Context: an optimization exercise on an open-source flow, tuned for small area. The choices shown serve that exercise and are no tape-out recipe. At most, simulation tests tie the RTL to the original design; equivalence was not proved. Some runs may be left out. An edit can pass the tests and still lose a function that they never use. Only the layout flow was run in runs 3 and 4; the RTL was not checked for function there. Power and IR drop assume default switching activity.

**flow/run.sh**
```bash
#!/bin/bash
# synth_recipe.tcl (not shown) runs the flow's synth.tcl, then flattens the netlist and writes it again
# the make line also repeats each setting of config.mk as NAME=value (left out here)
make -C /OpenROAD-flow-scripts/flow DESIGN_CONFIG=/design/flow/config.mk WORK_HOME=/design/flow/orfs CLKGATE_MAP_FILE= SYNTH_SCRIPT=/design/flow/synth_recipe.tcl finish
```
**flow/config.mk**
```make
export PLATFORM = sky130hd
export DESIGN_NAME = top
export DESIGN_NICKNAME = top
export VERILOG_FILES = /design/flow/design.v
export SDC_FILE = /design/flow/constraint.sdc
export NUM_CORES = 8
export LEC_CHECK = 0
export CAP_MARGIN = 20
export CORE_MARGIN = 2
export CORE_UTILIZATION = 40
export SLEW_MARGIN = 20
```
**flow/constraint.sdc**
```tcl
create_clock -name core_clock -period 10.0 [get_ports {clk}]
set_input_delay 2.0000 -clock core_clock [delete_from_list [all_inputs] [get_ports {clk}]]
set_output_delay 2.0000 -clock core_clock [all_outputs]
set_load 0.01 [all_outputs]
```
**flow/design.v**
```verilog
module flex_counter
#(
    parameter  NUM_CNT_BITS = 4
)
(
    input logic clk, n_rst, clear, count_enable,
    input logic [NUM_CNT_BITS-1 : 0] rollover_val,
    output logic [NUM_CNT_BITS-1 : 0] count_out,
    output logic rollover_flag
);
    logic next_rollover_flag;
    logic [NUM_CNT_BITS-1 : 0] next_count_out;
    always_ff @ (posedge clk, negedge n_rst) begin
        if(n_rst == 0) begin
            count_out <= 0;
            rollover_flag <= 0;
        end
        else begin
            count_out <= next_count_out;
            rollover_flag <= next_rollover_flag;
        end
    end
    always_comb begin
        if(clear) begin
            next_count_out = 0;
        end
        else begin
            if(count_enable) begin
                if(count_out == rollover_val) begin
                    next_count_out = 1;
                end
                else begin
                    next_count_out = count_out + 1;
                end
            end
            else begin
                next_count_out = count_out;
            end
        end
    end
    always_comb begin
        if(clear) begin
            next_rollover_flag = 0;
        end
        else begin
            if(rollover_val == next_count_out) begin
                next_rollover_flag = 1;
            end
            else begin
                next_rollover_flag = 0;
            end
        end
    end
endmodule
module flex_stp_sr
#(
    parameter NUM_BITS = 8,
    parameter SHIFT_MSB = 1
)
(
    input logic clk, n_rst, shift_enable, serial_in,
    output logic [NUM_BITS-1:0] parallel_out
);
    logic [NUM_BITS - 1:0] nxt_parallel_out;
    always_ff @( posedge clk, negedge n_rst ) begin
        if(n_rst == 0) begin
            parallel_out <= '1;
        end
        else begin
            parallel_out <= nxt_parallel_out;
        end
    end
    always_comb begin 
        if(shift_enable) begin
            if(SHIFT_MSB) begin
                nxt_parallel_out = {parallel_out[NUM_BITS - 2:0], serial_in};
            end
            else begin
                nxt_parallel_out = {serial_in, parallel_out[NUM_BITS - 1:1]};
            end
        end
        else begin
            nxt_parallel_out = parallel_out;
        end
    end
endmodule
module flex_pts_sr
#(
    parameter NUM_BITS = 4,
    parameter SHIFT_MSB = 1
)
(
    input logic clk, n_rst, shift_enable, load_enable,
    input logic [NUM_BITS-1 : 0] parallel_in,
    output logic serial_out
);
    logic [NUM_BITS-1 : 0] next_parallel;
    logic [NUM_BITS-1 : 0] parallel_out;
    always_ff @ (posedge clk, negedge n_rst) begin
        if(n_rst == 0) begin
            parallel_out <= '1;
        end
        else begin
            parallel_out <= next_parallel;
        end
    end
    always_comb begin
        if(load_enable) begin
            next_parallel = parallel_in;
        end
        else if(shift_enable) begin
            if(SHIFT_MSB) begin
                next_parallel = {parallel_out[NUM_BITS-2 : 0], 1'b1};
            end
            else begin
                next_parallel = {1'b1, parallel_out[NUM_BITS-1 : 1]};
            end       
        end
        else begin
            next_parallel = parallel_out;
        end
    end
    always_comb begin
        if(!SHIFT_MSB) begin
            serial_out = parallel_out[0];
        end
        else begin
            serial_out = parallel_out[NUM_BITS - 1];
        end
    end
endmodule
module sync_high
(
    input logic clk, n_rst, async_in,
    output logic sync_out
);
    logic temp;
    always_ff @( posedge clk, negedge n_rst ) begin : Synchronizer
        if(n_rst == 1'b0) begin
            sync_out <= 1'b1;
            temp <= 1'b1;
        end
        else begin
            temp <= async_in;
            sync_out <= temp;
        end
    end
endmodule
module sync_low
(
    input logic clk, n_rst, async_in,
    output logic sync_out
);
    logic temp;
    always_ff @( posedge clk, negedge n_rst ) begin : Synchronizer
        if(n_rst == 1'b0) begin
            sync_out <= 1'b0;
            temp <= 1'b0;
        end
        else begin
            temp <= async_in;
            sync_out <= temp;
        end
    end
endmodule
module eop_detector
(
    input logic clk, n_rst, dp_sync, dm_sync,
    output logic eop
);
    assign eop = (!dm_sync && !dp_sync);
endmodule
module edge_detector
(
    input logic clk, n_rst, dp_sync,
    output logic d_edge
);
    logic dp_temp;
    assign d_edge = (!dp_sync & dp_temp);
    always_ff @( posedge clk, negedge n_rst ) begin : Synchronizer
        if(n_rst == 1'b0) begin
            dp_temp <= 1'b1;
        end
        else begin
            dp_temp <= dp_sync;
        end
    end
endmodule
module decoder
(
    input logic clk, n_rst, dp_sync, eop, shift_enable,
    output logic d_orig
);
    logic temp_mid, temp_end, next_temp_end;
    assign d_orig = !(temp_mid ^ temp_end);
    always_ff @( posedge clk, negedge n_rst ) begin : Synchronizer
        if(n_rst == 1'b0) begin
            temp_mid <= 1'b1;
            temp_end <= 1'b1;
        end
        else begin
            temp_mid <= dp_sync;
            temp_end <= next_temp_end;
        end
    end
    always_comb begin
        if(shift_enable) begin
            if(eop) begin
                next_temp_end = 1'b1;
            end
            else begin
                next_temp_end = temp_mid;
            end
        end
        else begin
            next_temp_end = temp_end;
        end
    end
endmodule
module timer
(   
    input logic clk, n_rst, d_edge, rcving,
    output logic shift_enable, byte_received
);
    logic nxt_shift_enable;
    logic [3:0] count, nxt_count;
    always_ff @( posedge clk, negedge n_rst ) begin
        if(!n_rst) begin
            count <= 4'd5;
            shift_enable <= 1'b0;
        end
        else begin
            count <= nxt_count;
            shift_enable <= nxt_shift_enable;
        end
    end
    always_comb begin
        nxt_count = count;
        if(d_edge) begin
            nxt_count = 4'd5;
        end
        else if(rcving) begin
            if(count == 4'd8)begin
                nxt_count = 4'd1;
            end
            else begin
                nxt_count = count + 4'd1;
            end
        end
    end
    always_comb begin
        nxt_shift_enable = 1'b0;
        if(d_edge) begin
            nxt_shift_enable = 1'b0;
        end
        else if(nxt_count == 4'd8) begin
            nxt_shift_enable = 1'b1;
        end
        else begin
            nxt_shift_enable = 1'b0;
        end
    end
    flex_counter #( .NUM_CNT_BITS(4)) bit_counter (.clk(clk), .n_rst(n_rst), .clear(byte_received || !rcving), .count_enable(shift_enable), .rollover_val(4'd8), 
                                .rollover_flag(byte_received), .count_out());
endmodule
module shift_register
(   
    input logic clk, n_rst, d_orig, shift_enable,
    output logic [7:0] data
);
    flex_stp_sr #(.NUM_BITS(8), .SHIFT_MSB(0)) sr0 ( .clk(clk), .n_rst(n_rst), .shift_enable(shift_enable),
                                                    .serial_in(d_orig), .parallel_out(data));
endmodule
module rcu (
    input logic clk, n_rst, d_edge, eop, shift_enable, byte_received, buff_full,
    input logic [5:0] buffer_occupancy,
    input logic [7:0] data, 
    output logic rcving, w_enable, r_error, flush, data_en, buff_clear, data_ready,
    output logic [2:0] pid
);
    localparam SYNC_BYTE = 8'b10000000;
    typedef enum logic [4:0] { IDLE, EIDLE, SYNC, PID_CHK, DATA_RCV, DATA_LOAD, LOAD_WAIT, BUFF_CLEAR, INC_PCKT, ERR, EOP_WAIT, EEOP_WAIT, ADDR_CHK, ENDP1, ENDP2, ENDP_CHK, CRC_RCV, DATA_READY, PRE_EOP_WAIT } states;
    states state, nxt_state;
    logic nxt_w_enable, nxt_r_error, nxt_flush, nxt_data_en, nxt_buff_clear, nxt_data_ready;
    logic [2:0] nxt_pid;
    always_ff @( posedge clk, negedge n_rst ) begin
        if(!n_rst) begin
            state <= IDLE;
            w_enable <= 0;
            r_error <= 0;
            flush <= 0;
            data_en <= 0;
            buff_clear <= 0;
            data_ready <= 0;
            pid <= 3'b0;
        end
        else begin
            state <= nxt_state;
            w_enable <= nxt_w_enable;
            r_error <= nxt_r_error;
            flush <= nxt_flush;
            data_en <= nxt_data_en;
            buff_clear <= nxt_buff_clear;
            data_ready <= nxt_data_ready;
            pid <= nxt_pid;
        end
    end
    always_comb begin
        nxt_state = state;
        case(state) 
            IDLE: if(d_edge) nxt_state = SYNC;
            EIDLE: if(d_edge) nxt_state = SYNC;
            SYNC: begin
                if((eop && shift_enable)) nxt_state = EOP_WAIT;
                else if((data == SYNC_BYTE) && byte_received) nxt_state = PID_CHK;
                else if((data != SYNC_BYTE) && byte_received) nxt_state = ERR;
            end
            PID_CHK: begin
                if(byte_received) begin
                    if((data[3:0] == 4'b0011) || (data[3:0] == 4'b1011)) nxt_state = DATA_RCV;
                    else if((data[3:0] == 4'b0001) || (data[3:0] == 4'b1001)) nxt_state = ADDR_CHK;
                    else if((data[3:0] == 4'b0010) || (data[3:0] == 4'b1010) || (data[3:0] == 4'b1110)) nxt_state = PRE_EOP_WAIT;
                    else nxt_state = ERR;
                end
            end
            DATA_RCV:begin
                if(eop && byte_received) nxt_state = DATA_LOAD;
                else if(eop && shift_enable) nxt_state = INC_PCKT;
                else if(buff_full) nxt_state = DATA_LOAD;
            end
            DATA_LOAD: begin
                if(eop && shift_enable) nxt_state = EOP_WAIT;
                else nxt_state = LOAD_WAIT;
            end
            LOAD_WAIT: if(shift_enable) nxt_state = BUFF_CLEAR;
            BUFF_CLEAR: begin
                if(eop) nxt_state = EOP_WAIT;
                else if(shift_enable) nxt_state = DATA_RCV;
            end
            INC_PCKT: if(eop && shift_enable) nxt_state = EIDLE;
            ERR: if(eop && shift_enable) nxt_state = EEOP_WAIT;
            PRE_EOP_WAIT: begin
                if(!eop && shift_enable) nxt_state = ERR;
                else if(eop && shift_enable) nxt_state = EOP_WAIT;
            end
            EOP_WAIT: begin
                if(!eop && shift_enable) nxt_state = ERR;
                else if(eop && shift_enable) nxt_state = DATA_READY;
            end
            EEOP_WAIT: begin
                if(!eop && shift_enable) nxt_state = ERR;
                else if(eop && shift_enable) nxt_state = EIDLE;
            end
            ADDR_CHK: begin
                if(byte_received && (data == 8'b0)) nxt_state = ENDP1;
                else if(byte_received && !(data == 8'b0)) nxt_state = ERR;
            end
            ENDP1: if(shift_enable) nxt_state = ENDP2;
            ENDP2: if(shift_enable) nxt_state = ENDP_CHK;
            ENDP_CHK: begin
                if(shift_enable) begin
                    if((data[7:5] == 3'b0)) nxt_state = CRC_RCV;
                    else nxt_state = ERR;
                end 
            end
            CRC_RCV: if(eop && shift_enable) nxt_state = EOP_WAIT;
            DATA_READY: nxt_state = IDLE;
        endcase
    end
    always_comb begin
        nxt_data_en = 1'b0;
        nxt_buff_clear = 1'b0;
        nxt_data_ready = 1'b0;
        nxt_pid = pid;
        rcving = 1'b1;
        nxt_w_enable = w_enable;
        nxt_r_error = r_error;
        nxt_flush = flush;
        case(state)
            IDLE: begin
                rcving = 1'b0;
                nxt_w_enable = 1'b0;
                nxt_r_error = 1'b0;
                nxt_flush = 1'b0;
                nxt_pid = 3'b0;
            end
            EIDLE: begin
                rcving = 1'b0;
                nxt_w_enable = 1'b0;
                nxt_r_error = 1'b1;
                nxt_flush = 1'b0;
                nxt_pid = 3'b0;
            end
            SYNC: begin
                rcving = 1'b1;
                nxt_w_enable = 1'b0;
                nxt_r_error = 1'b0;
                nxt_flush = 1'b1;
                nxt_pid = 3'b0;
            end
            PID_CHK: begin
                rcving = 1'b1;
                nxt_w_enable = 1'b0;
                nxt_r_error = 1'b0;
                nxt_flush = 1'b0;
                if(byte_received) begin
                    case(data[3:0])
                        4'b0001: nxt_pid = 3'b001;
                        4'b1001: nxt_pid = 3'b010;
                        4'b0011: nxt_pid = 3'b011;
                        4'b1011: nxt_pid = 3'b100;
                        4'b0010: nxt_pid = 3'b101;
                        4'b1010: nxt_pid = 3'b110;
                        4'b1110: nxt_pid = 3'b111;
                        default: nxt_pid = 3'b000;
                    endcase
                end
            end
            DATA_RCV: begin
                rcving = 1'b1;
                nxt_w_enable = 1'b0;
                nxt_r_error = 1'b0;
                nxt_flush = 1'b0;
                nxt_pid = pid;
                nxt_data_en = 1'b1;
            end
            DATA_LOAD: begin
                rcving = 1'b1;
                nxt_w_enable = 1'b1;
                nxt_r_error = 1'b0;
                nxt_flush = 1'b0;
                nxt_pid = pid;
                nxt_data_en = 1'b1;
            end
            LOAD_WAIT: nxt_w_enable = 1'b0;
            BUFF_CLEAR: nxt_buff_clear = 1'b1;
            ERR: begin
                rcving = 1'b1;
                nxt_w_enable = 1'b0;
                nxt_r_error = 1'b1;
                nxt_flush = 1'b0;
                nxt_pid = pid;
            end
            INC_PCKT: begin
                rcving = 1'b1;
                nxt_w_enable = 1'b1;
                nxt_r_error = 1'b1;
                nxt_flush = 1'b0;
                nxt_pid = pid;
            end
            EOP_WAIT: begin
                rcving = 1'b1;
                nxt_w_enable = 1'b0;
                nxt_r_error = 1'b0;
                nxt_flush = 1'b0;
                nxt_pid = pid;
            end
            EEOP_WAIT: begin
                rcving = 1'b1;
                nxt_w_enable = 1'b0;
                nxt_r_error = 1'b1;
                nxt_flush = 1'b0;
                nxt_pid = pid;
            end
            CRC_RCV: begin
                rcving = 1'b1;
                nxt_w_enable = 1'b0;
                nxt_r_error = 1'b0;
                nxt_flush = 1'b0;
                nxt_pid = pid;
            end
            DATA_READY: nxt_data_ready = 1'b1;
        endcase
    end
endmodule
module rx_data_buffer
(
    input logic clk, n_rst, byte_received, data_en, buff_clear,
    input logic [7:0] data,
    output logic buff_full,
    output logic [31:0] rcv_data
);
    logic [2:0] count, nxt_count;
    logic [31:0] nxt_rcv_data;
    always_ff @( posedge clk, negedge n_rst ) begin : Synchronizer
        if(n_rst == 1'b0) begin
            rcv_data <= 32'b0;
            count <= 3'b0;
        end
        else begin
            rcv_data <= nxt_rcv_data;
            count <= nxt_count;
        end
    end
    always_comb begin
        nxt_rcv_data = rcv_data;
        if(byte_received && data_en) begin
            nxt_rcv_data = {data, rcv_data[31:8]};
        end
        else if(buff_clear) begin
            nxt_rcv_data = 32'b0;
        end
    end
    always_comb begin
        buff_full = 1'b0;
        if(count == 3'd4) begin
            buff_full = 1'b1;
        end
    end
    always_comb begin
        nxt_count = count;
        if(byte_received && data_en) begin
            nxt_count = count + 1;
        end
        else if(count == 3'd4) begin
            nxt_count = 2'b0;
        end
    end
endmodule
module usb_receiver(
    input logic clk, n_rst, dp_i, dm_i, 
    input logic [5:0] buffer_occupancy,
    output logic w_enable, rcving, r_error, flush, data_ready,
    output logic [2:0] pid,
    output logic [31:0] rcv_data
);
    logic dp_sync, dm_sync, eop, d_orig, d_edge, shift_enable, byte_received, buff_full, data_en, buff_clear;
    logic [7:0] data;
    sync_high high_synchonizer ( .clk(clk), .n_rst(n_rst), .async_in(dp_i), .sync_out(dp_sync) );
    sync_low low_synchonizer ( .clk(clk), .n_rst(n_rst), .async_in(dm_i), .sync_out(dm_sync) );
    eop_detector eop_detc ( .clk(clk), .n_rst(n_rst), .dp_sync(dp_sync), .dm_sync(dm_sync), .eop(eop) );
    edge_detector edge_detc ( .clk(clk), .n_rst(n_rst), .dp_sync(dp_sync), .d_edge(d_edge) );
    decoder decode ( .clk(clk), .n_rst(n_rst), .dp_sync(dp_sync), .eop(eop), .shift_enable(shift_enable), .d_orig(d_orig) );
    timer time_block ( .clk(clk), .n_rst(n_rst), .d_edge(d_edge), .rcving(rcving), .shift_enable(shift_enable), .byte_received(byte_received) );
    shift_register shift_reg ( .clk(clk), .n_rst(n_rst), .d_orig(d_orig), .shift_enable(shift_enable), .data(data) );
    rcu controller ( .clk(clk), .n_rst(n_rst), .d_edge(d_edge), .eop(eop), .shift_enable(shift_enable), .byte_received(byte_received), .buff_full(buff_full), .data(data), .data_ready(data_ready),
                     .buffer_occupancy(buffer_occupancy), .rcving(rcving), .w_enable(w_enable), .buff_clear(buff_clear), .r_error(r_error), .flush(flush), .data_en(data_en), .pid(pid) );
    rx_data_buffer data_buffer ( .clk(clk), .n_rst(n_rst), .byte_received(byte_received), .data_en(data_en), .buff_clear(buff_clear), .data(data), .buff_full(buff_full), .rcv_data(rcv_data) );
endmodule
module timer_tx (
    input logic enable_timer, clk, n_rst,
    output logic byte_complete, clk12
);
    logic [3:0] count_out1;
    logic [3:0] count_out2;
    flex_counter CNT1(.clk(clk), .n_rst(n_rst), .clear(!enable_timer),
                    .count_enable(enable_timer), .rollover_val(4'b1000), 
                    .count_out(count_out1), .rollover_flag(clk12));
    flex_counter CNT2(.clk(clk), .n_rst(n_rst), .clear(!enable_timer),
                    .count_enable(clk12), .rollover_val(4'b1000), 
                    .count_out(count_out2), .rollover_flag(byte_complete));
endmodule
module timer2_tx (
    input logic enable_timer_bits8, clk, n_rst,
    output logic bits8
);
    logic [3:0] count_out1;
    flex_counter CNT1(.clk(clk), .n_rst(n_rst), .clear(!enable_timer_bits8),
                    .count_enable(enable_timer_bits8), .rollover_val(4'b1001), 
                    .count_out(count_out1), .rollover_flag(bits8));
endmodule
module timer3_tx (
    input logic enable_timer_bits54, enable_timer_bits52, clk, n_rst,
    output logic bits54
);
    logic [5:0] tmp_rollover_val;
    logic tmp_count_enable;
    always_comb begin
        if(enable_timer_bits52) begin
            tmp_rollover_val = 6'd52;
        end
        else if(enable_timer_bits54) begin
            tmp_rollover_val = 6'd54;
        end
        else begin
            tmp_rollover_val = '0;
        end    
    end
    assign tmp_count_enable = enable_timer_bits54 || enable_timer_bits52;
    logic [5:0] count_out1;
    flex_counter #(.NUM_CNT_BITS(6)) CNT1(.clk(clk), .n_rst(n_rst), .clear(!tmp_count_enable),
                    .count_enable(tmp_count_enable), .rollover_val(tmp_rollover_val), 
                    .count_out(count_out1), .rollover_flag(bits54));
endmodule
module timer4_tx (
    input logic enable_timer_bits51, clk, n_rst,
    output logic bits51
);
    logic [5:0] count_out1;
    flex_counter #(.NUM_CNT_BITS(6)) CNT1(.clk(clk), .n_rst(n_rst), .clear(!enable_timer_bits51),
                    .count_enable(enable_timer_bits51), .rollover_val(6'd51), 
                    .count_out(count_out1), .rollover_flag(bits51));
endmodule
module shift_register_tx (
    input logic enable_pts, clk12, clk, n_rst,
    input logic [1:0] send_data,
    input logic [2:0] tx_packet,
    input logic [7:0] tx_packet_data,
    output logic serial_out
);
    logic [7:0] data;
    logic [3:0] tx_packet_out;
    logic [3:0] tx_packet_out_held;
    logic [6:0] counter;
    always_comb begin
        case(tx_packet)
            1: begin
                tx_packet_out = 4'b0011;
            end
            2: begin
                tx_packet_out = 4'b0010;
            end
            3: begin
                tx_packet_out = 4'b1010;
            end
            4: begin
                tx_packet_out = 4'b1110;
            end
            default: tx_packet_out = '0;
        endcase
    end
    always_ff @(posedge clk, negedge n_rst) begin
        if(!n_rst) begin
            counter <= 6'b0;
            tx_packet_out_held <= 4'b0;
        end
        else begin
            if(counter == 0 &&(tx_packet_out == 4'b0011 ||
                tx_packet_out == 4'b0010 || tx_packet_out == 4'b1010 ||
                tx_packet_out == 4'b1110)) begin
                tx_packet_out_held <= tx_packet_out;
                counter <= counter + 1;
            end
            else if (counter > 0 && counter < 70) begin
                counter <= counter + 1;
            end
            else if(counter == 70)begin
                counter <= 0;
            end
        end
    end
    always_comb begin
        case (send_data)
            1: begin
                data = {8'b10000000}; 
            end
            2: begin
                data = {4'b0, tx_packet_out_held};
            end
            3: begin
                data = tx_packet_data;
            end
            default: 
                data = 0;
        endcase       
    end
    flex_pts_sr #(.NUM_BITS(8), .SHIFT_MSB(0))
        SR8(.clk(clk), .n_rst(n_rst), .shift_enable(clk12), 
        .load_enable(enable_pts), .parallel_in(data), .serial_out(serial_out));
endmodule
module encoder (
    input logic serial_out, send_EOP, clk, n_rst, clk12, enable_pts,
    output logic D_plus, D_minus
);
    typedef enum logic [1:0] {IDLE, ZERO, ONE, EOP} state_type;
    state_type curr_state, next_state;
    logic clk12_sync1;
    logic clk12_sync;
    logic enable_pts1;
    always_ff @(posedge clk, negedge n_rst) begin 
        if(!n_rst) begin
            clk12_sync1 <= 0;
            enable_pts1 <= 0;
        end
        else begin
            clk12_sync1 <= clk12;
            enable_pts1 <= enable_pts;
        end
    end
    always_ff @(posedge clk, negedge n_rst) begin 
        if(!n_rst) begin
            clk12_sync <= 0;
        end
        else begin
            clk12_sync <= clk12_sync1 || enable_pts1;
        end
    end
    always_ff @(posedge clk, negedge n_rst) begin
        if(!n_rst) begin
            curr_state <= IDLE;
        end
        else begin
            curr_state <= next_state;
        end
    end
    always_comb begin
        next_state = curr_state;
        D_minus = 0;
        D_plus = 0;
        case (curr_state)
            IDLE: begin
                D_plus = 1;
                D_minus = 0;
                if(serial_out == 0 && clk12_sync) begin
                    next_state = ZERO;
                end
                else if(serial_out == 1 && clk12_sync) begin
                    next_state = ONE;
                end
            end
            ZERO: begin
                D_plus = 0;
                D_minus = 1;
                if(send_EOP == 1) begin
                    next_state = EOP;
                end
                else if(serial_out == 0 && clk12_sync) begin
                    next_state = ONE;
                end
            end
            ONE: begin
                D_plus = 1;
                D_minus = 0;
                if(send_EOP == 1) begin
                    next_state = EOP;
                end
                else if(serial_out == 0 && clk12_sync) begin
                    next_state = ZERO;
                end
            end
            EOP: begin
                D_plus = 0;
                D_minus = 0;
                if(send_EOP == 1) begin
                    next_state = EOP;
                end
                else begin
                    next_state = IDLE;
                end
            end
        endcase
    end
endmodule
module controller_tx (
    input logic [2:0] tx_packet, 
    input logic byte_complete, clk, n_rst,
    input logic bits8, bits54, bits51, 
    input logic [5:0] buffer_occupancy,
    output logic enable_timer, send_EOP, enable_pts, tx_transfer_active, tx_error, get_tx_packet_data,
    output logic [1:0] send_data,
    output logic enable_timer_bits8,
    output logic enable_timer_bits54,
    output logic enable_timer_bits52,
    output logic enable_timer_bits51 
);
    typedef enum logic [4:0] {IDLE, SYNC1, SYNC2, PID, DISABLE_EN1, DISABLE_EN2, EOP1, EOP2, DISABLE_EN3, DISABLE_EN4, DISABLE_EN5, DATA, PID1, 
                            WAIT1, WAIT2, WAIT3, WAIT4, PTS, PTS1, PTS2, PTS3, GET1, GET2, ERROR} state_type;
    state_type curr_state, next_state;
    always_ff @(posedge clk, negedge n_rst) begin
        if(!n_rst) begin
            curr_state <= IDLE;
        end
        else begin
            curr_state <= next_state;
        end
    end
    always_comb begin
        next_state = curr_state;
        enable_timer = 0;
        send_EOP = 0;
        enable_pts = 0;
        tx_transfer_active = 0;
        tx_error = 0;
        send_data = '0;
        get_tx_packet_data = 0;
        enable_timer_bits8 = 0;
        enable_timer_bits54 = 0;
        enable_timer_bits52 = 0; 
        enable_timer_bits51 = 0; 
        case(curr_state)
            IDLE: begin
                if(tx_packet == 2 || tx_packet == 3 || tx_packet == 4) begin
                    next_state = SYNC1;
                end
                else if(tx_packet == 1) begin
                    next_state = SYNC2;               
                end
            end
            SYNC1: begin
                send_data = 2'b1;
                enable_timer = 1;
                enable_pts = 1;
                tx_transfer_active = 1;
                enable_timer_bits8 = 1;
                next_state = DISABLE_EN1;
            end
            DISABLE_EN1: begin
                enable_timer = 1;
                send_data = 2'd1;
                tx_transfer_active = 1;
                enable_timer_bits8 = 1;
                if(bits8) begin
                    next_state = WAIT4;
                end
            end
            WAIT4: begin
                enable_timer = 1;
                enable_timer_bits54 = 1;
                tx_transfer_active = 1;
                if(bits54) begin
                    next_state = PTS3;
                    enable_pts = 1;
                    send_data = 2'd2;
                end
            end
            PTS3: begin
                enable_timer = 1;
                send_data = 2'd2;
                tx_transfer_active = 1;
                if(byte_complete) begin
                    next_state = PID;
                end
            end
            PID: begin
                send_data = 2'd2;
                enable_timer_bits8 = 1;
                enable_timer = 1;
                tx_transfer_active = 1;
                next_state = DISABLE_EN2;
            end
            DISABLE_EN2: begin
                enable_timer = 1;
                tx_transfer_active = 1;
                enable_timer_bits8 = 1;
                if(bits8) begin
                    next_state = WAIT3;
                end
            end
            EOP1: begin
                send_EOP = 1;
                tx_transfer_active = 1;
                next_state = IDLE;
            end 
            EOP2: begin
                tx_transfer_active = 1;
                next_state = IDLE;
            end
            SYNC2: begin
                send_data = 2'd1;
                enable_timer = 1;
                enable_pts = 1;
                tx_transfer_active = 1;
                enable_timer_bits8 = 1;  
                next_state = DISABLE_EN3;
            end
            DISABLE_EN3: begin
                enable_timer = 1;
                send_data = 2'd1;
                tx_transfer_active = 1;
                enable_timer_bits8 = 1;
                if(bits8) begin
                    next_state = WAIT1;
                end
            end
            WAIT1: begin
                enable_timer = 1;
                enable_timer_bits54 = 1;
                tx_transfer_active = 1;
                if(bits54) begin
                    next_state = PTS;
                    enable_pts = 1;
                    send_data = 2'd2;
                end
            end
            PTS: begin
                enable_timer = 1;
                send_data = 2'd2;
                tx_transfer_active = 1;
                if(byte_complete) begin
                    next_state = PID1;
                end
            end
            PID1: begin
                send_data = 2'd2;
                enable_timer_bits8 = 1;  
                tx_transfer_active = 1;
                next_state = DISABLE_EN4;
                enable_timer = 1;
            end
            DISABLE_EN4: begin
                enable_timer = 1;
                tx_transfer_active = 1;
                enable_timer_bits8 = 1;
                if(bits8) begin
                    next_state = WAIT2;
                end
            end
            WAIT2: begin
                enable_timer = 1;
                enable_timer_bits52 = 1;
                enable_timer_bits51 = 1;
                tx_transfer_active = 1;
                if(bits51) begin
                    next_state = GET1;
                    get_tx_packet_data = 1;
                end
            end
            GET1: begin
                enable_timer = 1;
                tx_transfer_active = 1;
                if(bits54) begin
                    next_state = PTS1;
                    enable_pts = 1;
                    send_data = 2'd3;
                end
            end
            PTS1: begin
                enable_timer = 1;
                send_data = 2'd3;
                tx_transfer_active = 1;
                if(byte_complete) begin
                    next_state = DATA;
                end
            end
            DATA: begin
                send_data = 2'd3;
                tx_transfer_active = 1;
                enable_timer_bits8 = 1;
                if(buffer_occupancy == 0) begin
                    next_state = ERROR;
                end
                next_state = DISABLE_EN5;
                enable_timer = 1;
            end
            DISABLE_EN5: begin
                enable_timer = 1;
                tx_transfer_active = 1;
                enable_timer_bits8 = 1;
                if(bits8) begin
                    next_state = WAIT3;
                end
            end
            WAIT3: begin
                enable_timer = 1;
                enable_timer_bits52 = 1;
                tx_transfer_active = 1;
                enable_timer_bits51 = 1;
                if(bits51) begin
                    next_state = GET2;
                    get_tx_packet_data = 1;
                end
            end
            GET2: begin
                enable_timer = 1;
                tx_transfer_active = 1;
                if(bits54) begin
                    enable_pts = 1;
                    next_state = PTS2;
                    send_data = 2'd3;
                end
            end
            PTS2: begin
                enable_timer = 1;
                tx_transfer_active = 1;            
                if(byte_complete) begin
                    if(buffer_occupancy == 0) begin
                        send_EOP = 1;
                        next_state = EOP1;
                    end
                    else begin
                        send_data = 2'd3;
                        next_state = DATA;
                    end
                end
            end
            ERROR: begin
                tx_error = 1;
                next_state = IDLE;
            end
        endcase
    end
endmodule
module usb_tx (
    input logic [5:0] buffer_occupancy, 
    input logic clk, n_rst,
    input logic [7:0] tx_packet_data, 
    input logic [2:0] tx_packet, 
    output logic tx_transfer_active, tx_error, dplus_out, dminus_out, get_tx_packet_data
);
    logic enable_timer;
    logic byte_complete;
    logic [1:0] send_data;
    logic enable_pts;
    logic send_EOP;
    logic clk12;
    logic [7:0] data;
    logic serial_out;
    logic enable_timer_bits8;  
    logic bits8;  
    logic enable_timer_bits54;
    logic bits54;
    logic enable_timer_bits52;
    logic bits51;
    logic enable_timer_bits51;
    controller_tx CONTROLLER(.tx_packet(tx_packet),
                            .byte_complete(byte_complete), 
                            .clk(clk), 
                            .n_rst(n_rst),
                            .enable_timer(enable_timer),
                            .send_EOP(send_EOP),
                            .enable_pts(enable_pts),
                            .tx_transfer_active(tx_transfer_active), 
                            .tx_error(tx_error), 
                            .get_tx_packet_data(get_tx_packet_data),
                            .send_data(send_data),
                            .bits8(bits8),
                            .enable_timer_bits8(enable_timer_bits8),
                            .bits54(bits54),
                            .enable_timer_bits54(enable_timer_bits54),
                            .bits51(bits51),
                            .enable_timer_bits51(enable_timer_bits51),
                            .enable_timer_bits52(enable_timer_bits52),
                            .buffer_occupancy(buffer_occupancy));
    timer_tx TIMER(.clk(clk),
                    .n_rst(n_rst),
                    .enable_timer(enable_timer),
                    .byte_complete(byte_complete),
                    .clk12(clk12));
    timer2_tx TIMER2(.clk(clk),
                    .n_rst(n_rst),
                    .enable_timer_bits8(enable_timer_bits8),
                    .bits8(bits8));
    timer3_tx TIMER3(.clk(clk),
                    .n_rst(n_rst),
                    .enable_timer_bits54(enable_timer_bits54),
                    .enable_timer_bits52(enable_timer_bits52),
                    .bits54(bits54));
    timer4_tx TIMER4(.clk(clk),
                    .n_rst(n_rst),
                    .enable_timer_bits51(enable_timer_bits51),
                    .bits51(bits51));
    shift_register_tx SHIFT_REG(.clk(clk), .n_rst(n_rst),
                            .clk12(clk12), 
                            .enable_pts(enable_pts),
                            .send_data(send_data),
                            .tx_packet(tx_packet),
                            .tx_packet_data(tx_packet_data),
                            .serial_out(serial_out));
    encoder ENCODER_TX(.clk(clk), .n_rst(n_rst),
                        .serial_out(serial_out), 
                        .send_EOP(send_EOP),
                        .D_plus(dplus_out),
                        .D_minus(dminus_out),
                        .clk12(clk12),
                        .enable_pts(enable_pts));
endmodule
module data_buffer_tx (
    input logic store_tx_data, clear, get_tx_packet_data, clk, n_rst,
    input logic [31:0] tx_data,
    input logic [1:0] hsize,
    output logic [7:0] tx_packet_data, 
    output logic [5:0] buffer_occupancy
);
    logic [6:0] write_ptr1;
    logic [5:0] read_ptr;
    logic [5:0] write_addr;
    logic empty;
    logic full;
    logic [6:0] next_write_ptr1;
    logic [5:0] next_read_ptr;
    logic [7:0] mem [64];
    logic [31:0] data_in;
    logic [7:0] data_out;
    logic [7:0] next_tx_packet_data;
    logic [5:0] next_buffer_occupancy;
    logic [5:0] buffer_occupancy1;
    always_ff @(posedge clk, negedge n_rst) begin
        if(!n_rst) begin
            read_ptr <= 0;
            write_ptr1[0] <= 0;
            write_ptr1[1] <= 0;
            write_ptr1[2] <= 0;
            write_ptr1[3] <= 0;
            write_ptr1[4] <= 0;
            write_ptr1[5] <= 0;
            write_ptr1[6] <= 0;
            tx_packet_data <= 0;
            buffer_occupancy1 <= 0;
        end
        else begin
            read_ptr <= next_read_ptr;
            write_ptr1 <= next_write_ptr1;
            tx_packet_data <= next_tx_packet_data;
            buffer_occupancy1 <= next_buffer_occupancy;
        end      
    end
    always_ff @(posedge clk, negedge n_rst) begin : write_data
        if(!n_rst) begin
            integer j;
            data_out <= 0;
            for (j = 0; j <= 63; j = j + 1) begin
                mem[j] <= 0;
            end
        end
        else if(clear) begin
            integer i;
            for (i = 0; i <= 63; i = i + 1) begin
                mem[i] <= 0;
            end
        end
        else begin
            case (hsize)
                3'd1: begin
                    mem[write_addr] <= data_in[7:0];
                end
                3'd2: begin
                    mem[write_addr] <= data_in[7:0];
                    mem[write_addr + 1] <= data_in[15:8];
                end
                3'd3: begin
                    mem[write_addr] <= data_in[7:0];
                    mem[write_addr + 1] <= data_in[15:8];
                    mem[write_addr + 2] <= data_in[23:16];
                    mem[write_addr + 3] <= data_in[31:24];
                end
                default: begin
                    mem[write_addr] <= 8'b0;
                end
            endcase
            data_out <= mem[read_ptr];
        end
    end
    always_comb begin : data_in_data_out_handle
        data_in = 0;
        next_tx_packet_data = tx_packet_data;
        if(store_tx_data == 1) begin
            data_in = tx_data;
        end
        if(get_tx_packet_data == 1) begin
            next_tx_packet_data = data_out;
        end
    end
    always_comb begin : write_ptr1_handle
        integer i;
        next_write_ptr1 = write_ptr1;
        if(clear) begin
            next_write_ptr1 = 0;
        end
        else begin
            if(store_tx_data) begin
                if(!full) begin
                    case(hsize) 
                        3'b1: begin
                            next_write_ptr1 = write_ptr1 + 6'b1;
                        end
                        3'd2: begin
                            next_write_ptr1 = write_ptr1 + 6'd2;
                        end
                        3'd3: begin
                            next_write_ptr1 = write_ptr1 + 6'd4;
                        end
                        default: begin
                            next_write_ptr1 = write_ptr1;
                        end
                    endcase
                end
            end
        end
    end 
    always_comb begin : read_ptr_handle
        next_read_ptr = read_ptr;
        if(clear) begin
            next_read_ptr = 0;
        end
        else begin
            if(get_tx_packet_data) begin
                if(!full && !empty) begin
                    next_read_ptr = read_ptr + 1;
                end
            end
        end
    end
    always_comb begin : full_empty_handle
        if(write_ptr1 == 0) begin
            empty = 1;
        end
        else begin
            empty = 0;
        end
        if(read_ptr == 63) begin
            full = 1;
        end
        else begin
            full = 0;
        end
    end
    assign write_addr = write_ptr1[5:0];
    assign next_buffer_occupancy = write_ptr1[5:0] - read_ptr;
    logic [5:0] shift_reg[62:0];
    always_ff @(posedge clk, negedge n_rst) begin
        if (!n_rst) begin
            integer i;
            for (i = 0; i < 64; i = i + 1) begin
                shift_reg[i] <= 6'b0;
            end
        end
        else begin
            integer j;
            shift_reg[0] <= buffer_occupancy1;
            for (j = 1; j < 63; j = j + 1) begin
                shift_reg[j] <= shift_reg[j - 1];
            end
        end
    end
    always_ff @(posedge clk, negedge n_rst) begin
        if(!n_rst) begin
            buffer_occupancy <= '0;
        end
        else begin
            buffer_occupancy <= shift_reg[62];
        end
    end
endmodule
module data_buffer_rx (
    input logic get_rx_data, store_rx_packet_data, flush, clk, n_rst,
    input logic [31:0] rx_packet_data,
    output logic [31:0] rx_data,
    output logic [5:0] buffer_occupancy_rx
);
    logic [6:0] write_ptr;
    logic [5:0] read_ptr;
    logic [5:0] write_addr;
    logic empty;
    logic full;
    logic [6:0] next_write_ptr;
    logic [5:0] next_read_ptr;
    logic [31:0] mem [64];
    logic [31:0] data_in;
    logic [31:0] data_out;
    logic [31:0] next_rx_data;
    logic [5:0] next_buffer_occupancy_rx;
    always_ff @(posedge clk, negedge n_rst) begin
        if(!n_rst) begin
            read_ptr <= 0;
            write_ptr <= 0;
            rx_data <= 0;  
            buffer_occupancy_rx <= 0;
        end
        else begin
            read_ptr <= next_read_ptr;
            write_ptr <= next_write_ptr;
            rx_data <= next_rx_data;
            buffer_occupancy_rx <= next_buffer_occupancy_rx;
        end      
    end
    always_ff @(posedge clk, negedge n_rst) begin : write_data
        if(!n_rst) begin
            integer j;
            data_out <= 0;
            for (j = 0; j <= 63; j = j + 1) begin
                mem[j] <= 0;
            end
        end
        else if(flush) begin
            integer i;
            for (i = 0; i <= 63; i = i + 1) begin
                mem[i] <= 0;
            end
        end
        else begin
            mem[write_addr] <= data_in;
            data_out <= mem[read_ptr];
        end
    end
    always_comb begin : data_in_data_out_handle
        data_in = 0;
        next_rx_data = rx_packet_data;
        if(store_rx_packet_data == 1) begin
            data_in = rx_packet_data;
        end
        if(get_rx_data) begin
            next_rx_data = data_out;
        end
    end
    always_comb begin : write_ptr_handle
        integer i;
        next_write_ptr = write_ptr;
        if(flush) begin
            next_write_ptr = 0;
        end
        else begin
            if(store_rx_packet_data) begin
                if(!full) begin
                    next_write_ptr = write_ptr + 1;
                end
            end
        end
    end 
    always_comb begin : read_ptr_handle
        next_read_ptr = read_ptr;
        if(flush) begin
            next_read_ptr = 0;
        end
        else begin
            if(get_rx_data) begin
                if(!full && !empty) begin
                    next_read_ptr = read_ptr + 1;
                end
            end
        end
    end
    always_comb begin : full_empty_handle
        if(write_ptr == 0) begin
            empty = 1;
        end
        else begin
            empty = 0;
        end
        if(read_ptr == 63) begin
            full = 1;
        end
        else begin
            full = 0;
        end
    end
    assign write_addr = write_ptr[5:0];
    assign next_buffer_occupancy_rx = write_ptr[5:0] - read_ptr;
endmodule
module ahb_lite_slave
(
	input logic clk, 
    input logic n_rst, 
    input logic hsel, hwrite, 
    input logic [1:0] hsize, htrans,
    input logic [3:0] haddr, 
    input logic [31:0] hwdata,
    input logic [2:0] rx_packet,
    input logic rx_data_ready, rx_transfer_active, rx_error,
    input logic tx_transfer_active, tx_error,
    input logic [5:0] buffer_occupancy,
    input logic [31:0] rx_data,
    output logic [31:0] hrdata,
    output logic hresp,  
    output logic [1:0] hsize_out,
    output logic [2:0] tx_packet,
    output logic get_rx_data, store_tx_data, clear, 
    output logic [31:0] tx_data,
    output logic d_mode  
);
logic reg_hsel, reg_hwrite;
logic [1:0] reg_hsize, reg_htrans;
logic [3:0] reg_haddr;
logic [31:0] reg_hwdata;
logic [2:0] reg_rx_packet;
logic reg_rx_data_ready, reg_rx_transfer_active, reg_rx_error;
logic reg_tx_transfer_active, reg_tx_error;
logic [5:0] reg_buffer_occupancy;
logic [31:0] reg_rx_data;
logic [31:0] next_hrdata;
logic [2:0] next_tx_packet;
logic next_get_rx_data, next_store_tx_data, next_clear; 
logic [31:0] next_tx_data;
logic next_d_mode;
logic [3:0] rx_pid_status;
logic [3:0] reg_rx_pid_status;
logic [1:0] hsize_1;
always_ff @(posedge clk, negedge n_rst)begin
    if (n_rst == 0)begin
        reg_hsel <= '0;
        reg_hwrite <= '0;
        reg_hsize <= '0;
        reg_htrans <= '0;
        reg_haddr <= '0;
        reg_hwdata <= '0;
        reg_rx_packet <= '0;
        reg_rx_data_ready <= '0;
        reg_rx_transfer_active <= '0; 
        reg_rx_error <= '0;
        reg_tx_transfer_active <= '0;
        reg_tx_error <= '0;
        reg_buffer_occupancy <= '0;
        reg_rx_data <= '0;
        reg_rx_pid_status <= '0;
        hrdata <= '0;
        tx_packet <= '0;
        get_rx_data <= '0; 
        store_tx_data <= '0; 
        clear <= '0; 
        tx_data <= '0;
        d_mode <= '0;
        hsize_out <= '0;
        hsize_1 <= '0;
    end
    else begin
        reg_hsel <= hsel;
        reg_hwrite <= hwrite;
        reg_hsize <= hsize;
        reg_htrans <= htrans;
        reg_haddr <= haddr;
        reg_hwdata <= hwdata;
        reg_rx_packet <= rx_packet;
        reg_rx_data_ready <= rx_data_ready;
        reg_rx_transfer_active <= rx_transfer_active; 
        reg_rx_error <= rx_error;
        reg_tx_transfer_active <= tx_transfer_active;
        reg_tx_error <= tx_error;
        reg_buffer_occupancy <= buffer_occupancy;
        reg_rx_data <= rx_data; 
        reg_rx_pid_status <= rx_pid_status;
        hrdata <= next_hrdata;
        tx_packet <= next_tx_packet;
        get_rx_data <= next_get_rx_data; 
        store_tx_data <= next_store_tx_data;  
        clear <= next_clear;  
        tx_data <= next_tx_data;
        d_mode <= next_d_mode;
        hsize_1 <= hsize;
        hsize_out <= hsize_1;      
    end
end
always_comb begin
    next_hrdata = 0;  
    next_tx_packet = '0;
    next_get_rx_data = 0; 
    next_store_tx_data = 0; 
    next_clear = clear;  
    next_tx_data = tx_data;
    next_d_mode = d_mode; 
    hresp = 0;
    rx_pid_status = '0;
    case (rx_packet)
    3'b010: rx_pid_status[0] = 1'b1;
    3'b001: rx_pid_status[1] = 1'b1;
    3'b101: rx_pid_status[2] = 1'b1;
    3'b110: rx_pid_status[3] = 1'b1;
    endcase
    if (reg_hsel) begin
        if (reg_hwrite)begin
            if(reg_hsize == 3)begin  
                case (reg_haddr)
                    0: next_tx_data = hwdata;
                    1: next_tx_data = hwdata;
                    2: next_tx_data = hwdata;
                    3: next_tx_data = hwdata;
                    12: begin
                        if (hwdata == 'd1)begin
                            next_store_tx_data = hwdata;
                            next_tx_packet = hwdata;
                        end
                        if (hwdata == 'd2)begin
                            next_tx_packet = hwdata;
                        end
                        if (hwdata == 'd3)begin
                            next_tx_packet = hwdata;
                        end
                        if (hwdata == 'd4)begin
                            next_tx_packet = hwdata;
                        end
                    end
                    13: next_clear = hwdata[0];  
                endcase
            end
            else if(reg_hsize == 2)begin
                case (reg_haddr)
                    0: next_tx_data[15:0]= hwdata[15:0];
                    1: next_tx_data[15:0] = hwdata[15:0];
                    2: next_tx_data[31:16] = hwdata[15:0];
                    3: next_tx_data[31:16] = hwdata[15:0];
                    12: begin
                        if (hwdata == 'd1)begin
                            next_store_tx_data = '1;
                            next_tx_packet = hwdata;
                        end
                        if (hwdata == 'd2)begin
                            next_tx_packet = hwdata;
                        end
                        if (hwdata == 'd3)begin
                            next_tx_packet = hwdata;
                        end
                        if (hwdata == 'd4)begin
                            next_tx_packet = hwdata;
                        end
                    end
                    13: next_clear = hwdata[0];
                endcase
            end
            else if(reg_hsize == 1)begin  
                case (reg_haddr)
                    0: next_tx_data[7:0] = hwdata[7:0];
                    1: next_tx_data[15:8] = hwdata[7:0];
                    2: next_tx_data[23:16] = hwdata[7:0];
                    3: next_tx_data [31:24]= hwdata[7:0];
                    12: begin
                        if (hwdata == 'd1)begin
                            next_store_tx_data = '1;
                            next_tx_packet = hwdata;
                        end
                        if (hwdata == 'd2)begin
                            next_tx_packet = hwdata;
                        end
                        if (hwdata == 'd3)begin
                            next_tx_packet = hwdata;
                        end
                        if (hwdata == 'd4)begin
                            next_tx_packet = hwdata;
                        end
                    end
                    13: begin
                        next_clear = hwdata[0]; 
                    end
                endcase
            end
        end
    end
    if (hsel)begin
        if(!hwrite)begin
            if ((reg_haddr == haddr) && (reg_hwrite == 1))begin  
                if(hsize == 3)begin  
                    case (haddr)
                        4'd0: next_hrdata = hwdata;
                        4'd1: next_hrdata = hwdata; 
                        4'd2: next_hrdata = hwdata;
                        4'd3: next_hrdata = hwdata;
                        4'd12: next_hrdata = hwdata;  
                        4'd13: next_hrdata = hwdata;  
                    endcase
                end
                else if(hsize == 2)begin  
                    case (haddr)
                        0: next_hrdata[15:0] = hwdata[15:0];
                        1: next_hrdata[15:0] = hwdata[31:16]; 
                        2: next_hrdata[15:0] = hwdata[15:0];
                        3: next_hrdata[15:0] = hwdata[31:16];
                        12: next_hrdata = hwdata;  
                        13: next_hrdata = hwdata;
                    endcase
                end
                else if(hsize == 1)begin  
                    case (haddr)
                        0: next_hrdata[7:0] = hwdata[7:0];
                        1: next_hrdata[7:0] = hwdata[15:8];
                        2: next_hrdata[7:0] = hwdata[23:16];
                        3: next_hrdata[7:0] = hwdata[31:24]; 
                        12: next_hrdata = hwdata;  
                        13: next_hrdata = hwdata;
                    endcase
                end
            end
            else begin 
                if(hsize == 3)begin  
                case (haddr)
                    0: next_hrdata = rx_data; 
                    1: next_hrdata = rx_data;
                    2: next_hrdata = rx_data;
                    3: next_hrdata = rx_data;
                    4: next_hrdata = {22'b0, tx_transfer_active, rx_transfer_active, 3'b0, rx_pid_status, rx_data_ready};
                    5: next_hrdata = {22'b0, tx_transfer_active, rx_transfer_active, 3'b0, rx_pid_status, rx_data_ready};
                    6: next_hrdata = {24'b0, tx_error, 6'b0, rx_error};
                    7: next_hrdata = {24'b0, tx_error, 6'b0, rx_error};
                    8: next_hrdata = {26'b0, buffer_occupancy};  
                    12: next_hrdata = tx_packet;  
                    13: next_hrdata = clear;
                endcase
                end
                if(hsize == 2)begin  
                    case (haddr)
                        0: next_hrdata[15:0] = rx_data[15:0];
                        1: next_hrdata[15:0] = rx_data[31:16]; 
                        2: next_hrdata[15:0] = rx_data[15:0];
                        3: next_hrdata[15:0] = rx_data[31:16];
                        4: next_hrdata[15:0] = {6'b0, tx_transfer_active, rx_transfer_active, 3'b0, rx_pid_status, rx_data_ready};
                        5: next_hrdata[15:0] = {6'b0, tx_transfer_active, rx_transfer_active, 3'b0, rx_pid_status, rx_data_ready};
                        6: next_hrdata = {8'b0, tx_error, 6'b0, rx_error};
                        7: next_hrdata = {8'b0, tx_error, 6'b0, rx_error};
                        8: next_hrdata = {10'b0, buffer_occupancy};  
                        12: next_hrdata = tx_packet;  
                        13: next_hrdata = clear;
                    endcase
                end
                if(hsize == 1)begin  
                    case (haddr)
                        0: next_hrdata[7:0] = rx_data[7:0];
                        1: next_hrdata[7:0] = rx_data[15:8];
                        2: next_hrdata[7:0] = rx_data[23:16];
                        3: next_hrdata[7:0] = rx_data[31:24]; 
                        4: next_hrdata[7:0] = {rx_transfer_active, 3'b0, rx_pid_status, rx_data_ready};
                        5: next_hrdata[7:0] = {6'b0, tx_transfer_active};
                        6: next_hrdata[7:0] = {tx_error, 6'b0, rx_error};
                        7: next_hrdata[7:0] = {8'b0};
                        8: next_hrdata[7:0] = {2'b0, buffer_occupancy};  
                        12: next_hrdata = tx_packet;  
                        13: next_hrdata = clear;
                    endcase
                end
            end
        end
    end
    if (hsel && !hwrite && ((haddr==0)||(haddr==1)||(haddr == 2)||(haddr == 3)))begin
        next_get_rx_data = 1;
    end
    if ((haddr>=4 && haddr<=8) && hwrite)begin
        hresp = 1;
    end
    if (haddr < 0 || haddr > 13)begin  
        hresp = 1;
    end
    if (haddr == 9 || haddr == 10 || haddr == 11)begin  
        hresp = 1;
    end
end
endmodule
module top
(
	input logic clk, 
    input logic n_rst,
    input logic hsel, hwrite, 
    input logic [1:0] hsize, htrans,
    input logic [3:0] haddr, 
    input logic [31:0] hwdata,
    input logic dplus_i, dminus_i,
    output logic [31:0] hrdata,
    output logic hresp, d_mode,
    output logic dplus_o, dminus_o
);
logic [2:0] rx_packet;
logic rx_data_ready, rx_transfer_active, rx_error;
logic store_rx_packet, flush_rx2ahb;
logic [31:0] rx_packet_data;  
logic tx_error, tx_transfer_active;
logic get_tx_packet_data;
logic [2:0] tx_packet;
logic get_rx_data, store_tx_data;
logic [31:0] tx_data;
logic clear_ahb2buffer;
logic [31:0] rx_data;
logic [7:0] tx_packet_data;
logic [5:0] buffer_occupancy_rx;
logic [5:0] buffer_occupancy_tx;
logic [1:0] hsize_out;
ahb_lite_slave BUS( 
                .clk(clk), 
                .n_rst(n_rst), 
                .hsel(hsel), 
                .haddr(haddr), 
                .hsize(hsize), 
                .htrans(htrans), 
                .hwrite(hwrite), 
                .hwdata(hwdata), 
                .hrdata(hrdata), 
                .hresp(hresp),
                .rx_packet(rx_packet),
                .rx_data_ready(rx_data_ready),
                .rx_transfer_active(rx_transfer_active),
                .rx_error(rx_error),
                .tx_packet(tx_packet),
                .tx_transfer_active(tx_transfer_active),
                .tx_error(tx_error),
                .buffer_occupancy(buffer_occupancy_tx),
                .rx_data(rx_data),
                .get_rx_data(get_rx_data),
                .store_tx_data(store_tx_data),
                .tx_data(tx_data),
                .clear(clear_ahb2buffer),
                .hsize_out(hsize_out),
                .d_mode(d_mode)
                );
usb_receiver RX(    
                .clk(clk), 
                .n_rst(n_rst), 
                .dp_i(dplus_i), 
                .dm_i(dminus_i),
                .buffer_occupancy(buffer_occupancy_rx),
                .pid(rx_packet),
                .data_ready(rx_data_ready),
                .rcving(rx_transfer_active),
                .r_error(rx_error),                  
                .flush(flush_rx2ahb),
                .w_enable(store_rx_packet),
                .rcv_data(rx_packet_data)
                );
usb_tx TX(  
            .clk(clk), 
            .n_rst(n_rst),
            .dplus_out(dplus_o),
            .dminus_out(dminus_o),
            .tx_transfer_active(tx_transfer_active),
            .tx_error(tx_error),
            .tx_packet(tx_packet),
            .tx_packet_data(tx_packet_data),
            .get_tx_packet_data(get_tx_packet_data),
            .buffer_occupancy(buffer_occupancy_tx)
        );
data_buffer_tx TXDBUFF(       
                    .clk(clk), 
                    .n_rst(n_rst),
                    .store_tx_data(store_tx_data), 
                    .clear(clear_ahb2buffer), 
                    .get_tx_packet_data(get_tx_packet_data), 
                    .tx_packet_data(tx_packet_data),
                    .tx_data(tx_data),
                    .hsize(hsize_out),
                    .buffer_occupancy(buffer_occupancy_tx)
                    );
data_buffer_rx RXDBUFF(       
                    .clk(clk), 
                    .n_rst(n_rst),
                    .rx_data(rx_data),
                    .get_rx_data(get_rx_data), 
                    .store_rx_packet_data(store_rx_packet), 
                    .flush(flush_rx2ahb), 
                    .rx_packet_data(rx_packet_data),
                    .buffer_occupancy_rx(buffer_occupancy_rx)
                    );
endmodule
```
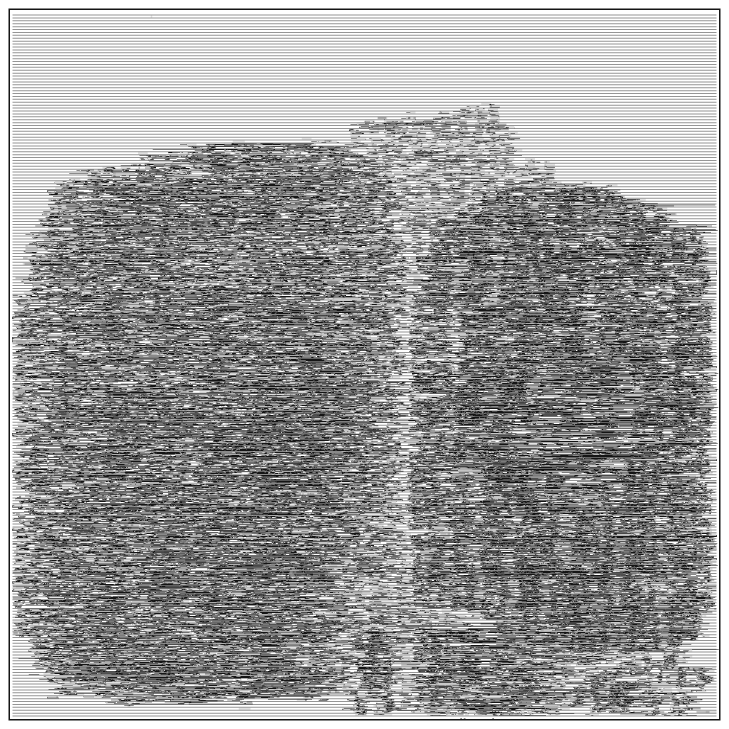
**Above:** run 1 (metal 1).
Supply wires on this layer in grey. Cells faint in the background.
The longest straight run is 153 um. The wires run mostly horizontal. The layer carries 315 mm of wire. 16771 nets have wire on it.
total wire length: 876 mm
Vias: 165608

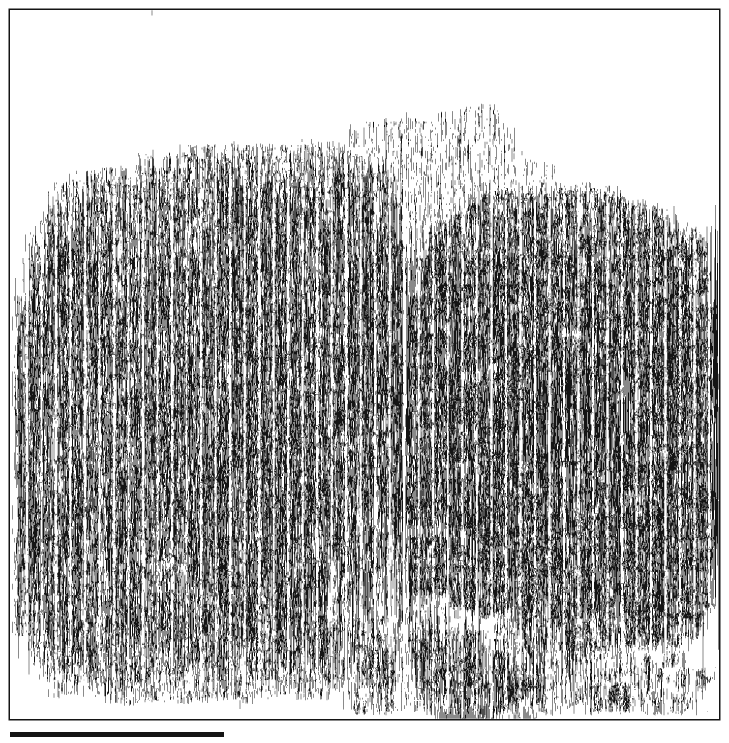
**Above:** run 1 (M2 wires).
Bar = 200 um.
13550 nets have wire on it. The wires run mostly vertical. The layer carries 350 mm of wire.
met2 GRT Util: 52.8%

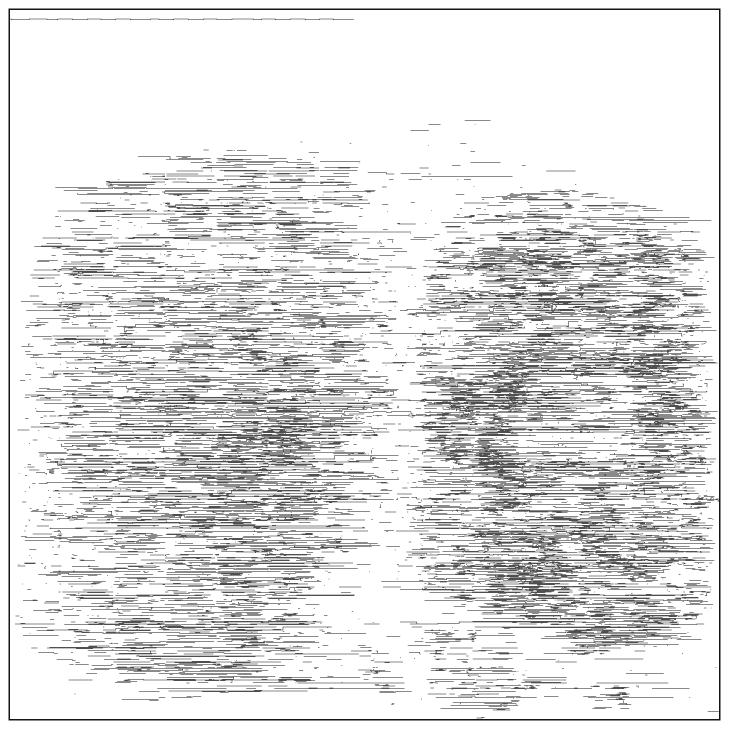
**Above:** run 1 (M3 wires).
The longest straight run is 192 um. The layer carries 119 mm of wire.

## run 1: cells in the final DEF (no fill, tap or decap), types with 251 or more instances in the layout
| cell type | count |
|---|---|
| a21oi_1 | 1166 |
| mux2i_1 | 873 |
| nand4_1 | 251 |
| o211ai_1 | 397 |
| a22oi_1 | 745 |
| dfrtp_1 | 3235 |
| nand3_1 | 469 |
| buf_4 | 452 |
| nand2_1 | 797 |
| o21ai_0 | 2867 |
| nor2_1 | 943 |
| o2bb2ai_1 | 297 |
| clkbuf_16 | 365 |
| nand3b_1 | 2118 |
## run 1: critical path, stage by stage
cell	delay (ns)
clkdlybuf4s50_1	0.83
nand2_1	0.34
o21ai_0	0.12
a21oi_1	0.22
clkdlybuf4s50_1	0.57
## run 1: metrics by stage
step | cells | cell area, um2 | total power, W
2_1_floorplan | 18562 | 174000 | 0.0161
3_3_place_gp | 22793 | 179000 | 0.0174
3_5_place_dp | 22795 | 179000 | 0.0174
4_1_cts | 23431 | 192000 | 0.0312
5_1_grt | 23448 | 192000 | 0.0320
6_report | 23514 | 192000 | 0.0313
==> summary.txt, run 1 <==
Outcome -> no timing/DRC/antenna violations
Slew headroom -> 6.52%
CTS Sinks -> 3267
Register-to-register setup slack -> 4.62 ns
Core area -> 432000 um2
Comb power -> 0.00373 W
Adder-cell share of the synthesized area -> 0.414%
Hold Crit Class -> reg -> reg
Fin crit period -> 6.10 ns
Final Core Density -> 44.5%
First-pass iteration count of the detailed router -> 9
Worst Max-Slew Pin Slew -> 1.40 ns
# Taps -> 5710
CP endpoint -> hresp
Tcrit/Tclk final -> 61.0%
Drt wl/cell -> 37.3 um
Buffering overhead -> 2.53%
Max-slew violation count -> 0
Register area -> 81800 um2
Simple-gate share of the synthesized area -> 18.9%
Total congestion overflow -> 0
Highest metal used -> met5
Switching Fraction -> 27.6%
Vias in the first global route -> 150228
Int Pwr -> 0.0227 W
Largest family of logic cells by synthesized area -> compound AO/OA/AOI/OAI gates
Non-clock buffer count -> 563
Max_cap viols -> 0
Crit end category -> output port
Hold_sp -> TXDBUFF.shift_reg[60][5]
Count leader, synth -> dfrtp_1
Crit path kind -> in -> out
Clock Tree Root -> clkbuf_16
Worst reg-to-reg path cell count -> 9
Comb pwr share -> 11.9%
I/O Buffers -> 78
CTS Buf Count -> 354
Max reg flops -> 2048
Layout cells sized above 1 -> 8.40%
Crit. Startpoint -> haddr[2]
Clock edge transition at the registers on the reported setup and hold paths -> 0.06 ns
Hold_buf cts -> 0
Clk cell area share -> 6.29%
Nets@finish -> 17546
#MultiIn Comb -> 13187
# IOs -> 82
DRC viols -> 0
Biggest Area Class -> multi-input combinational cells
Die height -> 663 um
# clk buffers -> 513
Post-route ant nets -> 0
Post-synthesis sequential element count -> 3267
Post-DP HPWL -> 505 mm
Area leader, netlist -> dfrtp_1
FFs & Latches -> 3267
Critical Path Source Type -> input pin
Synth Flop Type -> dfrtp_1
H-Tree Depth -> 5
Vias/cell -> 7.04
Area share of the largest cell type after synthesis -> 46.8%
Global-route wire length before repair -> 1210 mm
Leak -> 77.0 nW
Clock Power Share -> 44.7%
Power per cell area -> 163 nW/um2
Inverter count -> 71
TNS Setup -> 0 ns
Max VDD drop -> 0.197 mV
Ant diodes -> 80
DIE AREA -> 439000 um2
Peak Freq -> 164 MHz
Asr flop ratio synth -> 100%
Fillers -> 41014
Multiplexer area fraction after synthesis -> 5.65%
Post CTS Setup Buffer Count -> 0
Area growth syn-to-layout -> 10.5%
Initial antenna violation count -> 101
Fraction of area in registers -> 42.6%
Initial core utilization -> 40.2%
Met3 wire length -> 119 mm
Critical Path RT -> 8.00 ns
Yosys warns -> 22
Reg2reg end -> RXDBUFF.data_out[14]
RePlAce Congestion -> 1.10
Post-synth cell types -> 90
Seq/Total Area, Yosys -> 47.1%
Rows -> 241
Arrival @ worst endpoint -> 4.10 ns
Synth top area cells -> dfrtp_1 (47%), nand3b_1 (9.2%), o21ai_0 (8.3%)
Critical Path Fanout Max -> 17
Reg power frac -> 43.4%
Routed metal-1 wirelength -> 315 mm
Final Hold Violating Endpoints -> 0
Synthesized instance count -> 18562
Worst hold margin -> 0.331 ns
Met3 Usage GRT -> 13.3%
Synth top cells by count -> dfrtp_1 (3245), o21ai_0 (2867), nand3b_1 (2118), clkbuf_1 (1762), a21oi_1 (1166)
Area occupied by multi-input gates -> 85500 um2
Largest net degree at the start of global routing -> 294
Syn Nets -> 18664
CTS tree -> done
Per-instance average area after synthesis -> 9.36 um2
Drt first-iter violations -> 29023
Routed wire length on met2 -> 350 mm
Final setup vio count -> 0
P_sw -> 0.00866 W
Global route hottest layer -> met2
Clock skew -> 0.0704 ns
Post-synth EDFFs -> 0
Worst hold path cell count -> 0
RSZ-0062 raised after global routing -> false
Post-CTS resize count -> 0
RR Startpoint -> RXDBUFF.read_ptr[4]
GR Util All Layers -> 38.3%
Clock network power -> 0.0140 W
Seq. pwr -> 0.0136 W
Compound-Gate Fraction of Synth Area -> 22.9%
XOR/XNOR Fraction of Synth Area -> 0.351%
**Run 1: met4 routing**

Supply wires on this layer in grey. Cells faint in the background.
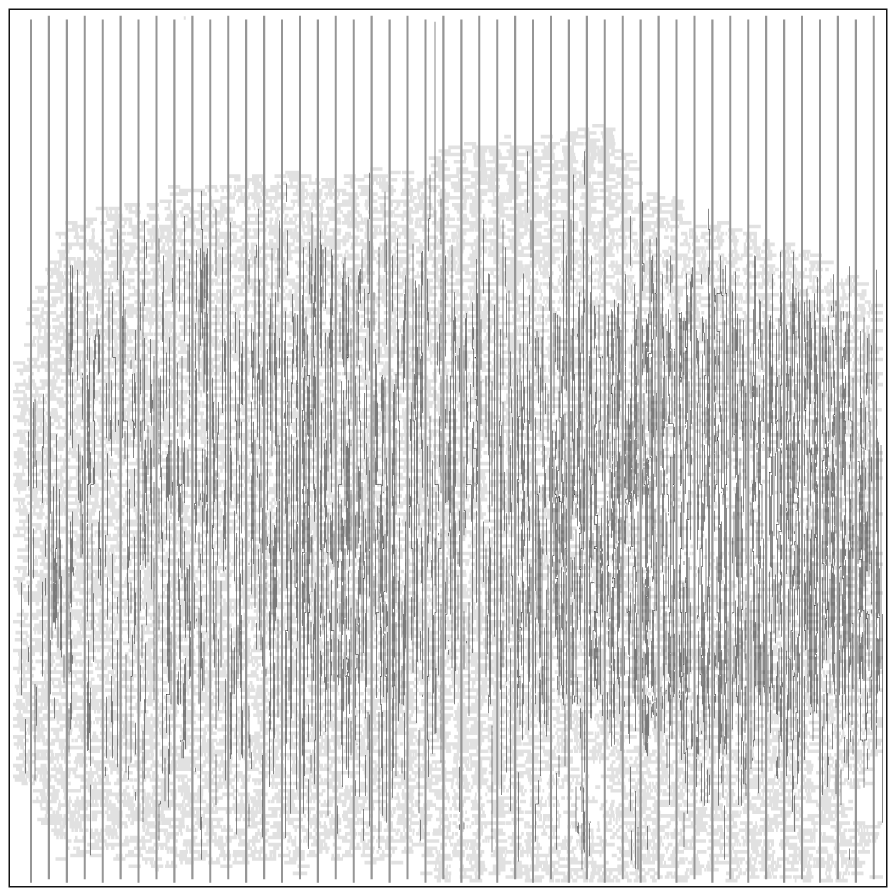

==> run 2, diff against run 1 <==
--- a/flow/design.v
+++ b/flow/design.v
@@ -1054,170 +1054,91 @@
                         .clk12(clk12),
                         .enable_pts(enable_pts));
 endmodule
-module data_buffer_tx (
+module data_buffer_tx #(parameter BW = 8) (
     input logic store_tx_data, clear, get_tx_packet_data, clk, n_rst,
-    input logic [31:0] tx_data,
+    input logic [4*BW-1:0] tx_data,
     input logic [1:0] hsize,
-    output logic [7:0] tx_packet_data, 
+    output logic [BW-1:0] tx_packet_data,
     output logic [5:0] buffer_occupancy
 );
-    logic [6:0] write_ptr1;
-    logic [5:0] read_ptr;
-    logic [5:0] write_addr;
-    logic empty;
-    logic full;
-    logic [6:0] next_write_ptr1;
-    logic [5:0] next_read_ptr;
-    logic [7:0] mem [64];
-    logic [31:0] data_in;
-    logic [7:0] data_out;
-    logic [7:0] next_tx_packet_data;
-    logic [5:0] next_buffer_occupancy;
-    logic [5:0] buffer_occupancy1;
-    always_ff @(posedge clk, negedge n_rst) begin
-        if(!n_rst) begin
-            read_ptr <= 0;
-            write_ptr1[0] <= 0;
-            write_ptr1[1] <= 0;
-            write_ptr1[2] <= 0;
-            write_ptr1[3] <= 0;
-            write_ptr1[4] <= 0;
-            write_ptr1[5] <= 0;
-            write_ptr1[6] <= 0;
-            tx_packet_data <= 0;
-            buffer_occupancy1 <= 0;
+    logic [6:0] wp;
+    logic [5:0] rp;
+    logic lapped;
+    logic [3:0] wf;
+    logic [BW-1:0] data_out;
+    logic [BW-1:0] mem [64];
+    wire [5:0] wa = wp[5:0];
+    wire full  = (rp == 6'd63);
+    wire empty = (wp == 7'd0);
+    wire wr_data = store_tx_data && (hsize != 2'd0);
+    wire adv = wr_data && !full;
+    wire rget = get_tx_packet_data && !full && !empty;
+    wire [2:0] k = (hsize == 2'd3) ? 3'd4 : (hsize == 2'd2) ? 3'd2 : 3'd1;
+    wire [6:0] wa_sum = {1'b0, wa} + {4'd0, k};
+    wire lapped_n = lapped || wa_sum[6];
+    logic [BW-1:0] lane [4];
+    always_comb begin
+        for (int m = 0; m < 4; m++) lane[m] = tx_data[BW * ((m - wa[1:0]) & 3) +: BW];
+    end
+    always_ff @(posedge clk) begin
+        for (int j = 0; j < 64; j++) begin
+            if (wr_data && ((6'(j) - wa) < 6'({3'd0, k}))) mem[j] <= lane[j & 3];
         end
-        else begin
-            read_ptr <= next_read_ptr;
-            write_ptr1 <= next_write_ptr1;
-            tx_packet_data <= next_tx_packet_data;
-            buffer_occupancy1 <= next_buffer_occupancy;
-        end      
     end
-    always_ff @(posedge clk, negedge n_rst) begin : write_data
-        if(!n_rst) begin
-            integer j;
-            data_out <= 0;
-            for (j = 0; j <= 63; j = j + 1) begin
-                mem[j] <= 0;
-            end
-        end
-        else if(clear) begin
-            integer i;
-            for (i = 0; i <= 63; i = i + 1) begin
-                mem[i] <= 0;
-            end
-        end
-        else begin
-            case (hsize)
-                3'd1: begin
-                    mem[write_addr] <= data_in[7:0];
-                end
-                3'd2: begin
-                    mem[write_addr] <= data_in[7:0];
-                    mem[write_addr + 1] <= data_in[15:8];
-                end
-                3'd3: begin
-                    mem[write_addr] <= data_in[7:0];
-                    mem[write_addr + 1] <= data_in[15:8];
-                    mem[write_addr + 2] <= data_in[23:16];
-                    mem[write_addr + 3] <= data_in[31:24];
-                end
-                default: begin
-                    mem[write_addr] <= 8'b0;
-                end
-            endcase
-            data_out <= mem[read_ptr];
-        end
-    end
-    always_comb begin : data_in_data_out_handle
-        data_in = 0;
-        next_tx_packet_data = tx_packet_data;
-        if(store_tx_data == 1) begin
-            data_in = tx_data;
-        end
-        if(get_tx_packet_data == 1) begin
-            next_tx_packet_data = data_out;
-        end
-    end
-    always_comb begin : write_ptr1_handle
-        integer i;
-        next_write_ptr1 = write_ptr1;
-        if(clear) begin
-            next_write_ptr1 = 0;
-        end
-        else begin
-            if(store_tx_data) begin
-                if(!full) begin
-                    case(hsize) 
-                        3'b1: begin
-                            next_write_ptr1 = write_ptr1 + 6'b1;
-                        end
-                        3'd2: begin
-                            next_write_ptr1 = write_ptr1 + 6'd2;
-                        end
-                        3'd3: begin
-                            next_write_ptr1 = write_ptr1 + 6'd4;
-                        end
-                        default: begin
-                            next_write_ptr1 = write_ptr1;
-                        end
-                    endcase
-                end
-            end
-        end
-    end 
-    always_comb begin : read_ptr_handle
-        next_read_ptr = read_ptr;
-        if(clear) begin
-            next_read_ptr = 0;
-        end
-        else begin
-            if(get_tx_packet_data) begin
-                if(!full && !empty) begin
-                    next_read_ptr = read_ptr + 1;
+    wire [5:0] ro = rp - wa;
+    wire rvalid = (ro < 6'd4) ? wf[ro[1:0]] : (lapped || (rp < wa));
+    always_ff @(posedge clk, negedge n_rst) begin
+        if (!n_rst) begin
+            wp <= '0;
+            rp <= '0;
+            lapped <= 1'b0;
+            wf <= '0;
+            data_out <= '0;
+            tx_packet_data <= '0;
+        end else begin
+            if (get_tx_packet_data) tx_packet_data <= data_out;
+            if (clear) begin
+                wp <= '0;
+                rp <= '0;
+                lapped <= 1'b0;
+                wf <= '0;
+            end else begin
+                data_out <= rvalid ? mem[rp] : '0;
+                if (rget) rp <= rp + 6'd1;
+                if (adv) begin
+                    wp <= wp + {4'd0, k};
+                    lapped <= lapped_n;
+                    for (int o = 0; o < 4; o++) begin
+                        if (o + k < 4) wf[o] <= wf[o + k];
+                        else wf[o] <= lapped_n || ({1'b0, wa_sum[5:0]} + 7'(o) >= 7'd64);
+                    end
+                end else begin
+                    for (int o = 0; o < 4; o++) if (o < k) wf[o] <= wr_data;
                 end
             end
         end
     end
-    always_comb begin : full_empty_handle
-        if(write_ptr1 == 0) begin
-            empty = 1;
-        end
-        else begin
-            empty = 0;
-        end
-        if(read_ptr == 63) begin
-            full = 1;
-        end
-        else begin
-            full = 0;
-        end
+    logic [2:0] ev;
+    always_comb begin
+        if (clear) ev = 3'd6;
+        else ev = (adv ? k : 3'd0) - {2'd0, rget};
+    end
+    localparam int DLY = 65;
+    logic [2:0] dline [DLY];
+    always_ff @(posedge clk) begin
+        dline[0] <= ev;
+        for (int i = 1; i < DLY; i++) dline[i] <= dline[i - 1];
     end
-    assign write_addr = write_ptr1[5:0];
-    assign next_buffer_occupancy = write_ptr1[5:0] - read_ptr;
-    logic [5:0] shift_reg[62:0];
+    logic [6:0] cnt;
+    wire [2:0] old_ev = dline[DLY - 1];
     always_ff @(posedge clk, negedge n_rst) begin
         if (!n_rst) begin
-            integer i;
-            for (i = 0; i < 64; i = i + 1) begin
-                shift_reg[i] <= 6'b0;
-            end
-        end
-        else begin
-            integer j;
-            shift_reg[0] <= buffer_occupancy1;
-            for (j = 1; j < 63; j = j + 1) begin
-                shift_reg[j] <= shift_reg[j - 1];
-            end
-        end
-    end
-    always_ff @(posedge clk, negedge n_rst) begin
-        if(!n_rst) begin
+            cnt <= '0;
             buffer_occupancy <= '0;
-        end
-        else begin
-            buffer_occupancy <= shift_reg[62];
+        end else begin
+            if (cnt != 7'(DLY)) cnt <= cnt + 7'd1;
+            else if (old_ev == 3'd6) buffer_occupancy <= '0;
+            else buffer_occupancy <= buffer_occupancy + ((old_ev == 3'd7) ? 6'h3f : {3'd0, old_ev});
         end
     end
 endmodule
@@ -1227,104 +1148,48 @@
     output logic [31:0] rx_data,
     output logic [5:0] buffer_occupancy_rx
 );
-    logic [6:0] write_ptr;
-    logic [5:0] read_ptr;
-    logic [5:0] write_addr;
-    logic empty;
-    logic full;
-    logic [6:0] next_write_ptr;
-    logic [5:0] next_read_ptr;
-    logic [31:0] mem [64];
-    logic [31:0] data_in;
+    logic [6:0] wp;
+    logic [5:0] rp;
+    logic lapped, wvalid;
     logic [31:0] data_out;
-    logic [31:0] next_rx_data;
-    logic [5:0] next_buffer_occupancy_rx;
-    always_ff @(posedge clk, negedge n_rst) begin
-        if(!n_rst) begin
-            read_ptr <= 0;
-            write_ptr <= 0;
-            rx_data <= 0;  
-            buffer_occupancy_rx <= 0;
-        end
-        else begin
-            read_ptr <= next_read_ptr;
-            write_ptr <= next_write_ptr;
-            rx_data <= next_rx_data;
-            buffer_occupancy_rx <= next_buffer_occupancy_rx;
-        end      
-    end
-    always_ff @(posedge clk, negedge n_rst) begin : write_data
-        if(!n_rst) begin
-            integer j;
-            data_out <= 0;
-            for (j = 0; j <= 63; j = j + 1) begin
-                mem[j] <= 0;
-            end
-        end
-        else if(flush) begin
-            integer i;
-            for (i = 0; i <= 63; i = i + 1) begin
-                mem[i] <= 0;
-            end
-        end
-        else begin
-            mem[write_addr] <= data_in;
-            data_out <= mem[read_ptr];
-        end
-    end
-    always_comb begin : data_in_data_out_handle
-        data_in = 0;
-        next_rx_data = rx_packet_data;
-        if(store_rx_packet_data == 1) begin
-            data_in = rx_packet_data;
-        end
-        if(get_rx_data) begin
-            next_rx_data = data_out;
-        end
+    logic [31:0] mem [64];
+    wire full  = (rp == 6'd63);
+    wire empty = (wp == 7'd0);
+    wire [5:0] wa = wp[5:0];
+    wire advance = store_rx_packet_data && !full;
+    wire rvalid = (rp == wa) ? wvalid : (lapped || (rp < wa));
+    always_ff @(posedge clk) begin
+        if (store_rx_packet_data) mem[wa] <= rx_packet_data;
     end
-    always_comb begin : write_ptr_handle
-        integer i;
-        next_write_ptr = write_ptr;
-        if(flush) begin
-            next_write_ptr = 0;
-        end
-        else begin
-            if(store_rx_packet_data) begin
-                if(!full) begin
-                    next_write_ptr = write_ptr + 1;
-                end
-            end
-        end
-    end 
-    always_comb begin : read_ptr_handle
-        next_read_ptr = read_ptr;
-        if(flush) begin
-            next_read_ptr = 0;
-        end
-        else begin
-            if(get_rx_data) begin
-                if(!full && !empty) begin
-                    next_read_ptr = read_ptr + 1;
+    always_ff @(posedge clk, negedge n_rst) begin
+        if (!n_rst) begin
+            wp <= '0;
+            rp <= '0;
+            lapped <= 1'b0;
+            wvalid <= 1'b0;
+            data_out <= '0;
+            rx_data <= '0;
+        end else begin
+            rx_data <= get_rx_data ? data_out : rx_packet_data;
+            if (flush) begin
+                wp <= '0;
+                rp <= '0;
+                lapped <= 1'b0;
+                wvalid <= 1'b0;
+            end else begin
+                data_out <= rvalid ? mem[rp] : 32'd0;
+                if (advance) begin
+                    wp <= wp + 7'd1;
+                    lapped <= lapped || (wa == 6'd63);
+                    wvalid <= lapped || (wa == 6'd63);
+                end else begin
+                    wvalid <= store_rx_packet_data;
                 end
+                if (get_rx_data && !full && !empty) rp <= rp + 6'd1;
             end
         end
     end
-    always_comb begin : full_empty_handle
-        if(write_ptr == 0) begin
-            empty = 1;
-        end
-        else begin
-            empty = 0;
-        end
-        if(read_ptr == 63) begin
-            full = 1;
-        end
-        else begin
-            full = 0;
-        end
-    end
-    assign write_addr = write_ptr[5:0];
-    assign next_buffer_occupancy_rx = write_ptr[5:0] - read_ptr;
+    assign buffer_occupancy_rx = wa - rp;
 endmodule
 module ahb_lite_slave
 (
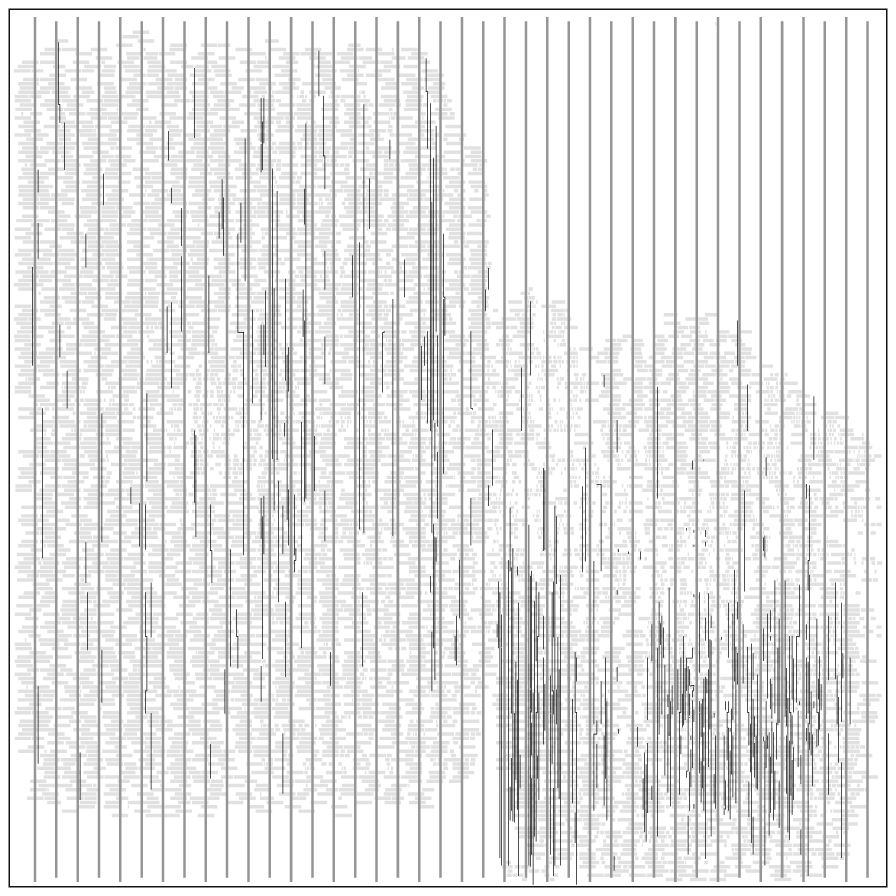
**Above:** run 2 (met4 routing).
Supply wires on this layer in grey. Cells faint in the background.
231 nets have wire on it. The longest straight run is 272 um.
total wire length: 368 mm
Vias: 70099

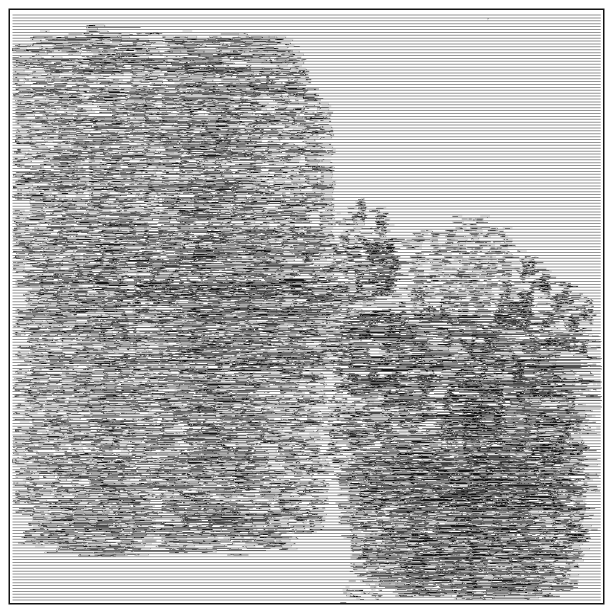
**Above:** run 2 (metal 1).
Supply wires on this layer in grey. Cells faint in the background.
The longest straight run is 116 um. The layer holds 40% of the routed length. The layer carries 146 mm of wire. The wires run mostly horizontal.

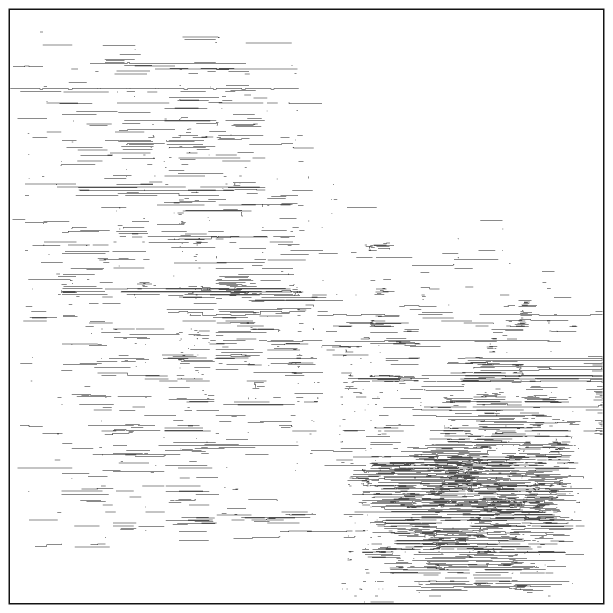
**Above:** run 2 (M3 wires).
The wires run mostly horizontal. The longest straight run is 169 um.

==> run 2 against run 1 <==
Effect of this change:
- clock-buffer cell count decreased by 111
- largest power group is now sequential cells
- first-iteration DRC count decreased by 68%
- sequential cell count decreased by 175
- still clean on timing, DRC and antenna
- synthesized area decreased by 30%
- cell area decreased by 27%
- largest cell class is now sequential cells
==> summary.txt, run 2 <==
Fin area -> 140000 um2
Area growth syn-to-layout -> 14.3%
Clock skew -> 0.116 ns
Hold_buf cts -> 0
Compound-Gate Fraction of Synth Area -> 6.70%
CTS tree -> done
Layout cells sized above 1 -> 19.2%
Outcome -> no timing/DRC/antenna violations
Total congestion overflow -> 0
Register area -> 89300 um2
Syn Nets -> 7206
Layout Cells excl Fill -> 11671
Area leader, netlist -> edfxtp_1
Worst hold margin -> 0.318 ns
Vias in the first global route -> 68323
CTS Buf Count -> 324
Final Core Density -> 46.0%
Count leader, synth -> edfxtp_1
# IOs -> 82
Critical Path RT -> 8.00 ns
Fillers -> 25675
Most common cell after layout, fill and taps aside -> edfxtp_1
CP Cell Sequence -> clkdlybuf4s50_1 > nand2_1 > o21ai_0 > a21oi_1 > clkdlybuf4s50_1
Clk cell area share -> 7.51%
Synthesized instance count -> 7074
Final Hold Violating Endpoints -> 0
Commonest cells after routing, fill and taps aside -> edfxtp_1 (2560), mux4_2 (462), mux2i_1 (340), nand2_1 (332), clkbuf_16 (328)
Asr flop ratio synth -> 10.9%
Post CTS Setup Buffer Count -> 0
Crit path kind -> in -> out
Post-DP Area -> 129000 um2
Buffers and inverters on the worst path -> 2
# clk buffers -> 402
Slowest Stage Delay on Critical Path -> 0.86 ns
Initial antenna violation count -> 50
Drt first-iter violations -> 9287
Critical Path Source Type -> input pin
Post-synth cell types -> 87
Post-synthesis sequential element count -> 3092
CP max-delay cell -> clkdlybuf4s50_1
I/O Buffers -> 78
Clock Tree Root -> clkbuf_16
First-pass iteration count of the detailed router -> 7
Max reg flops -> 2048
Crit end category -> output port
Per-instance average area after synthesis -> 17.3 um2
Leak -> 44.2 nW
Max VDD drop -> 0.161 mV
Seq/Total Area, Yosys -> 73.0%
Most used cell, CP -> clkdlybuf4s50_1
Met3 wire length -> 36.1 mm
Worst Max-Slew Pin Slew -> 1.35 ns
Global route hottest layer -> met2
Simple-gate share of the synthesized area -> 4.87%
Initial core utilization -> 40.3%
Biggest Area Class -> sequential cells
Synth Flop Type -> edfxtp_1
TNS Setup -> 0 ns
Fraction of area in registers -> 63.9%
Ant diodes -> 19
Buffering overhead -> 1.82%
# Taps -> 4080
Max-slew violation count -> 0
Area occupied by multi-input gates -> 31900 um2
Post-DP HPWL -> 214 mm
Met3 Usage GRT -> 5.12%
Max_cap viols -> 0
Arrival @ worst endpoint -> 4.33 ns
## run 2: changes by cell type after synthesis, sizes merged, moves of 533 or more
cell    delta
mux2i    -533
edfxtp  +2560
o21ai   -2639
nand2    -553
clkbuf  -1506
nand3b  -2100
dfrtp   -2930
a21oi    -997
nor2     -656
## run 2: report_power, final
part / switching [W] / leakage [nW] / total [W] / internal (W)
registers: 0.000294 / 28.5 / 0.0146 / 0.0143
logic: 0.00184 / 10.6 / 0.00294 / 0.00109
clock network: 0.00510 / 5.12 / 0.0119 / 0.00682
## run 2: path summary, 6_finish.rpt
check                                     start                           to  slack, ns  cells after the start
max                                    haddr[3]                        hresp       3.67                      5
min                        TXDBUFF.dline[61][0]         TXDBUFF.dline[62][0]       0.32                      0
max reg2reg                       RXDBUFF.rp[0]         RXDBUFF.data_out[19]       5.05                      8
min reg2reg                TXDBUFF.dline[61][0]         TXDBUFF.dline[62][0]       0.32                      0
max in group asynchronous                 n_rst  RX.data_buffer.rcv_data[28]       6.65                      3
min in group asynchronous                 n_rst   TX.TIMER.CNT2.count_out[2]       1.23                      1
**Run 2: the clock network**

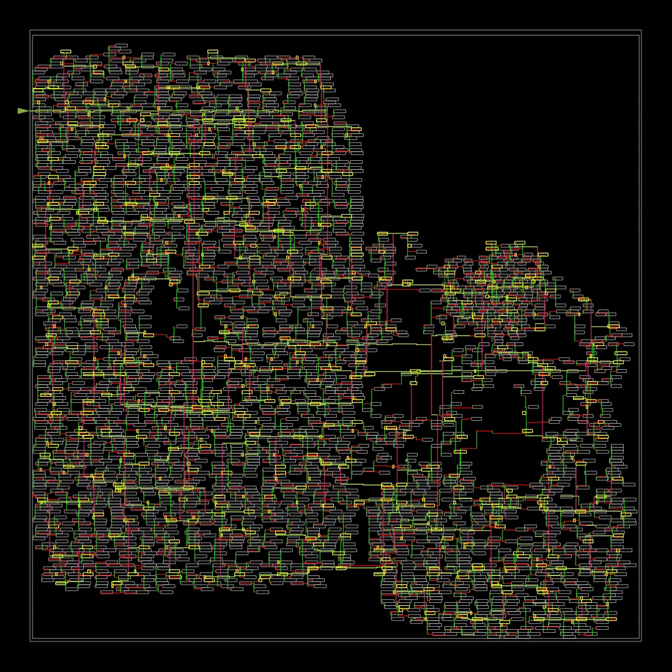

==> run 3, diff against run 2 <==
--- a/flow/design.v
+++ b/flow/design.v
@@ -1080,13 +1080,27 @@
     always_comb begin
         for (int m = 0; m < 4; m++) lane[m] = tx_data[BW * ((m - wa[1:0]) & 3) +: BW];
     end
+    logic [63:0] woh, wen;
+    always_comb begin
+        woh = 64'd1 << wa;
+        for (int j = 0; j < 64; j++)
+            wen[j] = wr_data && (woh[j] || (hsize[1] && woh[(j + 63) % 64])
+                                 || (hsize == 2'd3 && (woh[(j + 62) % 64] || woh[(j + 61) % 64])));
+    end
     always_ff @(posedge clk) begin
         for (int j = 0; j < 64; j++) begin
-            if (wr_data && ((6'(j) - wa) < 6'({3'd0, k}))) mem[j] <= lane[j & 3];
+            if (wen[j]) mem[j] <= lane[j & 3];
         end
     end
     wire [5:0] ro = rp - wa;
     wire rvalid = (ro < 6'd4) ? wf[ro[1:0]] : (lapped || (rp < wa));
+    logic [63:0] rsel;
+    logic [BW-1:0] rbyte;
+    always_comb begin
+        rsel = rvalid ? (64'd1 << rp) : 64'd0;
+        rbyte = '0;
+        for (int i = 0; i < 64; i++) rbyte = rbyte | ({BW{rsel[i]}} & mem[i]);
+    end
     always_ff @(posedge clk, negedge n_rst) begin
         if (!n_rst) begin
             wp <= '0;
@@ -1103,7 +1117,7 @@
                 lapped <= 1'b0;
                 wf <= '0;
             end else begin
-                data_out <= rvalid ? mem[rp] : '0;
+                data_out <= rbyte;
                 if (rget) rp <= rp + 6'd1;
                 if (adv) begin
                     wp <= wp + {4'd0, k};
@@ -1158,6 +1172,13 @@
     wire [5:0] wa = wp[5:0];
     wire advance = store_rx_packet_data && !full;
     wire rvalid = (rp == wa) ? wvalid : (lapped || (rp < wa));
+    logic [63:0] rsel;
+    logic [31:0] rword;
+    always_comb begin
+        rsel = rvalid ? (64'd1 << rp) : 64'd0;
+        rword = '0;
+        for (int i = 0; i < 64; i++) rword = rword | ({32{rsel[i]}} & mem[i]);
+    end
     always_ff @(posedge clk) begin
         if (store_rx_packet_data) mem[wa] <= rx_packet_data;
     end
@@ -1177,7 +1198,7 @@
                 lapped <= 1'b0;
                 wvalid <= 1'b0;
             end else begin
-                data_out <= rvalid ? mem[rp] : 32'd0;
+                data_out <= rword;
                 if (advance) begin
                     wp <= wp + 7'd1;
                     lapped <= lapped || (wa == 6'd63);
@@ -1193,11 +1214,11 @@
 endmodule
 module ahb_lite_slave
 (
-	input logic clk, 
-    input logic n_rst, 
-    input logic hsel, hwrite, 
+    input logic clk,
+    input logic n_rst,
+    input logic hsel, hwrite,
     input logic [1:0] hsize, htrans,
-    input logic [3:0] haddr, 
+    input logic [3:0] haddr,
     input logic [31:0] hwdata,
     input logic [2:0] rx_packet,
     input logic rx_data_ready, rx_transfer_active, rx_error,
@@ -1205,274 +1226,109 @@
     input logic [5:0] buffer_occupancy,
     input logic [31:0] rx_data,
     output logic [31:0] hrdata,
-    output logic hresp,  
+    output logic hresp,
     output logic [1:0] hsize_out,
     output logic [2:0] tx_packet,
-    output logic get_rx_data, store_tx_data, clear, 
+    output logic get_rx_data, store_tx_data, clear,
     output logic [31:0] tx_data,
-    output logic d_mode  
+    output logic d_mode
 );
-logic reg_hsel, reg_hwrite;
-logic [1:0] reg_hsize, reg_htrans;
-logic [3:0] reg_haddr;
-logic [31:0] reg_hwdata;
-logic [2:0] reg_rx_packet;
-logic reg_rx_data_ready, reg_rx_transfer_active, reg_rx_error;
-logic reg_tx_transfer_active, reg_tx_error;
-logic [5:0] reg_buffer_occupancy;
-logic [31:0] reg_rx_data;
-logic [31:0] next_hrdata;
-logic [2:0] next_tx_packet;
-logic next_get_rx_data, next_store_tx_data, next_clear; 
-logic [31:0] next_tx_data;
-logic next_d_mode;
-logic [3:0] rx_pid_status;
-logic [3:0] reg_rx_pid_status;
-logic [1:0] hsize_1;
-always_ff @(posedge clk, negedge n_rst)begin
-    if (n_rst == 0)begin
-        reg_hsel <= '0;
-        reg_hwrite <= '0;
-        reg_hsize <= '0;
-        reg_htrans <= '0;
-        reg_haddr <= '0;
-        reg_hwdata <= '0;
-        reg_rx_packet <= '0;
-        reg_rx_data_ready <= '0;
-        reg_rx_transfer_active <= '0; 
-        reg_rx_error <= '0;
-        reg_tx_transfer_active <= '0;
-        reg_tx_error <= '0;
-        reg_buffer_occupancy <= '0;
-        reg_rx_data <= '0;
-        reg_rx_pid_status <= '0;
-        hrdata <= '0;
-        tx_packet <= '0;
-        get_rx_data <= '0; 
-        store_tx_data <= '0; 
-        clear <= '0; 
-        tx_data <= '0;
-        d_mode <= '0;
-        hsize_out <= '0;
-        hsize_1 <= '0;
-    end
-    else begin
-        reg_hsel <= hsel;
-        reg_hwrite <= hwrite;
-        reg_hsize <= hsize;
-        reg_htrans <= htrans;
-        reg_haddr <= haddr;
-        reg_hwdata <= hwdata;
-        reg_rx_packet <= rx_packet;
-        reg_rx_data_ready <= rx_data_ready;
-        reg_rx_transfer_active <= rx_transfer_active; 
-        reg_rx_error <= rx_error;
-        reg_tx_transfer_active <= tx_transfer_active;
-        reg_tx_error <= tx_error;
-        reg_buffer_occupancy <= buffer_occupancy;
-        reg_rx_data <= rx_data; 
-        reg_rx_pid_status <= rx_pid_status;
-        hrdata <= next_hrdata;
-        tx_packet <= next_tx_packet;
-        get_rx_data <= next_get_rx_data; 
-        store_tx_data <= next_store_tx_data;  
-        clear <= next_clear;  
-        tx_data <= next_tx_data;
-        d_mode <= next_d_mode;
-        hsize_1 <= hsize;
-        hsize_out <= hsize_1;      
-    end
-end
-always_comb begin
-    next_hrdata = 0;  
-    next_tx_packet = '0;
-    next_get_rx_data = 0; 
-    next_store_tx_data = 0; 
-    next_clear = clear;  
-    next_tx_data = tx_data;
-    next_d_mode = d_mode; 
-    hresp = 0;
-    rx_pid_status = '0;
-    case (rx_packet)
-    3'b010: rx_pid_status[0] = 1'b1;
-    3'b001: rx_pid_status[1] = 1'b1;
-    3'b101: rx_pid_status[2] = 1'b1;
-    3'b110: rx_pid_status[3] = 1'b1;
-    endcase
-    if (reg_hsel) begin
-        if (reg_hwrite)begin
-            if(reg_hsize == 3)begin  
-                case (reg_haddr)
-                    0: next_tx_data = hwdata;
-                    1: next_tx_data = hwdata;
-                    2: next_tx_data = hwdata;
-                    3: next_tx_data = hwdata;
-                    12: begin
-                        if (hwdata == 'd1)begin
-                            next_store_tx_data = hwdata;
-                            next_tx_packet = hwdata;
-                        end
-                        if (hwdata == 'd2)begin
-                            next_tx_packet = hwdata;
-                        end
-                        if (hwdata == 'd3)begin
-                            next_tx_packet = hwdata;
-                        end
-                        if (hwdata == 'd4)begin
-                            next_tx_packet = hwdata;
-                        end
-                    end
-                    13: next_clear = hwdata[0];  
-                endcase
-            end
-            else if(reg_hsize == 2)begin
-                case (reg_haddr)
-                    0: next_tx_data[15:0]= hwdata[15:0];
-                    1: next_tx_data[15:0] = hwdata[15:0];
-                    2: next_tx_data[31:16] = hwdata[15:0];
-                    3: next_tx_data[31:16] = hwdata[15:0];
-                    12: begin
-                        if (hwdata == 'd1)begin
-                            next_store_tx_data = '1;
-                            next_tx_packet = hwdata;
-                        end
-                        if (hwdata == 'd2)begin
-                            next_tx_packet = hwdata;
-                        end
-                        if (hwdata == 'd3)begin
-                            next_tx_packet = hwdata;
-                        end
-                        if (hwdata == 'd4)begin
-                            next_tx_packet = hwdata;
-                        end
-                    end
-                    13: next_clear = hwdata[0];
-                endcase
-            end
-            else if(reg_hsize == 1)begin  
-                case (reg_haddr)
-                    0: next_tx_data[7:0] = hwdata[7:0];
-                    1: next_tx_data[15:8] = hwdata[7:0];
-                    2: next_tx_data[23:16] = hwdata[7:0];
-                    3: next_tx_data [31:24]= hwdata[7:0];
-                    12: begin
-                        if (hwdata == 'd1)begin
-                            next_store_tx_data = '1;
-                            next_tx_packet = hwdata;
-                        end
-                        if (hwdata == 'd2)begin
-                            next_tx_packet = hwdata;
-                        end
-                        if (hwdata == 'd3)begin
-                            next_tx_packet = hwdata;
-                        end
-                        if (hwdata == 'd4)begin
-                            next_tx_packet = hwdata;
-                        end
-                    end
-                    13: begin
-                        next_clear = hwdata[0]; 
-                    end
-                endcase
-            end
-        end
+    logic reg_hsel, reg_hwrite;
+    logic [1:0] reg_hsize;
+    logic [3:0] reg_haddr;
+    assign d_mode = 1'b0;
+    wire wr = reg_hsel && reg_hwrite && (reg_hsize != 2'd0);
+    wire wr_data = wr && (reg_haddr[3:2] == 2'b00);
+    wire wr_ctrl = wr && (reg_haddr == 4'd12);
+    wire wr_flush = wr && (reg_haddr == 4'd13);
+    wire hw_hi_zero = (hwdata[31:3] == 29'd0);
+    wire cmd_ok = hw_hi_zero && (hwdata[2:0] != 3'd0) && (hwdata[2:0] <= 3'd4);
+    logic [3:0] lanes;
+    always_comb begin
+        case (reg_hsize)
+            2'd3: lanes = 4'b1111;
+            2'd2: lanes = reg_haddr[1] ? 4'b1100 : 4'b0011;
+            2'd1: lanes = 4'b0001 << reg_haddr[1:0];
+            default: lanes = 4'b0000;
+        endcase
+    end
+    wire [31:0] wdata = (reg_hsize == 2'd3) ? hwdata :
+                        (reg_hsize == 2'd2) ? {2{hwdata[15:0]}} : {4{hwdata[7:0]}};
+    wire rd = hsel && !hwrite;
+    wire raw = (reg_haddr == haddr) && reg_hwrite;
+    wire [31:0] src = raw ? hwdata : rx_data;
+    logic [3:0] pid_status;
+    always_comb begin
+        pid_status = 4'd0;
+        case (rx_packet)
+            3'b010: pid_status[0] = 1'b1;
+            3'b001: pid_status[1] = 1'b1;
+            3'b101: pid_status[2] = 1'b1;
+            3'b110: pid_status[3] = 1'b1;
+            default: ;
+        endcase
     end
-    if (hsel)begin
-        if(!hwrite)begin
-            if ((reg_haddr == haddr) && (reg_hwrite == 1))begin  
-                if(hsize == 3)begin  
-                    case (haddr)
-                        4'd0: next_hrdata = hwdata;
-                        4'd1: next_hrdata = hwdata; 
-                        4'd2: next_hrdata = hwdata;
-                        4'd3: next_hrdata = hwdata;
-                        4'd12: next_hrdata = hwdata;  
-                        4'd13: next_hrdata = hwdata;  
-                    endcase
-                end
-                else if(hsize == 2)begin  
-                    case (haddr)
-                        0: next_hrdata[15:0] = hwdata[15:0];
-                        1: next_hrdata[15:0] = hwdata[31:16]; 
-                        2: next_hrdata[15:0] = hwdata[15:0];
-                        3: next_hrdata[15:0] = hwdata[31:16];
-                        12: next_hrdata = hwdata;  
-                        13: next_hrdata = hwdata;
-                    endcase
-                end
-                else if(hsize == 1)begin  
-                    case (haddr)
-                        0: next_hrdata[7:0] = hwdata[7:0];
-                        1: next_hrdata[7:0] = hwdata[15:8];
-                        2: next_hrdata[7:0] = hwdata[23:16];
-                        3: next_hrdata[7:0] = hwdata[31:24]; 
-                        12: next_hrdata = hwdata;  
-                        13: next_hrdata = hwdata;
-                    endcase
-                end
-            end
-            else begin 
-                if(hsize == 3)begin  
+    logic [31:0] next_hrdata;
+    always_comb begin
+        next_hrdata = '0;
+        if (rd && hsize != 2'd0) begin
+            if (haddr[3:2] == 2'b00) begin
+                case (hsize)
+                    2'd3: next_hrdata = src;
+                    2'd2: next_hrdata[15:0] = haddr[0] ? src[31:16] : src[15:0];
+                    default: next_hrdata[7:0] = src[8 * haddr[1:0] +: 8];
+                endcase
+            end else if (haddr == 4'd12 || haddr == 4'd13) begin
+                if (raw) next_hrdata = hwdata;
+                else if (haddr[0]) next_hrdata[0] = clear;
+                else next_hrdata[2:0] = tx_packet;
+            end else if (!raw) begin
                 case (haddr)
-                    0: next_hrdata = rx_data; 
-                    1: next_hrdata = rx_data;
-                    2: next_hrdata = rx_data;
-                    3: next_hrdata = rx_data;
-                    4: next_hrdata = {22'b0, tx_transfer_active, rx_transfer_active, 3'b0, rx_pid_status, rx_data_ready};
-                    5: next_hrdata = {22'b0, tx_transfer_active, rx_transfer_active, 3'b0, rx_pid_status, rx_data_ready};
-                    6: next_hrdata = {24'b0, tx_error, 6'b0, rx_error};
-                    7: next_hrdata = {24'b0, tx_error, 6'b0, rx_error};
-                    8: next_hrdata = {26'b0, buffer_occupancy};  
-                    12: next_hrdata = tx_packet;  
-                    13: next_hrdata = clear;
+                    4'd4: next_hrdata[9:0] = (hsize == 2'd1) ? {5'b00000, pid_status, rx_data_ready}
+                                                            : {tx_transfer_active, rx_transfer_active, 3'b000, pid_status, rx_data_ready};
+                    4'd5: next_hrdata[9:0] = (hsize == 2'd1) ? {9'd0, tx_transfer_active}
+                                                            : {tx_transfer_active, rx_transfer_active, 3'b000, pid_status, rx_data_ready};
+                    4'd6: next_hrdata[7:0] = {tx_error, 6'b0, rx_error};
+                    4'd7: next_hrdata[7:0] = (hsize == 2'd1) ? 8'd0 : {tx_error, 6'b0, rx_error};
+                    4'd8: next_hrdata[5:0] = buffer_occupancy;
+                    default: ;
                 endcase
-                end
-                if(hsize == 2)begin  
-                    case (haddr)
-                        0: next_hrdata[15:0] = rx_data[15:0];
-                        1: next_hrdata[15:0] = rx_data[31:16]; 
-                        2: next_hrdata[15:0] = rx_data[15:0];
-                        3: next_hrdata[15:0] = rx_data[31:16];
-                        4: next_hrdata[15:0] = {6'b0, tx_transfer_active, rx_transfer_active, 3'b0, rx_pid_status, rx_data_ready};
-                        5: next_hrdata[15:0] = {6'b0, tx_transfer_active, rx_transfer_active, 3'b0, rx_pid_status, rx_data_ready};
-                        6: next_hrdata = {8'b0, tx_error, 6'b0, rx_error};
-                        7: next_hrdata = {8'b0, tx_error, 6'b0, rx_error};
-                        8: next_hrdata = {10'b0, buffer_occupancy};  
-                        12: next_hrdata = tx_packet;  
-                        13: next_hrdata = clear;
-                    endcase
-                end
-                if(hsize == 1)begin  
-                    case (haddr)
-                        0: next_hrdata[7:0] = rx_data[7:0];
-                        1: next_hrdata[7:0] = rx_data[15:8];
-                        2: next_hrdata[7:0] = rx_data[23:16];
-                        3: next_hrdata[7:0] = rx_data[31:24]; 
-                        4: next_hrdata[7:0] = {rx_transfer_active, 3'b0, rx_pid_status, rx_data_ready};
-                        5: next_hrdata[7:0] = {6'b0, tx_transfer_active};
-                        6: next_hrdata[7:0] = {tx_error, 6'b0, rx_error};
-                        7: next_hrdata[7:0] = {8'b0};
-                        8: next_hrdata[7:0] = {2'b0, buffer_occupancy};  
-                        12: next_hrdata = tx_packet;  
-                        13: next_hrdata = clear;
-                    endcase
-                end
             end
         end
     end
-    if (hsel && !hwrite && ((haddr==0)||(haddr==1)||(haddr == 2)||(haddr == 3)))begin
-        next_get_rx_data = 1;
-    end
-    if ((haddr>=4 && haddr<=8) && hwrite)begin
-        hresp = 1;
-    end
-    if (haddr < 0 || haddr > 13)begin  
-        hresp = 1;
+    always_comb begin
+        hresp = 1'b0;
+        if (haddr == 4'd9 || haddr == 4'd10 || haddr == 4'd11 || haddr == 4'd14 || haddr == 4'd15) hresp = 1'b1;
+        if (hwrite && haddr >= 4'd4 && haddr <= 4'd8) hresp = 1'b1;
     end
-    if (haddr == 9 || haddr == 10 || haddr == 11)begin  
-        hresp = 1;
+    always_ff @(posedge clk, negedge n_rst) begin
+        if (!n_rst) begin
+            reg_hsel <= 1'b0;
+            reg_hwrite <= 1'b0;
+            reg_hsize <= 2'd0;
+            reg_haddr <= 4'd0;
+            hsize_out <= 2'd0;
+            hrdata <= '0;
+            tx_packet <= '0;
+            get_rx_data <= 1'b0;
+            store_tx_data <= 1'b0;
+            clear <= 1'b0;
+            tx_data <= '0;
+        end else begin
+            reg_hsel <= hsel;
+            reg_hwrite <= hwrite;
+            reg_hsize <= hsize;
+            reg_haddr <= haddr;
+            hsize_out <= reg_hsize;
+            hrdata <= next_hrdata;
+            tx_packet <= (wr_ctrl && cmd_ok) ? hwdata[2:0] : 3'd0;
+            store_tx_data <= wr_ctrl && hw_hi_zero && (hwdata[2:0] == 3'd1);
+            get_rx_data <= rd && (haddr[3:2] == 2'b00);
+            if (wr_flush) clear <= hwdata[0];
+            for (int i = 0; i < 4; i++)
+                if (wr_data && lanes[i]) tx_data[8 * i +: 8] <= wdata[8 * i +: 8];
+        end
     end
-end
 endmodule
 module top
 (
--- a/flow/config.mk
+++ b/flow/config.mk
@@ -8,4 +8,5 @@
 export CAP_MARGIN = 20
 export CORE_MARGIN = 2
 export CORE_UTILIZATION = 40
+export CTS_BUF_LIST = sky130_fd_sc_hd__clkbuf_4
 export SLEW_MARGIN = 20
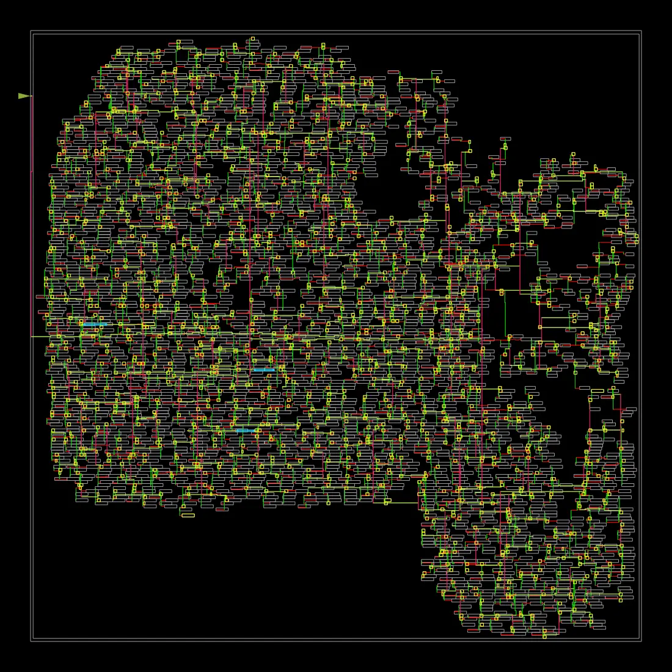
**Above:** run 3 (the clock network).
# clk buffers: 1173
clock skew: 0.269 ns
clock network power: 0.0108 W

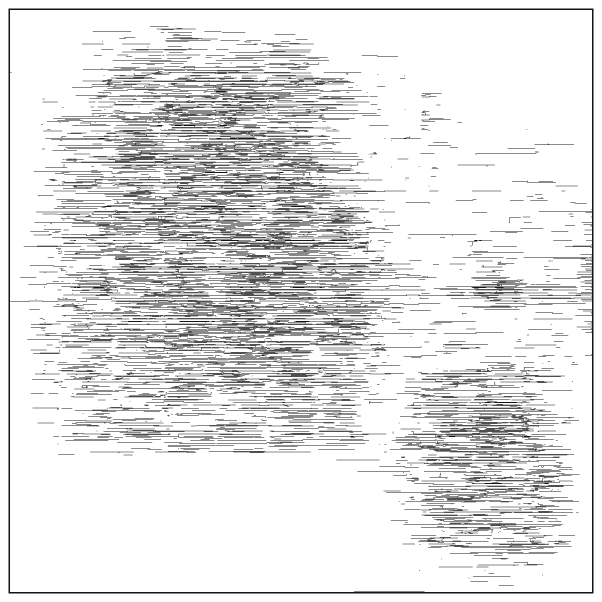
**Above:** run 3 (M3 wires).
The longest straight run is 290 um. The layer carries 74.7 mm of wire. The wires run mostly horizontal. 1107 nets have wire on it. The layer holds 16% of the routed length.

==> run 3 against run 2 <==
Effect of this change:
- still clean
- synthesized area down 3.5%
- total power down 4.4%
- first-iteration DRC count up 66%
- routed wire length up 28%
- sequential power about the same
- worst hold slack worse by 0.081 ns
- core utilization up 0.076 points
- largest cell class unchanged
==> summary.txt, run 3 <==
GR Util All Layers -> 30.6%
Die height -> 547 um
Synth top area cells -> edfxtp_1 (65%), dfrtp_1 (6.7%), a22oi_1 (3.7%)
Critical Path RT -> 8.00 ns
P_sw -> 0.00775 W
Hold_sp -> TXDBUFF.dline[0][0]
CP top delay family -> buffers and inverters
Syn Nets -> 7576
Area share of the largest cell type after synthesis -> 65.1%
CTS Sinks -> 3092
Post-CTS resize count -> 0
Max reg flops -> 2048
Switching Fraction -> 27.5%
Final Core Density -> 46.1%
CP endpoint -> hresp
RR Startpoint -> RXDBUFF.wp[2]
Worst Max-Slew Pin Slew -> 1.31 ns
Post-synth cell types -> 94
Pwr Total -> 0.0281 W
CP max-delay cell -> clkdlybuf4s50_1
TNS Setup -> 0 ns
WHS Endpoint -> TXDBUFF.dline[1][0]
Synth Flop Type -> edfxtp_1
Hold_buf cts -> 0
Slowest Stage Delay on Critical Path -> 0.63 ns
Total wire length -> 469 mm
Layout Cells excl Fill -> 12711
Global-route wire length before repair -> 636 mm
Layout cells sized above 1 -> 22.4%
Core area -> 294000 um2
CTS Buf Count -> 778
Area growth syn-to-layout -> 14.8%
Int Pwr -> 0.0204 W
Worst reg-to-reg path cell count -> 12
Buffers and inverters on the worst path -> 4
Post-route ant nets -> 0
Total congestion overflow -> 0
Asr flop ratio synth -> 10.9%
Reg power frac -> 51.1%
Commonest cells after routing, fill and taps aside -> edfxtp_1 (2560), clkbuf_4 (1173), a22oi_1 (589), nand2_1 (430), nor2_1 (322)
Worst hold path cell count -> 0
I/O Buffers -> 78
Leak -> 42.8 nW
Power per cell area -> 208 nW/um2
First-pass iteration count of the detailed router -> 19
Outcome -> no timing/DRC/antenna violations
Initial antenna violation count -> 39
Synth top cells by count -> edfxtp_1 (2560), a22oi_1 (589), nand2_1 (431), nor2_1 (405), dfrtp_1 (315)
Final setup vio count -> 0
Post CTS Setup Buffer Count -> 0
Clock Tree Root -> clkbuf_4
Arrival @ worst endpoint -> 4.20 ns
Area leader, netlist -> edfxtp_1
Reg2reg end -> RXDBUFF.data_out[15]
Crit. Startpoint -> haddr[1]
Slew headroom -> 12.8%
Register-to-register setup slack -> 4.19 ns
Drt first-iter violations -> 15374
Peak Freq -> 161 MHz
Clock edge transition at the registers on the reported setup and hold paths -> 0.06 ns
Vias in the first global route -> 78410
# placed instances -> 11330
Max-slew violation count -> 0
Critical Path Stages -> 5
Drt wl/cell -> 36.9 um
Nets@finish -> 8299
Initial core utilization -> 40.2%
Final Hold Violating Endpoints -> 0
Most common cell after layout, fill and taps aside -> edfxtp_1
Most used cell, CP -> clkdlybuf4s50_1
Post-DP Area -> 125000 um2
Post-DP HPWL -> 264 mm
Worst hold margin -> 0.237 ns
Die Wd -> 547 um
RePlAce Congestion -> 0.946
Rows -> 199
Per-instance average area after synthesis -> 15.8 um2
DRC viols -> 0
DIE AREA -> 299000 um2
Count leader, synth -> edfxtp_1
Vias/cell -> 6.52
Vias -> 82897
Crit path kind -> in -> out
Fin crit period -> 6.20 ns
Fillers -> 25690
Hold Crit Class -> reg -> reg
Clock Power Share -> 38.3%
Critical Path Source Type -> input pin
H-Tree Depth -> 6
Fin area -> 135000 um2
Seq. pwr -> 0.0144 W
RSZ-0062 raised after global routing -> false
Comb pwr share -> 10.5%
Post-synth EDFFs -> 2560
Tcrit/Tclk final -> 62.0%
Yosys warns -> 22
Seq/Total Area, Yosys -> 75.6%
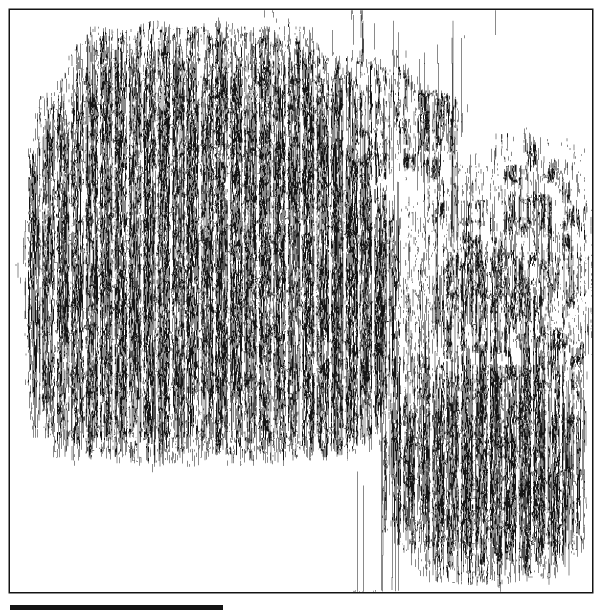
**Above:** run 3 (M2 wires).
Bar = 200 um.
The layer holds 43% of the routed length. The wires run mostly vertical. The layer carries 201 mm of wire. 7001 nets have wire on it.

## run 3: final cells by class
| type | count | area, um2 | area share, % |
|---|---|---|---|
| Inverter | 73 | 274 | 0.202 |
| Timing Repair Buffer | 397 | 3220 | 2.37 |
| Clock inverter | 190 | 1150 | 0.852 |
| Tap cell | 3919 | 4900 | 3.62 |
| Multi-Input combinational cell | 3849 | 27800 | 20.5 |
| Sequential cell | 3092 | 89300 | 65.9 |
| Antenna cell | 18 | 45.0 | 0.0332 |
| Clock buffer | 1173 | 8810 | 6.50 |
## run 3: layer usage
metal / vias up / routed length, um / GRT usage [%]
met5: - / 236 / 0
met4: 32 / 30200 / 16.9
met3: 1530 / 74700 / 10.8
met2: 7605 / 201000 / 44.7
met1: 41625 / 163000 / 39.6
li1: 32105 / - / -
## run 3: cells by family (layout without fill, tap and decap cells)
family,Yosys count,in the layout,synth area share (%)
other,1,19,0.00318
XOR/XNOR,58,58,0.430
AND/OR/NAND/NOR,1493,1493,6.07
AO/OA/AOI/OAI,2021,2021,13.0
multiplexers,213,213,2.34
adder cells (fa/ha/maj),63,63,0.685
buffers and inverters,527,1833,1.86
flip-flops,3092,3092,75.6
**Run 3: met4 routing**

Supply wires on this layer in grey. Cells faint in the background.
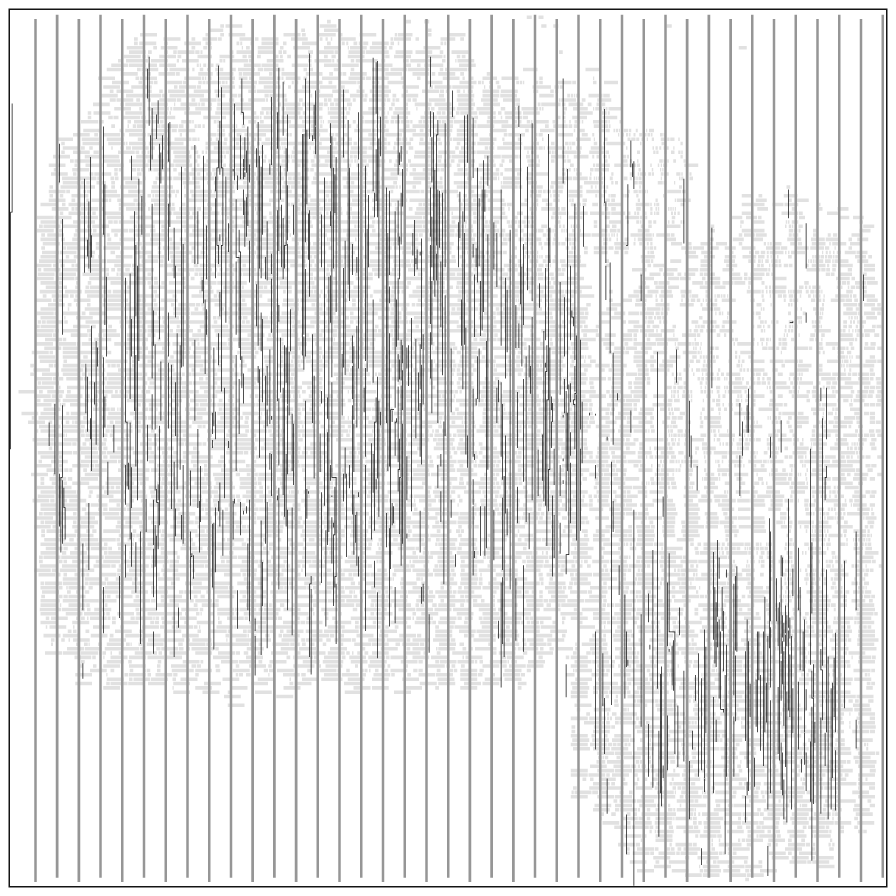

==> run 4, diff against run 3 <==
--- a/flow/config.mk
+++ b/flow/config.mk
@@ -8,5 +8,6 @@
 export CAP_MARGIN = 20
 export CORE_MARGIN = 2
 export CORE_UTILIZATION = 40
-export CTS_BUF_LIST = sky130_fd_sc_hd__clkbuf_4
+export CTS_BUF_LIST = sky130_fd_sc_hd__clkbuf_2 sky130_fd_sc_hd__clkbuf_4 sky130_fd_sc_hd__clkbuf_8
+export CTS_CLUSTER_SIZE = 30
 export SLEW_MARGIN = 20
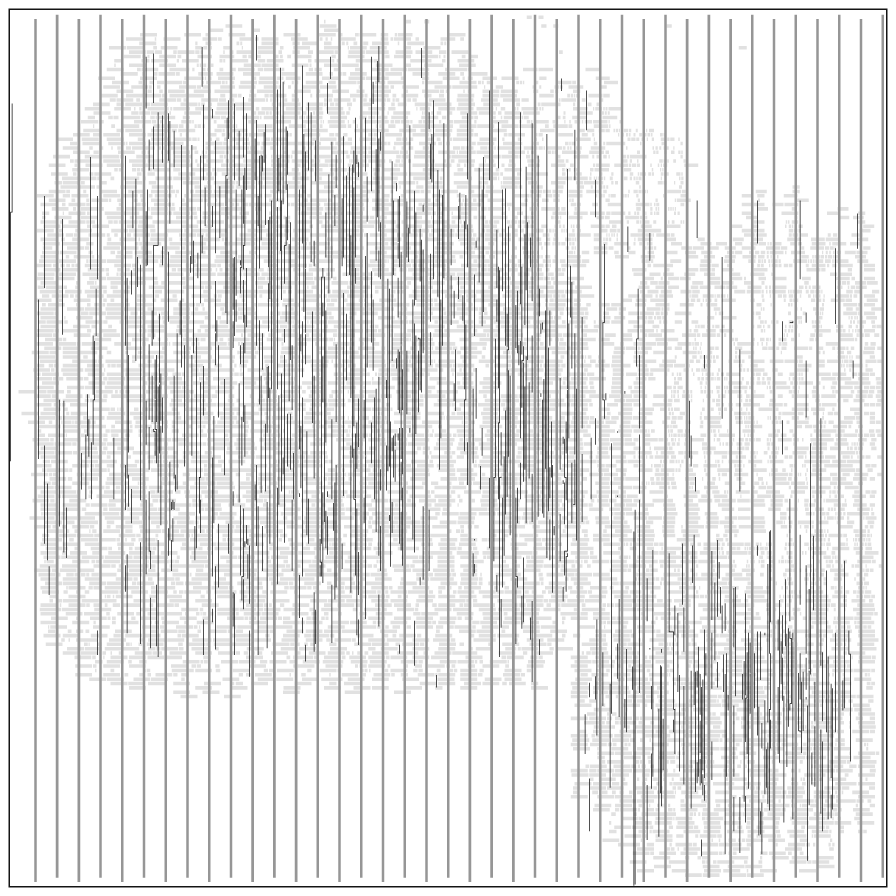
**Above:** run 4 (met4 routing).
Supply wires on this layer in grey. Cells faint in the background.
The longest straight run is 265 um. 351 nets have wire on it. The layer holds 6.6% of the routed length. The layer carries 30.7 mm of wire. The wires run mostly vertical.

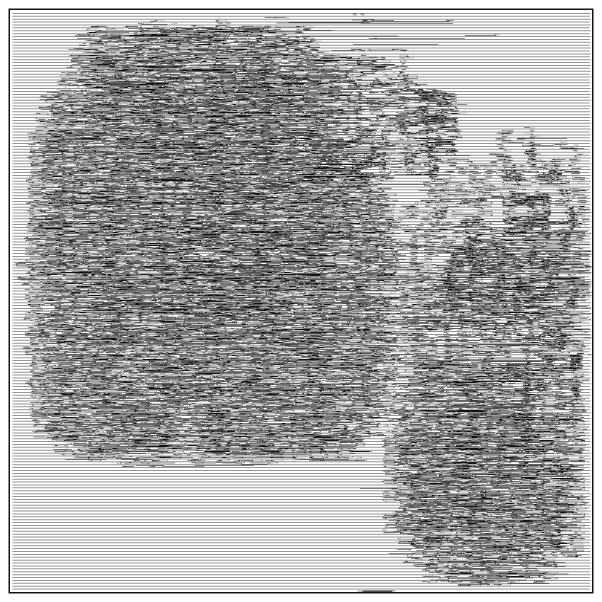
**Above:** run 4 (metal 1).
Supply wires on this layer in grey. Cells faint in the background.
The wires run mostly horizontal. The layer holds 35% of the routed length. 7692 nets have wire on it.

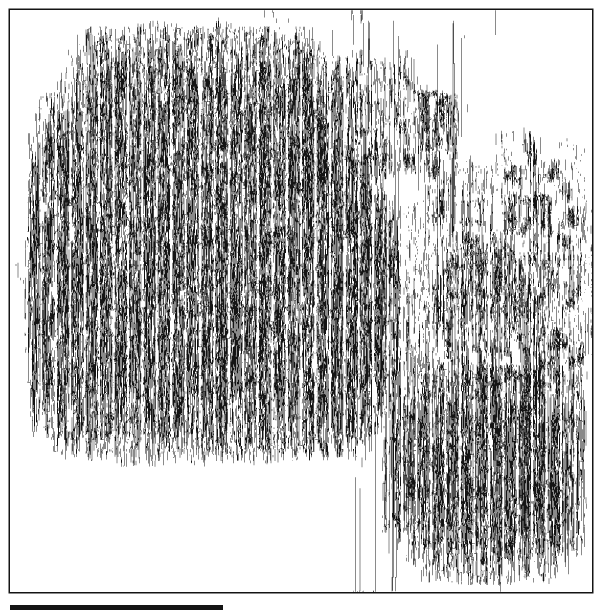
**Above:** run 4 (M2 wires).
Bar = 200 um.
The layer holds 43% of the routed length. The wires run mostly vertical. The layer carries 200 mm of wire. The longest straight run is 150 um. 6715 nets have wire on it.
Vias: 80664
total wire length: 467 mm
met2 GRT Util: 44.7%

==> run 4 against run 3 <==
Effect of this change:
- core utilization about the same
- largest cell class unchanged
- still clean
- clock-buffer cell count down 448
- largest power group unchanged
- synthesized area unchanged
- synthesized cell count unchanged
==> summary.txt, run 4 <==
Most common cell after layout, fill and taps aside -> edfxtp_1
Fin area -> 136000 um2
Met3 wire length -> 70.9 mm
CP endpoint -> hresp
Clock skew -> 0.168 ns
Clk cell area share -> 7.40%
Clock Tree Root -> clkbuf_8
I/O Buffers -> 78
Worst hold path cell count -> 0
Fillers -> 25464
Core area -> 294000 um2
Worst reg-to-reg path cell count -> 12
Max-slew violation count -> 0
CP Cell Sequence -> clkdlybuf4s50_1 > buf_4 > clkinv_1 > a21oi_1 > clkdlybuf4s50_1
Smallest setup slack after layout -> 3.81 ns
Layout cells sized above 1 -> 18.5%
Critical Path Fanout Max -> 18
Yosys warns -> 22
CP top delay family -> buffers and inverters
Clock Power Share -> 39.1%
Initial core utilization -> 40.2%
Drt wl/cell -> 38.2 um
Die height -> 547 um
Leak -> 42.2 nW
Post-CTS resize count -> 0
Per-instance average area after synthesis -> 15.8 um2
Inverter count -> 73
Power per cell area -> 210 nW/um2
Hold_sp -> TXDBUFF.dline[0][0]
Area leader, netlist -> edfxtp_1
Biggest Area Class -> sequential cells
WHS Endpoint -> TXDBUFF.dline[1][0]
Post-DP Area -> 125000 um2
Max_cap viols -> 0
Crit. Startpoint -> haddr[1]
Outcome -> no timing/DRC/antenna violations
Met3 Usage GRT -> 9.94%
Global-route wire length before repair -> 631 mm
Final Hold Violating Endpoints -> 0
Synthesized instance count -> 7468
# clk buffers -> 725
Drt first-iter violations -> 14438
# IOs -> 82
RSZ-0062 raised after global routing -> false
Buffers and inverters on the worst path -> 4
Critical Path RT -> 8.00 ns
Routed metal-1 wirelength -> 165 mm
Fin crit period -> 6.19 ns
P_sw -> 0.00756 W
# Taps -> 3919
Nets@finish -> 8005
Slowest Stage Delay on Critical Path -> 0.63 ns
CTS Buf Count -> 483
Post-DP HPWL -> 264 mm
Asr flop ratio synth -> 10.9%
Final setup vio count -> 0
First-pass iteration count of the detailed router -> 24
Pwr top -> sequential cells
Routed wire length on met2 -> 200 mm
Hold_buf cts -> 0
Post-synth EDFFs -> 2560
Initial antenna violation count -> 34
Switching Fraction -> 26.5%
CTS tree -> done
Worst Max-Slew Pin Slew -> 1.29 ns
Fraction of area in registers -> 65.9%
Fraction of area in multi-input gates -> 20.5%
RR Startpoint -> RXDBUFF.wp[2]
CP max-delay cell -> clkdlybuf4s50_1
Comb power -> 0.00295 W
#MultiIn Comb -> 3849
Comb pwr share -> 10.4%
Peak Freq -> 162 MHz
Die Wd -> 547 um
Tcrit/Tclk final -> 61.9%
H-Tree Depth -> 5
FFs & Latches -> 3092
Total congestion overflow -> 0
Ant diodes -> 17
Slew headroom -> 14.0%
Int Pwr -> 0.0209 W
Buffering overhead -> 2.39%
Post CTS Setup Buffer Count -> 0
Most used cell, CP -> clkdlybuf4s50_1
Synth Flop Type -> edfxtp_1
Clock latency on the worst-skew pair -> 1.21 ns
Reg2reg end -> RXDBUFF.data_out[15]
Crit end category -> output port
Post-route ant nets -> 0
GR Util All Layers -> 30.4%
Arrival @ worst endpoint -> 4.19 ns
CTS Sinks -> 3092
Global route hottest layer -> met2
Count leader, synth -> edfxtp_1
Seq/Total Area, Yosys -> 75.6%
Register-to-register setup slack -> 4.14 ns
DRC viols -> 0
TNS Setup -> 0 ns
Post-synth cell types -> 94
Critical Path Source Type -> input pin
Met1 Use GR -> 39.8%
Synth top cells by count -> edfxtp_1 (2560), a22oi_1 (589), nand2_1 (431), nor2_1 (405), dfrtp_1 (315)
Hold Crit Class -> reg -> reg
Rows -> 199
Clock edge transition at the registers on the reported setup and hold paths -> 0.06 ns
Area share of the largest cell type after synthesis -> 65.1%
Reg power frac -> 50.6%
Area occupied by multi-input gates -> 27800 um2
Post-Syn Area -> 118000 um2
DIE AREA -> 299000 um2
Critical Path Stages -> 5
Max reg flops -> 2048
Syn Nets -> 7576
Highest metal used -> met5
Post-synthesis sequential element count -> 3092
Clock network power -> 0.0111 W
Non-clock buffer count -> 398
RePlAce Congestion -> 0.946
Vias in the first global route -> 75979
Largest net degree at the start of global routing -> 108
Vias/cell -> 6.60
Register area -> 89300 um2
Area growth syn-to-layout -> 14.9%
Seq. pwr -> 0.0144 W
Crit path kind -> in -> out
Commonest cells after routing, fill and taps aside -> edfxtp_1 (2560), a22oi_1 (589), clkbuf_8 (525), nand2_1 (430), nor2_1 (324)
Synth top area cells -> edfxtp_1 (65%), dfrtp_1 (6.7%), a22oi_1 (3.7%)
Max VDD drop -> 0.319 mV
==> run 4: cell count changes in the layout (fill, tap and decap cells not counted), sizes merged <==
| cell | change |
|---|---|
| buf | +1 |
| clkinv | -45 |
| bufinv | +12 |
| clkinvlp | -8 |
| inv | +1 |
| diode | -1 |
| clkbuf | -448 |
==> run 4: per-stage QoR <==
step	util, %	instances	hold WS (ns)	total power, W
final	46.1	12223	0.292	0.0285
after global placement	42.7	11328	0.311	0.0175
after floorplan	-	7468	0.310	0.0160
after detailed placement	42.7	11330	0.312	0.0175
after CTS	46.1	12205	0.302	0.0284
after global routing	46.1	12207	0.315	0.0291
==> run 4: logic make-up (layout without fill, tap and decap cells) <==
family / Yosys count / in the layout / synth area share [%]
other: 1 / 18 / 0.00318
AO/OA/AOI/OAI: 2021 / 2021 / 13.0
buffers and inverters: 527 / 1346 / 1.86
flip-flops: 3092 / 3092 / 75.6
multiplexers: 213 / 213 / 2.34
AND/OR/NAND/NOR: 1493 / 1493 / 6.07
adder cells (fa/ha/maj): 63 / 63 / 0.685
XOR/XNOR: 58 / 58 / 0.430
**Run 4: the clock network**

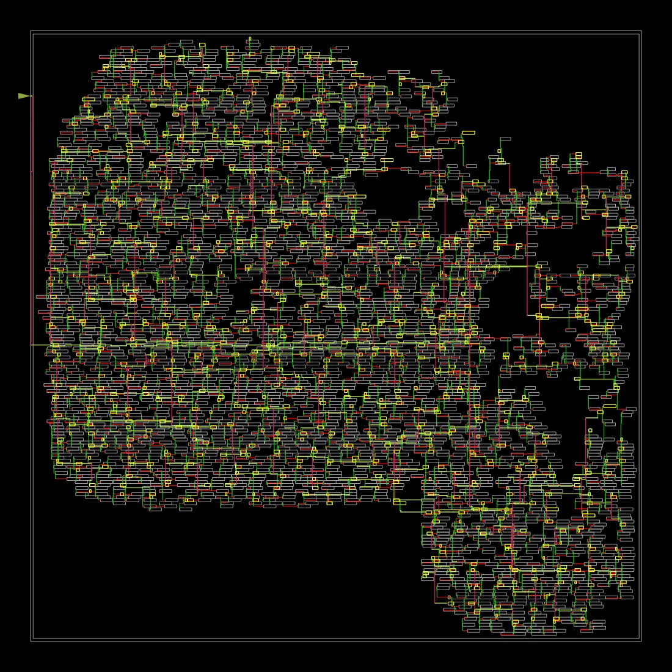

==> run 5, diff against run 4 <==
--- a/flow/design.v
+++ b/flow/design.v
@@ -84,51 +84,6 @@
         end
     end
 endmodule
-module flex_pts_sr
-#(
-    parameter NUM_BITS = 4,
-    parameter SHIFT_MSB = 1
-)
-(
-    input logic clk, n_rst, shift_enable, load_enable,
-    input logic [NUM_BITS-1 : 0] parallel_in,
-    output logic serial_out
-);
-    logic [NUM_BITS-1 : 0] next_parallel;
-    logic [NUM_BITS-1 : 0] parallel_out;
-    always_ff @ (posedge clk, negedge n_rst) begin
-        if(n_rst == 0) begin
-            parallel_out <= '1;
-        end
-        else begin
-            parallel_out <= next_parallel;
-        end
-    end
-    always_comb begin
-        if(load_enable) begin
-            next_parallel = parallel_in;
-        end
-        else if(shift_enable) begin
-            if(SHIFT_MSB) begin
-                next_parallel = {parallel_out[NUM_BITS-2 : 0], 1'b1};
-            end
-            else begin
-                next_parallel = {1'b1, parallel_out[NUM_BITS-1 : 1]};
-            end       
-        end
-        else begin
-            next_parallel = parallel_out;
-        end
-    end
-    always_comb begin
-        if(!SHIFT_MSB) begin
-            serial_out = parallel_out[0];
-        end
-        else begin
-            serial_out = parallel_out[NUM_BITS - 1];
-        end
-    end
-endmodule
 module sync_high
 (
     input logic clk, n_rst, async_in,
@@ -537,522 +492,80 @@
                      .buffer_occupancy(buffer_occupancy), .rcving(rcving), .w_enable(w_enable), .buff_clear(buff_clear), .r_error(r_error), .flush(flush), .data_en(data_en), .pid(pid) );
     rx_data_buffer data_buffer ( .clk(clk), .n_rst(n_rst), .byte_received(byte_received), .data_en(data_en), .buff_clear(buff_clear), .data(data), .buff_full(buff_full), .rcv_data(rcv_data) );
 endmodule
-module timer_tx (
-    input logic enable_timer, clk, n_rst,
-    output logic byte_complete, clk12
-);
-    logic [3:0] count_out1;
-    logic [3:0] count_out2;
-    flex_counter CNT1(.clk(clk), .n_rst(n_rst), .clear(!enable_timer),
-                    .count_enable(enable_timer), .rollover_val(4'b1000), 
-                    .count_out(count_out1), .rollover_flag(clk12));
-    flex_counter CNT2(.clk(clk), .n_rst(n_rst), .clear(!enable_timer),
-                    .count_enable(clk12), .rollover_val(4'b1000), 
-                    .count_out(count_out2), .rollover_flag(byte_complete));
-endmodule
-module timer2_tx (
-    input logic enable_timer_bits8, clk, n_rst,
-    output logic bits8
-);
-    logic [3:0] count_out1;
-    flex_counter CNT1(.clk(clk), .n_rst(n_rst), .clear(!enable_timer_bits8),
-                    .count_enable(enable_timer_bits8), .rollover_val(4'b1001), 
-                    .count_out(count_out1), .rollover_flag(bits8));
-endmodule
-module timer3_tx (
-    input logic enable_timer_bits54, enable_timer_bits52, clk, n_rst,
-    output logic bits54
-);
-    logic [5:0] tmp_rollover_val;
-    logic tmp_count_enable;
-    always_comb begin
-        if(enable_timer_bits52) begin
-            tmp_rollover_val = 6'd52;
-        end
-        else if(enable_timer_bits54) begin
-            tmp_rollover_val = 6'd54;
-        end
-        else begin
-            tmp_rollover_val = '0;
-        end    
-    end
-    assign tmp_count_enable = enable_timer_bits54 || enable_timer_bits52;
-    logic [5:0] count_out1;
-    flex_counter #(.NUM_CNT_BITS(6)) CNT1(.clk(clk), .n_rst(n_rst), .clear(!tmp_count_enable),
-                    .count_enable(tmp_count_enable), .rollover_val(tmp_rollover_val), 
-                    .count_out(count_out1), .rollover_flag(bits54));
-endmodule
-module timer4_tx (
-    input logic enable_timer_bits51, clk, n_rst,
-    output logic bits51
-);
-    logic [5:0] count_out1;
-    flex_counter #(.NUM_CNT_BITS(6)) CNT1(.clk(clk), .n_rst(n_rst), .clear(!enable_timer_bits51),
-                    .count_enable(enable_timer_bits51), .rollover_val(6'd51), 
-                    .count_out(count_out1), .rollover_flag(bits51));
-endmodule
-module shift_register_tx (
-    input logic enable_pts, clk12, clk, n_rst,
-    input logic [1:0] send_data,
-    input logic [2:0] tx_packet,
+module usb_tx (
+    input logic [5:0] buffer_occupancy,
+    input logic clk, n_rst,
     input logic [7:0] tx_packet_data,
-    output logic serial_out
+    input logic [2:0] tx_packet,
+    output logic tx_transfer_active, tx_error, dplus_out, dminus_out, get_tx_packet_data
 );
-    logic [7:0] data;
-    logic [3:0] tx_packet_out;
-    logic [3:0] tx_packet_out_held;
-    logic [6:0] counter;
-    always_comb begin
-        case(tx_packet)
-            1: begin
-                tx_packet_out = 4'b0011;
-            end
-            2: begin
-                tx_packet_out = 4'b0010;
-            end
-            3: begin
-                tx_packet_out = 4'b1010;
-            end
-            4: begin
-                tx_packet_out = 4'b1110;
-            end
-            default: tx_packet_out = '0;
+    logic busy, eop1;             
+    logic dtype;                  
+    logic [1:0] stg;              
+    logic [5:0] ph;               
+    logic [6:0] hcnt;             
+    logic [1:0] held;             
+    logic [1:0] pidc;             
+    logic [1:0] enc;              
+    wire cmd_ok = (tx_packet != 3'd0) && (tx_packet <= 3'd4);
+    wire idle = !busy && !eop1;
+    wire start = idle && cmd_ok;
+    wire check = busy && (ph == 6'd1) && (stg[1] && (stg[0] || !dtype));
+    wire send_eop = (check && (buffer_occupancy == 6'd0)) || eop1;
+    assign tx_error = 1'b0;
+    assign tx_transfer_active = busy || eop1;
+    assign get_tx_packet_data = busy && (ph == 6'd63) && (stg != 2'd0);
+    logic [7:0] cur_byte;
+    always_comb begin
+        case (stg)
+            2'd0: cur_byte = 8'h80;
+            2'd1: case (pidc)
+                      2'd0: cur_byte = 8'b0000_0011;
+                      2'd1: cur_byte = 8'b0000_0010;
+                      2'd2: cur_byte = 8'b0000_1010;
+                      default: cur_byte = 8'b0000_1110;
+                  endcase
+            default: cur_byte = tx_packet_data;
         endcase
     end
-    always_ff @(posedge clk, negedge n_rst) begin
-        if(!n_rst) begin
-            counter <= 6'b0;
-            tx_packet_out_held <= 4'b0;
-        end
-        else begin
-            if(counter == 0 &&(tx_packet_out == 4'b0011 ||
-                tx_packet_out == 4'b0010 || tx_packet_out == 4'b1010 ||
-                tx_packet_out == 4'b1110)) begin
-                tx_packet_out_held <= tx_packet_out;
-                counter <= counter + 1;
-            end
-            else if (counter > 0 && counter < 70) begin
-                counter <= counter + 1;
-            end
-            else if(counter == 70)begin
-                counter <= 0;
-            end
-        end
-    end
-    always_comb begin
-        case (send_data)
-            1: begin
-                data = {8'b10000000}; 
-            end
-            2: begin
-                data = {4'b0, tx_packet_out_held};
-            end
-            3: begin
-                data = tx_packet_data;
-            end
-            default: 
-                data = 0;
-        endcase       
-    end
-    flex_pts_sr #(.NUM_BITS(8), .SHIFT_MSB(0))
-        SR8(.clk(clk), .n_rst(n_rst), .shift_enable(clk12), 
-        .load_enable(enable_pts), .parallel_in(data), .serial_out(serial_out));
-endmodule
-module encoder (
-    input logic serial_out, send_EOP, clk, n_rst, clk12, enable_pts,
-    output logic D_plus, D_minus
-);
-    typedef enum logic [1:0] {IDLE, ZERO, ONE, EOP} state_type;
-    state_type curr_state, next_state;
-    logic clk12_sync1;
-    logic clk12_sync;
-    logic enable_pts1;
-    always_ff @(posedge clk, negedge n_rst) begin 
-        if(!n_rst) begin
-            clk12_sync1 <= 0;
-            enable_pts1 <= 0;
-        end
-        else begin
-            clk12_sync1 <= clk12;
-            enable_pts1 <= enable_pts;
-        end
-    end
-    always_ff @(posedge clk, negedge n_rst) begin 
-        if(!n_rst) begin
-            clk12_sync <= 0;
-        end
-        else begin
-            clk12_sync <= clk12_sync1 || enable_pts1;
-        end
-    end
-    always_ff @(posedge clk, negedge n_rst) begin
-        if(!n_rst) begin
-            curr_state <= IDLE;
-        end
-        else begin
-            curr_state <= next_state;
+    wire sbit = cur_byte[ph[5:3]];
+    wire tick = busy && (ph[2:0] == 3'd2);
+    always_ff @(posedge clk) begin
+        if (start) begin
+            dtype <= (tx_packet == 3'd1);
+            ph <= 6'd0;
+            stg <= 2'd0;
+        end else begin
+            ph <= ph + 6'd1;
+            if (ph == 6'd63 && stg != 2'd3) stg <= stg + 2'd1;
         end
+        if (busy && ph == 6'd0 && stg == 2'd1) pidc <= held;
+        if (cmd_ok && hcnt == 7'd0) held <= tx_packet[1:0] - 2'd1;
     end
-    always_comb begin
-        next_state = curr_state;
-        D_minus = 0;
-        D_plus = 0;
-        case (curr_state)
-            IDLE: begin
-                D_plus = 1;
-                D_minus = 0;
-                if(serial_out == 0 && clk12_sync) begin
-                    next_state = ZERO;
-                end
-                else if(serial_out == 1 && clk12_sync) begin
-                    next_state = ONE;
-                end
-            end
-            ZERO: begin
-                D_plus = 0;
-                D_minus = 1;
-                if(send_EOP == 1) begin
-                    next_state = EOP;
-                end
-                else if(serial_out == 0 && clk12_sync) begin
-                    next_state = ONE;
-                end
-            end
-            ONE: begin
-                D_plus = 1;
-                D_minus = 0;
-                if(send_EOP == 1) begin
-                    next_state = EOP;
-                end
-                else if(serial_out == 0 && clk12_sync) begin
-                    next_state = ZERO;
-                end
-            end
-            EOP: begin
-                D_plus = 0;
-                D_minus = 0;
-                if(send_EOP == 1) begin
-                    next_state = EOP;
-                end
-                else begin
-                    next_state = IDLE;
-                end
-            end
-        endcase
-    end
-endmodule
-module controller_tx (
-    input logic [2:0] tx_packet, 
-    input logic byte_complete, clk, n_rst,
-    input logic bits8, bits54, bits51, 
-    input logic [5:0] buffer_occupancy,
-    output logic enable_timer, send_EOP, enable_pts, tx_transfer_active, tx_error, get_tx_packet_data,
-    output logic [1:0] send_data,
-    output logic enable_timer_bits8,
-    output logic enable_timer_bits54,
-    output logic enable_timer_bits52,
-    output logic enable_timer_bits51 
-);
-    typedef enum logic [4:0] {IDLE, SYNC1, SYNC2, PID, DISABLE_EN1, DISABLE_EN2, EOP1, EOP2, DISABLE_EN3, DISABLE_EN4, DISABLE_EN5, DATA, PID1, 
-                            WAIT1, WAIT2, WAIT3, WAIT4, PTS, PTS1, PTS2, PTS3, GET1, GET2, ERROR} state_type;
-    state_type curr_state, next_state;
     always_ff @(posedge clk, negedge n_rst) begin
-        if(!n_rst) begin
-            curr_state <= IDLE;
+        if (!n_rst) begin
+            busy <= 1'b0;
+            eop1 <= 1'b0;
+            hcnt <= 7'd0;
+            enc <= 2'd0;
+        end else begin
+            eop1 <= check && (buffer_occupancy == 6'd0);
+            if (start) busy <= 1'b1;
+            else if (check && (buffer_occupancy == 6'd0)) busy <= 1'b0;
+            if (hcnt == 7'd0) begin
+                if (cmd_ok) hcnt <= 7'd1;
+            end else if (hcnt == 7'd70) hcnt <= 7'd0;
+            else hcnt <= hcnt + 7'd1;
+            case (enc)
+                2'd0: if (tick) enc <= sbit ? 2'd2 : 2'd1;
+                2'd1: if (send_eop) enc <= 2'd3; else if (!sbit && tick) enc <= 2'd2;
+                2'd2: if (send_eop) enc <= 2'd3; else if (!sbit && tick) enc <= 2'd1;
+                default: if (!send_eop) enc <= 2'd0;
+            endcase
         end
-        else begin
-            curr_state <= next_state;
-        end
-    end
-    always_comb begin
-        next_state = curr_state;
-        enable_timer = 0;
-        send_EOP = 0;
-        enable_pts = 0;
-        tx_transfer_active = 0;
-        tx_error = 0;
-        send_data = '0;
-        get_tx_packet_data = 0;
-        enable_timer_bits8 = 0;
-        enable_timer_bits54 = 0;
-        enable_timer_bits52 = 0; 
-        enable_timer_bits51 = 0; 
-        case(curr_state)
-            IDLE: begin
-                if(tx_packet == 2 || tx_packet == 3 || tx_packet == 4) begin
-                    next_state = SYNC1;
-                end
-                else if(tx_packet == 1) begin
-                    next_state = SYNC2;               
-                end
-            end
-            SYNC1: begin
-                send_data = 2'b1;
-                enable_timer = 1;
-                enable_pts = 1;
-                tx_transfer_active = 1;
-                enable_timer_bits8 = 1;
-                next_state = DISABLE_EN1;
-            end
-            DISABLE_EN1: begin
-                enable_timer = 1;
-                send_data = 2'd1;
-                tx_transfer_active = 1;
-                enable_timer_bits8 = 1;
-                if(bits8) begin
-                    next_state = WAIT4;
-                end
-            end
-            WAIT4: begin
-                enable_timer = 1;
-                enable_timer_bits54 = 1;
-                tx_transfer_active = 1;
-                if(bits54) begin
-                    next_state = PTS3;
-                    enable_pts = 1;
-                    send_data = 2'd2;
-                end
-            end
-            PTS3: begin
-                enable_timer = 1;
-                send_data = 2'd2;
-                tx_transfer_active = 1;
-                if(byte_complete) begin
-                    next_state = PID;
-                end
-            end
-            PID: begin
-                send_data = 2'd2;
-                enable_timer_bits8 = 1;
-                enable_timer = 1;
-                tx_transfer_active = 1;
-                next_state = DISABLE_EN2;
-            end
-            DISABLE_EN2: begin
-                enable_timer = 1;
-                tx_transfer_active = 1;
-                enable_timer_bits8 = 1;
-                if(bits8) begin
-                    next_state = WAIT3;
-                end
-            end
-            EOP1: begin
-                send_EOP = 1;
-                tx_transfer_active = 1;
-                next_state = IDLE;
-            end 
-            EOP2: begin
-                tx_transfer_active = 1;
-                next_state = IDLE;
-            end
-            SYNC2: begin
-                send_data = 2'd1;
-                enable_timer = 1;
-                enable_pts = 1;
-                tx_transfer_active = 1;
-                enable_timer_bits8 = 1;  
-                next_state = DISABLE_EN3;
-            end
-            DISABLE_EN3: begin
-                enable_timer = 1;
-                send_data = 2'd1;
-                tx_transfer_active = 1;
-                enable_timer_bits8 = 1;
-                if(bits8) begin
-                    next_state = WAIT1;
-                end
-            end
-            WAIT1: begin
-                enable_timer = 1;
-                enable_timer_bits54 = 1;
-                tx_transfer_active = 1;
-                if(bits54) begin
-                    next_state = PTS;
-                    enable_pts = 1;
-                    send_data = 2'd2;
-                end
-            end
-            PTS: begin
-                enable_timer = 1;
-                send_data = 2'd2;
-                tx_transfer_active = 1;
-                if(byte_complete) begin
-                    next_state = PID1;
-                end
-            end
-            PID1: begin
-                send_data = 2'd2;
-                enable_timer_bits8 = 1;  
-                tx_transfer_active = 1;
-                next_state = DISABLE_EN4;
-                enable_timer = 1;
-            end
-            DISABLE_EN4: begin
-                enable_timer = 1;
-                tx_transfer_active = 1;
-                enable_timer_bits8 = 1;
-                if(bits8) begin
-                    next_state = WAIT2;
-                end
-            end
-            WAIT2: begin
-                enable_timer = 1;
-                enable_timer_bits52 = 1;
-                enable_timer_bits51 = 1;
-                tx_transfer_active = 1;
-                if(bits51) begin
-                    next_state = GET1;
-                    get_tx_packet_data = 1;
-                end
-            end
-            GET1: begin
-                enable_timer = 1;
-                tx_transfer_active = 1;
-                if(bits54) begin
-                    next_state = PTS1;
-                    enable_pts = 1;
-                    send_data = 2'd3;
-                end
-            end
-            PTS1: begin
-                enable_timer = 1;
-                send_data = 2'd3;
-                tx_transfer_active = 1;
-                if(byte_complete) begin
-                    next_state = DATA;
-                end
-            end
-            DATA: begin
-                send_data = 2'd3;
-                tx_transfer_active = 1;
-                enable_timer_bits8 = 1;
-                if(buffer_occupancy == 0) begin
-                    next_state = ERROR;
-                end
-                next_state = DISABLE_EN5;
-                enable_timer = 1;
-            end
-            DISABLE_EN5: begin
-                enable_timer = 1;
-                tx_transfer_active = 1;
-                enable_timer_bits8 = 1;
-                if(bits8) begin
-                    next_state = WAIT3;
-                end
-            end
-            WAIT3: begin
-                enable_timer = 1;
-                enable_timer_bits52 = 1;
-                tx_transfer_active = 1;
-                enable_timer_bits51 = 1;
-                if(bits51) begin
-                    next_state = GET2;
-                    get_tx_packet_data = 1;
-                end
-            end
-            GET2: begin
-                enable_timer = 1;
-                tx_transfer_active = 1;
-                if(bits54) begin
-                    enable_pts = 1;
-                    next_state = PTS2;
-                    send_data = 2'd3;
-                end
-            end
-            PTS2: begin
-                enable_timer = 1;
-                tx_transfer_active = 1;            
-                if(byte_complete) begin
-                    if(buffer_occupancy == 0) begin
-                        send_EOP = 1;
-                        next_state = EOP1;
-                    end
-                    else begin
-                        send_data = 2'd3;
-                        next_state = DATA;
-                    end
-                end
-            end
-            ERROR: begin
-                tx_error = 1;
-                next_state = IDLE;
-            end
-        endcase
     end
-endmodule
-module usb_tx (
-    input logic [5:0] buffer_occupancy, 
-    input logic clk, n_rst,
-    input logic [7:0] tx_packet_data, 
-    input logic [2:0] tx_packet, 
-    output logic tx_transfer_active, tx_error, dplus_out, dminus_out, get_tx_packet_data
-);
-    logic enable_timer;
-    logic byte_complete;
-    logic [1:0] send_data;
-    logic enable_pts;
-    logic send_EOP;
-    logic clk12;
-    logic [7:0] data;
-    logic serial_out;
-    logic enable_timer_bits8;  
-    logic bits8;  
-    logic enable_timer_bits54;
-    logic bits54;
-    logic enable_timer_bits52;
-    logic bits51;
-    logic enable_timer_bits51;
-    controller_tx CONTROLLER(.tx_packet(tx_packet),
-                            .byte_complete(byte_complete), 
-                            .clk(clk), 
-                            .n_rst(n_rst),
-                            .enable_timer(enable_timer),
-                            .send_EOP(send_EOP),
-                            .enable_pts(enable_pts),
-                            .tx_transfer_active(tx_transfer_active), 
-                            .tx_error(tx_error), 
-                            .get_tx_packet_data(get_tx_packet_data),
-                            .send_data(send_data),
-                            .bits8(bits8),
-                            .enable_timer_bits8(enable_timer_bits8),
-                            .bits54(bits54),
-                            .enable_timer_bits54(enable_timer_bits54),
-                            .bits51(bits51),
-                            .enable_timer_bits51(enable_timer_bits51),
-                            .enable_timer_bits52(enable_timer_bits52),
-                            .buffer_occupancy(buffer_occupancy));
-    timer_tx TIMER(.clk(clk),
-                    .n_rst(n_rst),
-                    .enable_timer(enable_timer),
-                    .byte_complete(byte_complete),
-                    .clk12(clk12));
-    timer2_tx TIMER2(.clk(clk),
-                    .n_rst(n_rst),
-                    .enable_timer_bits8(enable_timer_bits8),
-                    .bits8(bits8));
-    timer3_tx TIMER3(.clk(clk),
-                    .n_rst(n_rst),
-                    .enable_timer_bits54(enable_timer_bits54),
-                    .enable_timer_bits52(enable_timer_bits52),
-                    .bits54(bits54));
-    timer4_tx TIMER4(.clk(clk),
-                    .n_rst(n_rst),
-                    .enable_timer_bits51(enable_timer_bits51),
-                    .bits51(bits51));
-    shift_register_tx SHIFT_REG(.clk(clk), .n_rst(n_rst),
-                            .clk12(clk12), 
-                            .enable_pts(enable_pts),
-                            .send_data(send_data),
-                            .tx_packet(tx_packet),
-                            .tx_packet_data(tx_packet_data),
-                            .serial_out(serial_out));
-    encoder ENCODER_TX(.clk(clk), .n_rst(n_rst),
-                        .serial_out(serial_out), 
-                        .send_EOP(send_EOP),
-                        .D_plus(dplus_out),
-                        .D_minus(dminus_out),
-                        .clk12(clk12),
-                        .enable_pts(enable_pts));
+    assign dplus_out = (enc == 2'd0) || (enc == 2'd2);
+    assign dminus_out = (enc == 2'd1);
 endmodule
 module data_buffer_tx #(parameter BW = 8) (
     input logic store_tx_data, clear, get_tx_packet_data, clk, n_rst,
==> flow/config.mk (replaced) <==
export PLATFORM = sky130hd
export DESIGN_NAME = top
export DESIGN_NICKNAME = top
export VERILOG_FILES = /design/flow/design.v
export SDC_FILE = /design/flow/constraint.sdc
export NUM_CORES = 8
export LEC_CHECK = 0
export CAP_MARGIN = 20
export CORE_MARGIN = 2
export CORE_UTILIZATION = 60
export CTS_CLUSTER_DIAMETER = 60
export CTS_CLUSTER_SIZE = 20
export PLACE_DENSITY = 0.7
export SLEW_MARGIN = 20
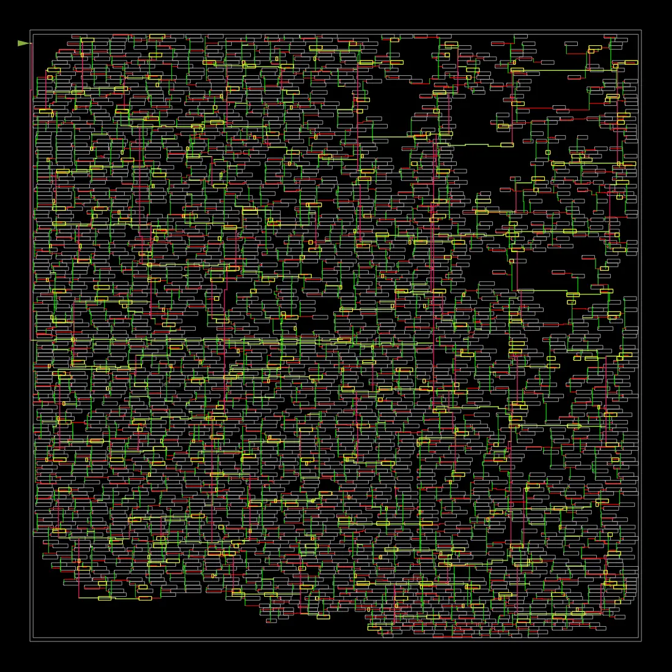
**Above:** run 5 (the clock network).
CTS Sinks: 3058
# clk buffers: 288
FFs & Latches: 3058

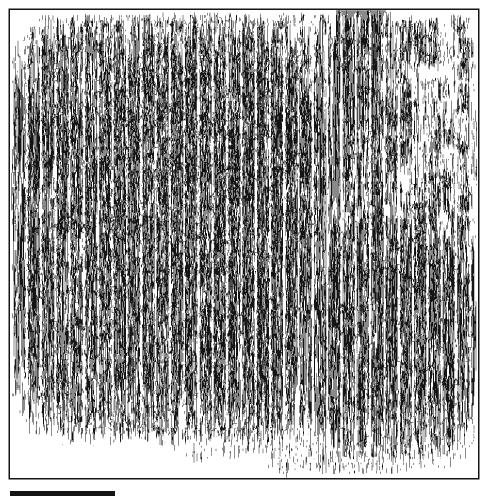
**Above:** run 5 (M2 wires).
Bar = 100 um.
The layer carries 192 mm of wire. 6232 nets have wire on it. The longest straight run is 189 um. The layer holds 41% of the routed length. The wires run mostly vertical.
Vias: 79598
total wire length: 462 mm

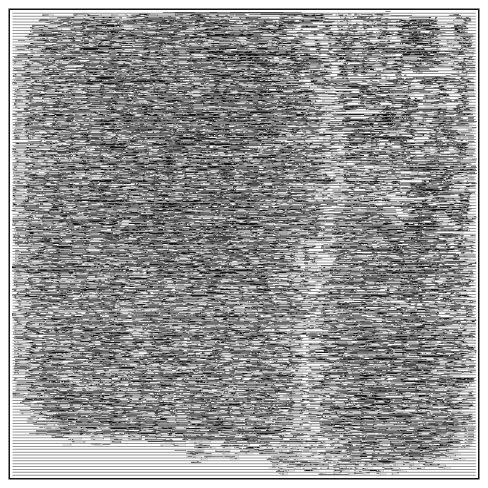
**Above:** run 5 (metal 1).
Supply wires on this layer in grey. Cells faint in the background.
The longest straight run is 88.8 um. The layer holds 30% of the routed length. The wires run mostly horizontal.
met1 Use GR: 57.3%

==> run 5 against run 4 <==
Effect of this change:
- total power down 9.3%
- sequential share of layout area up 2.9 points
- synthesized cell count down 2.5%
- worst hold slack better by 0.026 ns
- clock skew down 0.11 ns
- cell count down 17%
- global-route usage up 16 points
- first-iteration DRC count up 19%
- non-clock buffer count up 12
- critical endpoint is now RXDBUFF.data_out[7]
==> summary.txt, run 5 <==
Post-DP HPWL -> 262 mm
Worst hold path cell count -> 0
Int Pwr -> 0.0188 W
TNS Setup -> 0 ns
Switching Fraction -> 27.3%
Drt first-iter violations -> 17128
Per-instance average area after synthesis -> 15.9 um2
Vias/cell -> 7.82
Worst reg-to-reg path cell count -> 12
Pwr top -> sequential cells
Outcome -> no timing/DRC/antenna violations
Clock Power Share -> 32.4%
Most flop-heavy register -> RXDBUFF.mem
CTS tree -> done
GR Util All Layers -> 46.6%
Initial core utilization -> 60.3%
Syn Nets -> 7397
Drt wl/cell -> 45.4 um
Initial antenna violation count -> 33
Largest family of logic cells by synthesized area -> compound AO/OA/AOI/OAI gates
Most used cell, CP -> buf_4
Global route hottest layer -> met2
Max reg flops -> 2048
DIE AREA -> 197000 um2
Nets@finish -> 7555
Clock Tree Root -> clkbuf_16
CP endpoint -> RXDBUFF.data_out[7]
Reg2reg end -> RXDBUFF.data_out[7]
Crit. Startpoint -> RXDBUFF.rp[2]
RePlAce Congestion -> 0.994
Post-synth cell types -> 94
Core area -> 192000 um2
Met2 GRT Util -> 66.1%
Worst hold margin -> 0.318 ns
Tcrit/Tclk final -> 61.0%
Clock latency on the worst-skew pair -> 0.93 ns
WHS Endpoint -> TXDBUFF.dline[13][0]
Post-synthesis sequential element count -> 3058
# IOs -> 82
First-pass iteration count of the detailed router -> 10
Total congestion overflow -> 0
RR Startpoint -> RXDBUFF.rp[2]
Register-to-register setup slack -> 3.90 ns
Most common cell after layout, fill and taps aside -> edfxtp_1
Hold_sp -> TXDBUFF.dline[12][0]
Area leader, netlist -> edfxtp_1
Largest net degree at the start of global routing -> 145
Max-slew violation count -> 0
Slowest Stage Delay on Critical Path -> 0.81 ns
Synth Flop Type -> edfxtp_1
Highest metal used -> met5
Critical Path RT -> 10.76 ns
Comb pwr share -> 11.7%
Layout cells sized above 1 -> 13.5%
Multiplexer area fraction after synthesis -> 2.50%
Arrival @ worst endpoint -> 6.86 ns
Critical Path Source Type -> flip-flop
Peak Freq -> 164 MHz
Clock edge transition at the registers on the reported setup and hold paths -> 0.08 ns
Comb power -> 0.00302 W
Post-Syn Area -> 116000 um2
XOR/XNOR Fraction of Synth Area -> 0.347%
Post-synth EDFFs -> 2565
Routed metal-1 wirelength -> 141 mm
Global-route wire length before repair -> 618 mm
P_sw -> 0.00706 W
Die Wd -> 444 um
Vias in the first global route -> 73101
RSZ-0062 raised after global routing -> false
Post-route ant nets -> 0
Critical Path Fanout Max -> 111
Count leader, synth -> edfxtp_1
CTS Buf Count -> 194
Hold_buf cts -> 0
Seq/Total Area, Yosys -> 76.1%
Fin crit period -> 6.10 ns
Power per cell area -> 201 nW/um2
Routed wire length on met2 -> 192 mm
Slew headroom -> 8.39%
CP Cell Sequence -> buf_4 > ha_1 > and4_1 > and4_4 > a21oi_4 > buf_12 > a211oi_4 > buf_4 > a22o_1 > nor3_1 > nand4_1 > o32a_1
CP max-delay cell -> nor3_1
Clock network power -> 0.00838 W
Synth top cells by count -> edfxtp_1 (2565), a22oi_1 (572), nand2_1 (435), nor2_1 (393), clkbuf_1 (321)
Simple-gate share of the synthesized area -> 5.86%
Rows -> 161
Leak -> 40.1 nW
Final Hold Violating Endpoints -> 0
Hold Crit Class -> reg -> reg
Reg power frac -> 55.9%
Worst Max-Slew Pin Slew -> 1.34 ns
Max VDD drop -> 0.218 mV
Crit path kind -> reg -> reg
Smallest setup slack after layout -> 3.90 ns
Post CTS Setup Buffer Count -> 0
Clock skew -> 0.0624 ns
I/O Buffers -> 78
Yosys warns -> 16
Met3 Usage GRT -> 18.4%
Area growth syn-to-layout -> 10.7%
DRC viols -> 0
Commonest cells after routing, fill and taps aside -> edfxtp_1 (2565), a22oi_1 (572), nand2_1 (434), buf_4 (325), nor2_1 (304)
Max_cap viols -> 0
Die height -> 444 um
Final setup vio count -> 0
Crit end category -> flip-flop
run 5: cell types whose count changed after synthesis, moves of 15 or more:
cell and delta:
nand4_1 -15, o22ai_1 +15, dfrtp_1 -39, clkbuf_1 +20, buf_4 -16, a22oi_1 -17
mux2_2 +23, a221oi_1 -15, nand2b_1 -34, nand3b_1 +24, and4_1 -16, o21ai_0 -49
mux2i_1 -17
run 5: through the flow:
stage          total power [W]  util [%]  cells  instance area, um2
2_1_floorplan           0.0158         -   7284              116000
3_3_place_gp            0.0174      63.5   9768              122000
3_5_place_dp            0.0175      63.5   9770              122000
4_1_cts                 0.0255      66.7  10129              128000
5_1_grt                 0.0262      66.8  10160              128000
6_report                0.0258      66.8  10176              129000
run 5: critical path, delay by kind of cell, from the launching register on:
kind / cells / cell delay, ns
flops: 1 / 0.33
compound gates: 4 / 1.47
simple gates: 4 / 2.00
buf+inv: 3 / 1.41
fa+ha+maj: 1 / 0.34
run 5: layout make-up:
type / instances / area [um2]
antenna: 45 / 113
clock buffer: 288 / 5380
clock inverter: 71 / 813
fill: 13164 / 63900
inverter: 75 / 282
multi-input combinational: 3703 / 27000
sequential: 3058 / 88400
tap: 2526 / 3160
timing repair buffer: 410 / 3360
**Run 5: met4 routing**

Supply wires on this layer in grey. Cells faint in the background.
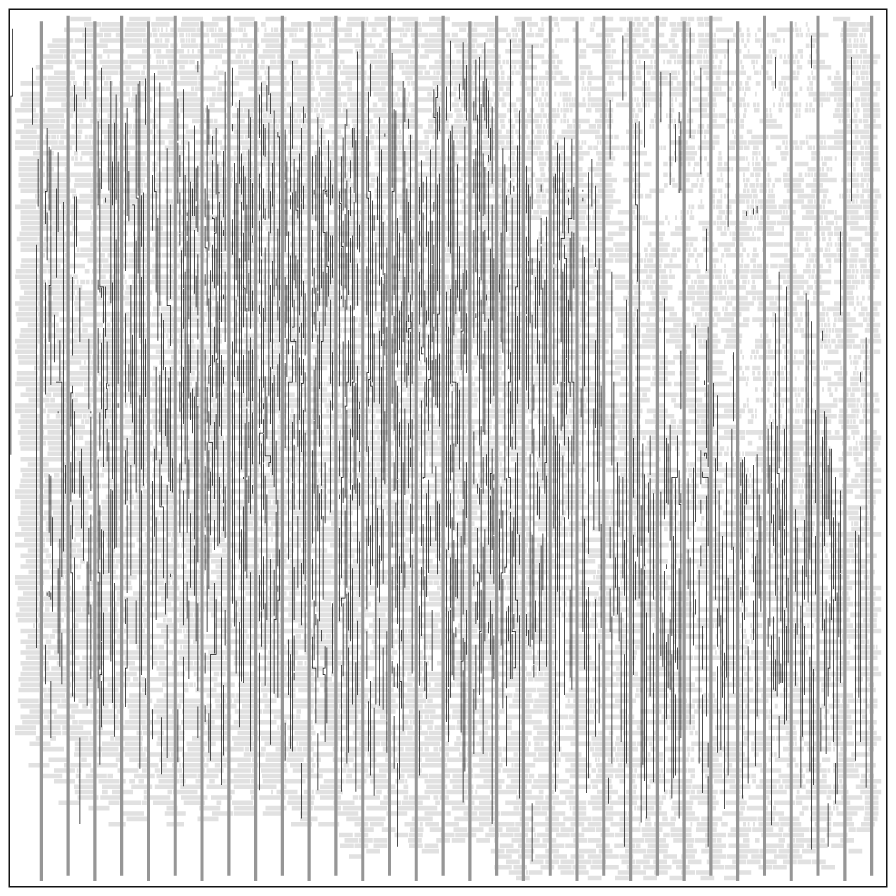

==> run 6, diff against run 5 <==
==> flow/flow/run.sh (new file) <==
#!/bin/bash
# Layout flow: the standard synthesis; its combinational logic re-mapped for
# area with ABC (registers untouched); then the standard layout, with clock tree
# synthesis run without dummy loads and with larger sink clusters.
set -euo pipefail
W=$PWD
R=$W/orfs/results/$FLOW_PLATFORM/top/base
PLAT=$FLOW_HOME/platforms/$FLOW_PLATFORM
YOSYS=$(command -v yosys || echo $FLOW_HOME/../tools/install/yosys/bin/yosys)

# 1. standard synthesis only
bash standard.sh $R/1_2_yosys.v > synth.log 2>&1
cp $R/1_2_yosys.v $W/std_netlist.v

# 2. area re-map of the combinational logic
export LIBFILE=$PLAT/lib/sky130_fd_sc_hd__tt_025C_1v80.lib
export DONT_USE=$(sed -n '/DONT_USE_CELLS +=/,/^$/p' $PLAT/config.mk | grep -o 'sky130_fd_sc_hd__[a-z0-9_]*' | tr '\n' ' ')
export NETLIST=$W/std_netlist.v OUT=$W/remap_netlist.v TOP=$FLOW_TOP ABCSCRIPT=$W/flow/area.abc
$YOSYS -c $W/flow/remap.tcl > remap.log 2>&1
cp $W/remap_netlist.v $R/1_2_yosys.v
touch $R/1_2_yosys.v

# 3. the rest of the standard layout
export CTS_ARGS="-sink_clustering_enable -repair_clock_nets -dont_use_dummy_load -sink_clustering_size 20 -sink_clustering_max_diameter 60"
bash standard.sh > layout.log 2>&1
==> flow/flow/area.abc (new file) <==
&get -n
&st
&dch -f
&nf -p -R 1000 -F 8 -A 4
&put
topo
==> flow/flow/remap.tcl (new file) <==
# Re-map the combinational logic of the standard synthesis netlist with an
# area-oriented ABC script. Register instances (names and cell types) are kept.
set lib $::env(LIBFILE)
yosys read_liberty -ignore_miss_func $lib
yosys blackbox sky130_fd_sc_hd__df* sky130_fd_sc_hd__edf* sky130_fd_sc_hd__sdf* sky130_fd_sc_hd__sedf* sky130_fd_sc_hd__dl*
yosys read_verilog $::env(NETLIST)
yosys hierarchy -top $::env(TOP)
yosys flatten
yosys opt_clean -purge
yosys techmap
yosys opt -fast
set du {}
foreach c $::env(DONT_USE) { lappend du -dont_use $c }
yosys abc -script $::env(ABCSCRIPT) -liberty $lib {*}$du
yosys read_liberty -lib -overwrite $lib
yosys splitnets
yosys opt_clean -purge
yosys hilomap -singleton -hicell sky130_fd_sc_hd__conb_1 HI -locell sky130_fd_sc_hd__conb_1 LO
yosys tee -o $::env(OUT).stat stat -liberty $lib
yosys check -assert -mapped
yosys write_verilog -noattr -nohex -nodec $::env(OUT)
==> flow/standard.sh (new file) <==
#!/bin/bash
# synth_recipe.tcl (not shown) runs the flow's synth.tcl, then flattens the netlist and writes it again
# the make line also repeats each setting of config.mk as NAME=value (left out here)
make -C /OpenROAD-flow-scripts/flow DESIGN_CONFIG=/design/flow/config.mk WORK_HOME=/design/flow/orfs CLKGATE_MAP_FILE= SYNTH_SCRIPT=/design/flow/synth_recipe.tcl "${@:-finish}"
--- a/flow/config.mk
+++ b/flow/config.mk
@@ -8,7 +8,5 @@
 export CAP_MARGIN = 20
 export CORE_MARGIN = 2
 export CORE_UTILIZATION = 60
-export CTS_CLUSTER_DIAMETER = 60
-export CTS_CLUSTER_SIZE = 20
 export PLACE_DENSITY = 0.7
 export SLEW_MARGIN = 20
removed: flow/run.sh
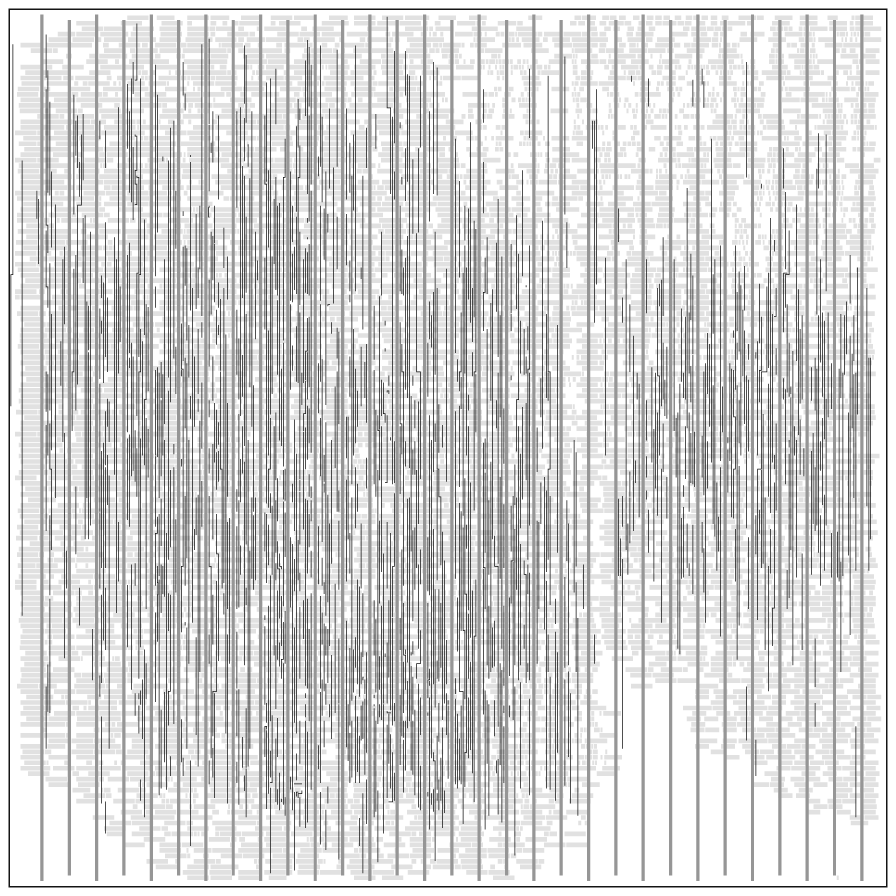
**Above:** run 6 (met4 routing).
Supply wires on this layer in grey. Cells faint in the background.
The layer carries 43.9 mm of wire. The layer holds 10% of the routed length. 486 nets have wire on it.
total wire length: 434 mm
Vias: 77052

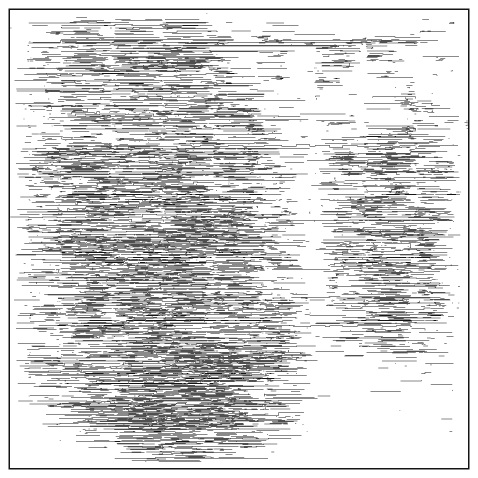
**Above:** run 6 (M3 wires).
1167 nets have wire on it. The layer carries 77.7 mm of wire. The longest straight run is 213 um. The wires run mostly horizontal. The layer holds 18% of the routed length.
met3 Usage GRT: 17.3%

==> run 6 against run 5 <==
Effect of this change:
- global-route usage down 1.4 points
- die area is 4.0% lower
- non-clock buffer count up 11
- core utilization hardly changed
- cell count decreased by 3.9%
- worst hold slack lost 0.021 ns
- clock-buffer cell count shrank 99
- via count is 3.2% lower
==> summary.txt, run 6 <==
Smallest setup slack after layout -> 3.54 ns
Nets@finish -> 7328
Reg2reg end -> RXDBUFF.data_out[18]
Synthesized instance count -> 6670
Layout Cells excl Fill -> 9780
Reg power frac -> 59.9%
Hold_sp -> TXDBUFF.dline[20][2]
Arrival @ worst endpoint -> 7.20 ns
Die height -> 435 um
Register-to-register setup slack -> 3.54 ns
Die Wd -> 435 um
RSZ-0062 raised after global routing -> false
Peak Freq -> 155 MHz
Syn Nets -> 6716
Int Pwr -> 0.0180 W
Max_cap viols -> 0
Worst reg-to-reg path cell count -> 14
Core area -> 185000 um2
Worst hold path cell count -> 0
Max VDD drop -> 0.197 mV
Post CTS Setup Buffer Count -> 0
Clock Tree Root -> clkbuf_16
GR Util All Layers -> 45.3%
Pwr top -> sequential cells
Worst hold margin -> 0.297 ns
Tcrit/Tclk final -> 64.6%
# placed instances -> 9568
CTS Sinks -> 3058
Switching Fraction -> 25.1%
Global-route wire length before repair -> 582 mm
TNS Setup -> 0 ns
H-Tree Depth -> 4
Comb power -> 0.00235 W
Max reg flops -> 2048
Area growth syn-to-layout -> 11.0%
Clock Power Share -> 30.3%
Leak -> 39.6 nW
I/O Buffers -> 78
Most common cell after layout, fill and taps aside -> edfxtp_1
Final Hold Violating Endpoints -> 0
Pwr Total -> 0.0240 W
Vias/cell -> 7.88
Comb pwr share -> 9.8%
RR Startpoint -> RXDBUFF.rp[5]
RePlAce Congestion -> 1.01
Clock edge transition at the registers on the reported setup and hold paths -> 0.08 ns
Post-route ant nets -> 0
Initial core utilization -> 60.2%
Post-CTS resize count -> 0
Crit end category -> flip-flop
Crit path kind -> reg -> reg
Worst Max-Slew Pin Slew -> 1.20 ns
Largest net degree at the start of global routing -> 119
Fin crit period -> 6.46 ns
Yosys warns -> 16
Post-DP HPWL -> 248 mm
Critical Path RT -> 10.74 ns
Per-instance average area after synthesis -> 16.7 um2
DRC viols -> 0
Critical Path Fanout Max -> 39
Drt first-iter violations -> 17067
Hold Crit Class -> reg -> reg
CP endpoint -> RXDBUFF.data_out[18]
Crit. Startpoint -> RXDBUFF.rp[5]
WHS Endpoint -> TXDBUFF.dline[21][2]
Layout cells sized above 1 -> 10.9%
P_sw -> 0.00601 W
Total congestion overflow -> 0
Fin area -> 124000 um2
Vias in the first global route -> 70604
Final Core Density -> 66.9%
Outcome -> no timing/DRC/antenna violations
Rows -> 158
Drt wl/cell -> 44.4 um
Most flop-heavy register -> RXDBUFF.mem
Post-Syn Area -> 111000 um2
# IOs -> 82
Max-slew violation count -> 0
Critical Path Source Type -> flip-flop
CTS tree -> done
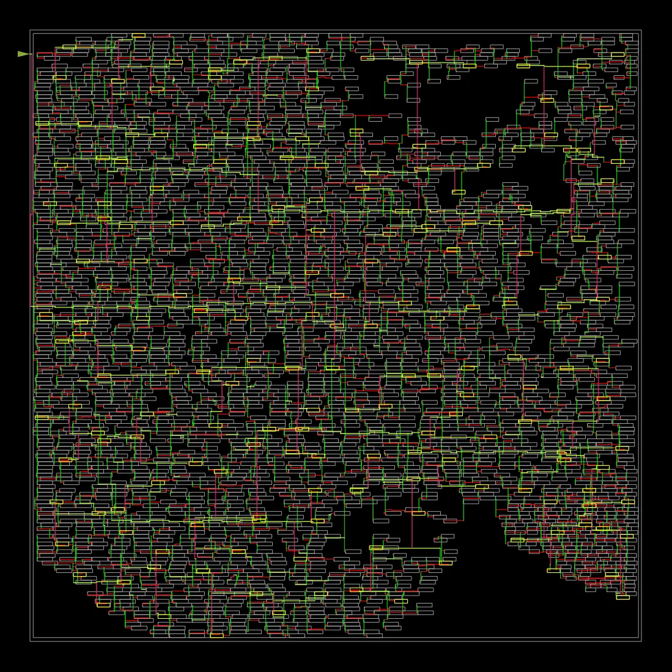
**Above:** run 6 (the clock network).
clock skew: 0.105 ns
clock network power: 0.00727 W
# clk buffers: 189
clock latency on the worst-skew pair: 0.91 ns
CTS Buf Count: 189

run 6: area by class of cell:
cell class / count / area (um2)
diodes: 20 / 50.0
clock buffers: 189 / 4730
fillers: 12632 / 61300
inverters: 60 / 225
multi-input cells: 3552 / 23800
flip-flops and latches: 3058 / 88400
well taps: 2480 / 3100
repair buffers: 421 / 3380
run 6: critical path, cell delays in order, from the launching register on:
cell and delay [ns]:
dfrtp_4 0.88, xnor2_1 0.21, nand4_1 0.14, a2111oi_0 0.58, mux2i_1 0.37, nand2_1 0.10
buf_4 0.31, nand2_2 0.80, nor2_4 0.05, buf_4 0.31, a221o_1 0.47, a2111oi_0 1.00
nand4_1 0.59, nor3_1 0.40, a21oi_1 0.08
run 6: per-layer routing:
metal  share of wire (%)  GRT usage [%]
met5                0.12          0.907
met4                  10           34.1
met3                  18           17.3
met2                  42           64.7
met1                  30           56.1
**Run 6: M2 wires**

Bar = 100 um.
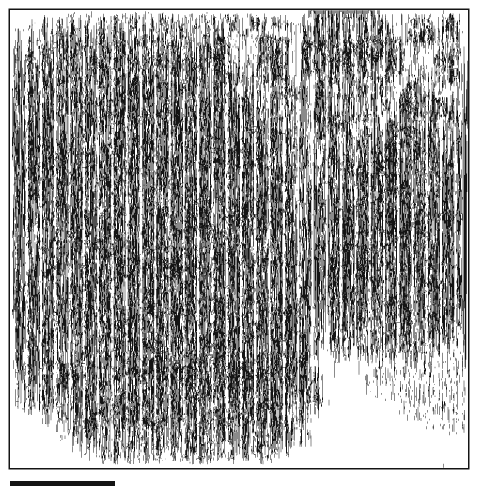

==> run 7, diff against run 6 <==
--- a/flow/design.v
+++ b/flow/design.v
@@ -52,38 +52,6 @@
         end
     end
 endmodule
-module flex_stp_sr
-#(
-    parameter NUM_BITS = 8,
-    parameter SHIFT_MSB = 1
-)
-(
-    input logic clk, n_rst, shift_enable, serial_in,
-    output logic [NUM_BITS-1:0] parallel_out
-);
-    logic [NUM_BITS - 1:0] nxt_parallel_out;
-    always_ff @( posedge clk, negedge n_rst ) begin
-        if(n_rst == 0) begin
-            parallel_out <= '1;
-        end
-        else begin
-            parallel_out <= nxt_parallel_out;
-        end
-    end
-    always_comb begin 
-        if(shift_enable) begin
-            if(SHIFT_MSB) begin
-                nxt_parallel_out = {parallel_out[NUM_BITS - 2:0], serial_in};
-            end
-            else begin
-                nxt_parallel_out = {serial_in, parallel_out[NUM_BITS - 1:1]};
-            end
-        end
-        else begin
-            nxt_parallel_out = parallel_out;
-        end
-    end
-endmodule
 module sync_high
 (
     input logic clk, n_rst, async_in,
@@ -219,12 +187,13 @@
                                 .rollover_flag(byte_received), .count_out());
 endmodule
 module shift_register
-(   
+(
     input logic clk, n_rst, d_orig, shift_enable,
     output logic [7:0] data
 );
-    flex_stp_sr #(.NUM_BITS(8), .SHIFT_MSB(0)) sr0 ( .clk(clk), .n_rst(n_rst), .shift_enable(shift_enable),
-                                                    .serial_in(d_orig), .parallel_out(data));
+    always_ff @(posedge clk) begin
+        if (shift_enable) data <= {d_orig, data[7:1]};
+    end
 endmodule
 module rcu (
     input logic clk, n_rst, d_edge, eop, shift_enable, byte_received, buff_full,
@@ -614,23 +583,23 @@
         rbyte = '0;
         for (int i = 0; i < 64; i++) rbyte = rbyte | ({BW{rsel[i]}} & mem[i]);
     end
+    always_ff @(posedge clk) begin
+        if (!clear) data_out <= rbyte;
+        if (get_tx_packet_data) tx_packet_data <= data_out;
+    end
     always_ff @(posedge clk, negedge n_rst) begin
         if (!n_rst) begin
             wp <= '0;
             rp <= '0;
             lapped <= 1'b0;
             wf <= '0;
-            data_out <= '0;
-            tx_packet_data <= '0;
         end else begin
-            if (get_tx_packet_data) tx_packet_data <= data_out;
             if (clear) begin
                 wp <= '0;
                 rp <= '0;
                 lapped <= 1'b0;
                 wf <= '0;
             end else begin
-                data_out <= rbyte;
                 if (rget) rp <= rp + 6'd1;
                 if (adv) begin
                     wp <= wp + {4'd0, k};
@@ -669,31 +638,35 @@
         end
     end
 endmodule
-module data_buffer_rx (
+module data_buffer_rx #(parameter DW = 32) (
     input logic get_rx_data, store_rx_packet_data, flush, clk, n_rst,
-    input logic [31:0] rx_packet_data,
-    output logic [31:0] rx_data,
+    input logic [DW-1:0] rx_packet_data,
+    output logic [DW-1:0] rx_data,
     output logic [5:0] buffer_occupancy_rx
 );
     logic [6:0] wp;
     logic [5:0] rp;
     logic lapped, wvalid;
-    logic [31:0] data_out;
-    logic [31:0] mem [64];
+    logic [5:0] rp_q;             
+    logic rv_q;                   
+    logic [5:0] wa_q;             
+    logic we_q;                   
+    logic [DW-1:0] mem [64];
     wire full  = (rp == 6'd63);
     wire empty = (wp == 7'd0);
     wire [5:0] wa = wp[5:0];
     wire advance = store_rx_packet_data && !full;
     wire rvalid = (rp == wa) ? wvalid : (lapped || (rp < wa));
+    always_ff @(posedge clk) begin
+        if (we_q) mem[wa_q] <= rx_packet_data;
+        wa_q <= wa;
+    end
     logic [63:0] rsel;
-    logic [31:0] rword;
+    logic [DW-1:0] data_out;
     always_comb begin
-        rsel = rvalid ? (64'd1 << rp) : 64'd0;
-        rword = '0;
-        for (int i = 0; i < 64; i++) rword = rword | ({32{rsel[i]}} & mem[i]);
-    end
-    always_ff @(posedge clk) begin
-        if (store_rx_packet_data) mem[wa] <= rx_packet_data;
+        rsel = rv_q ? (64'd1 << rp_q) : 64'd0;
+        data_out = '0;
+        for (int i = 0; i < 64; i++) data_out = data_out | ({DW{rsel[i]}} & mem[i]);
     end
     always_ff @(posedge clk, negedge n_rst) begin
         if (!n_rst) begin
@@ -701,17 +674,21 @@
             rp <= '0;
             lapped <= 1'b0;
             wvalid <= 1'b0;
-            data_out <= '0;
+            rp_q <= '0;
+            rv_q <= 1'b0;
+            we_q <= 1'b0;
             rx_data <= '0;
         end else begin
             rx_data <= get_rx_data ? data_out : rx_packet_data;
+            we_q <= store_rx_packet_data && !flush;
             if (flush) begin
                 wp <= '0;
                 rp <= '0;
                 lapped <= 1'b0;
                 wvalid <= 1'b0;
             end else begin
-                data_out <= rword;
+                rp_q <= rp;
+                rv_q <= rvalid;
                 if (advance) begin
                     wp <= wp + 7'd1;
                     lapped <= lapped || (wa == 6'd63);
@@ -814,13 +791,15 @@
         if (haddr == 4'd9 || haddr == 4'd10 || haddr == 4'd11 || haddr == 4'd14 || haddr == 4'd15) hresp = 1'b1;
         if (hwrite && haddr >= 4'd4 && haddr <= 4'd8) hresp = 1'b1;
     end
+    always_ff @(posedge clk) begin
+        reg_hsize <= hsize;
+        reg_haddr <= haddr;
+        hsize_out <= reg_hsize;
+    end
     always_ff @(posedge clk, negedge n_rst) begin
         if (!n_rst) begin
             reg_hsel <= 1'b0;
             reg_hwrite <= 1'b0;
-            reg_hsize <= 2'd0;
-            reg_haddr <= 4'd0;
-            hsize_out <= 2'd0;
             hrdata <= '0;
             tx_packet <= '0;
             get_rx_data <= 1'b0;
@@ -830,9 +809,6 @@
         end else begin
             reg_hsel <= hsel;
             reg_hwrite <= hwrite;
-            reg_hsize <= hsize;
-            reg_haddr <= haddr;
-            hsize_out <= reg_hsize;
             hrdata <= next_hrdata;
             tx_packet <= (wr_ctrl && cmd_ok) ? hwdata[2:0] : 3'd0;
             store_tx_data <= wr_ctrl && hw_hi_zero && (hwdata[2:0] == 3'd1);
--- a/flow/flow/run.sh
+++ b/flow/flow/run.sh
@@ -21,5 +21,7 @@
 touch $R/1_2_yosys.v
 
 # 3. the rest of the standard layout
-export CTS_ARGS="-sink_clustering_enable -repair_clock_nets -dont_use_dummy_load -sink_clustering_size 20 -sink_clustering_max_diameter 60"
+# port buffers: the smallest buffer (repair_design resizes any that need it)
+export BUFFER_PORTS_ARGS="-buffer_cell sky130_fd_sc_hd__buf_1"
+export CTS_ARGS="-sink_clustering_enable -repair_clock_nets -dont_use_dummy_load -sink_clustering_size 25 -sink_clustering_max_diameter 80"
 bash standard.sh > layout.log 2>&1
==> flow/flow/area.abc (replaced) <==
&get -n
&st
&dch -f
&nf -p -R 1000 -F 8 -A 4 -E 100 -C 32
&st
&dch -f
&nf -p -R 1000 -F 8 -A 4 -E 100 -C 32
&put
topo
--- a/flow/config.mk
+++ b/flow/config.mk
@@ -7,6 +7,6 @@
 export LEC_CHECK = 0
 export CAP_MARGIN = 20
 export CORE_MARGIN = 2
-export CORE_UTILIZATION = 60
-export PLACE_DENSITY = 0.7
+export CORE_UTILIZATION = 70
+export PLACE_DENSITY = 0.8
 export SLEW_MARGIN = 20
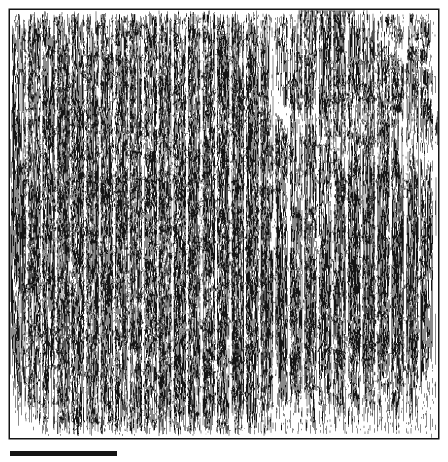
**Above:** run 7 (M2 wires).
Bar = 100 um.
The layer carries 172 mm of wire. The layer holds 42% of the routed length. The longest straight run is 168 um. The wires run mostly vertical.

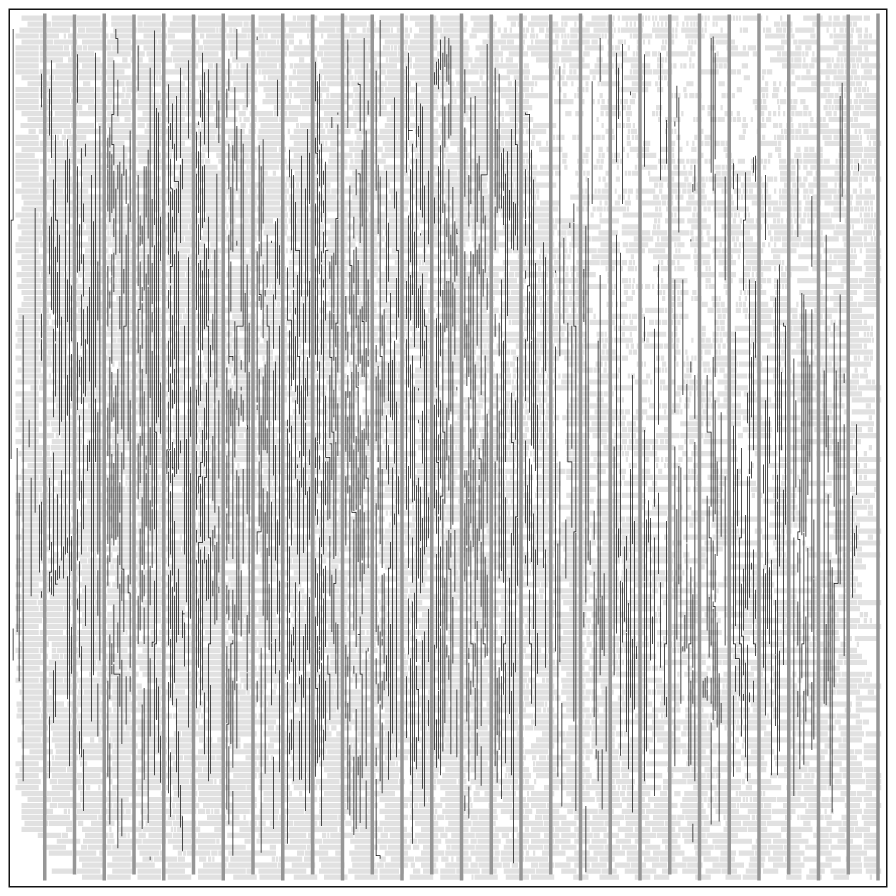
**Above:** run 7 (met4 routing).
Supply wires on this layer in grey. Cells faint in the background.
The longest straight run is 277 um. The layer holds 11% of the routed length. 513 nets have wire on it.
total wire length: 405 mm
Vias: 73932

==> run 7 against run 6 <==
Effect of this change:
- core utilization grew 9.9 points
- sequential share of layout area is 2.1 points higher
- non-clock buffer count shrank 37
- global-route usage rose by 5.6 points
- die area fell by 16%
- synthesized area is 1.8% lower
==> summary.txt, run 7 <==
Outcome -> no timing/DRC/antenna violations
Comb pwr share -> 6.8%
Fin crit period -> 6.23 ns
Clock skew -> 0.121 ns
Critical Path RT -> 10.62 ns
Die Wd -> 399 um
RR Startpoint -> RXDBUFF.rp_q[0]
Pwr top -> sequential cells
Layout cells sized above 1 -> 10.2%
Pre-CTS setup slack -> 4.65 ns
Post-DP HPWL -> 231 mm
Area growth syn-to-layout -> 9.26%
Clock edge transition at the registers on the reported setup and hold paths -> 0.09 ns
Int Pwr -> 0.0169 W
Met2 GRT Util -> 72.0%
CP Cell Sequence -> clkinv_1 > nand2_1 > buf_4 > nor2_2 > buf_4 > a222oi_1 > nand2_1 > nor4_1 > nand4_1 > o32a_1
Max-slew violation count -> 0
Final Hold Violating Endpoints -> 0
Final Core Density -> 76.7%
Total congestion overflow -> 0
Reg power frac -> 64.2%
Power per cell area -> 184 nW/um2
Vias in the first global route -> 69440
Crit end category -> flip-flop
Fillers -> 8600
First-pass iteration count of the detailed router -> 14
Worst reg-to-reg path cell count -> 10
Initial antenna violation count -> 30
Clock latency on the worst-skew pair -> 0.85 ns
Leak -> 35.1 nW
Clock Power Share -> 29.0%
Post-CTS resize count -> 0
Max reg flops -> 2048
Yosys warns -> 16
Core area -> 156000 um2
Max_cap viols -> 0
Met3 Usage GRT -> 21.3%
Crit path kind -> reg -> reg
Nets@finish -> 6948
Critical Path Source Type -> flip-flop
Met3 wire length -> 74.0 mm
Register area -> 88000 um2
Syn Nets -> 6414
Hold_buf cts -> 0
RePlAce Congestion -> 0.996
# IOs -> 82
Vias/cell -> 8.24
Highest metal used -> met5
Peak Freq -> 161 MHz
Routed wire length on met2 -> 172 mm
Critical Path Fanout Max -> 31
Worst hold margin -> 0.321 ns
Drt first-iter violations -> 17331
Clock network power -> 0.00639 W
TNS Setup -> 0 ns
Post-Syn Area -> 109000 um2
Routed metal-1 wirelength -> 115 mm
Slowest Stage Delay on Critical Path -> 0.94 ns
Crit. Startpoint -> RXDBUFF.rp_q[0]
Worst Max-Slew Pin Slew -> 1.28 ns
Post CTS Setup Buffer Count -> 0
Switching Fraction -> 23.2%
I/O Buffers -> 78
Final setup vio count -> 0
Rows -> 145
Smallest setup slack after layout -> 3.77 ns
Arrival @ worst endpoint -> 6.84 ns
CTS tree -> done
Global route hottest layer -> met2
Clock Tree Root -> clkbuf_16
Global-route wire length before repair -> 546 mm
Tcrit/Tclk final -> 62.3%
DRC viols -> 0
GR Util All Layers -> 50.8%
DIE AREA -> 160000 um2
Initial core utilization -> 70.2%
Most common cell after layout, fill and taps aside -> edfxtp_1
Met1 Use GR -> 61.1%
Largest net degree at the start of global routing -> 166
Post-route ant nets -> 0
Comb power -> 0.00150 W
P_sw -> 0.00512 W
Register-to-register setup slack -> 3.77 ns
Area occupied by multi-input gates -> 22400 um2
H-Tree Depth -> 4
CP max-delay cell -> nor4_1
Worst hold path cell count -> 0
Synthesized instance count -> 6368
Hold Crit Class -> reg -> reg
Clock buffer depth -> 3
Per-instance average area after synthesis -> 17.2 um2
RSZ-0062 raised after global routing -> false
Seq. pwr -> 0.0142 W
Hold_sp -> TXDBUFF.dline[16][0]
Drt wl/cell -> 45.1 um
Die height -> 399 um
Commonest cells after routing, fill and taps aside -> edfxtp_1 (2589), nand2_1 (480), a222oi_1 (415), buf_4 (301), nor2_1 (299)
Slew headroom -> 14.2%
WHS Endpoint -> TXDBUFF.dline[17][0]
Most flop-heavy register -> RXDBUFF.mem
Max VDD drop -> 0.240 mV
Reg2reg end -> RXDBUFF.rx_data[27]
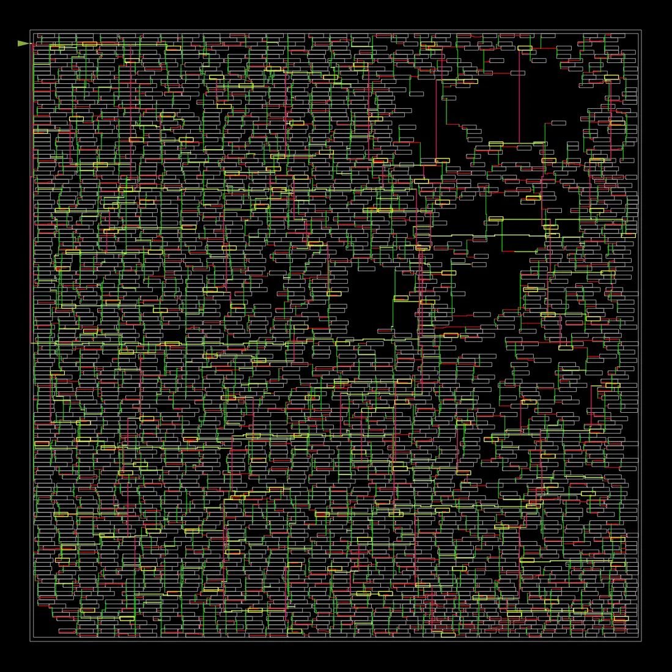
**Above:** run 7 (the clock network).
FFs & Latches: 3040
# clk buffers: 148
CTS Buf Count: 148
CTS Sinks: 3040

## run 7: how the worst max path moves through the flow
| stage | depth (start not counted) | to |
|---|---|---|
| after detailed placement | 10 | RXDBUFF.rx_data[27] |
| after global routing | 10 | RXDBUFF.rx_data[27] |
| after CTS | 10 | RXDBUFF.rx_data[27] |
| after global placement | 10 | RXDBUFF.rx_data[27] |
| final | 10 | RXDBUFF.rx_data[27] |
| after floorplan | 8 | RXDBUFF.rx_data[21] |
## run 7: cell type report
cell class / count / area share (%)
inverters: 68 / 0.213
multi-input cells: 3260 / 18.7
flip-flops and latches: 3040 / 73.6
diodes: 12 / 0.0251
clock buffers: 148 / 3.10
repair buffers: 384 / 2.19
well taps: 2058 / 2.15
## run 7: critical path, delay by kind of cell, from the launching register on
family                 cells  cell delay [ns]
buffers and inverters      3             1.59
AND/OR/NAND/NOR            5             2.68
flip-flops                 1             0.76
AO/OA/AOI/OAI              2             0.92
## run 7: through the flow
step / cell area [um2] / cells / total power (W)
floorplan: 109000 / 6368 / 0.0150
global placement: 116000 / 8802 / 0.0158
detailed placement: 116000 / 8802 / 0.0158
CTS: 119000 / 8950 / 0.0218
global route: 120000 / 8958 / 0.0224
finish: 120000 / 8970 / 0.0221
**Run 7: metal 1**

Supply wires on this layer in grey. Cells faint in the background.
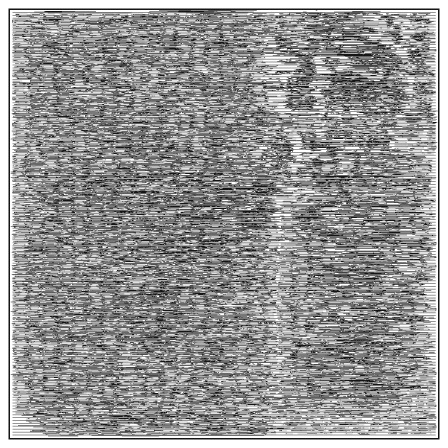

==> run 8, diff against run 7 <==
--- a/flow/flow/run.sh
+++ b/flow/flow/run.sh
@@ -21,7 +21,5 @@
 touch $R/1_2_yosys.v
 
 # 3. the rest of the standard layout
-# port buffers: the smallest buffer (repair_design resizes any that need it)
-export BUFFER_PORTS_ARGS="-buffer_cell sky130_fd_sc_hd__buf_1"
 export CTS_ARGS="-sink_clustering_enable -repair_clock_nets -dont_use_dummy_load -sink_clustering_size 25 -sink_clustering_max_diameter 80"
 bash standard.sh > layout.log 2>&1
==> flow/flow/area.abc (replaced) <==
&get -n
&st
&dch -f
&nf -p -R 1000 -F 8 -A 4
&st
&dch -f
&nf -p -R 1000 -F 8 -A 4
&put
topo
--- a/flow/config.mk
+++ b/flow/config.mk
@@ -7,6 +7,6 @@
 export LEC_CHECK = 0
 export CAP_MARGIN = 20
 export CORE_MARGIN = 2
-export CORE_UTILIZATION = 70
-export PLACE_DENSITY = 0.8
+export CORE_UTILIZATION = 60
+export PLACE_DENSITY = 0.7
 export SLEW_MARGIN = 20
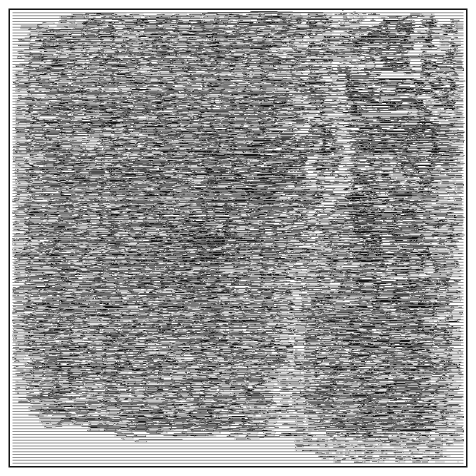
**Above:** run 8 (metal 1).
Supply wires on this layer in grey. Cells faint in the background.
The layer carries 128 mm of wire. 6797 nets have wire on it. The layer holds 32% of the routed length. The wires run mostly horizontal. The longest straight run is 144 um.

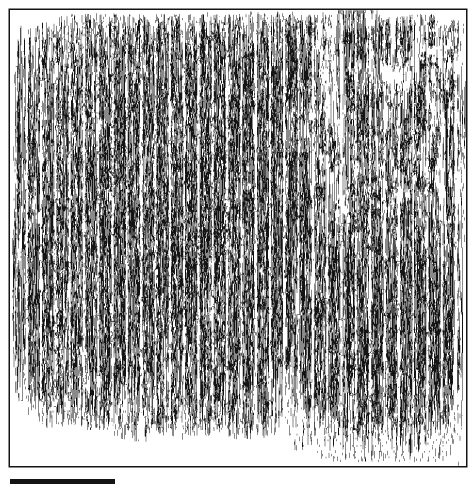
**Above:** run 8 (M2 wires).
Bar = 100 um.
The layer carries 175 mm of wire. The layer holds 43% of the routed length.

==> run 8 against run 7 <==
Effect of this change:
- still clean on timing, DRC and antenna
- routed wire length up 0.47%
- global-route usage down 7.5 points
- worst hold slack worse by 0.022 ns
- clock-buffer cell count down 1
- maximum frequency up 0.22%
- total power down 0.61%
- setup slack better by 0.014 ns
- combinational power down 7%
- critical path type unchanged
- largest cell class unchanged
- largest power group unchanged
- highest routed layer unchanged
==> summary.txt, run 8 <==
Critical Path Source Type -> flip-flop
Die height -> 432 um
Synthesized instance count -> 6539
Post-DP HPWL -> 234 mm
DRC viols -> 0
Slowest Stage Delay on Critical Path -> 0.88 ns
Pwr Total -> 0.0219 W
RSZ-0062 raised after global routing -> false
# placed instances -> 9298
I/O Buffers -> 78
GR Util All Layers -> 43.4%
Vias in the first global route -> 67696
Initial core utilization -> 60.3%
Fin area -> 121000 um2
Crit end category -> flip-flop
Buffers and inverters on the worst path -> 3
Syn Nets -> 6585
Vias/cell -> 7.72
Fin crit period -> 6.21 ns
Post-route ant nets -> 0
Pre-CTS setup slack -> 4.03 ns
Hold Crit Class -> reg -> reg
Power per cell area -> 181 nW/um2
Drt first-iter violations -> 14700
Post-CTS resize count -> 0
Arrival @ worst endpoint -> 6.87 ns
Slew headroom -> 17.2%
Vias -> 72991
Fillers -> 12525
CP top delay family -> simple AND/OR/NAND/NOR gates
Clock skew -> 0.0790 ns
Most used cell, CP -> buf_4
Critical Path Fanout Max -> 39
First-pass iteration count of the detailed router -> 9
Nets@finish -> 7111
Total wire length -> 407 mm
Final setup vio count -> 0
Global-route wire length before repair -> 549 mm
Total congestion overflow -> 0
Post CTS Setup Buffer Count -> 0
H-Tree Depth -> 4
Register area -> 88000 um2
Layout cells sized above 1 -> 9.50%
Worst Max-Slew Pin Slew -> 1.24 ns
Critical Path RT -> 10.65 ns
CP max-delay cell -> a21oi_1
Die Wd -> 432 um
Crit path kind -> reg -> reg
CP Cell Sequence -> buf_4 > nand2b_1 > or2_0 > nor2b_1 > and2_1 > buf_4 > a222oi_1 > nand2_1 > a21oi_1 > nand3_1 > nor4_2 > buf_4 > a21oi_1
Per-instance average area after synthesis -> 16.8 um2
Clock Tree Root -> clkbuf_16
Post-DP Area -> 117000 um2
DIE AREA -> 187000 um2
Area occupied by multi-input gates -> 22900 um2
Max-slew violation count -> 0
Peak Freq -> 161 MHz
Final Hold Violating Endpoints -> 0
Drt wl/cell -> 43.0 um
Leak -> 36.3 nW
TNS Setup -> 0 ns
Area growth syn-to-layout -> 9.75%
Post-Syn Area -> 110000 um2
Max VDD drop -> 0.211 mV
Layout Cells excl Fill -> 9456
Most flop-heavy register -> RXDBUFF.mem
CTS tree -> done
Max_cap viols -> 0
Yosys warns -> 16
# IOs -> 82
Rows -> 157
Final Core Density -> 66.2%
Most common cell after layout, fill and taps aside -> edfxtp_1
Max reg flops -> 2048
Clock buffer depth -> 3
RePlAce Congestion -> 1.01
Smallest setup slack after layout -> 3.79 ns
Core area -> 183000 um2
Initial antenna violation count -> 33
Commonest cells after routing, fill and taps aside -> edfxtp_1 (2589), nand2_1 (463), a22oi_1 (417), a21oi_1 (331), nor2_1 (319)
CTS Sinks -> 3040
Largest net degree at the start of global routing -> 102
Hold_buf cts -> 0
Tcrit/Tclk final -> 62.1%
Clock edge transition at the registers on the reported setup and hold paths -> 0.09 ns
Outcome -> no timing/DRC/antenna violations
Worst hold margin -> 0.299 ns
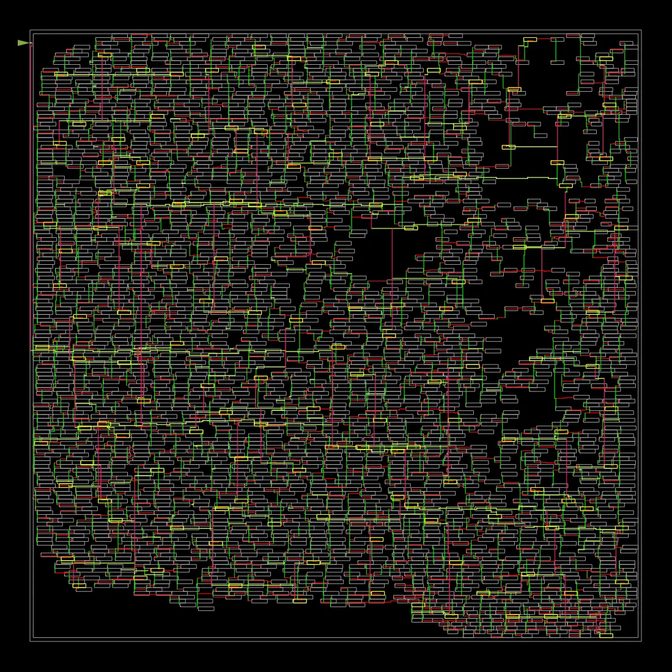
**Above:** run 8 (the clock network).
# clk buffers: 147
clock network power: 0.00639 W
clock latency on the worst-skew pair: 0.86 ns
CTS Buf Count: 147

run 8: power breakdown:
part,internal [W],switching [W]
logic,0.000334,0.00106
registers,0.0139,0.000219
clock network,0.00263,0.00376
total,0.0169,0.00504
run 8: layer usage:
metal	track usage [%]	up-vias	share of wire (%)
li1	-	28027	-
met1	55.2	36190	32
met2	63.3	7149	43
met3	15.0	1597	17
met4	29.2	28	8.8
met5	0	-	0.048
run 8: cell type report:
class                   count  share of cell area [%]
clock buffers             147                    3.04
well taps                2385                    2.47
repair buffers            377                    2.51
diodes                      8                  0.0166
multi-input cells        3445                    19.0
flip-flops and latches   3040                    72.8
inverters                  54                   0.168
run 8: final timing paths:
check	start	end	slack (ns)	cells past startpoint
setup / recovery	RXDBUFF.rp_q[0]	RXDBUFF.rx_data[2]	3.79	13
max in group asynchronous	n_rst	RXDBUFF.rp_q[0]	7.27	2
hold / removal	TXDBUFF.dline[15][1]	TXDBUFF.dline[16][1]	0.30	0
setup reg to reg	RXDBUFF.rp_q[0]	RXDBUFF.rx_data[2]	3.79	13
min in group asynchronous	n_rst	BUS.hrdata[8]	1.23	1
hold reg to reg	TXDBUFF.dline[15][1]	TXDBUFF.dline[16][1]	0.30	0
**Run 8: met4 routing**

Supply wires on this layer in grey. Cells faint in the background.
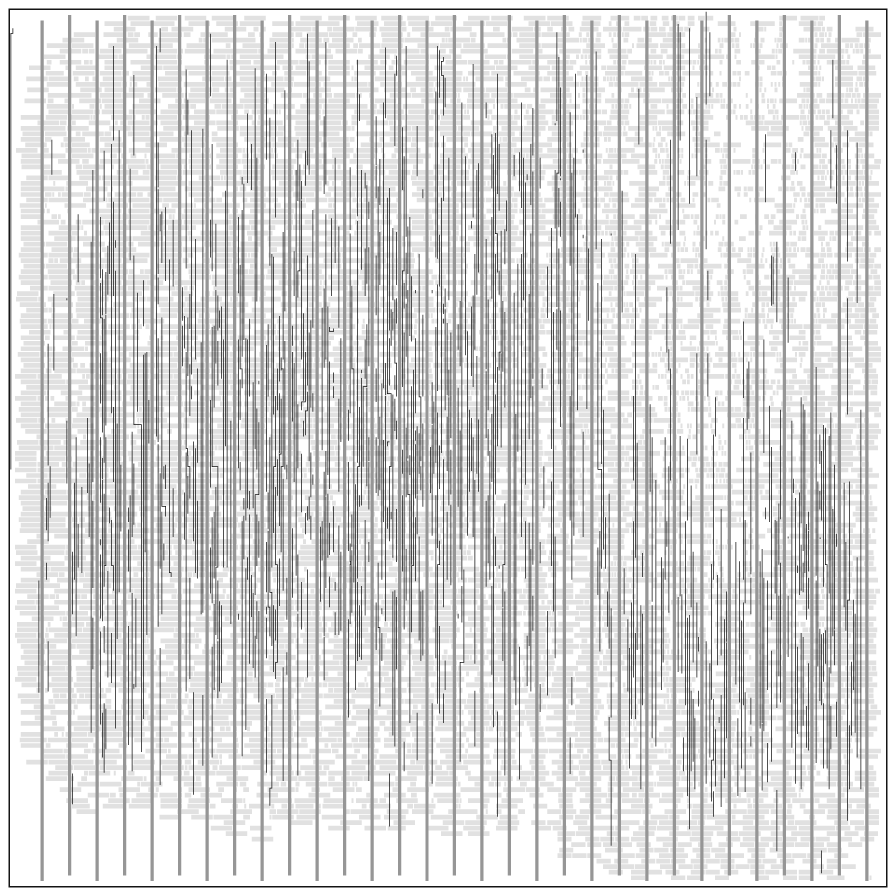

==> run 9, diff against run 8 <==
==> flow/flow/run.sh (replaced) <==
#!/bin/bash
set -euo pipefail
W=$PWD
R=$W/orfs/results/$FLOW_PLATFORM/top/base
PLAT=$FLOW_HOME/platforms/$FLOW_PLATFORM
YOSYS=$(command -v yosys || echo $FLOW_HOME/../tools/install/yosys/bin/yosys)

# 1. standard synthesis only
bash standard.sh $R/1_2_yosys.v > synth.log 2>&1
cp $R/1_2_yosys.v $W/std_netlist.v

# 2. re-map
export LIBFILE=$PLAT/lib/sky130_fd_sc_hd__tt_025C_1v80.lib
export DONT_USE=$(sed -n '/DONT_USE_CELLS +=/,/^$/p' $PLAT/config.mk | grep -o 'sky130_fd_sc_hd__[a-z0-9_]*' | tr '\n' ' ')
export TOP=$FLOW_TOP ABCSCRIPT=$W/flow/area.abc
final=$W/std_netlist.v
if python3 $W/flow/rxread.py $W/std_netlist.v $W/surg_netlist.v $W/rxread_hm.v $W/rxread_stub.v > rxread.log 2>&1 \
   && STUB=$W/rxread_stub.v NETLIST=$W/surg_netlist.v OUT=$W/surg_remap.v $YOSYS -c $W/flow/remap.tcl > remap_surg.log 2>&1 \
   && NETLIST=$W/surg_remap.v MODULE=$W/rxread_hm.v OUT=$W/remap_netlist.v $YOSYS -c $W/flow/merge.tcl > merge.log 2>&1 \
   && A=$W/std_netlist.v B=$W/remap_netlist.v $YOSYS -c $W/flow/eqnet.tcl > eqnet.log 2>&1; then
  final=$W/remap_netlist.v
elif NETLIST=$W/std_netlist.v OUT=$W/remap_plain.v $YOSYS -c $W/flow/remap.tcl > remap_plain.log 2>&1 \
   && A=$W/std_netlist.v B=$W/remap_plain.v $YOSYS -c $W/flow/eqnet.tcl > eqnet_plain.log 2>&1; then
  final=$W/remap_plain.v
fi
echo "netlist: $final"
cp $final $R/1_2_yosys.v
touch $R/1_2_yosys.v

# 3. the rest of the standard layout
export BUFFER_PORTS_ARGS="-buffer_cell sky130_fd_sc_hd__buf_1"
export CTS_ARGS="-sink_clustering_enable -repair_clock_nets -dont_use_dummy_load -sink_clustering_size 25 -sink_clustering_max_diameter 80"
bash standard.sh > layout.log 2>&1
==> flow/flow/area.abc (replaced) <==
&get -n
&st
&dch -f
&nf -p -R 1000 -F 8 -A 4 -E 100 -C 32
&st
&dch -f
&nf -p -R 1000 -F 8 -A 4 -E 100 -C 32
&put
topo
==> flow/flow/eqnet.tcl (new file) <==
# combinational equivalence of two netlists with the same registers
set lib $::env(LIBFILE)
yosys read_liberty -ignore_miss_func $lib
yosys read_verilog $::env(A)
yosys rename $::env(TOP) gold
yosys read_verilog $::env(B)
yosys rename $::env(TOP) gate
yosys hierarchy -check
yosys flatten
yosys opt_clean
yosys async2sync
yosys equiv_make gold gate equiv
yosys equiv_simple -seq 1
yosys equiv_status -assert
==> flow/flow/merge.tcl (new file) <==
# Put the hand-mapped module into the re-mapped netlist and flatten it.
yosys read_liberty -lib $::env(LIBFILE)
yosys read_verilog $::env(NETLIST) $::env(MODULE)
yosys hierarchy -top $::env(TOP)
yosys flatten
yosys opt_clean -purge
yosys tee -o $::env(OUT).stat stat -liberty $::env(LIBFILE)
yosys check -assert -mapped
yosys write_verilog -noattr -nohex -nodec $::env(OUT)
--- a/flow/flow/remap.tcl
+++ b/flow/flow/remap.tcl
@@ -3,6 +3,7 @@
 set lib $::env(LIBFILE)
 yosys read_liberty -ignore_miss_func $lib
 yosys blackbox sky130_fd_sc_hd__df* sky130_fd_sc_hd__edf* sky130_fd_sc_hd__sdf* sky130_fd_sc_hd__sedf* sky130_fd_sc_hd__dl*
+if {[info exists ::env(STUB)]} { yosys read_verilog $::env(STUB) }
 yosys read_verilog $::env(NETLIST)
 yosys hierarchy -top $::env(TOP)
 yosys flatten
==> flow/flow/rxread.py (new file) <==
#!/usr/bin/env python3
"""Replace the logic that feeds the RX data register (rx_data) with a hand-mapped
one-hot AND-OR read of the RX buffer storage.

Usage: rxread.py IN.v OUT.v MODULE.v STUB.v

rx_data[b] <= get_rx_data ? (OR_i sel_i & mem[i][b]) : rcv_data[b]
sel_i = rv_q & (rp_q == i)

The flops are found by instance name. The old logic is left unconnected, so the
next synthesis step removes it.
"""
import re, sys

src, out, modf, stubf = sys.argv[1:5]
text = open(src).read()

inst_re = re.compile(r'^\s*(sky130_fd_sc_hd__\w+)\s+(\\\S+|\w+)\s*\((.*?)\);', re.S | re.M)
pin_re = re.compile(r'\.(\w+)\((.*?)\)\s*(?:,|$)', re.S)

def pins(body):
    return {p: n.strip() for p, n in pin_re.findall(body)}

q = {}      # flop instance base name -> Q net
dpos = {}   # rx_data bit -> (start, end) of the D connection text
for m in inst_re.finditer(text):
    cell, name, body = m.group(1), m.group(2), m.group(3)
    if not name.startswith('\\'):
        continue
    base = name[1:].split('$')[0]
    p = pins(body)
    if 'Q' in p:
        q[base] = p['Q']
    mm = re.match(r'RXDBUFF\.rx_data\[(\d+)\]$', base)
    if mm:
        dm = re.search(r'\.D\((.*?)\)', body)
        s = m.start(3) + dm.start(1)
        dpos[int(mm.group(1))] = (s, m.start(3) + dm.end(1))

W = len(dpos)
assert W == 32, W
def Q(name):
    n = q[name]
    return n + ' ' if n.startswith('\\') else n
mem = [[Q(f'RXDBUFF.mem[{i}][{b}]') for b in range(W)] for i in range(64)]
rpq = [Q(f'RXDBUFF.rp_q[{k}]') for k in range(6)]
rvq = Q('RXDBUFF.rv_q')
get = Q('BUS.get_rx_data')
rcv = [Q(f'RX.data_buffer.rcv_data[{b}]') for b in range(W)]

# rewire the D inputs (from the end, so positions stay valid)
for b in sorted(dpos, key=lambda b: dpos[b][0], reverse=True):
    s, e = dpos[b]
    text = text[:s] + f'rxread_d[{b}]' + text[e:]
# instance of the hand-mapped read
ports = ['d', 'mem', 'rpq', 'rvq', 'get', 'rcv']
conn = (f'  wire [{W-1}:0] rxread_d;\n'
        f'  rxread_hm u_rxread (.d(rxread_d), '
        f'.mem({{{", ".join(mem[i][b] for i in reversed(range(64)) for b in reversed(range(W)))}}}), '
        f'.rpq({{{", ".join(reversed(rpq))}}}), .rvq({rvq}), .get({get}), '
        f'.rcv({{{", ".join(reversed(rcv))}}}));\n')
i = text.rindex('endmodule')
text = text[:i] + conn + text[i:]
open(out, 'w').write(text)

hdr = (f'module rxread_hm(d, mem, rpq, rvq, get, rcv);\n'
       f'  output [{W-1}:0] d;\n  input [{64*W-1}:0] mem;\n  input [5:0] rpq;\n'
       f'  input rvq;\n  input get;\n  input [{W-1}:0] rcv;\n')
open(stubf, 'w').write('(* blackbox *)\n' + hdr + 'endmodule\n')

L = [hdr]
n = [0]
def cell(t, **p):
    n[0] += 1
    L.append(f'  sky130_fd_sc_hd__{t} c{n[0]} ({", ".join(f".{k}({v})" for k, v in p.items())});\n')
def wire(w):
    L.append(f'  wire {w};\n')
    return w
# select decode: sel_i = rv & lo[i%8] & hi[i/8]
nr = [wire(f'nr{k}') for k in range(6)]
for k in range(6):
    cell('inv_1', A=f'rpq[{k}]', Y=nr[k])
def bitv(k, v):
    return f'rpq[{k}]' if v else nr[k]
nlo = [wire(f'nlo{j}') for j in range(8)]
nhi = [wire(f'nhi{j}') for j in range(8)]
for j in range(8):
    cell('nand3_1', A=bitv(0, j & 1), B=bitv(1, j >> 1 & 1), C=bitv(2, j >> 2 & 1), Y=nlo[j])
    cell('nand4_1', A='rvq', B=bitv(3, j & 1), C=bitv(4, j >> 1 & 1), D=bitv(5, j >> 2 & 1), Y=nhi[j])
sel = [wire(f'sel{i}') for i in range(64)]
for i in range(64):
    cell('nor2_1', A=nlo[i % 8], B=nhi[i // 8], Y=sel[i])
def m(i, b):
    return f'mem[{i * W + b}]'
for b in range(W):
    g = []
    for k in range(21):
        w = wire(f'g{b}_{k}')
        i = 3 * k
        cell('a222oi_1', A1=sel[i], A2=m(i, b), B1=sel[i + 1], B2=m(i + 1, b), C1=sel[i + 2], C2=m(i + 2, b), Y=w)
        g.append(w)
    w = wire(f'g{b}_21')
    cell('nand2_1', A=sel[63], B=m(63, b), Y=w)
    g.append(w)
    p = []
    for k in range(5):
        w = wire(f'p{b}_{k}')
        cell('nand4_1', A=g[4 * k], B=g[4 * k + 1], C=g[4 * k + 2], D=g[4 * k + 3], Y=w)
        p.append(w)
    w = wire(f'p{b}_5')
    cell('nand2_1', A=g[20], B=g[21], Y=w)
    p.append(w)
    q0 = wire(f'q{b}_0'); q1 = wire(f'q{b}_1')
    cell('nor3_1', A=p[0], B=p[1], C=p[2], Y=q0)
    cell('nor3_1', A=p[3], B=p[4], C=p[5], Y=q1)
    o = wire(f'o{b}')
    cell('nand2_1', A=q0, B=q1, Y=o)
    cell('mux2_1', A0=f'rcv[{b}]', A1=o, S='get', X=f'd[{b}]')
L.append('endmodule\n')
open(modf, 'w').write(''.join(L))
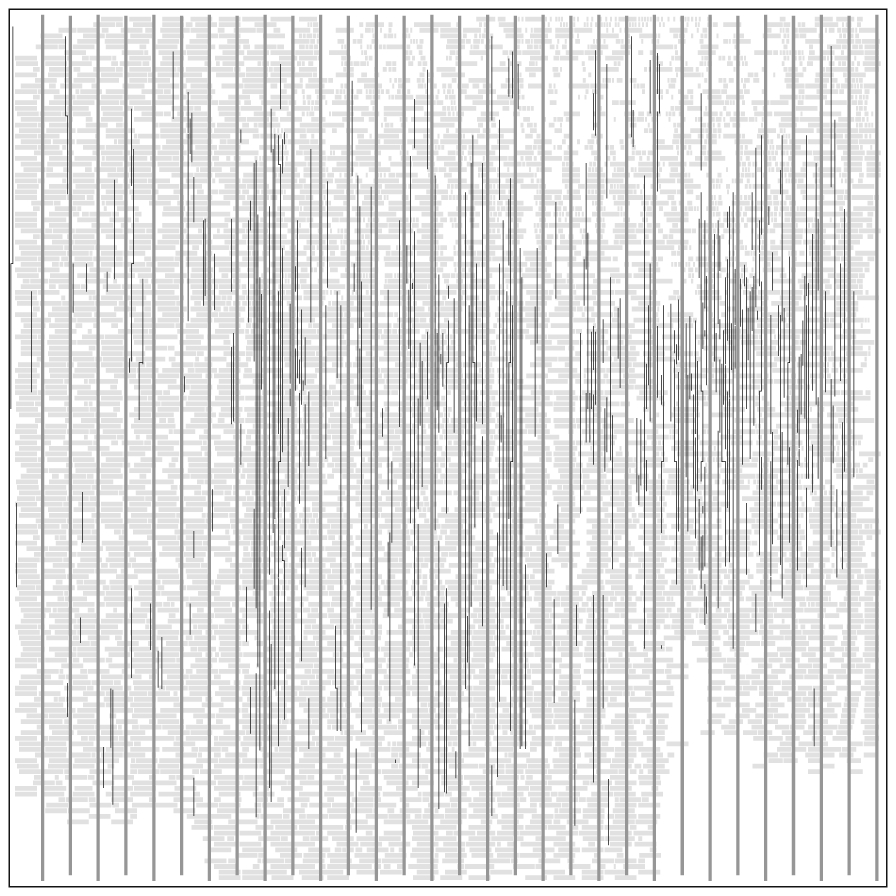
**Above:** run 9 (met4 routing).
Supply wires on this layer in grey. Cells faint in the background.
The layer holds 5.7% of the routed length. The layer carries 18300 um of wire.
Vias: 64748
total wire length: 320 mm

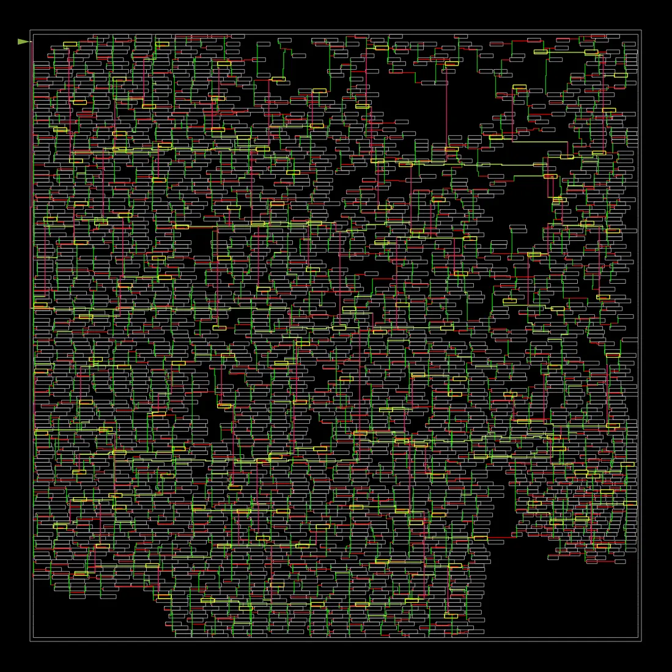
**Above:** run 9 (the clock network).
clock latency on the worst-skew pair: 0.87 ns
CTS Buf Count: 148

==> run 9 against run 8 <==
Effect of this change:
- cell area fell by 2.6%
- die area fell by 2.3%
- via count fell by 11%
- combinational power rose by 4%
- sequential cell count did not move
- sequential share of layout area rose by 1.9 points
- core utilization fell by 0.092 points
- worst hold slack improved by 0.0063 ns
- synthesized area fell by 2.3%
- global-route usage fell by 8.6 points
- first-iteration DRC count fell by 12%
==> summary.txt, run 9 <==
Outcome -> no timing/DRC/antenna violations
Buffers and inverters on the worst path -> 5
Initial antenna violation count -> 13
Register-to-register setup slack -> 4.84 ns
Clock buffer depth -> 3
Hold Crit Class -> reg -> reg
DRC viols -> 0
Clock edge transition at the registers on the reported setup and hold paths -> 0.09 ns
Register area -> 88000 um2
Hold_buf cts -> 0
Drt wl/cell -> 36.7 um
Hold_sp -> TXDBUFF.dline[14][2]
Pre-CTS setup slack -> 4.18 ns
CP top delay family -> buffers and inverters
Fillers -> 11829
Synthesized instance count -> 5883
Most used cell, CP -> o21ai_0
Max reg flops -> 2048
Most common cell after layout, fill and taps aside -> edfxtp_1
Power per cell area -> 186 nW/um2
Peak Freq -> 192 MHz
Leak -> 35.1 nW
Reg2reg end -> TXDBUFF.data_out[5]
Most flop-heavy register -> RXDBUFF.mem
Post CTS Setup Buffer Count -> 0
Layout Cells excl Fill -> 8720
Max VDD drop -> 0.219 mV
Critical Path Fanout Max -> 52
Yosys warns -> 16
Syn Nets -> 5929
Post-route ant nets -> 0
Core area -> 178000 um2
Slowest Stage Delay on Critical Path -> 0.66 ns
Vias/cell -> 7.43
CTS tree -> done
Critical Path Stages -> 12
Vias in the first global route -> 60116
RePlAce Congestion -> 1.04
Critical Path RT -> 10.63 ns
Largest net degree at the start of global routing -> 78
Initial core utilization -> 60.3%
Worst Max-Slew Pin Slew -> 1.38 ns
Die height -> 427 um
Fin area -> 118000 um2
GR Util All Layers -> 34.8%
Post-Syn Area -> 108000 um2
Per-instance average area after synthesis -> 18.3 um2
Arrival @ worst endpoint -> 5.84 ns
Drt first-iter violations -> 12991
Post-DP HPWL -> 191 mm
Global-route wire length before repair -> 446 mm
Fin crit period -> 5.22 ns
Worst hold path cell count -> 0
DIE AREA -> 183000 um2
I/O Buffers -> 78
CTS Sinks -> 3040
Post-CTS resize count -> 0
Post-DP Area -> 114000 um2
Max_cap viols -> 0
Critical Path Source Type -> input pin
Commonest cells after routing, fill and taps aside -> edfxtp_1 (2589), a222oi_1 (734), nand2_1 (287), nor2_1 (245), buf_4 (232)
Smallest setup slack after layout -> 4.78 ns
RSZ-0062 raised after global routing -> false
Final Core Density -> 66.1%
Total congestion overflow -> 0
Area growth syn-to-layout -> 9.48%
# IOs -> 82
Crit path kind -> in -> reg
RR Startpoint -> TXDBUFF.rp[2]
Worst reg-to-reg path cell count -> 11
Crit end category -> flip-flop
Nets@finish -> 6406
Tcrit/Tclk final -> 52.2%
CP max-delay cell -> clkinv_1
CP Cell Sequence -> buf_1 > buf_4 > clkinv_1 > o21ai_0 > or4_2 > buf_4 > clkinv_1 > and3_1 > a2111oi_0 > a221oi_1 > o21ai_0 > o21ai_0
# placed instances -> 8557
Final Hold Violating Endpoints -> 0
TNS Setup -> 0 ns
WHS Endpoint -> TXDBUFF.dline[15][2]
Pwr Total -> 0.0219 W
Slew headroom -> 7.26%
Final setup vio count -> 0
Die Wd -> 427 um
Clock Tree Root -> clkbuf_16
First-pass iteration count of the detailed router -> 13
Clock skew -> 0.0624 ns
Max-slew violation count -> 0
Area occupied by multi-input gates -> 20400 um2
Worst hold margin -> 0.305 ns
H-Tree Depth -> 4
Rows -> 155
Layout cells sized above 1 -> 9.77%
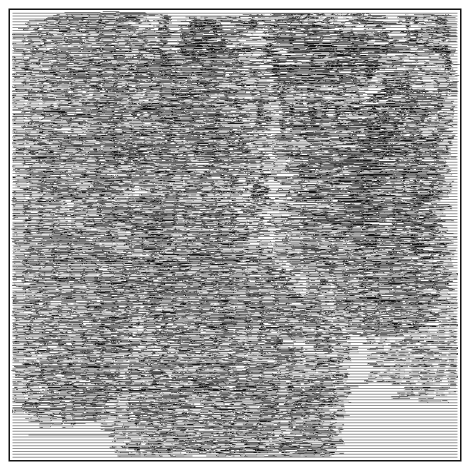
**Above:** run 9 (metal 1).
Supply wires on this layer in grey. Cells faint in the background.
6230 nets have wire on it. The longest straight run is 108 um.
met1 Use GR: 49.2%

-- run 9: worst max-delay path by stage --
stage	to	startpoint	slack [ns]
6_report	BUS.hrdata[2]	haddr[1]	4.78
5_1_grt	BUS.hrdata[2]	haddr[1]	4.62
4_1_cts	hresp	haddr[2]	4.89
3_5_place_dp	BUS.hrdata[2]	haddr[1]	4.18
3_3_place_gp	BUS.hrdata[2]	haddr[1]	4.23
2_1_floorplan	BUS.hrdata[2]	haddr[1]	4.92
-- run 9: final cells by class --
type                       instances  share of cell area [%]
inverter                          59                   0.188
clock buffer                     148                    3.15
sequential                      3040                    74.7
multi-input combinational       2784                    17.3
antenna                            7                  0.0149
tap                             2355                    2.50
timing repair buffer             327                    2.08
-- run 9: report_power, final --
group	leakage (nW)	total (W)	switching (W)	internal, W
registers	25.6	0.0142	0.000240	0.0140
logic	7.66	0.00144	0.00109	0.000350
clock network	1.82	0.00630	0.00365	0.00265
total	35.1	0.0219	0.00498	0.0169
-- run 9: layer usage --
layer	GRT usage (%)	wire (um)	up-vias
li1	-	-	26324
met1	49.2	114000	33038
met2	52.2	145000	4697
met3	7.29	42400	685
met4	16.7	18300	4
met5	0	22	-
**Run 9: M3 wires**

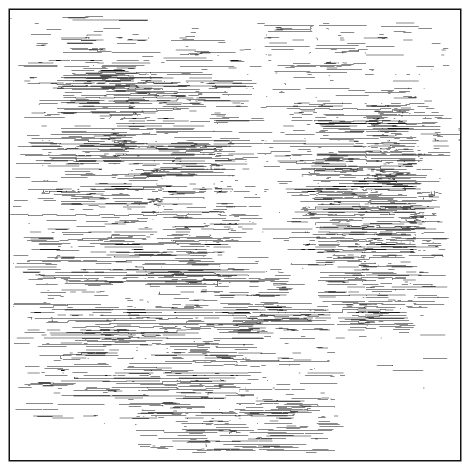

==> run 10, diff against run 9 <==
--- a/flow/flow/rxread.py
+++ b/flow/flow/rxread.py
@@ -90,6 +90,8 @@
 sel = [wire(f'sel{i}') for i in range(64)]
 for i in range(64):
     cell('nor2_1', A=nlo[i % 8], B=nhi[i // 8], Y=sel[i])
+ngt = wire('ngt')
+cell('inv_1', A='get', Y=ngt)
 def m(i, b):
     return f'mem[{i * W + b}]'
 for b in range(W):
@@ -113,8 +115,9 @@
     q0 = wire(f'q{b}_0'); q1 = wire(f'q{b}_1')
     cell('nor3_1', A=p[0], B=p[1], C=p[2], Y=q0)
     cell('nor3_1', A=p[3], B=p[4], C=p[5], Y=q1)
-    o = wire(f'o{b}')
-    cell('nand2_1', A=q0, B=q1, Y=o)
-    cell('mux2_1', A0=f'rcv[{b}]', A1=o, S='get', X=f'd[{b}]')
+    # d = get ? ~(q0 & q1) : rcv
+    nrc = wire(f'nrcv{b}')
+    cell('inv_1', A=f'rcv[{b}]', Y=nrc)
+    cell('a32oi_1', A1='get', A2=q0, A3=q1, B1=ngt, B2=nrc, Y=f'd[{b}]')
 L.append('endmodule\n')
 open(modf, 'w').write(''.join(L))
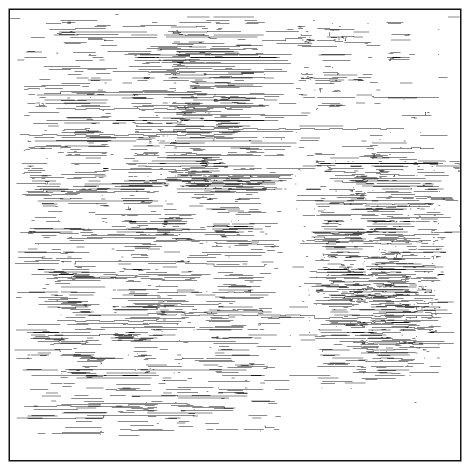
**Above:** run 10 (M3 wires).
The longest straight run is 145 um. The layer holds 12% of the routed length. The layer carries 37.8 mm of wire. The wires run mostly horizontal.
met3 Usage GRT: 6.65%
total wire length: 307 mm
Vias: 63561

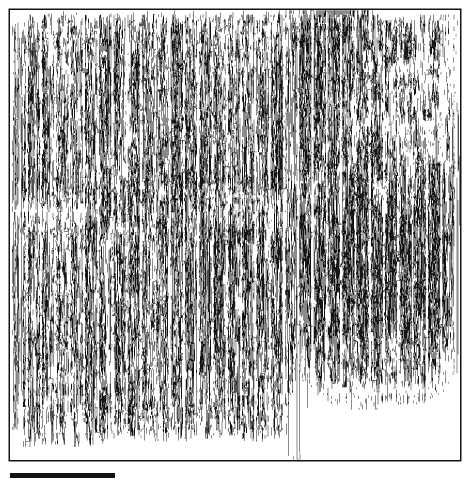
**Above:** run 10 (M2 wires).
Bar = 100 um.
The layer holds 47% of the routed length. The wires run mostly vertical. The longest straight run is 186 um. 5559 nets have wire on it.

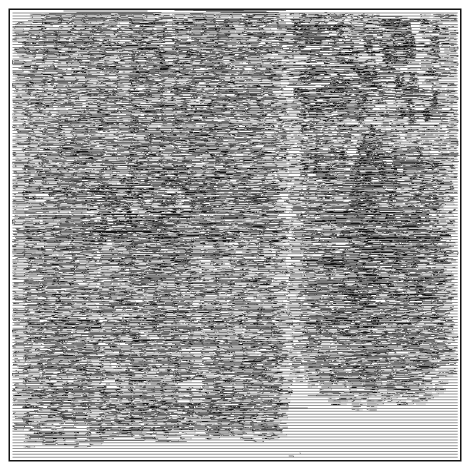
**Above:** run 10 (metal 1).
Supply wires on this layer in grey. Cells faint in the background.
The layer holds 36% of the routed length. 6192 nets have wire on it. The layer carries 110 mm of wire. The longest straight run is 111 um.
met1 Use GR: 46.3%

==> run 10 against run 9 <==
Effect of this change:
- critical path depth is 8 lower
- via count is 1.8% lower
- largest power group unchanged
- routed wire length is 4.0% lower
- highest routed layer unchanged
- still clean on timing, DRC and antenna
- non-clock buffer count is 22 lower
- worst hold slack better by 0.0018 ns
- setup slack worse by 0.068 ns
==> summary.txt, run 10 <==
Outcome -> no timing/DRC/antenna violations
Post-route ant nets -> 0
Worst hold path cell count -> 0
RR Startpoint -> TXDBUFF.rp[2]
Peak Freq -> 189 MHz
Worst hold margin -> 0.307 ns
Most used cell, CP -> buf_1
Post-DP HPWL -> 180 mm
Slew headroom -> 8.48%
Critical Path RT -> 8.00 ns
TNS Setup -> 0 ns
Hold Crit Class -> reg -> reg
Hold_sp -> TXDBUFF.dline[15][0]
Clock skew -> 0.0809 ns
Max VDD drop -> 0.203 mV
Slowest Stage Delay on Critical Path -> 0.42 ns
Hold_buf cts -> 0
CTS Sinks -> 3040
Arrival @ worst endpoint -> 3.28 ns
Total congestion overflow -> 0
Initial antenna violation count -> 18
Pwr Total -> 0.0218 W
Reg2reg end -> TXDBUFF.data_out[5]
Vias/cell -> 7.31
Fillers -> 11999
Core area -> 178000 um2
Register-to-register setup slack -> 5.36 ns
Post-DP Area -> 114000 um2
Syn Nets -> 5930
Worst reg-to-reg path cell count -> 11
RSZ-0062 raised after global routing -> false
Post-Syn Area -> 107000 um2
# IOs -> 82
H-Tree Depth -> 4
Area growth syn-to-layout -> 9.10%
CTS Buf Count -> 146
Drt first-iter violations -> 12122
Final Core Density -> 65.8%
Crit. Startpoint -> haddr[3]
Max_cap viols -> 0
Critical Path Fanout Max -> 11
Nets@finish -> 6383
Clock buffer depth -> 3
Crit path kind -> in -> out
Critical Path Source Type -> input pin
Commonest cells after routing, fill and taps aside -> edfxtp_1 (2589), a222oi_1 (734), nand2_1 (256), nor2_1 (249), dfxtp_1 (217)
CP Cell Sequence -> buf_1 > nor2_1 > nor3_1 > buf_1
Most flop-heavy register -> RXDBUFF.mem
Max reg flops -> 2048
DIE AREA -> 183000 um2
Initial core utilization -> 60.3%
RePlAce Congestion -> 1.03
Leak -> 34.6 nW
Final Hold Violating Endpoints -> 0
Die height -> 427 um
Largest net degree at the start of global routing -> 143
Most common cell after layout, fill and taps aside -> edfxtp_1
Global-route wire length before repair -> 433 mm
Post CTS Setup Buffer Count -> 0
Drt wl/cell -> 35.3 um
Worst Max-Slew Pin Slew -> 1.36 ns
Yosys warns -> 16
Clock edge transition at the registers on the reported setup and hold paths -> 0.09 ns
CTS tree -> done
Vias in the first global route -> 59958
Clock latency on the worst-skew pair -> 0.85 ns
Synthesized instance count -> 5884
Fin crit period -> 5.28 ns
Post-CTS resize count -> 0
CP max-delay cell -> nor3_1
I/O Buffers -> 78
Rows -> 155
Per-instance average area after synthesis -> 18.3 um2
DRC viols -> 0
First-pass iteration count of the detailed router -> 13
Layout cells sized above 1 -> 9.36%
Fin area -> 117000 um2
Die Wd -> 427 um
CP endpoint -> hresp
Max-slew violation count -> 0
Clock Tree Root -> clkbuf_16
Final setup vio count -> 0
Tcrit/Tclk final -> 52.8%
Power per cell area -> 186 nW/um2
GR Util All Layers -> 33.4%
WHS Endpoint -> TXDBUFF.dline[16][0]
Crit end category -> output port
==> run 10: cell type report <==
class / instances / area [um2] / share of cell area, %
timing repair buffer: 305 / 2150 / 1.83
clock buffer: 146 / 3650 / 3.12
multi-input combinational: 2752 / 20200 / 17.2
inverter: 92 / 345 / 0.294
tap: 2355 / 2950 / 2.51
antenna: 4 / 10.0 / 0.00854
sequential: 3040 / 88000 / 75.0
==> run 10: stage by stage <==
stage / instances / worst slack, ns
after floorplan: 5884 / 4.92
after global placement: 8533 / 4.36
after detailed placement: 8539 / 4.32
after CTS: 8685 / 4.76
after global routing: 8692 / 4.65
final: 8694 / 4.72
==> run 10: power breakdown <==
group	total [W]	switching, W	internal, W
logic	0.00141	0.00106	0.000341
clock network	0.00623	0.00361	0.00261
registers	0.0142	0.000216	0.0140
==> run 10: routing by layer <==
metal	vias up	share of wire [%]	global-route usage, %	wire length, um
met5	-	0.019	0	57
met4	8	4.9	14.4	14900
met3	578	12	6.65	37800
met2	4372	47	52.2	144000
met1	32318	36	46.3	110000
li1	26285	-	-	-
==> run 10: critical path: cells and delay by family <==
family / cells / cell delay, ns
buffers and inverters: 2 / 0.59
AND/OR/NAND/NOR: 2 / 0.69
**Run 10: the clock network**

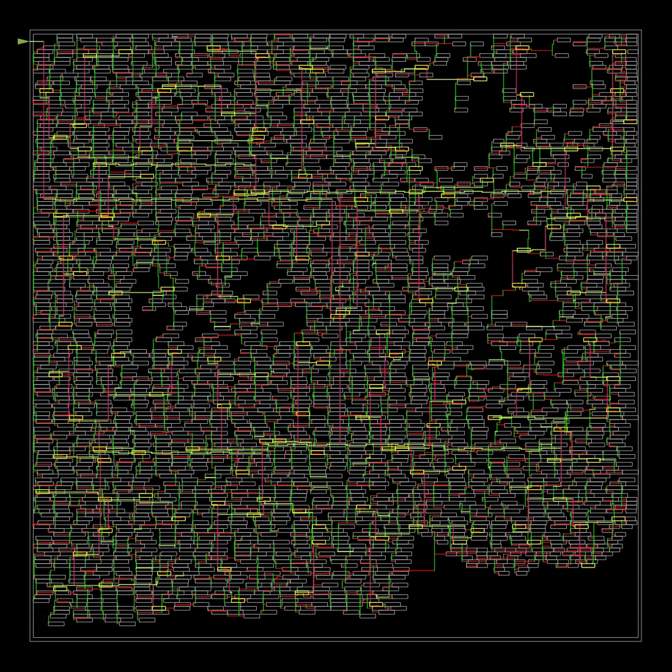

==> run 11, diff against run 10 <==
--- a/flow/config.mk
+++ b/flow/config.mk
@@ -7,6 +7,6 @@
 export LEC_CHECK = 0
 export CAP_MARGIN = 20
 export CORE_MARGIN = 2
-export CORE_UTILIZATION = 60
-export PLACE_DENSITY = 0.7
+export CORE_UTILIZATION = 70
+export PLACE_DENSITY = 0.8
 export SLEW_MARGIN = 20
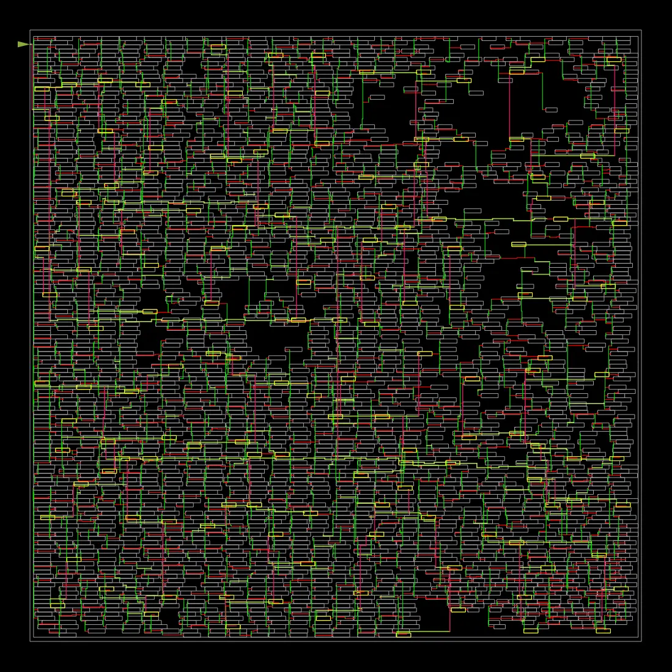
**Above:** run 11 (the clock network).
clock network power: 0.00622 W
# clk buffers: 146
clock latency on the worst-skew pair: 0.82 ns
clock skew: 0.100 ns

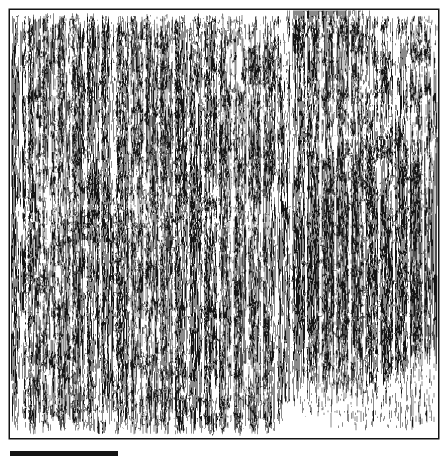
**Above:** run 11 (M2 wires).
Bar = 100 um.
The wires run mostly vertical. The layer carries 147 mm of wire. The layer holds 47% of the routed length. 5645 nets have wire on it.
total wire length: 313 mm
Vias: 65628

==> run 11 against run 10 <==
Effect of this change:
- synthesized cell count stayed put
- clock-buffer cell count stayed put
- sequential share of layout area is 0.31 points higher
- core utilization is 11 points higher
- cell area is 0.41% lower
- cell count is 3.6% lower
- register-to-register slack worse by 0.29 ns
- maximum frequency is 0.84% lower
- critical path type unchanged
==> summary.txt, run 11 <==
Outcome -> no timing/DRC/antenna violations
# IOs -> 82
Clock buffer depth -> 3
Vias in the first global route -> 61669
Initial core utilization -> 70.6%
First-pass iteration count of the detailed router -> 11
Hold Crit Class -> reg -> reg
Comb power -> 0.00138 W
# placed instances -> 8225
Clock Tree Root -> clkbuf_16
Pwr top -> sequential cells
Post-CTS resize count -> 0
Yosys warns -> 16
Worst Max-Slew Pin Slew -> 1.34 ns
Crit. Startpoint -> haddr[3]
Clock edge transition at the registers on the reported setup and hold paths -> 0.09 ns
Met3 Usage GRT -> 8.93%
Die height -> 396 um
Drt wl/cell -> 37.3 um
Slowest Stage Delay on Critical Path -> 0.41 ns
CTS tree -> done
Max VDD drop -> 0.269 mV
Slew headroom -> 9.72%
Fin crit period -> 5.33 ns
Initial antenna violation count -> 16
H-Tree Depth -> 4
Worst reg-to-reg path cell count -> 9
GR Util All Layers -> 39.6%
Per-instance average area after synthesis -> 18.3 um2
Synthesized instance count -> 5884
Hold_buf cts -> 0
Rows -> 143
Reg2reg end -> TXDBUFF.data_out[0]
Most common cell after layout, fill and taps aside -> edfxtp_1
Peak Freq -> 188 MHz
CP max-delay cell -> buf_1
Critical Path Source Type -> input pin
P_sw -> 0.00490 W
Commonest cells after routing, fill and taps aside -> edfxtp_1 (2589), a222oi_1 (734), nand2_1 (256), nor2_1 (242), buf_4 (229)
Comb pwr share -> 6.4%
Fin area -> 117000 um2
Tcrit/Tclk final -> 53.3%
Seq. pwr -> 0.0142 W
CP top delay family -> simple AND/OR/NAND/NOR gates
Reg power frac -> 65.1%
Arrival @ worst endpoint -> 3.33 ns
Max_cap viols -> 0
Final Core Density -> 76.7%
Crit path kind -> in -> out
Leak -> 34.6 nW
Layout Cells excl Fill -> 8384
DIE AREA -> 157000 um2
DRC viols -> 0
Post-route ant nets -> 0
CTS Sinks -> 3040
Buffers and inverters on the worst path -> 2
Drt first-iter violations -> 13902
TNS Setup -> 0 ns
Int Pwr -> 0.0169 W
CP endpoint -> hresp
Critical Path RT -> 8.00 ns
Area growth syn-to-layout -> 8.65%
Post-DP Area -> 113000 um2
Pwr Total -> 0.0218 W
Worst hold margin -> 0.303 ns
RSZ-0062 raised after global routing -> false
CP Cell Sequence -> buf_1 > nor2_1 > nor3_1 > buf_1
I/O Buffers -> 78
Clock Power Share -> 28.5%
Post-Syn Area -> 107000 um2
Post-DP HPWL -> 181 mm
Power per cell area -> 187 nW/um2
Switching Fraction -> 22.5%
Die Wd -> 396 um
Critical Path Fanout Max -> 11
Global-route wire length before repair -> 441 mm
Final Hold Violating Endpoints -> 0
Vias/cell -> 7.83
Max reg flops -> 2048
Fillers -> 8339
Layout cells sized above 1 -> 9.67%
RR Startpoint -> TXDBUFF.rp[2]
Pre-CTS setup slack -> 4.32 ns
Total congestion overflow -> 0
Nets@finish -> 6390
CTS Buf Count -> 146
Global route hottest layer -> met2
Max-slew violation count -> 0
Syn Nets -> 5930
Final setup vio count -> 0
Most used cell, CP -> buf_1
RePlAce Congestion -> 1.01
Core area -> 152000 um2
Most flop-heavy register -> RXDBUFF.mem
Smallest setup slack after layout -> 4.67 ns
Met2 GRT Util -> 62.3%
Register-to-register setup slack -> 5.07 ns
Crit end category -> output port
Largest net degree at the start of global routing -> 84
Critical Path Stages -> 4
Post CTS Setup Buffer Count -> 0
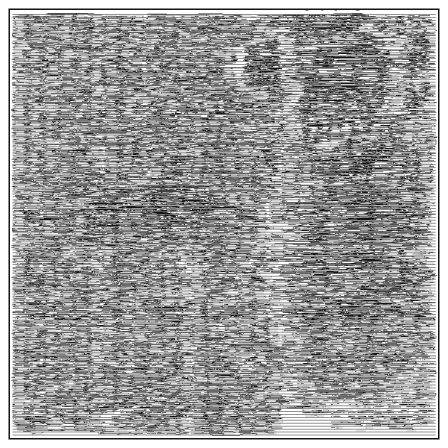
**Above:** run 11 (metal 1).
Supply wires on this layer in grey. Cells faint in the background.
The layer carries 102 mm of wire. 6196 nets have wire on it. The longest straight run is 100 um.
met1 Use GR: 54.2%

## run 11: area by class of cell
class                           count  area, um2  share of cell area [%]
Sequential cell                  3040      88000                    75.3
Multi-Input combinational cell   2752      20100                    17.2
Clock buffer                      146       3650                    3.13
Tap cell                         2030       2540                    2.18
Timing Repair Buffer              312       2120                    1.82
Inverter                           92        345                   0.296
Antenna cell                       12       30.0                  0.0257
## run 11: how the worst min path moves through the flow
stage / from / endpoint / slack, ns / cells after the start
floorplan: TXDBUFF.dline[9][0] / TXDBUFF.dline[10][0] / 0.31 / 0
global placement: TXDBUFF.dline[21][1] / TXDBUFF.dline[22][1] / 0.31 / 0
detailed placement: TXDBUFF.dline[23][2] / TXDBUFF.dline[24][2] / 0.31 / 0
CTS: TXDBUFF.dline[20][0] / TXDBUFF.dline[21][0] / 0.31 / 0
global route: TXDBUFF.dline[20][0] / TXDBUFF.dline[21][0] / 0.31 / 0
finish: TXDBUFF.dline[20][0] / TXDBUFF.dline[21][0] / 0.30 / 0
## run 11: routing by layer
| layer | vias up | part of all wire (%) |
|---|---|---|
| met5 | - | 0.025 |
| met4 | 10 | 5.5 |
| met3 | 837 | 15 |
| met2 | 5816 | 47 |
| met1 | 32659 | 32 |
| li1 | 26306 | - |
**Run 11: met4 routing**

Supply wires on this layer in grey. Cells faint in the background.
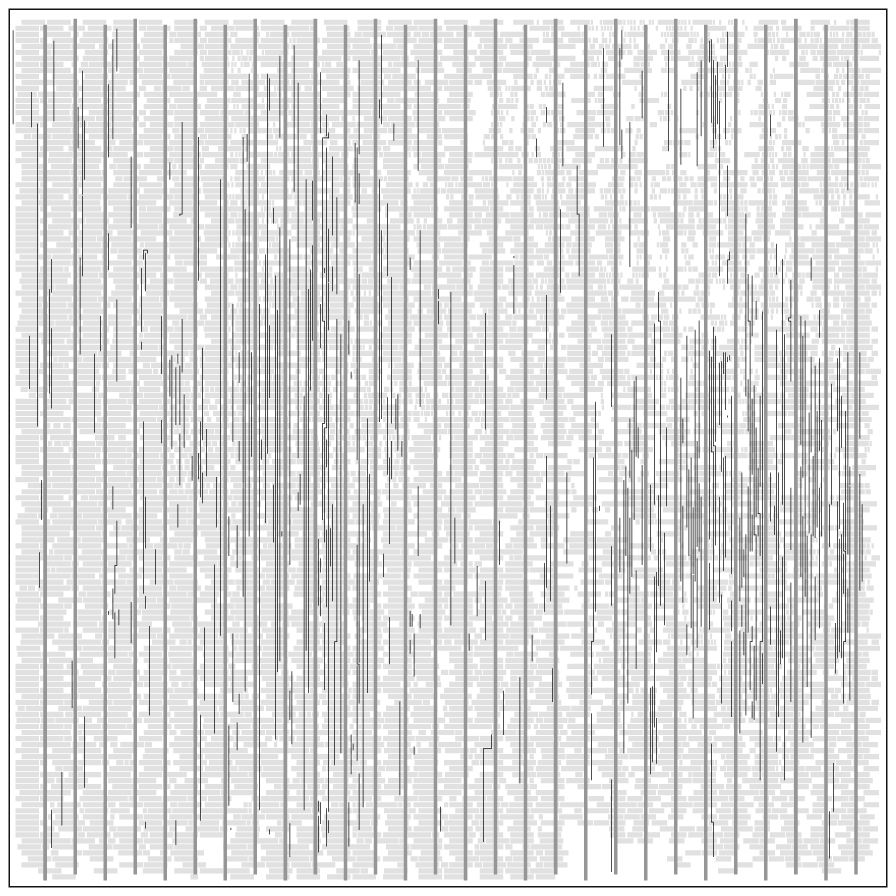

==> run 12, diff against run 11 <==
--- a/flow/design.v
+++ b/flow/design.v
@@ -660,6 +660,11 @@
     always_ff @(posedge clk) begin
         if (we_q) mem[wa_q] <= rx_packet_data;
         wa_q <= wa;
+        we_q <= store_rx_packet_data && !flush;
+        if (!flush) begin
+            rp_q <= rp;
+            rv_q <= rvalid;
+        end
     end
     logic [63:0] rsel;
     logic [DW-1:0] data_out;
@@ -674,21 +679,15 @@
             rp <= '0;
             lapped <= 1'b0;
             wvalid <= 1'b0;
-            rp_q <= '0;
-            rv_q <= 1'b0;
-            we_q <= 1'b0;
             rx_data <= '0;
         end else begin
             rx_data <= get_rx_data ? data_out : rx_packet_data;
-            we_q <= store_rx_packet_data && !flush;
             if (flush) begin
                 wp <= '0;
                 rp <= '0;
                 lapped <= 1'b0;
                 wvalid <= 1'b0;
             end else begin
-                rp_q <= rp;
-                rv_q <= rvalid;
                 if (advance) begin
                     wp <= wp + 7'd1;
                     lapped <= lapped || (wa == 6'd63);
==> flow/flow/area.abc (replaced) <==
&get -n
&st
&deepsyn -T 180
&dch -f
&nf -p -R 1000 -F 8 -A 4 -E 100 -C 32
&st
&dch -f
&nf -p -R 1000 -F 8 -A 4 -E 100 -C 32
&put
topo
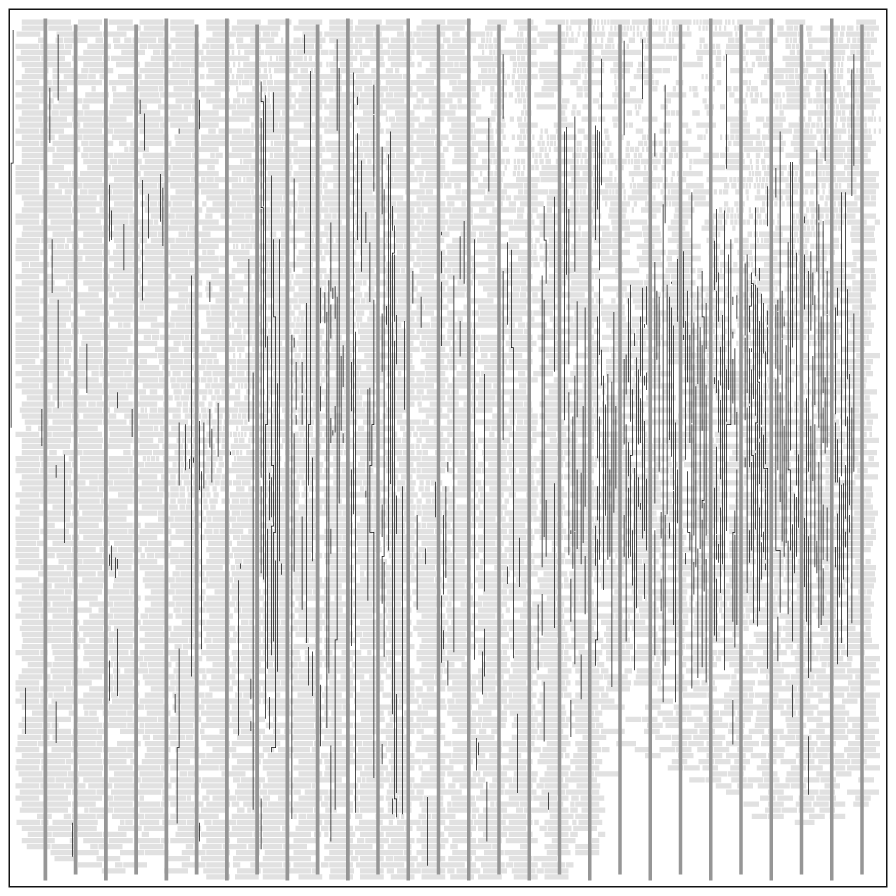
**Above:** run 12 (met4 routing).
Supply wires on this layer in grey. Cells faint in the background.
The layer holds 6.9% of the routed length. The layer carries 21.3 mm of wire. The longest straight run is 223 um. 290 nets have wire on it.

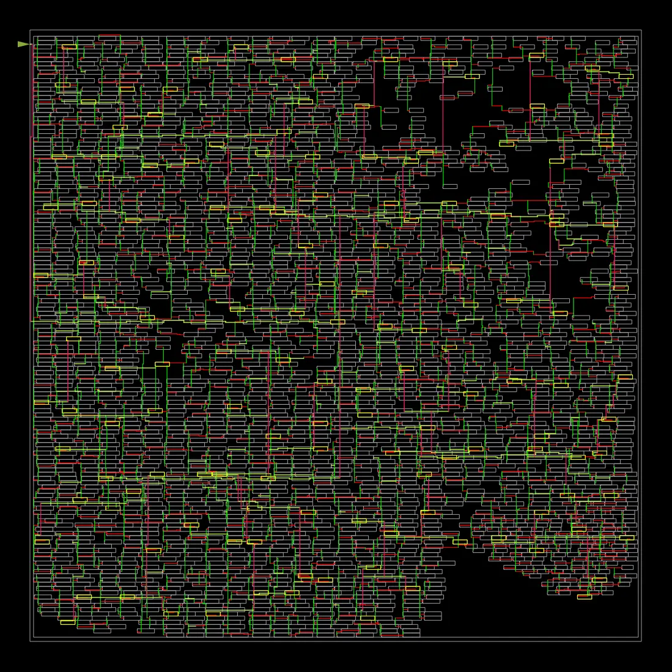
**Above:** run 12 (the clock network).
clock latency on the worst-skew pair: 0.81 ns
# clk buffers: 144
clock network power: 0.00618 W

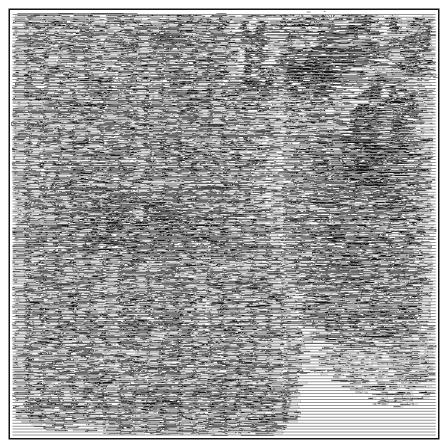
**Above:** run 12 (metal 1).
Supply wires on this layer in grey. Cells faint in the background.
The longest straight run is 110 um. 5931 nets have wire on it. The layer carries 97.4 mm of wire.

==> run 12 against run 11 <==
Effect of this change:
- first-iteration DRC count grew 1.6%
- sequential cell count is the same
- routed wire length is 1.5% lower
- clock-buffer cell count is 2 lower
- register-to-register slack better by 0.14 ns
- still clean on timing, DRC and antenna
- clock power down 0.6%
- synthesized area is 1.4% lower
- worst hold slack improved by 0.011 ns
- critical path depth up 2
- highest routed layer unchanged
==> summary.txt, run 12 <==
Met3 wire length -> 51.0 mm
I/O Buffers -> 78
Final setup vio count -> 0
CTS Buf Count -> 144
Switching Fraction -> 25.5%
Die height -> 393 um
Buffers and inverters on the worst path -> 3
Nets@finish -> 6081
Peak Freq -> 190 MHz
CP Cell Sequence -> buf_1 > clkinv_1 > nand3_1 > o21ai_0 > a21oi_1 > buf_1
Reg power frac -> 61.8%
# IOs -> 82
Max_cap viols -> 0
Int Pwr -> 0.0172 W
Vias in the first global route -> 59290
Post-DP Area -> 112000 um2
Layout Cells excl Fill -> 8056
P_sw -> 0.00589 W
Rows -> 142
Syn Nets -> 5607
Global-route wire length before repair -> 432 mm
CP top delay family -> buffers and inverters
TNS Setup -> 0 ns
Post-CTS resize count -> 0
Most common cell after layout, fill and taps aside -> edfxtp_1
Largest net degree at the start of global routing -> 154
Worst Max-Slew Pin Slew -> 1.37 ns
Fin crit period -> 5.26 ns
Routed wire length on met2 -> 138 mm
Post-route ant nets -> 0
Routed metal-1 wirelength -> 97.4 mm
Crit path kind -> in -> out
CP max-delay cell -> buf_1
Initial antenna violation count -> 16
First-pass iteration count of the detailed router -> 12
Critical Path RT -> 8.00 ns
Smallest setup slack after layout -> 4.74 ns
Pwr Total -> 0.0231 W
Per-instance average area after synthesis -> 19.0 um2
Arrival @ worst endpoint -> 3.26 ns
Layout cells sized above 1 -> 10.6%
Post CTS Setup Buffer Count -> 0
Yosys warns -> 16
Initial core utilization -> 70.6%
Met2 GRT Util -> 60.1%
Comb pwr share -> 11.4%
Slowest Stage Delay on Critical Path -> 0.32 ns
Met3 Usage GRT -> 11.2%
Clock Power Share -> 26.8%
CTS Sinks -> 3040
Fin area -> 115000 um2
Max VDD drop -> 0.218 mV
Final Hold Violating Endpoints -> 0
Clock Tree Root -> clkbuf_16
Highest metal used -> met5
RSZ-0062 raised after global routing -> false
Slew headroom -> 8.01%
Crit end category -> output port
Synthesized instance count -> 5561
DIE AREA -> 154000 um2
Post-Syn Area -> 106000 um2
Commonest cells after routing, fill and taps aside -> edfxtp_1 (2596), a222oi_1 (761), buf_4 (226), nand4_1 (220), dfxtp_1 (218)
Max-slew violation count -> 0
Met1 Use GR -> 54.3%
RePlAce Congestion -> 1.08
# placed instances -> 7894
Outcome -> no timing/DRC/antenna violations
Clock edge transition at the registers on the reported setup and hold paths -> 0.09 ns
H-Tree Depth -> 4
Most used cell, CP -> buf_1
Vias/cell -> 7.88
Area growth syn-to-layout -> 9.00%
Total congestion overflow -> 0
Hold_buf cts -> 0
Post-DP HPWL -> 181 mm
Pre-CTS setup slack -> 4.75 ns
Clock skew -> 0.0791 ns
GR Util All Layers -> 40.0%
Final Core Density -> 76.9%
Vias -> 63517
Hold Crit Class -> reg -> reg
Clock buffer depth -> 3
Drt first-iter violations -> 14123
==> run 12: power groups by stage <==
stage	clock, W	sequential [W]	combinational [W]
2_1_floorplan	0	0.0145	0.000971
3_3_place_gp	0	0.0145	0.00232
3_5_place_dp	0	0.0145	0.00239
4_1_cts	0.00613	0.0143	0.00240
5_1_grt	0.00653	0.0143	0.00256
6_report	0.00618	0.0143	0.00262
==> run 12: area by class of cell <==
| type | instances | area, um2 |
|---|---|---|
| sequential | 3040 | 88000 |
| fill | 8075 | 34700 |
| multi-input combinational | 2430 | 18400 |
| clock buffer | 144 | 3600 |
| timing repair buffer | 328 | 2530 |
| tap | 2016 | 2520 |
| inverter | 91 | 342 |
| antenna | 7 | 17.5 |
==> run 12: path summary, 6_finish.rpt <==
check,from,endpoint,slack (ns),cells after the start
hold reg to reg,TXDBUFF.dline[0][2],TXDBUFF.dline[1][2],0.31,0
max in group asynchronous,n_rst,RX.data_buffer.rcv_data[30],7.00,3
setup / recovery,haddr[1],hresp,4.74,6
hold / removal,TXDBUFF.dline[0][2],TXDBUFF.dline[1][2],0.31,0
min in group asynchronous,n_rst,TX.busy,1.48,2
setup reg to reg,TXDBUFF.rp[0],TXDBUFF.data_out[7],5.21,10
**Run 12: M2 wires**

Bar = 100 um.
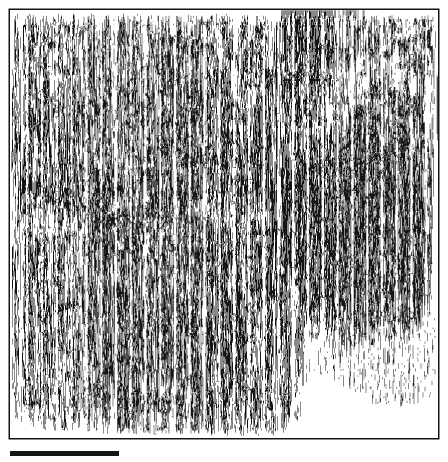

==> run 13, diff against run 12 <==
--- a/flow/design.v
+++ b/flow/design.v
@@ -574,12 +574,11 @@
             if (wen[j]) mem[j] <= lane[j & 3];
         end
     end
-    wire [5:0] ro = rp - wa;
-    wire rvalid = (ro < 6'd4) ? wf[ro[1:0]] : (lapped || (rp < wa));
+    logic rv;
     logic [63:0] rsel;
     logic [BW-1:0] rbyte;
     always_comb begin
-        rsel = rvalid ? (64'd1 << rp) : 64'd0;
+        rsel = rv ? (64'd1 << rp) : 64'd0;
         rbyte = '0;
         for (int i = 0; i < 64; i++) rbyte = rbyte | ({BW{rsel[i]}} & mem[i]);
     end
@@ -587,31 +586,49 @@
         if (!clear) data_out <= rbyte;
         if (get_tx_packet_data) tx_packet_data <= data_out;
     end
+    logic [6:0] wp_n;
+    logic [5:0] rp_n;
+    logic lapped_nx;
+    logic [3:0] wf_n;
+    always_comb begin
+        wp_n = wp;
+        rp_n = rp;
+        lapped_nx = lapped;
+        wf_n = wf;
+        if (clear) begin
+            wp_n = '0;
+            rp_n = '0;
+            lapped_nx = 1'b0;
+            wf_n = '0;
+        end else begin
+            if (rget) rp_n = rp + 6'd1;
+            if (adv) begin
+                wp_n = wp + {4'd0, k};
+                lapped_nx = lapped_n;
+                for (int o = 0; o < 4; o++) begin
+                    if (o + k < 4) wf_n[o] = wf[o + k];
+                    else wf_n[o] = lapped_n || ({1'b0, wa_sum[5:0]} + 7'(o) >= 7'd64);
+                end
+            end else begin
+                for (int o = 0; o < 4; o++) if (o < k) wf_n[o] = wr_data;
+            end
+        end
+    end
+    wire [5:0] ro_n = rp_n - wp_n[5:0];
+    wire rvalid_n = (ro_n < 6'd4) ? wf_n[ro_n[1:0]] : (lapped_nx || (rp_n < wp_n[5:0]));
     always_ff @(posedge clk, negedge n_rst) begin
         if (!n_rst) begin
             wp <= '0;
             rp <= '0;
             lapped <= 1'b0;
             wf <= '0;
+            rv <= 1'b0;
         end else begin
-            if (clear) begin
-                wp <= '0;
-                rp <= '0;
-                lapped <= 1'b0;
-                wf <= '0;
-            end else begin
-                if (rget) rp <= rp + 6'd1;
-                if (adv) begin
-                    wp <= wp + {4'd0, k};
-                    lapped <= lapped_n;
-                    for (int o = 0; o < 4; o++) begin
-                        if (o + k < 4) wf[o] <= wf[o + k];
-                        else wf[o] <= lapped_n || ({1'b0, wa_sum[5:0]} + 7'(o) >= 7'd64);
-                    end
-                end else begin
-                    for (int o = 0; o < 4; o++) if (o < k) wf[o] <= wr_data;
-                end
-            end
+            wp <= wp_n;
+            rp <= rp_n;
+            lapped <= lapped_nx;
+            wf <= wf_n;
+            rv <= rvalid_n;
         end
     end
     logic [2:0] ev;
--- a/flow/flow/run.sh
+++ b/flow/flow/run.sh
@@ -14,9 +14,9 @@
 export DONT_USE=$(sed -n '/DONT_USE_CELLS +=/,/^$/p' $PLAT/config.mk | grep -o 'sky130_fd_sc_hd__[a-z0-9_]*' | tr '\n' ' ')
 export TOP=$FLOW_TOP ABCSCRIPT=$W/flow/area.abc
 final=$W/std_netlist.v
-if python3 $W/flow/rxread.py $W/std_netlist.v $W/surg_netlist.v $W/rxread_hm.v $W/rxread_stub.v > rxread.log 2>&1 \
-   && STUB=$W/rxread_stub.v NETLIST=$W/surg_netlist.v OUT=$W/surg_remap.v $YOSYS -c $W/flow/remap.tcl > remap_surg.log 2>&1 \
-   && NETLIST=$W/surg_remap.v MODULE=$W/rxread_hm.v OUT=$W/remap_netlist.v $YOSYS -c $W/flow/merge.tcl > merge.log 2>&1 \
+if python3 $W/flow/memread.py $W/std_netlist.v $W/surg_netlist.v $W/memread_hm.v $W/memread_stub.v > memread.log 2>&1 \
+   && STUB=$W/memread_stub.v NETLIST=$W/surg_netlist.v OUT=$W/surg_remap.v $YOSYS -c $W/flow/remap.tcl > remap_surg.log 2>&1 \
+   && NETLIST=$W/surg_remap.v MODULE=$W/memread_hm.v OUT=$W/remap_netlist.v $YOSYS -c $W/flow/merge.tcl > merge.log 2>&1 \
    && A=$W/std_netlist.v B=$W/remap_netlist.v $YOSYS -c $W/flow/eqnet.tcl > eqnet.log 2>&1; then
   final=$W/remap_netlist.v
 elif NETLIST=$W/std_netlist.v OUT=$W/remap_plain.v $YOSYS -c $W/flow/remap.tcl > remap_plain.log 2>&1 \
==> flow/flow/memread.py (new file) <==
#!/usr/bin/env python3
"""Replace the read logic of the RX and TX buffer storage with hand-mapped
one-hot AND-OR cells (a222oi groups and a NAND/NOR tree).

Usage: memread.py IN.v OUT.v MODULES.v STUBS.v

RX: rx_data[b] <= get_rx_data ? (OR_i sel_i & mem[i][b]) : rcv_data[b],
    sel_i = rv_q & (rp_q == i)
TX: data_out[b] <= OR_i sel_i & mem[i][b],  sel_i = rv & (rp == i)

The flops are found by instance name. The D inputs of the output flops are
rewired to the new modules; the old logic is left unconnected, so the next
synthesis step removes it.
"""
import re, sys

src, out, modf, stubf = sys.argv[1:5]
text = open(src).read()

inst_re = re.compile(r'^\s*(sky130_fd_sc_hd__\w+)\s+(\\\S+|\w+)\s*\((.*?)\);', re.S | re.M)
pin_re = re.compile(r'\.(\w+)\((.*?)\)\s*(?:,|$)', re.S)

q = {}      # flop instance base name -> Q net
dpos = {}   # (prefix, bit) -> (start, end) of the D connection text
targets = {'RXDBUFF.rx_data': 'rx', 'TXDBUFF.data_out': 'tx'}
for m in inst_re.finditer(text):
    name, body = m.group(2), m.group(3)
    if not name.startswith('\\'):
        continue
    base = name[1:].split('$')[0]
    p = {a: n.strip() for a, n in pin_re.findall(body)}
    if 'Q' in p:
        q[base] = p['Q']
    mm = re.match(r'(RXDBUFF\.rx_data|TXDBUFF\.data_out)\[(\d+)\]$', base)
    if mm:
        dm = re.search(r'\.D\((.*?)\)', body)
        dpos[(targets[mm.group(1)], int(mm.group(2)))] = (m.start(3) + dm.start(1), m.start(3) + dm.end(1))

def Q(name):
    n = q[name]
    return n + ' ' if n.startswith('\\') else n

def cat(nets):
    return '{' + ', '.join(reversed(nets)) + '}'

units = []
if any(k[0] == 'rx' for k in dpos):
    W = 32
    units.append(dict(tag='rx', W=W, mod='rxread_hm',
        mem=[[Q(f'RXDBUFF.mem[{i}][{b}]') for b in range(W)] for i in range(64)],
        rp=[Q(f'RXDBUFF.rp_q[{k}]') for k in range(6)], rv=Q('RXDBUFF.rv_q'),
        get=Q('BUS.get_rx_data'), rcv=[Q(f'RX.data_buffer.rcv_data[{b}]') for b in range(W)]))
if any(k[0] == 'tx' for k in dpos):
    W = 8
    units.append(dict(tag='tx', W=W, mod='txread_hm',
        mem=[[Q(f'TXDBUFF.mem[{i}][{b}]') for b in range(W)] for i in range(64)],
        rp=[Q(f'TXDBUFF.rp[{k}]') for k in range(6)], rv=Q('TXDBUFF.rv'), get=None, rcv=None))

# rewire the D inputs (from the end of the text, so positions stay valid)
for key in sorted(dpos, key=lambda k: dpos[k][0], reverse=True):
    s, e = dpos[key]
    text = text[:s] + f'{key[0]}read_d[{key[1]}]' + text[e:]

conn = ''
mods = []
stubs = []
for u in units:
    W, tag = u['W'], u['tag']
    assert sum(1 for k in dpos if k[0] == tag) == W
    flat = [u['mem'][i][b] for i in range(64) for b in range(W)]
    c = f'.d({tag}read_d), .mem({cat(flat)}), .rpq({cat(u["rp"])}), .rvq({u["rv"]})'
    ports = f'd, mem, rpq, rvq'
    decl = (f'  output [{W-1}:0] d;\n  input [{64*W-1}:0] mem;\n  input [5:0] rpq;\n  input rvq;\n')
    if u['get']:
        c += f', .get({u["get"]}), .rcv({cat(u["rcv"])})'
        ports += ', get, rcv'
        decl += f'  input get;\n  input [{W-1}:0] rcv;\n'
    conn += f'  wire [{W-1}:0] {tag}read_d;\n  {u["mod"]} u_{tag}read ({c});\n'
    hdr = f'module {u["mod"]}({ports});\n' + decl
    stubs.append('(* blackbox *)\n' + hdr + 'endmodule\n')

    L = [hdr]
    n = [0]
    def cell(t, **p):
        n[0] += 1
        L.append(f'  sky130_fd_sc_hd__{t} c{n[0]} ({", ".join(f".{k}({v})" for k, v in p.items())});\n')
    def wire(w):
        L.append(f'  wire {w};\n')
        return w
    # select decode: sel_i = rv & lo[i%8] & hi[i/8]
    nr = [wire(f'nr{k}') for k in range(6)]
    for k in range(6):
        cell('inv_1', A=f'rpq[{k}]', Y=nr[k])
    def bitv(k, v):
        return f'rpq[{k}]' if v else nr[k]
    nlo = [wire(f'nlo{j}') for j in range(8)]
    nhi = [wire(f'nhi{j}') for j in range(8)]
    for j in range(8):
        cell('nand3_1', A=bitv(0, j & 1), B=bitv(1, j >> 1 & 1), C=bitv(2, j >> 2 & 1), Y=nlo[j])
        cell('nand4_1', A='rvq', B=bitv(3, j & 1), C=bitv(4, j >> 1 & 1), D=bitv(5, j >> 2 & 1), Y=nhi[j])
    sel = [wire(f'sel{i}') for i in range(64)]
    for i in range(64):
        cell('nor2_1', A=nlo[i % 8], B=nhi[i // 8], Y=sel[i])
    if u['get']:
        ngt = wire('ngt')
        cell('inv_1', A='get', Y=ngt)
    def m(i, b):
        return f'mem[{i * W + b}]'
    for b in range(W):
        g = []
        for k in range(21):
            w = wire(f'g{b}_{k}')
            i = 3 * k
            cell('a222oi_1', A1=sel[i], A2=m(i, b), B1=sel[i + 1], B2=m(i + 1, b), C1=sel[i + 2], C2=m(i + 2, b), Y=w)
            g.append(w)
        w = wire(f'g{b}_21')
        cell('nand2_1', A=sel[63], B=m(63, b), Y=w)
        g.append(w)
        p = []
        for k in range(5):
            w = wire(f'p{b}_{k}')
            cell('nand4_1', A=g[4 * k], B=g[4 * k + 1], C=g[4 * k + 2], D=g[4 * k + 3], Y=w)
            p.append(w)
        w = wire(f'p{b}_5')
        cell('nand2_1', A=g[20], B=g[21], Y=w)
        p.append(w)
        q0 = wire(f'q{b}_0'); q1 = wire(f'q{b}_1')
        cell('nor3_1', A=p[0], B=p[1], C=p[2], Y=q0)
        cell('nor3_1', A=p[3], B=p[4], C=p[5], Y=q1)
        if u['get']:
            # d = get ? ~(q0 & q1) : rcv
            nrc = wire(f'nrcv{b}')
            cell('inv_1', A=f'rcv[{b}]', Y=nrc)
            cell('a32oi_1', A1='get', A2=q0, A3=q1, B1=ngt, B2=nrc, Y=f'd[{b}]')
        else:
            cell('nand2_1', A=q0, B=q1, Y=f'd[{b}]')
    L.append('endmodule\n')
    mods.append(''.join(L))

i = text.rindex('endmodule')
text = text[:i] + conn + text[i:]
open(out, 'w').write(text)
open(modf, 'w').write(''.join(mods))
open(stubf, 'w').write(''.join(stubs))
print('units:', [u['tag'] for u in units])
removed: flow/flow/rxread.py
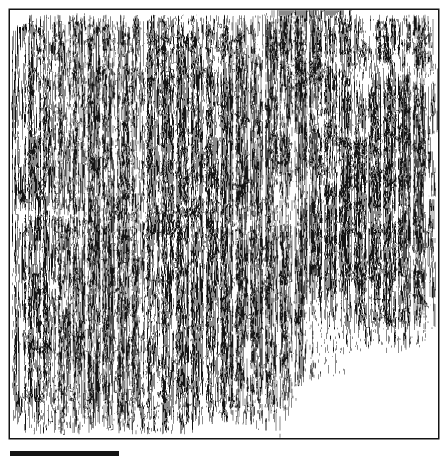
**Above:** run 13 (M2 wires).
Bar = 100 um.
5317 nets have wire on it. The longest straight run is 175 um. The wires run mostly vertical. The layer carries 134 mm of wire.

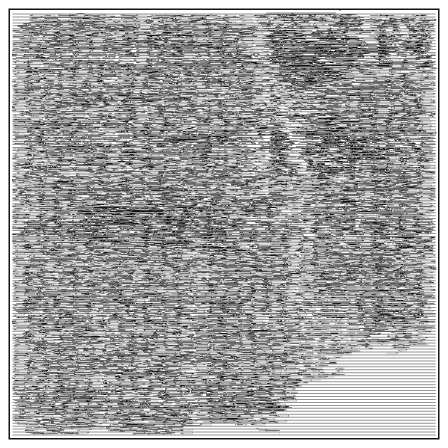
**Above:** run 13 (metal 1).
Supply wires on this layer in grey. Cells faint in the background.
The wires run mostly horizontal. The layer holds 31% of the routed length. The layer carries 89.8 mm of wire.
met1 Use GR: 50.2%
total wire length: 286 mm
Vias: 62137

==> run 13 against run 12 <==
Effect of this change:
- still clean
- total power is 0.13% lower
- critical path depth stayed put
- clock power is 1% lower
- combinational power hardly changed
- worst hold slack worse by 0.030 ns
- maximum frequency is 3.8% lower
- largest cell class unchanged
==> summary.txt, run 13 <==
Post-Syn Area -> 106000 um2
Pre-CTS setup slack -> 4.58 ns
Layout cells sized above 1 -> 9.09%
RePlAce Congestion -> 0.983
Switching Fraction -> 25.5%
Crit end category -> output port
# IOs -> 82
Routed wire length on met2 -> 134 mm
Area growth syn-to-layout -> 8.22%
Synthesized instance count -> 5502
I/O Buffers -> 78
Slew headroom -> 5.23%
CP Cell Sequence -> buf_1 > clkinv_1 > and3_1 > nor2_1 > o31a_1 > buf_1
Rows -> 142
Largest net degree at the start of global routing -> 159
Hold Crit Class -> reg -> reg
First-pass iteration count of the detailed router -> 14
Hold_buf cts -> 0
Outcome -> no timing/DRC/antenna violations
Vias/cell -> 7.84
Critical Path RT -> 8.00 ns
Nets@finish -> 5946
Most used cell, CP -> buf_1
Tcrit/Tclk final -> 54.7%
Critical Path Fanout Max -> 12
Clock Tree Root -> clkbuf_16
Final Core Density -> 76.3%
Peak Freq -> 183 MHz
Layout Cells excl Fill -> 7925
Reg power frac -> 62.1%
Global route hottest layer -> met2
CP top delay family -> buffers and inverters
Clock buffer depth -> 3
Clock edge transition at the registers on the reported setup and hold paths -> 0.09 ns
Most common cell after layout, fill and taps aside -> edfxtp_1
Initial core utilization -> 70.5%
Worst Max-Slew Pin Slew -> 1.41 ns
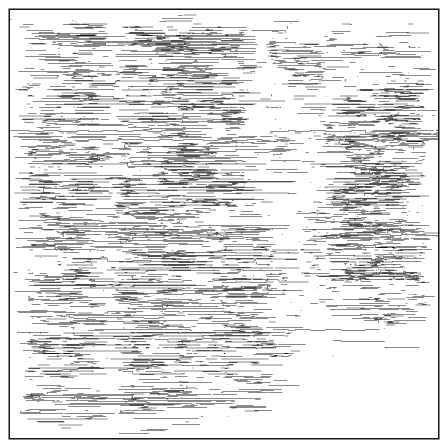
**Above:** run 13 (M3 wires).
The layer holds 16% of the routed length. 1202 nets have wire on it. The layer carries 45.6 mm of wire. The longest straight run is 122 um.
met3 Usage GRT: 9.07%

[run 13: power by group through the flow]
stage                     sequential (W)  combinational [W]  clock (W)
after floorplan                   0.0145            0.00102          0
after global routing              0.0143            0.00257    0.00647
final                             0.0143            0.00261    0.00611
after global placement            0.0146            0.00240          0
after detailed placement          0.0146            0.00245          0
after CTS                         0.0143            0.00246    0.00608
[run 13: cell type report]
cell class | instances | area (um2)
sequential | 3040 | 88000
fill | 8007 | 35500
multi-input combinational | 2377 | 18200
clock buffer | 142 | 3550
tap | 2016 | 2520
timing repair buffer | 254 | 1810
inverter | 85 | 319
antenna | 11 | 27.5
[run 13: final timing paths]
kind,startpoint,to,slack [ns],cells after the start
max,haddr[1],hresp,4.53,6
min,TXDBUFF.dline[51][0],TXDBUFF.dline[52][0],0.28,0
max reg2reg,TXDBUFF.wp[1],TXDBUFF.rv,5.43,12
min reg2reg,TXDBUFF.dline[51][0],TXDBUFF.dline[52][0],0.28,0
max in group asynchronous,n_rst,RX.data_buffer.rcv_data[19],7.58,2
min in group asynchronous,n_rst,TX.enc[0],1.10,1

## Gallery

M3 wires.
image #1
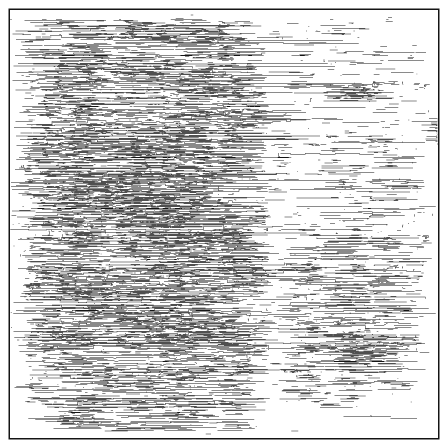
image #2
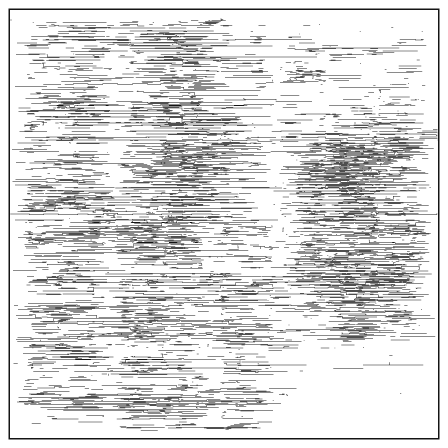
image #2: run 12
image #1: run 7


## Gallery

M3 wires.
picture 1
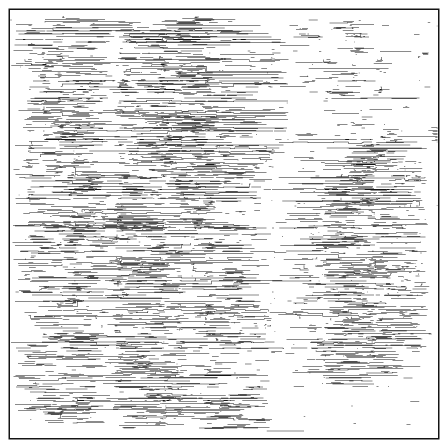
picture 2
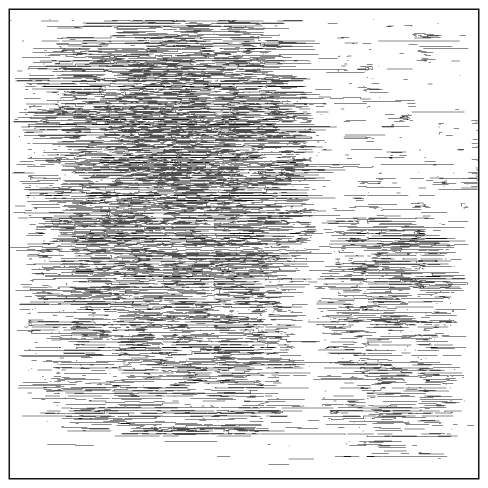
| picture | from |
|---|---|
| picture 2 | run 5 |
| picture 1 | run 11 |

Key to picture 2:
The layer carries 81.0 mm of wire. The layer holds 18% of the routed length. The wires run mostly horizontal.

what the ideal ports hide:
How much do the figures lean on ideal ports? The routed layouts below were timed once more, with nothing changed but the port constraints. Step 1 sets driving cells, clkbuf_16 on the clock port and buf_2 on the other inputs (assumed; they add their load-dependent delay and slew). Step 2 adds t to the input delays and takes it off the output delays; t is the mean of the earliest and latest rising clock arrival at the registers after step 1. Input paths then give back, and output paths get back, about the clock's delay inside the block. Slacks: ideal / step 1 / step 2; pairs: ideal / step 1.
| run | t, ns | setup WS [ns] | worst setup path after step 2 | pins driven straight from the clock port |
|---|---|---|---|---|
| run 1 | 1.151 | 3.903 / 3.881 / 3.881 | input to output | 1 |
| run 2 | 0.988 | 3.665 / 3.637 / 3.637 | input to output | 1 |
| run 3 | 1.665 | 3.798 / 3.768 / 3.768 | input to output | 1 |
| run 4 | 1.216 | 3.809 / 3.779 / 3.779 | input to output | 1 |
| run 5 | 0.988 | 3.903 / 3.903 / 3.903 | register to register | 1 |
| run 6 | 0.942 | 3.540 / 3.540 / 3.540 | register to register | 1 |
| run 7 | 0.890 | 3.775 / 3.775 / 3.775 | register to register | 1 |
| run 8 | 0.919 | 3.788 / 3.788 / 3.788 | register to register | 1 |
| run 9 | 0.913 | 4.784 / 4.799 / 3.934 | input to register | 1 |
| run 10 | 0.891 | 4.716 / 4.665 / 4.125 | input to register | 1 |
| run 11 | 0.871 | 4.671 / 4.621 / 4.234 | input to register | 1 |
| run 12 | 0.871 | 4.741 / 4.715 / 4.715 | input to output | 1 |
| run 13 | 0.877 | 4.531 / 4.506 / 4.506 | input to output | 1 |
After both steps every run listed still meets setup and hold. For run 9, which loses most, drivers alone change the setup slack by +0.015 ns; drivers and shift together by -0.850 ns.
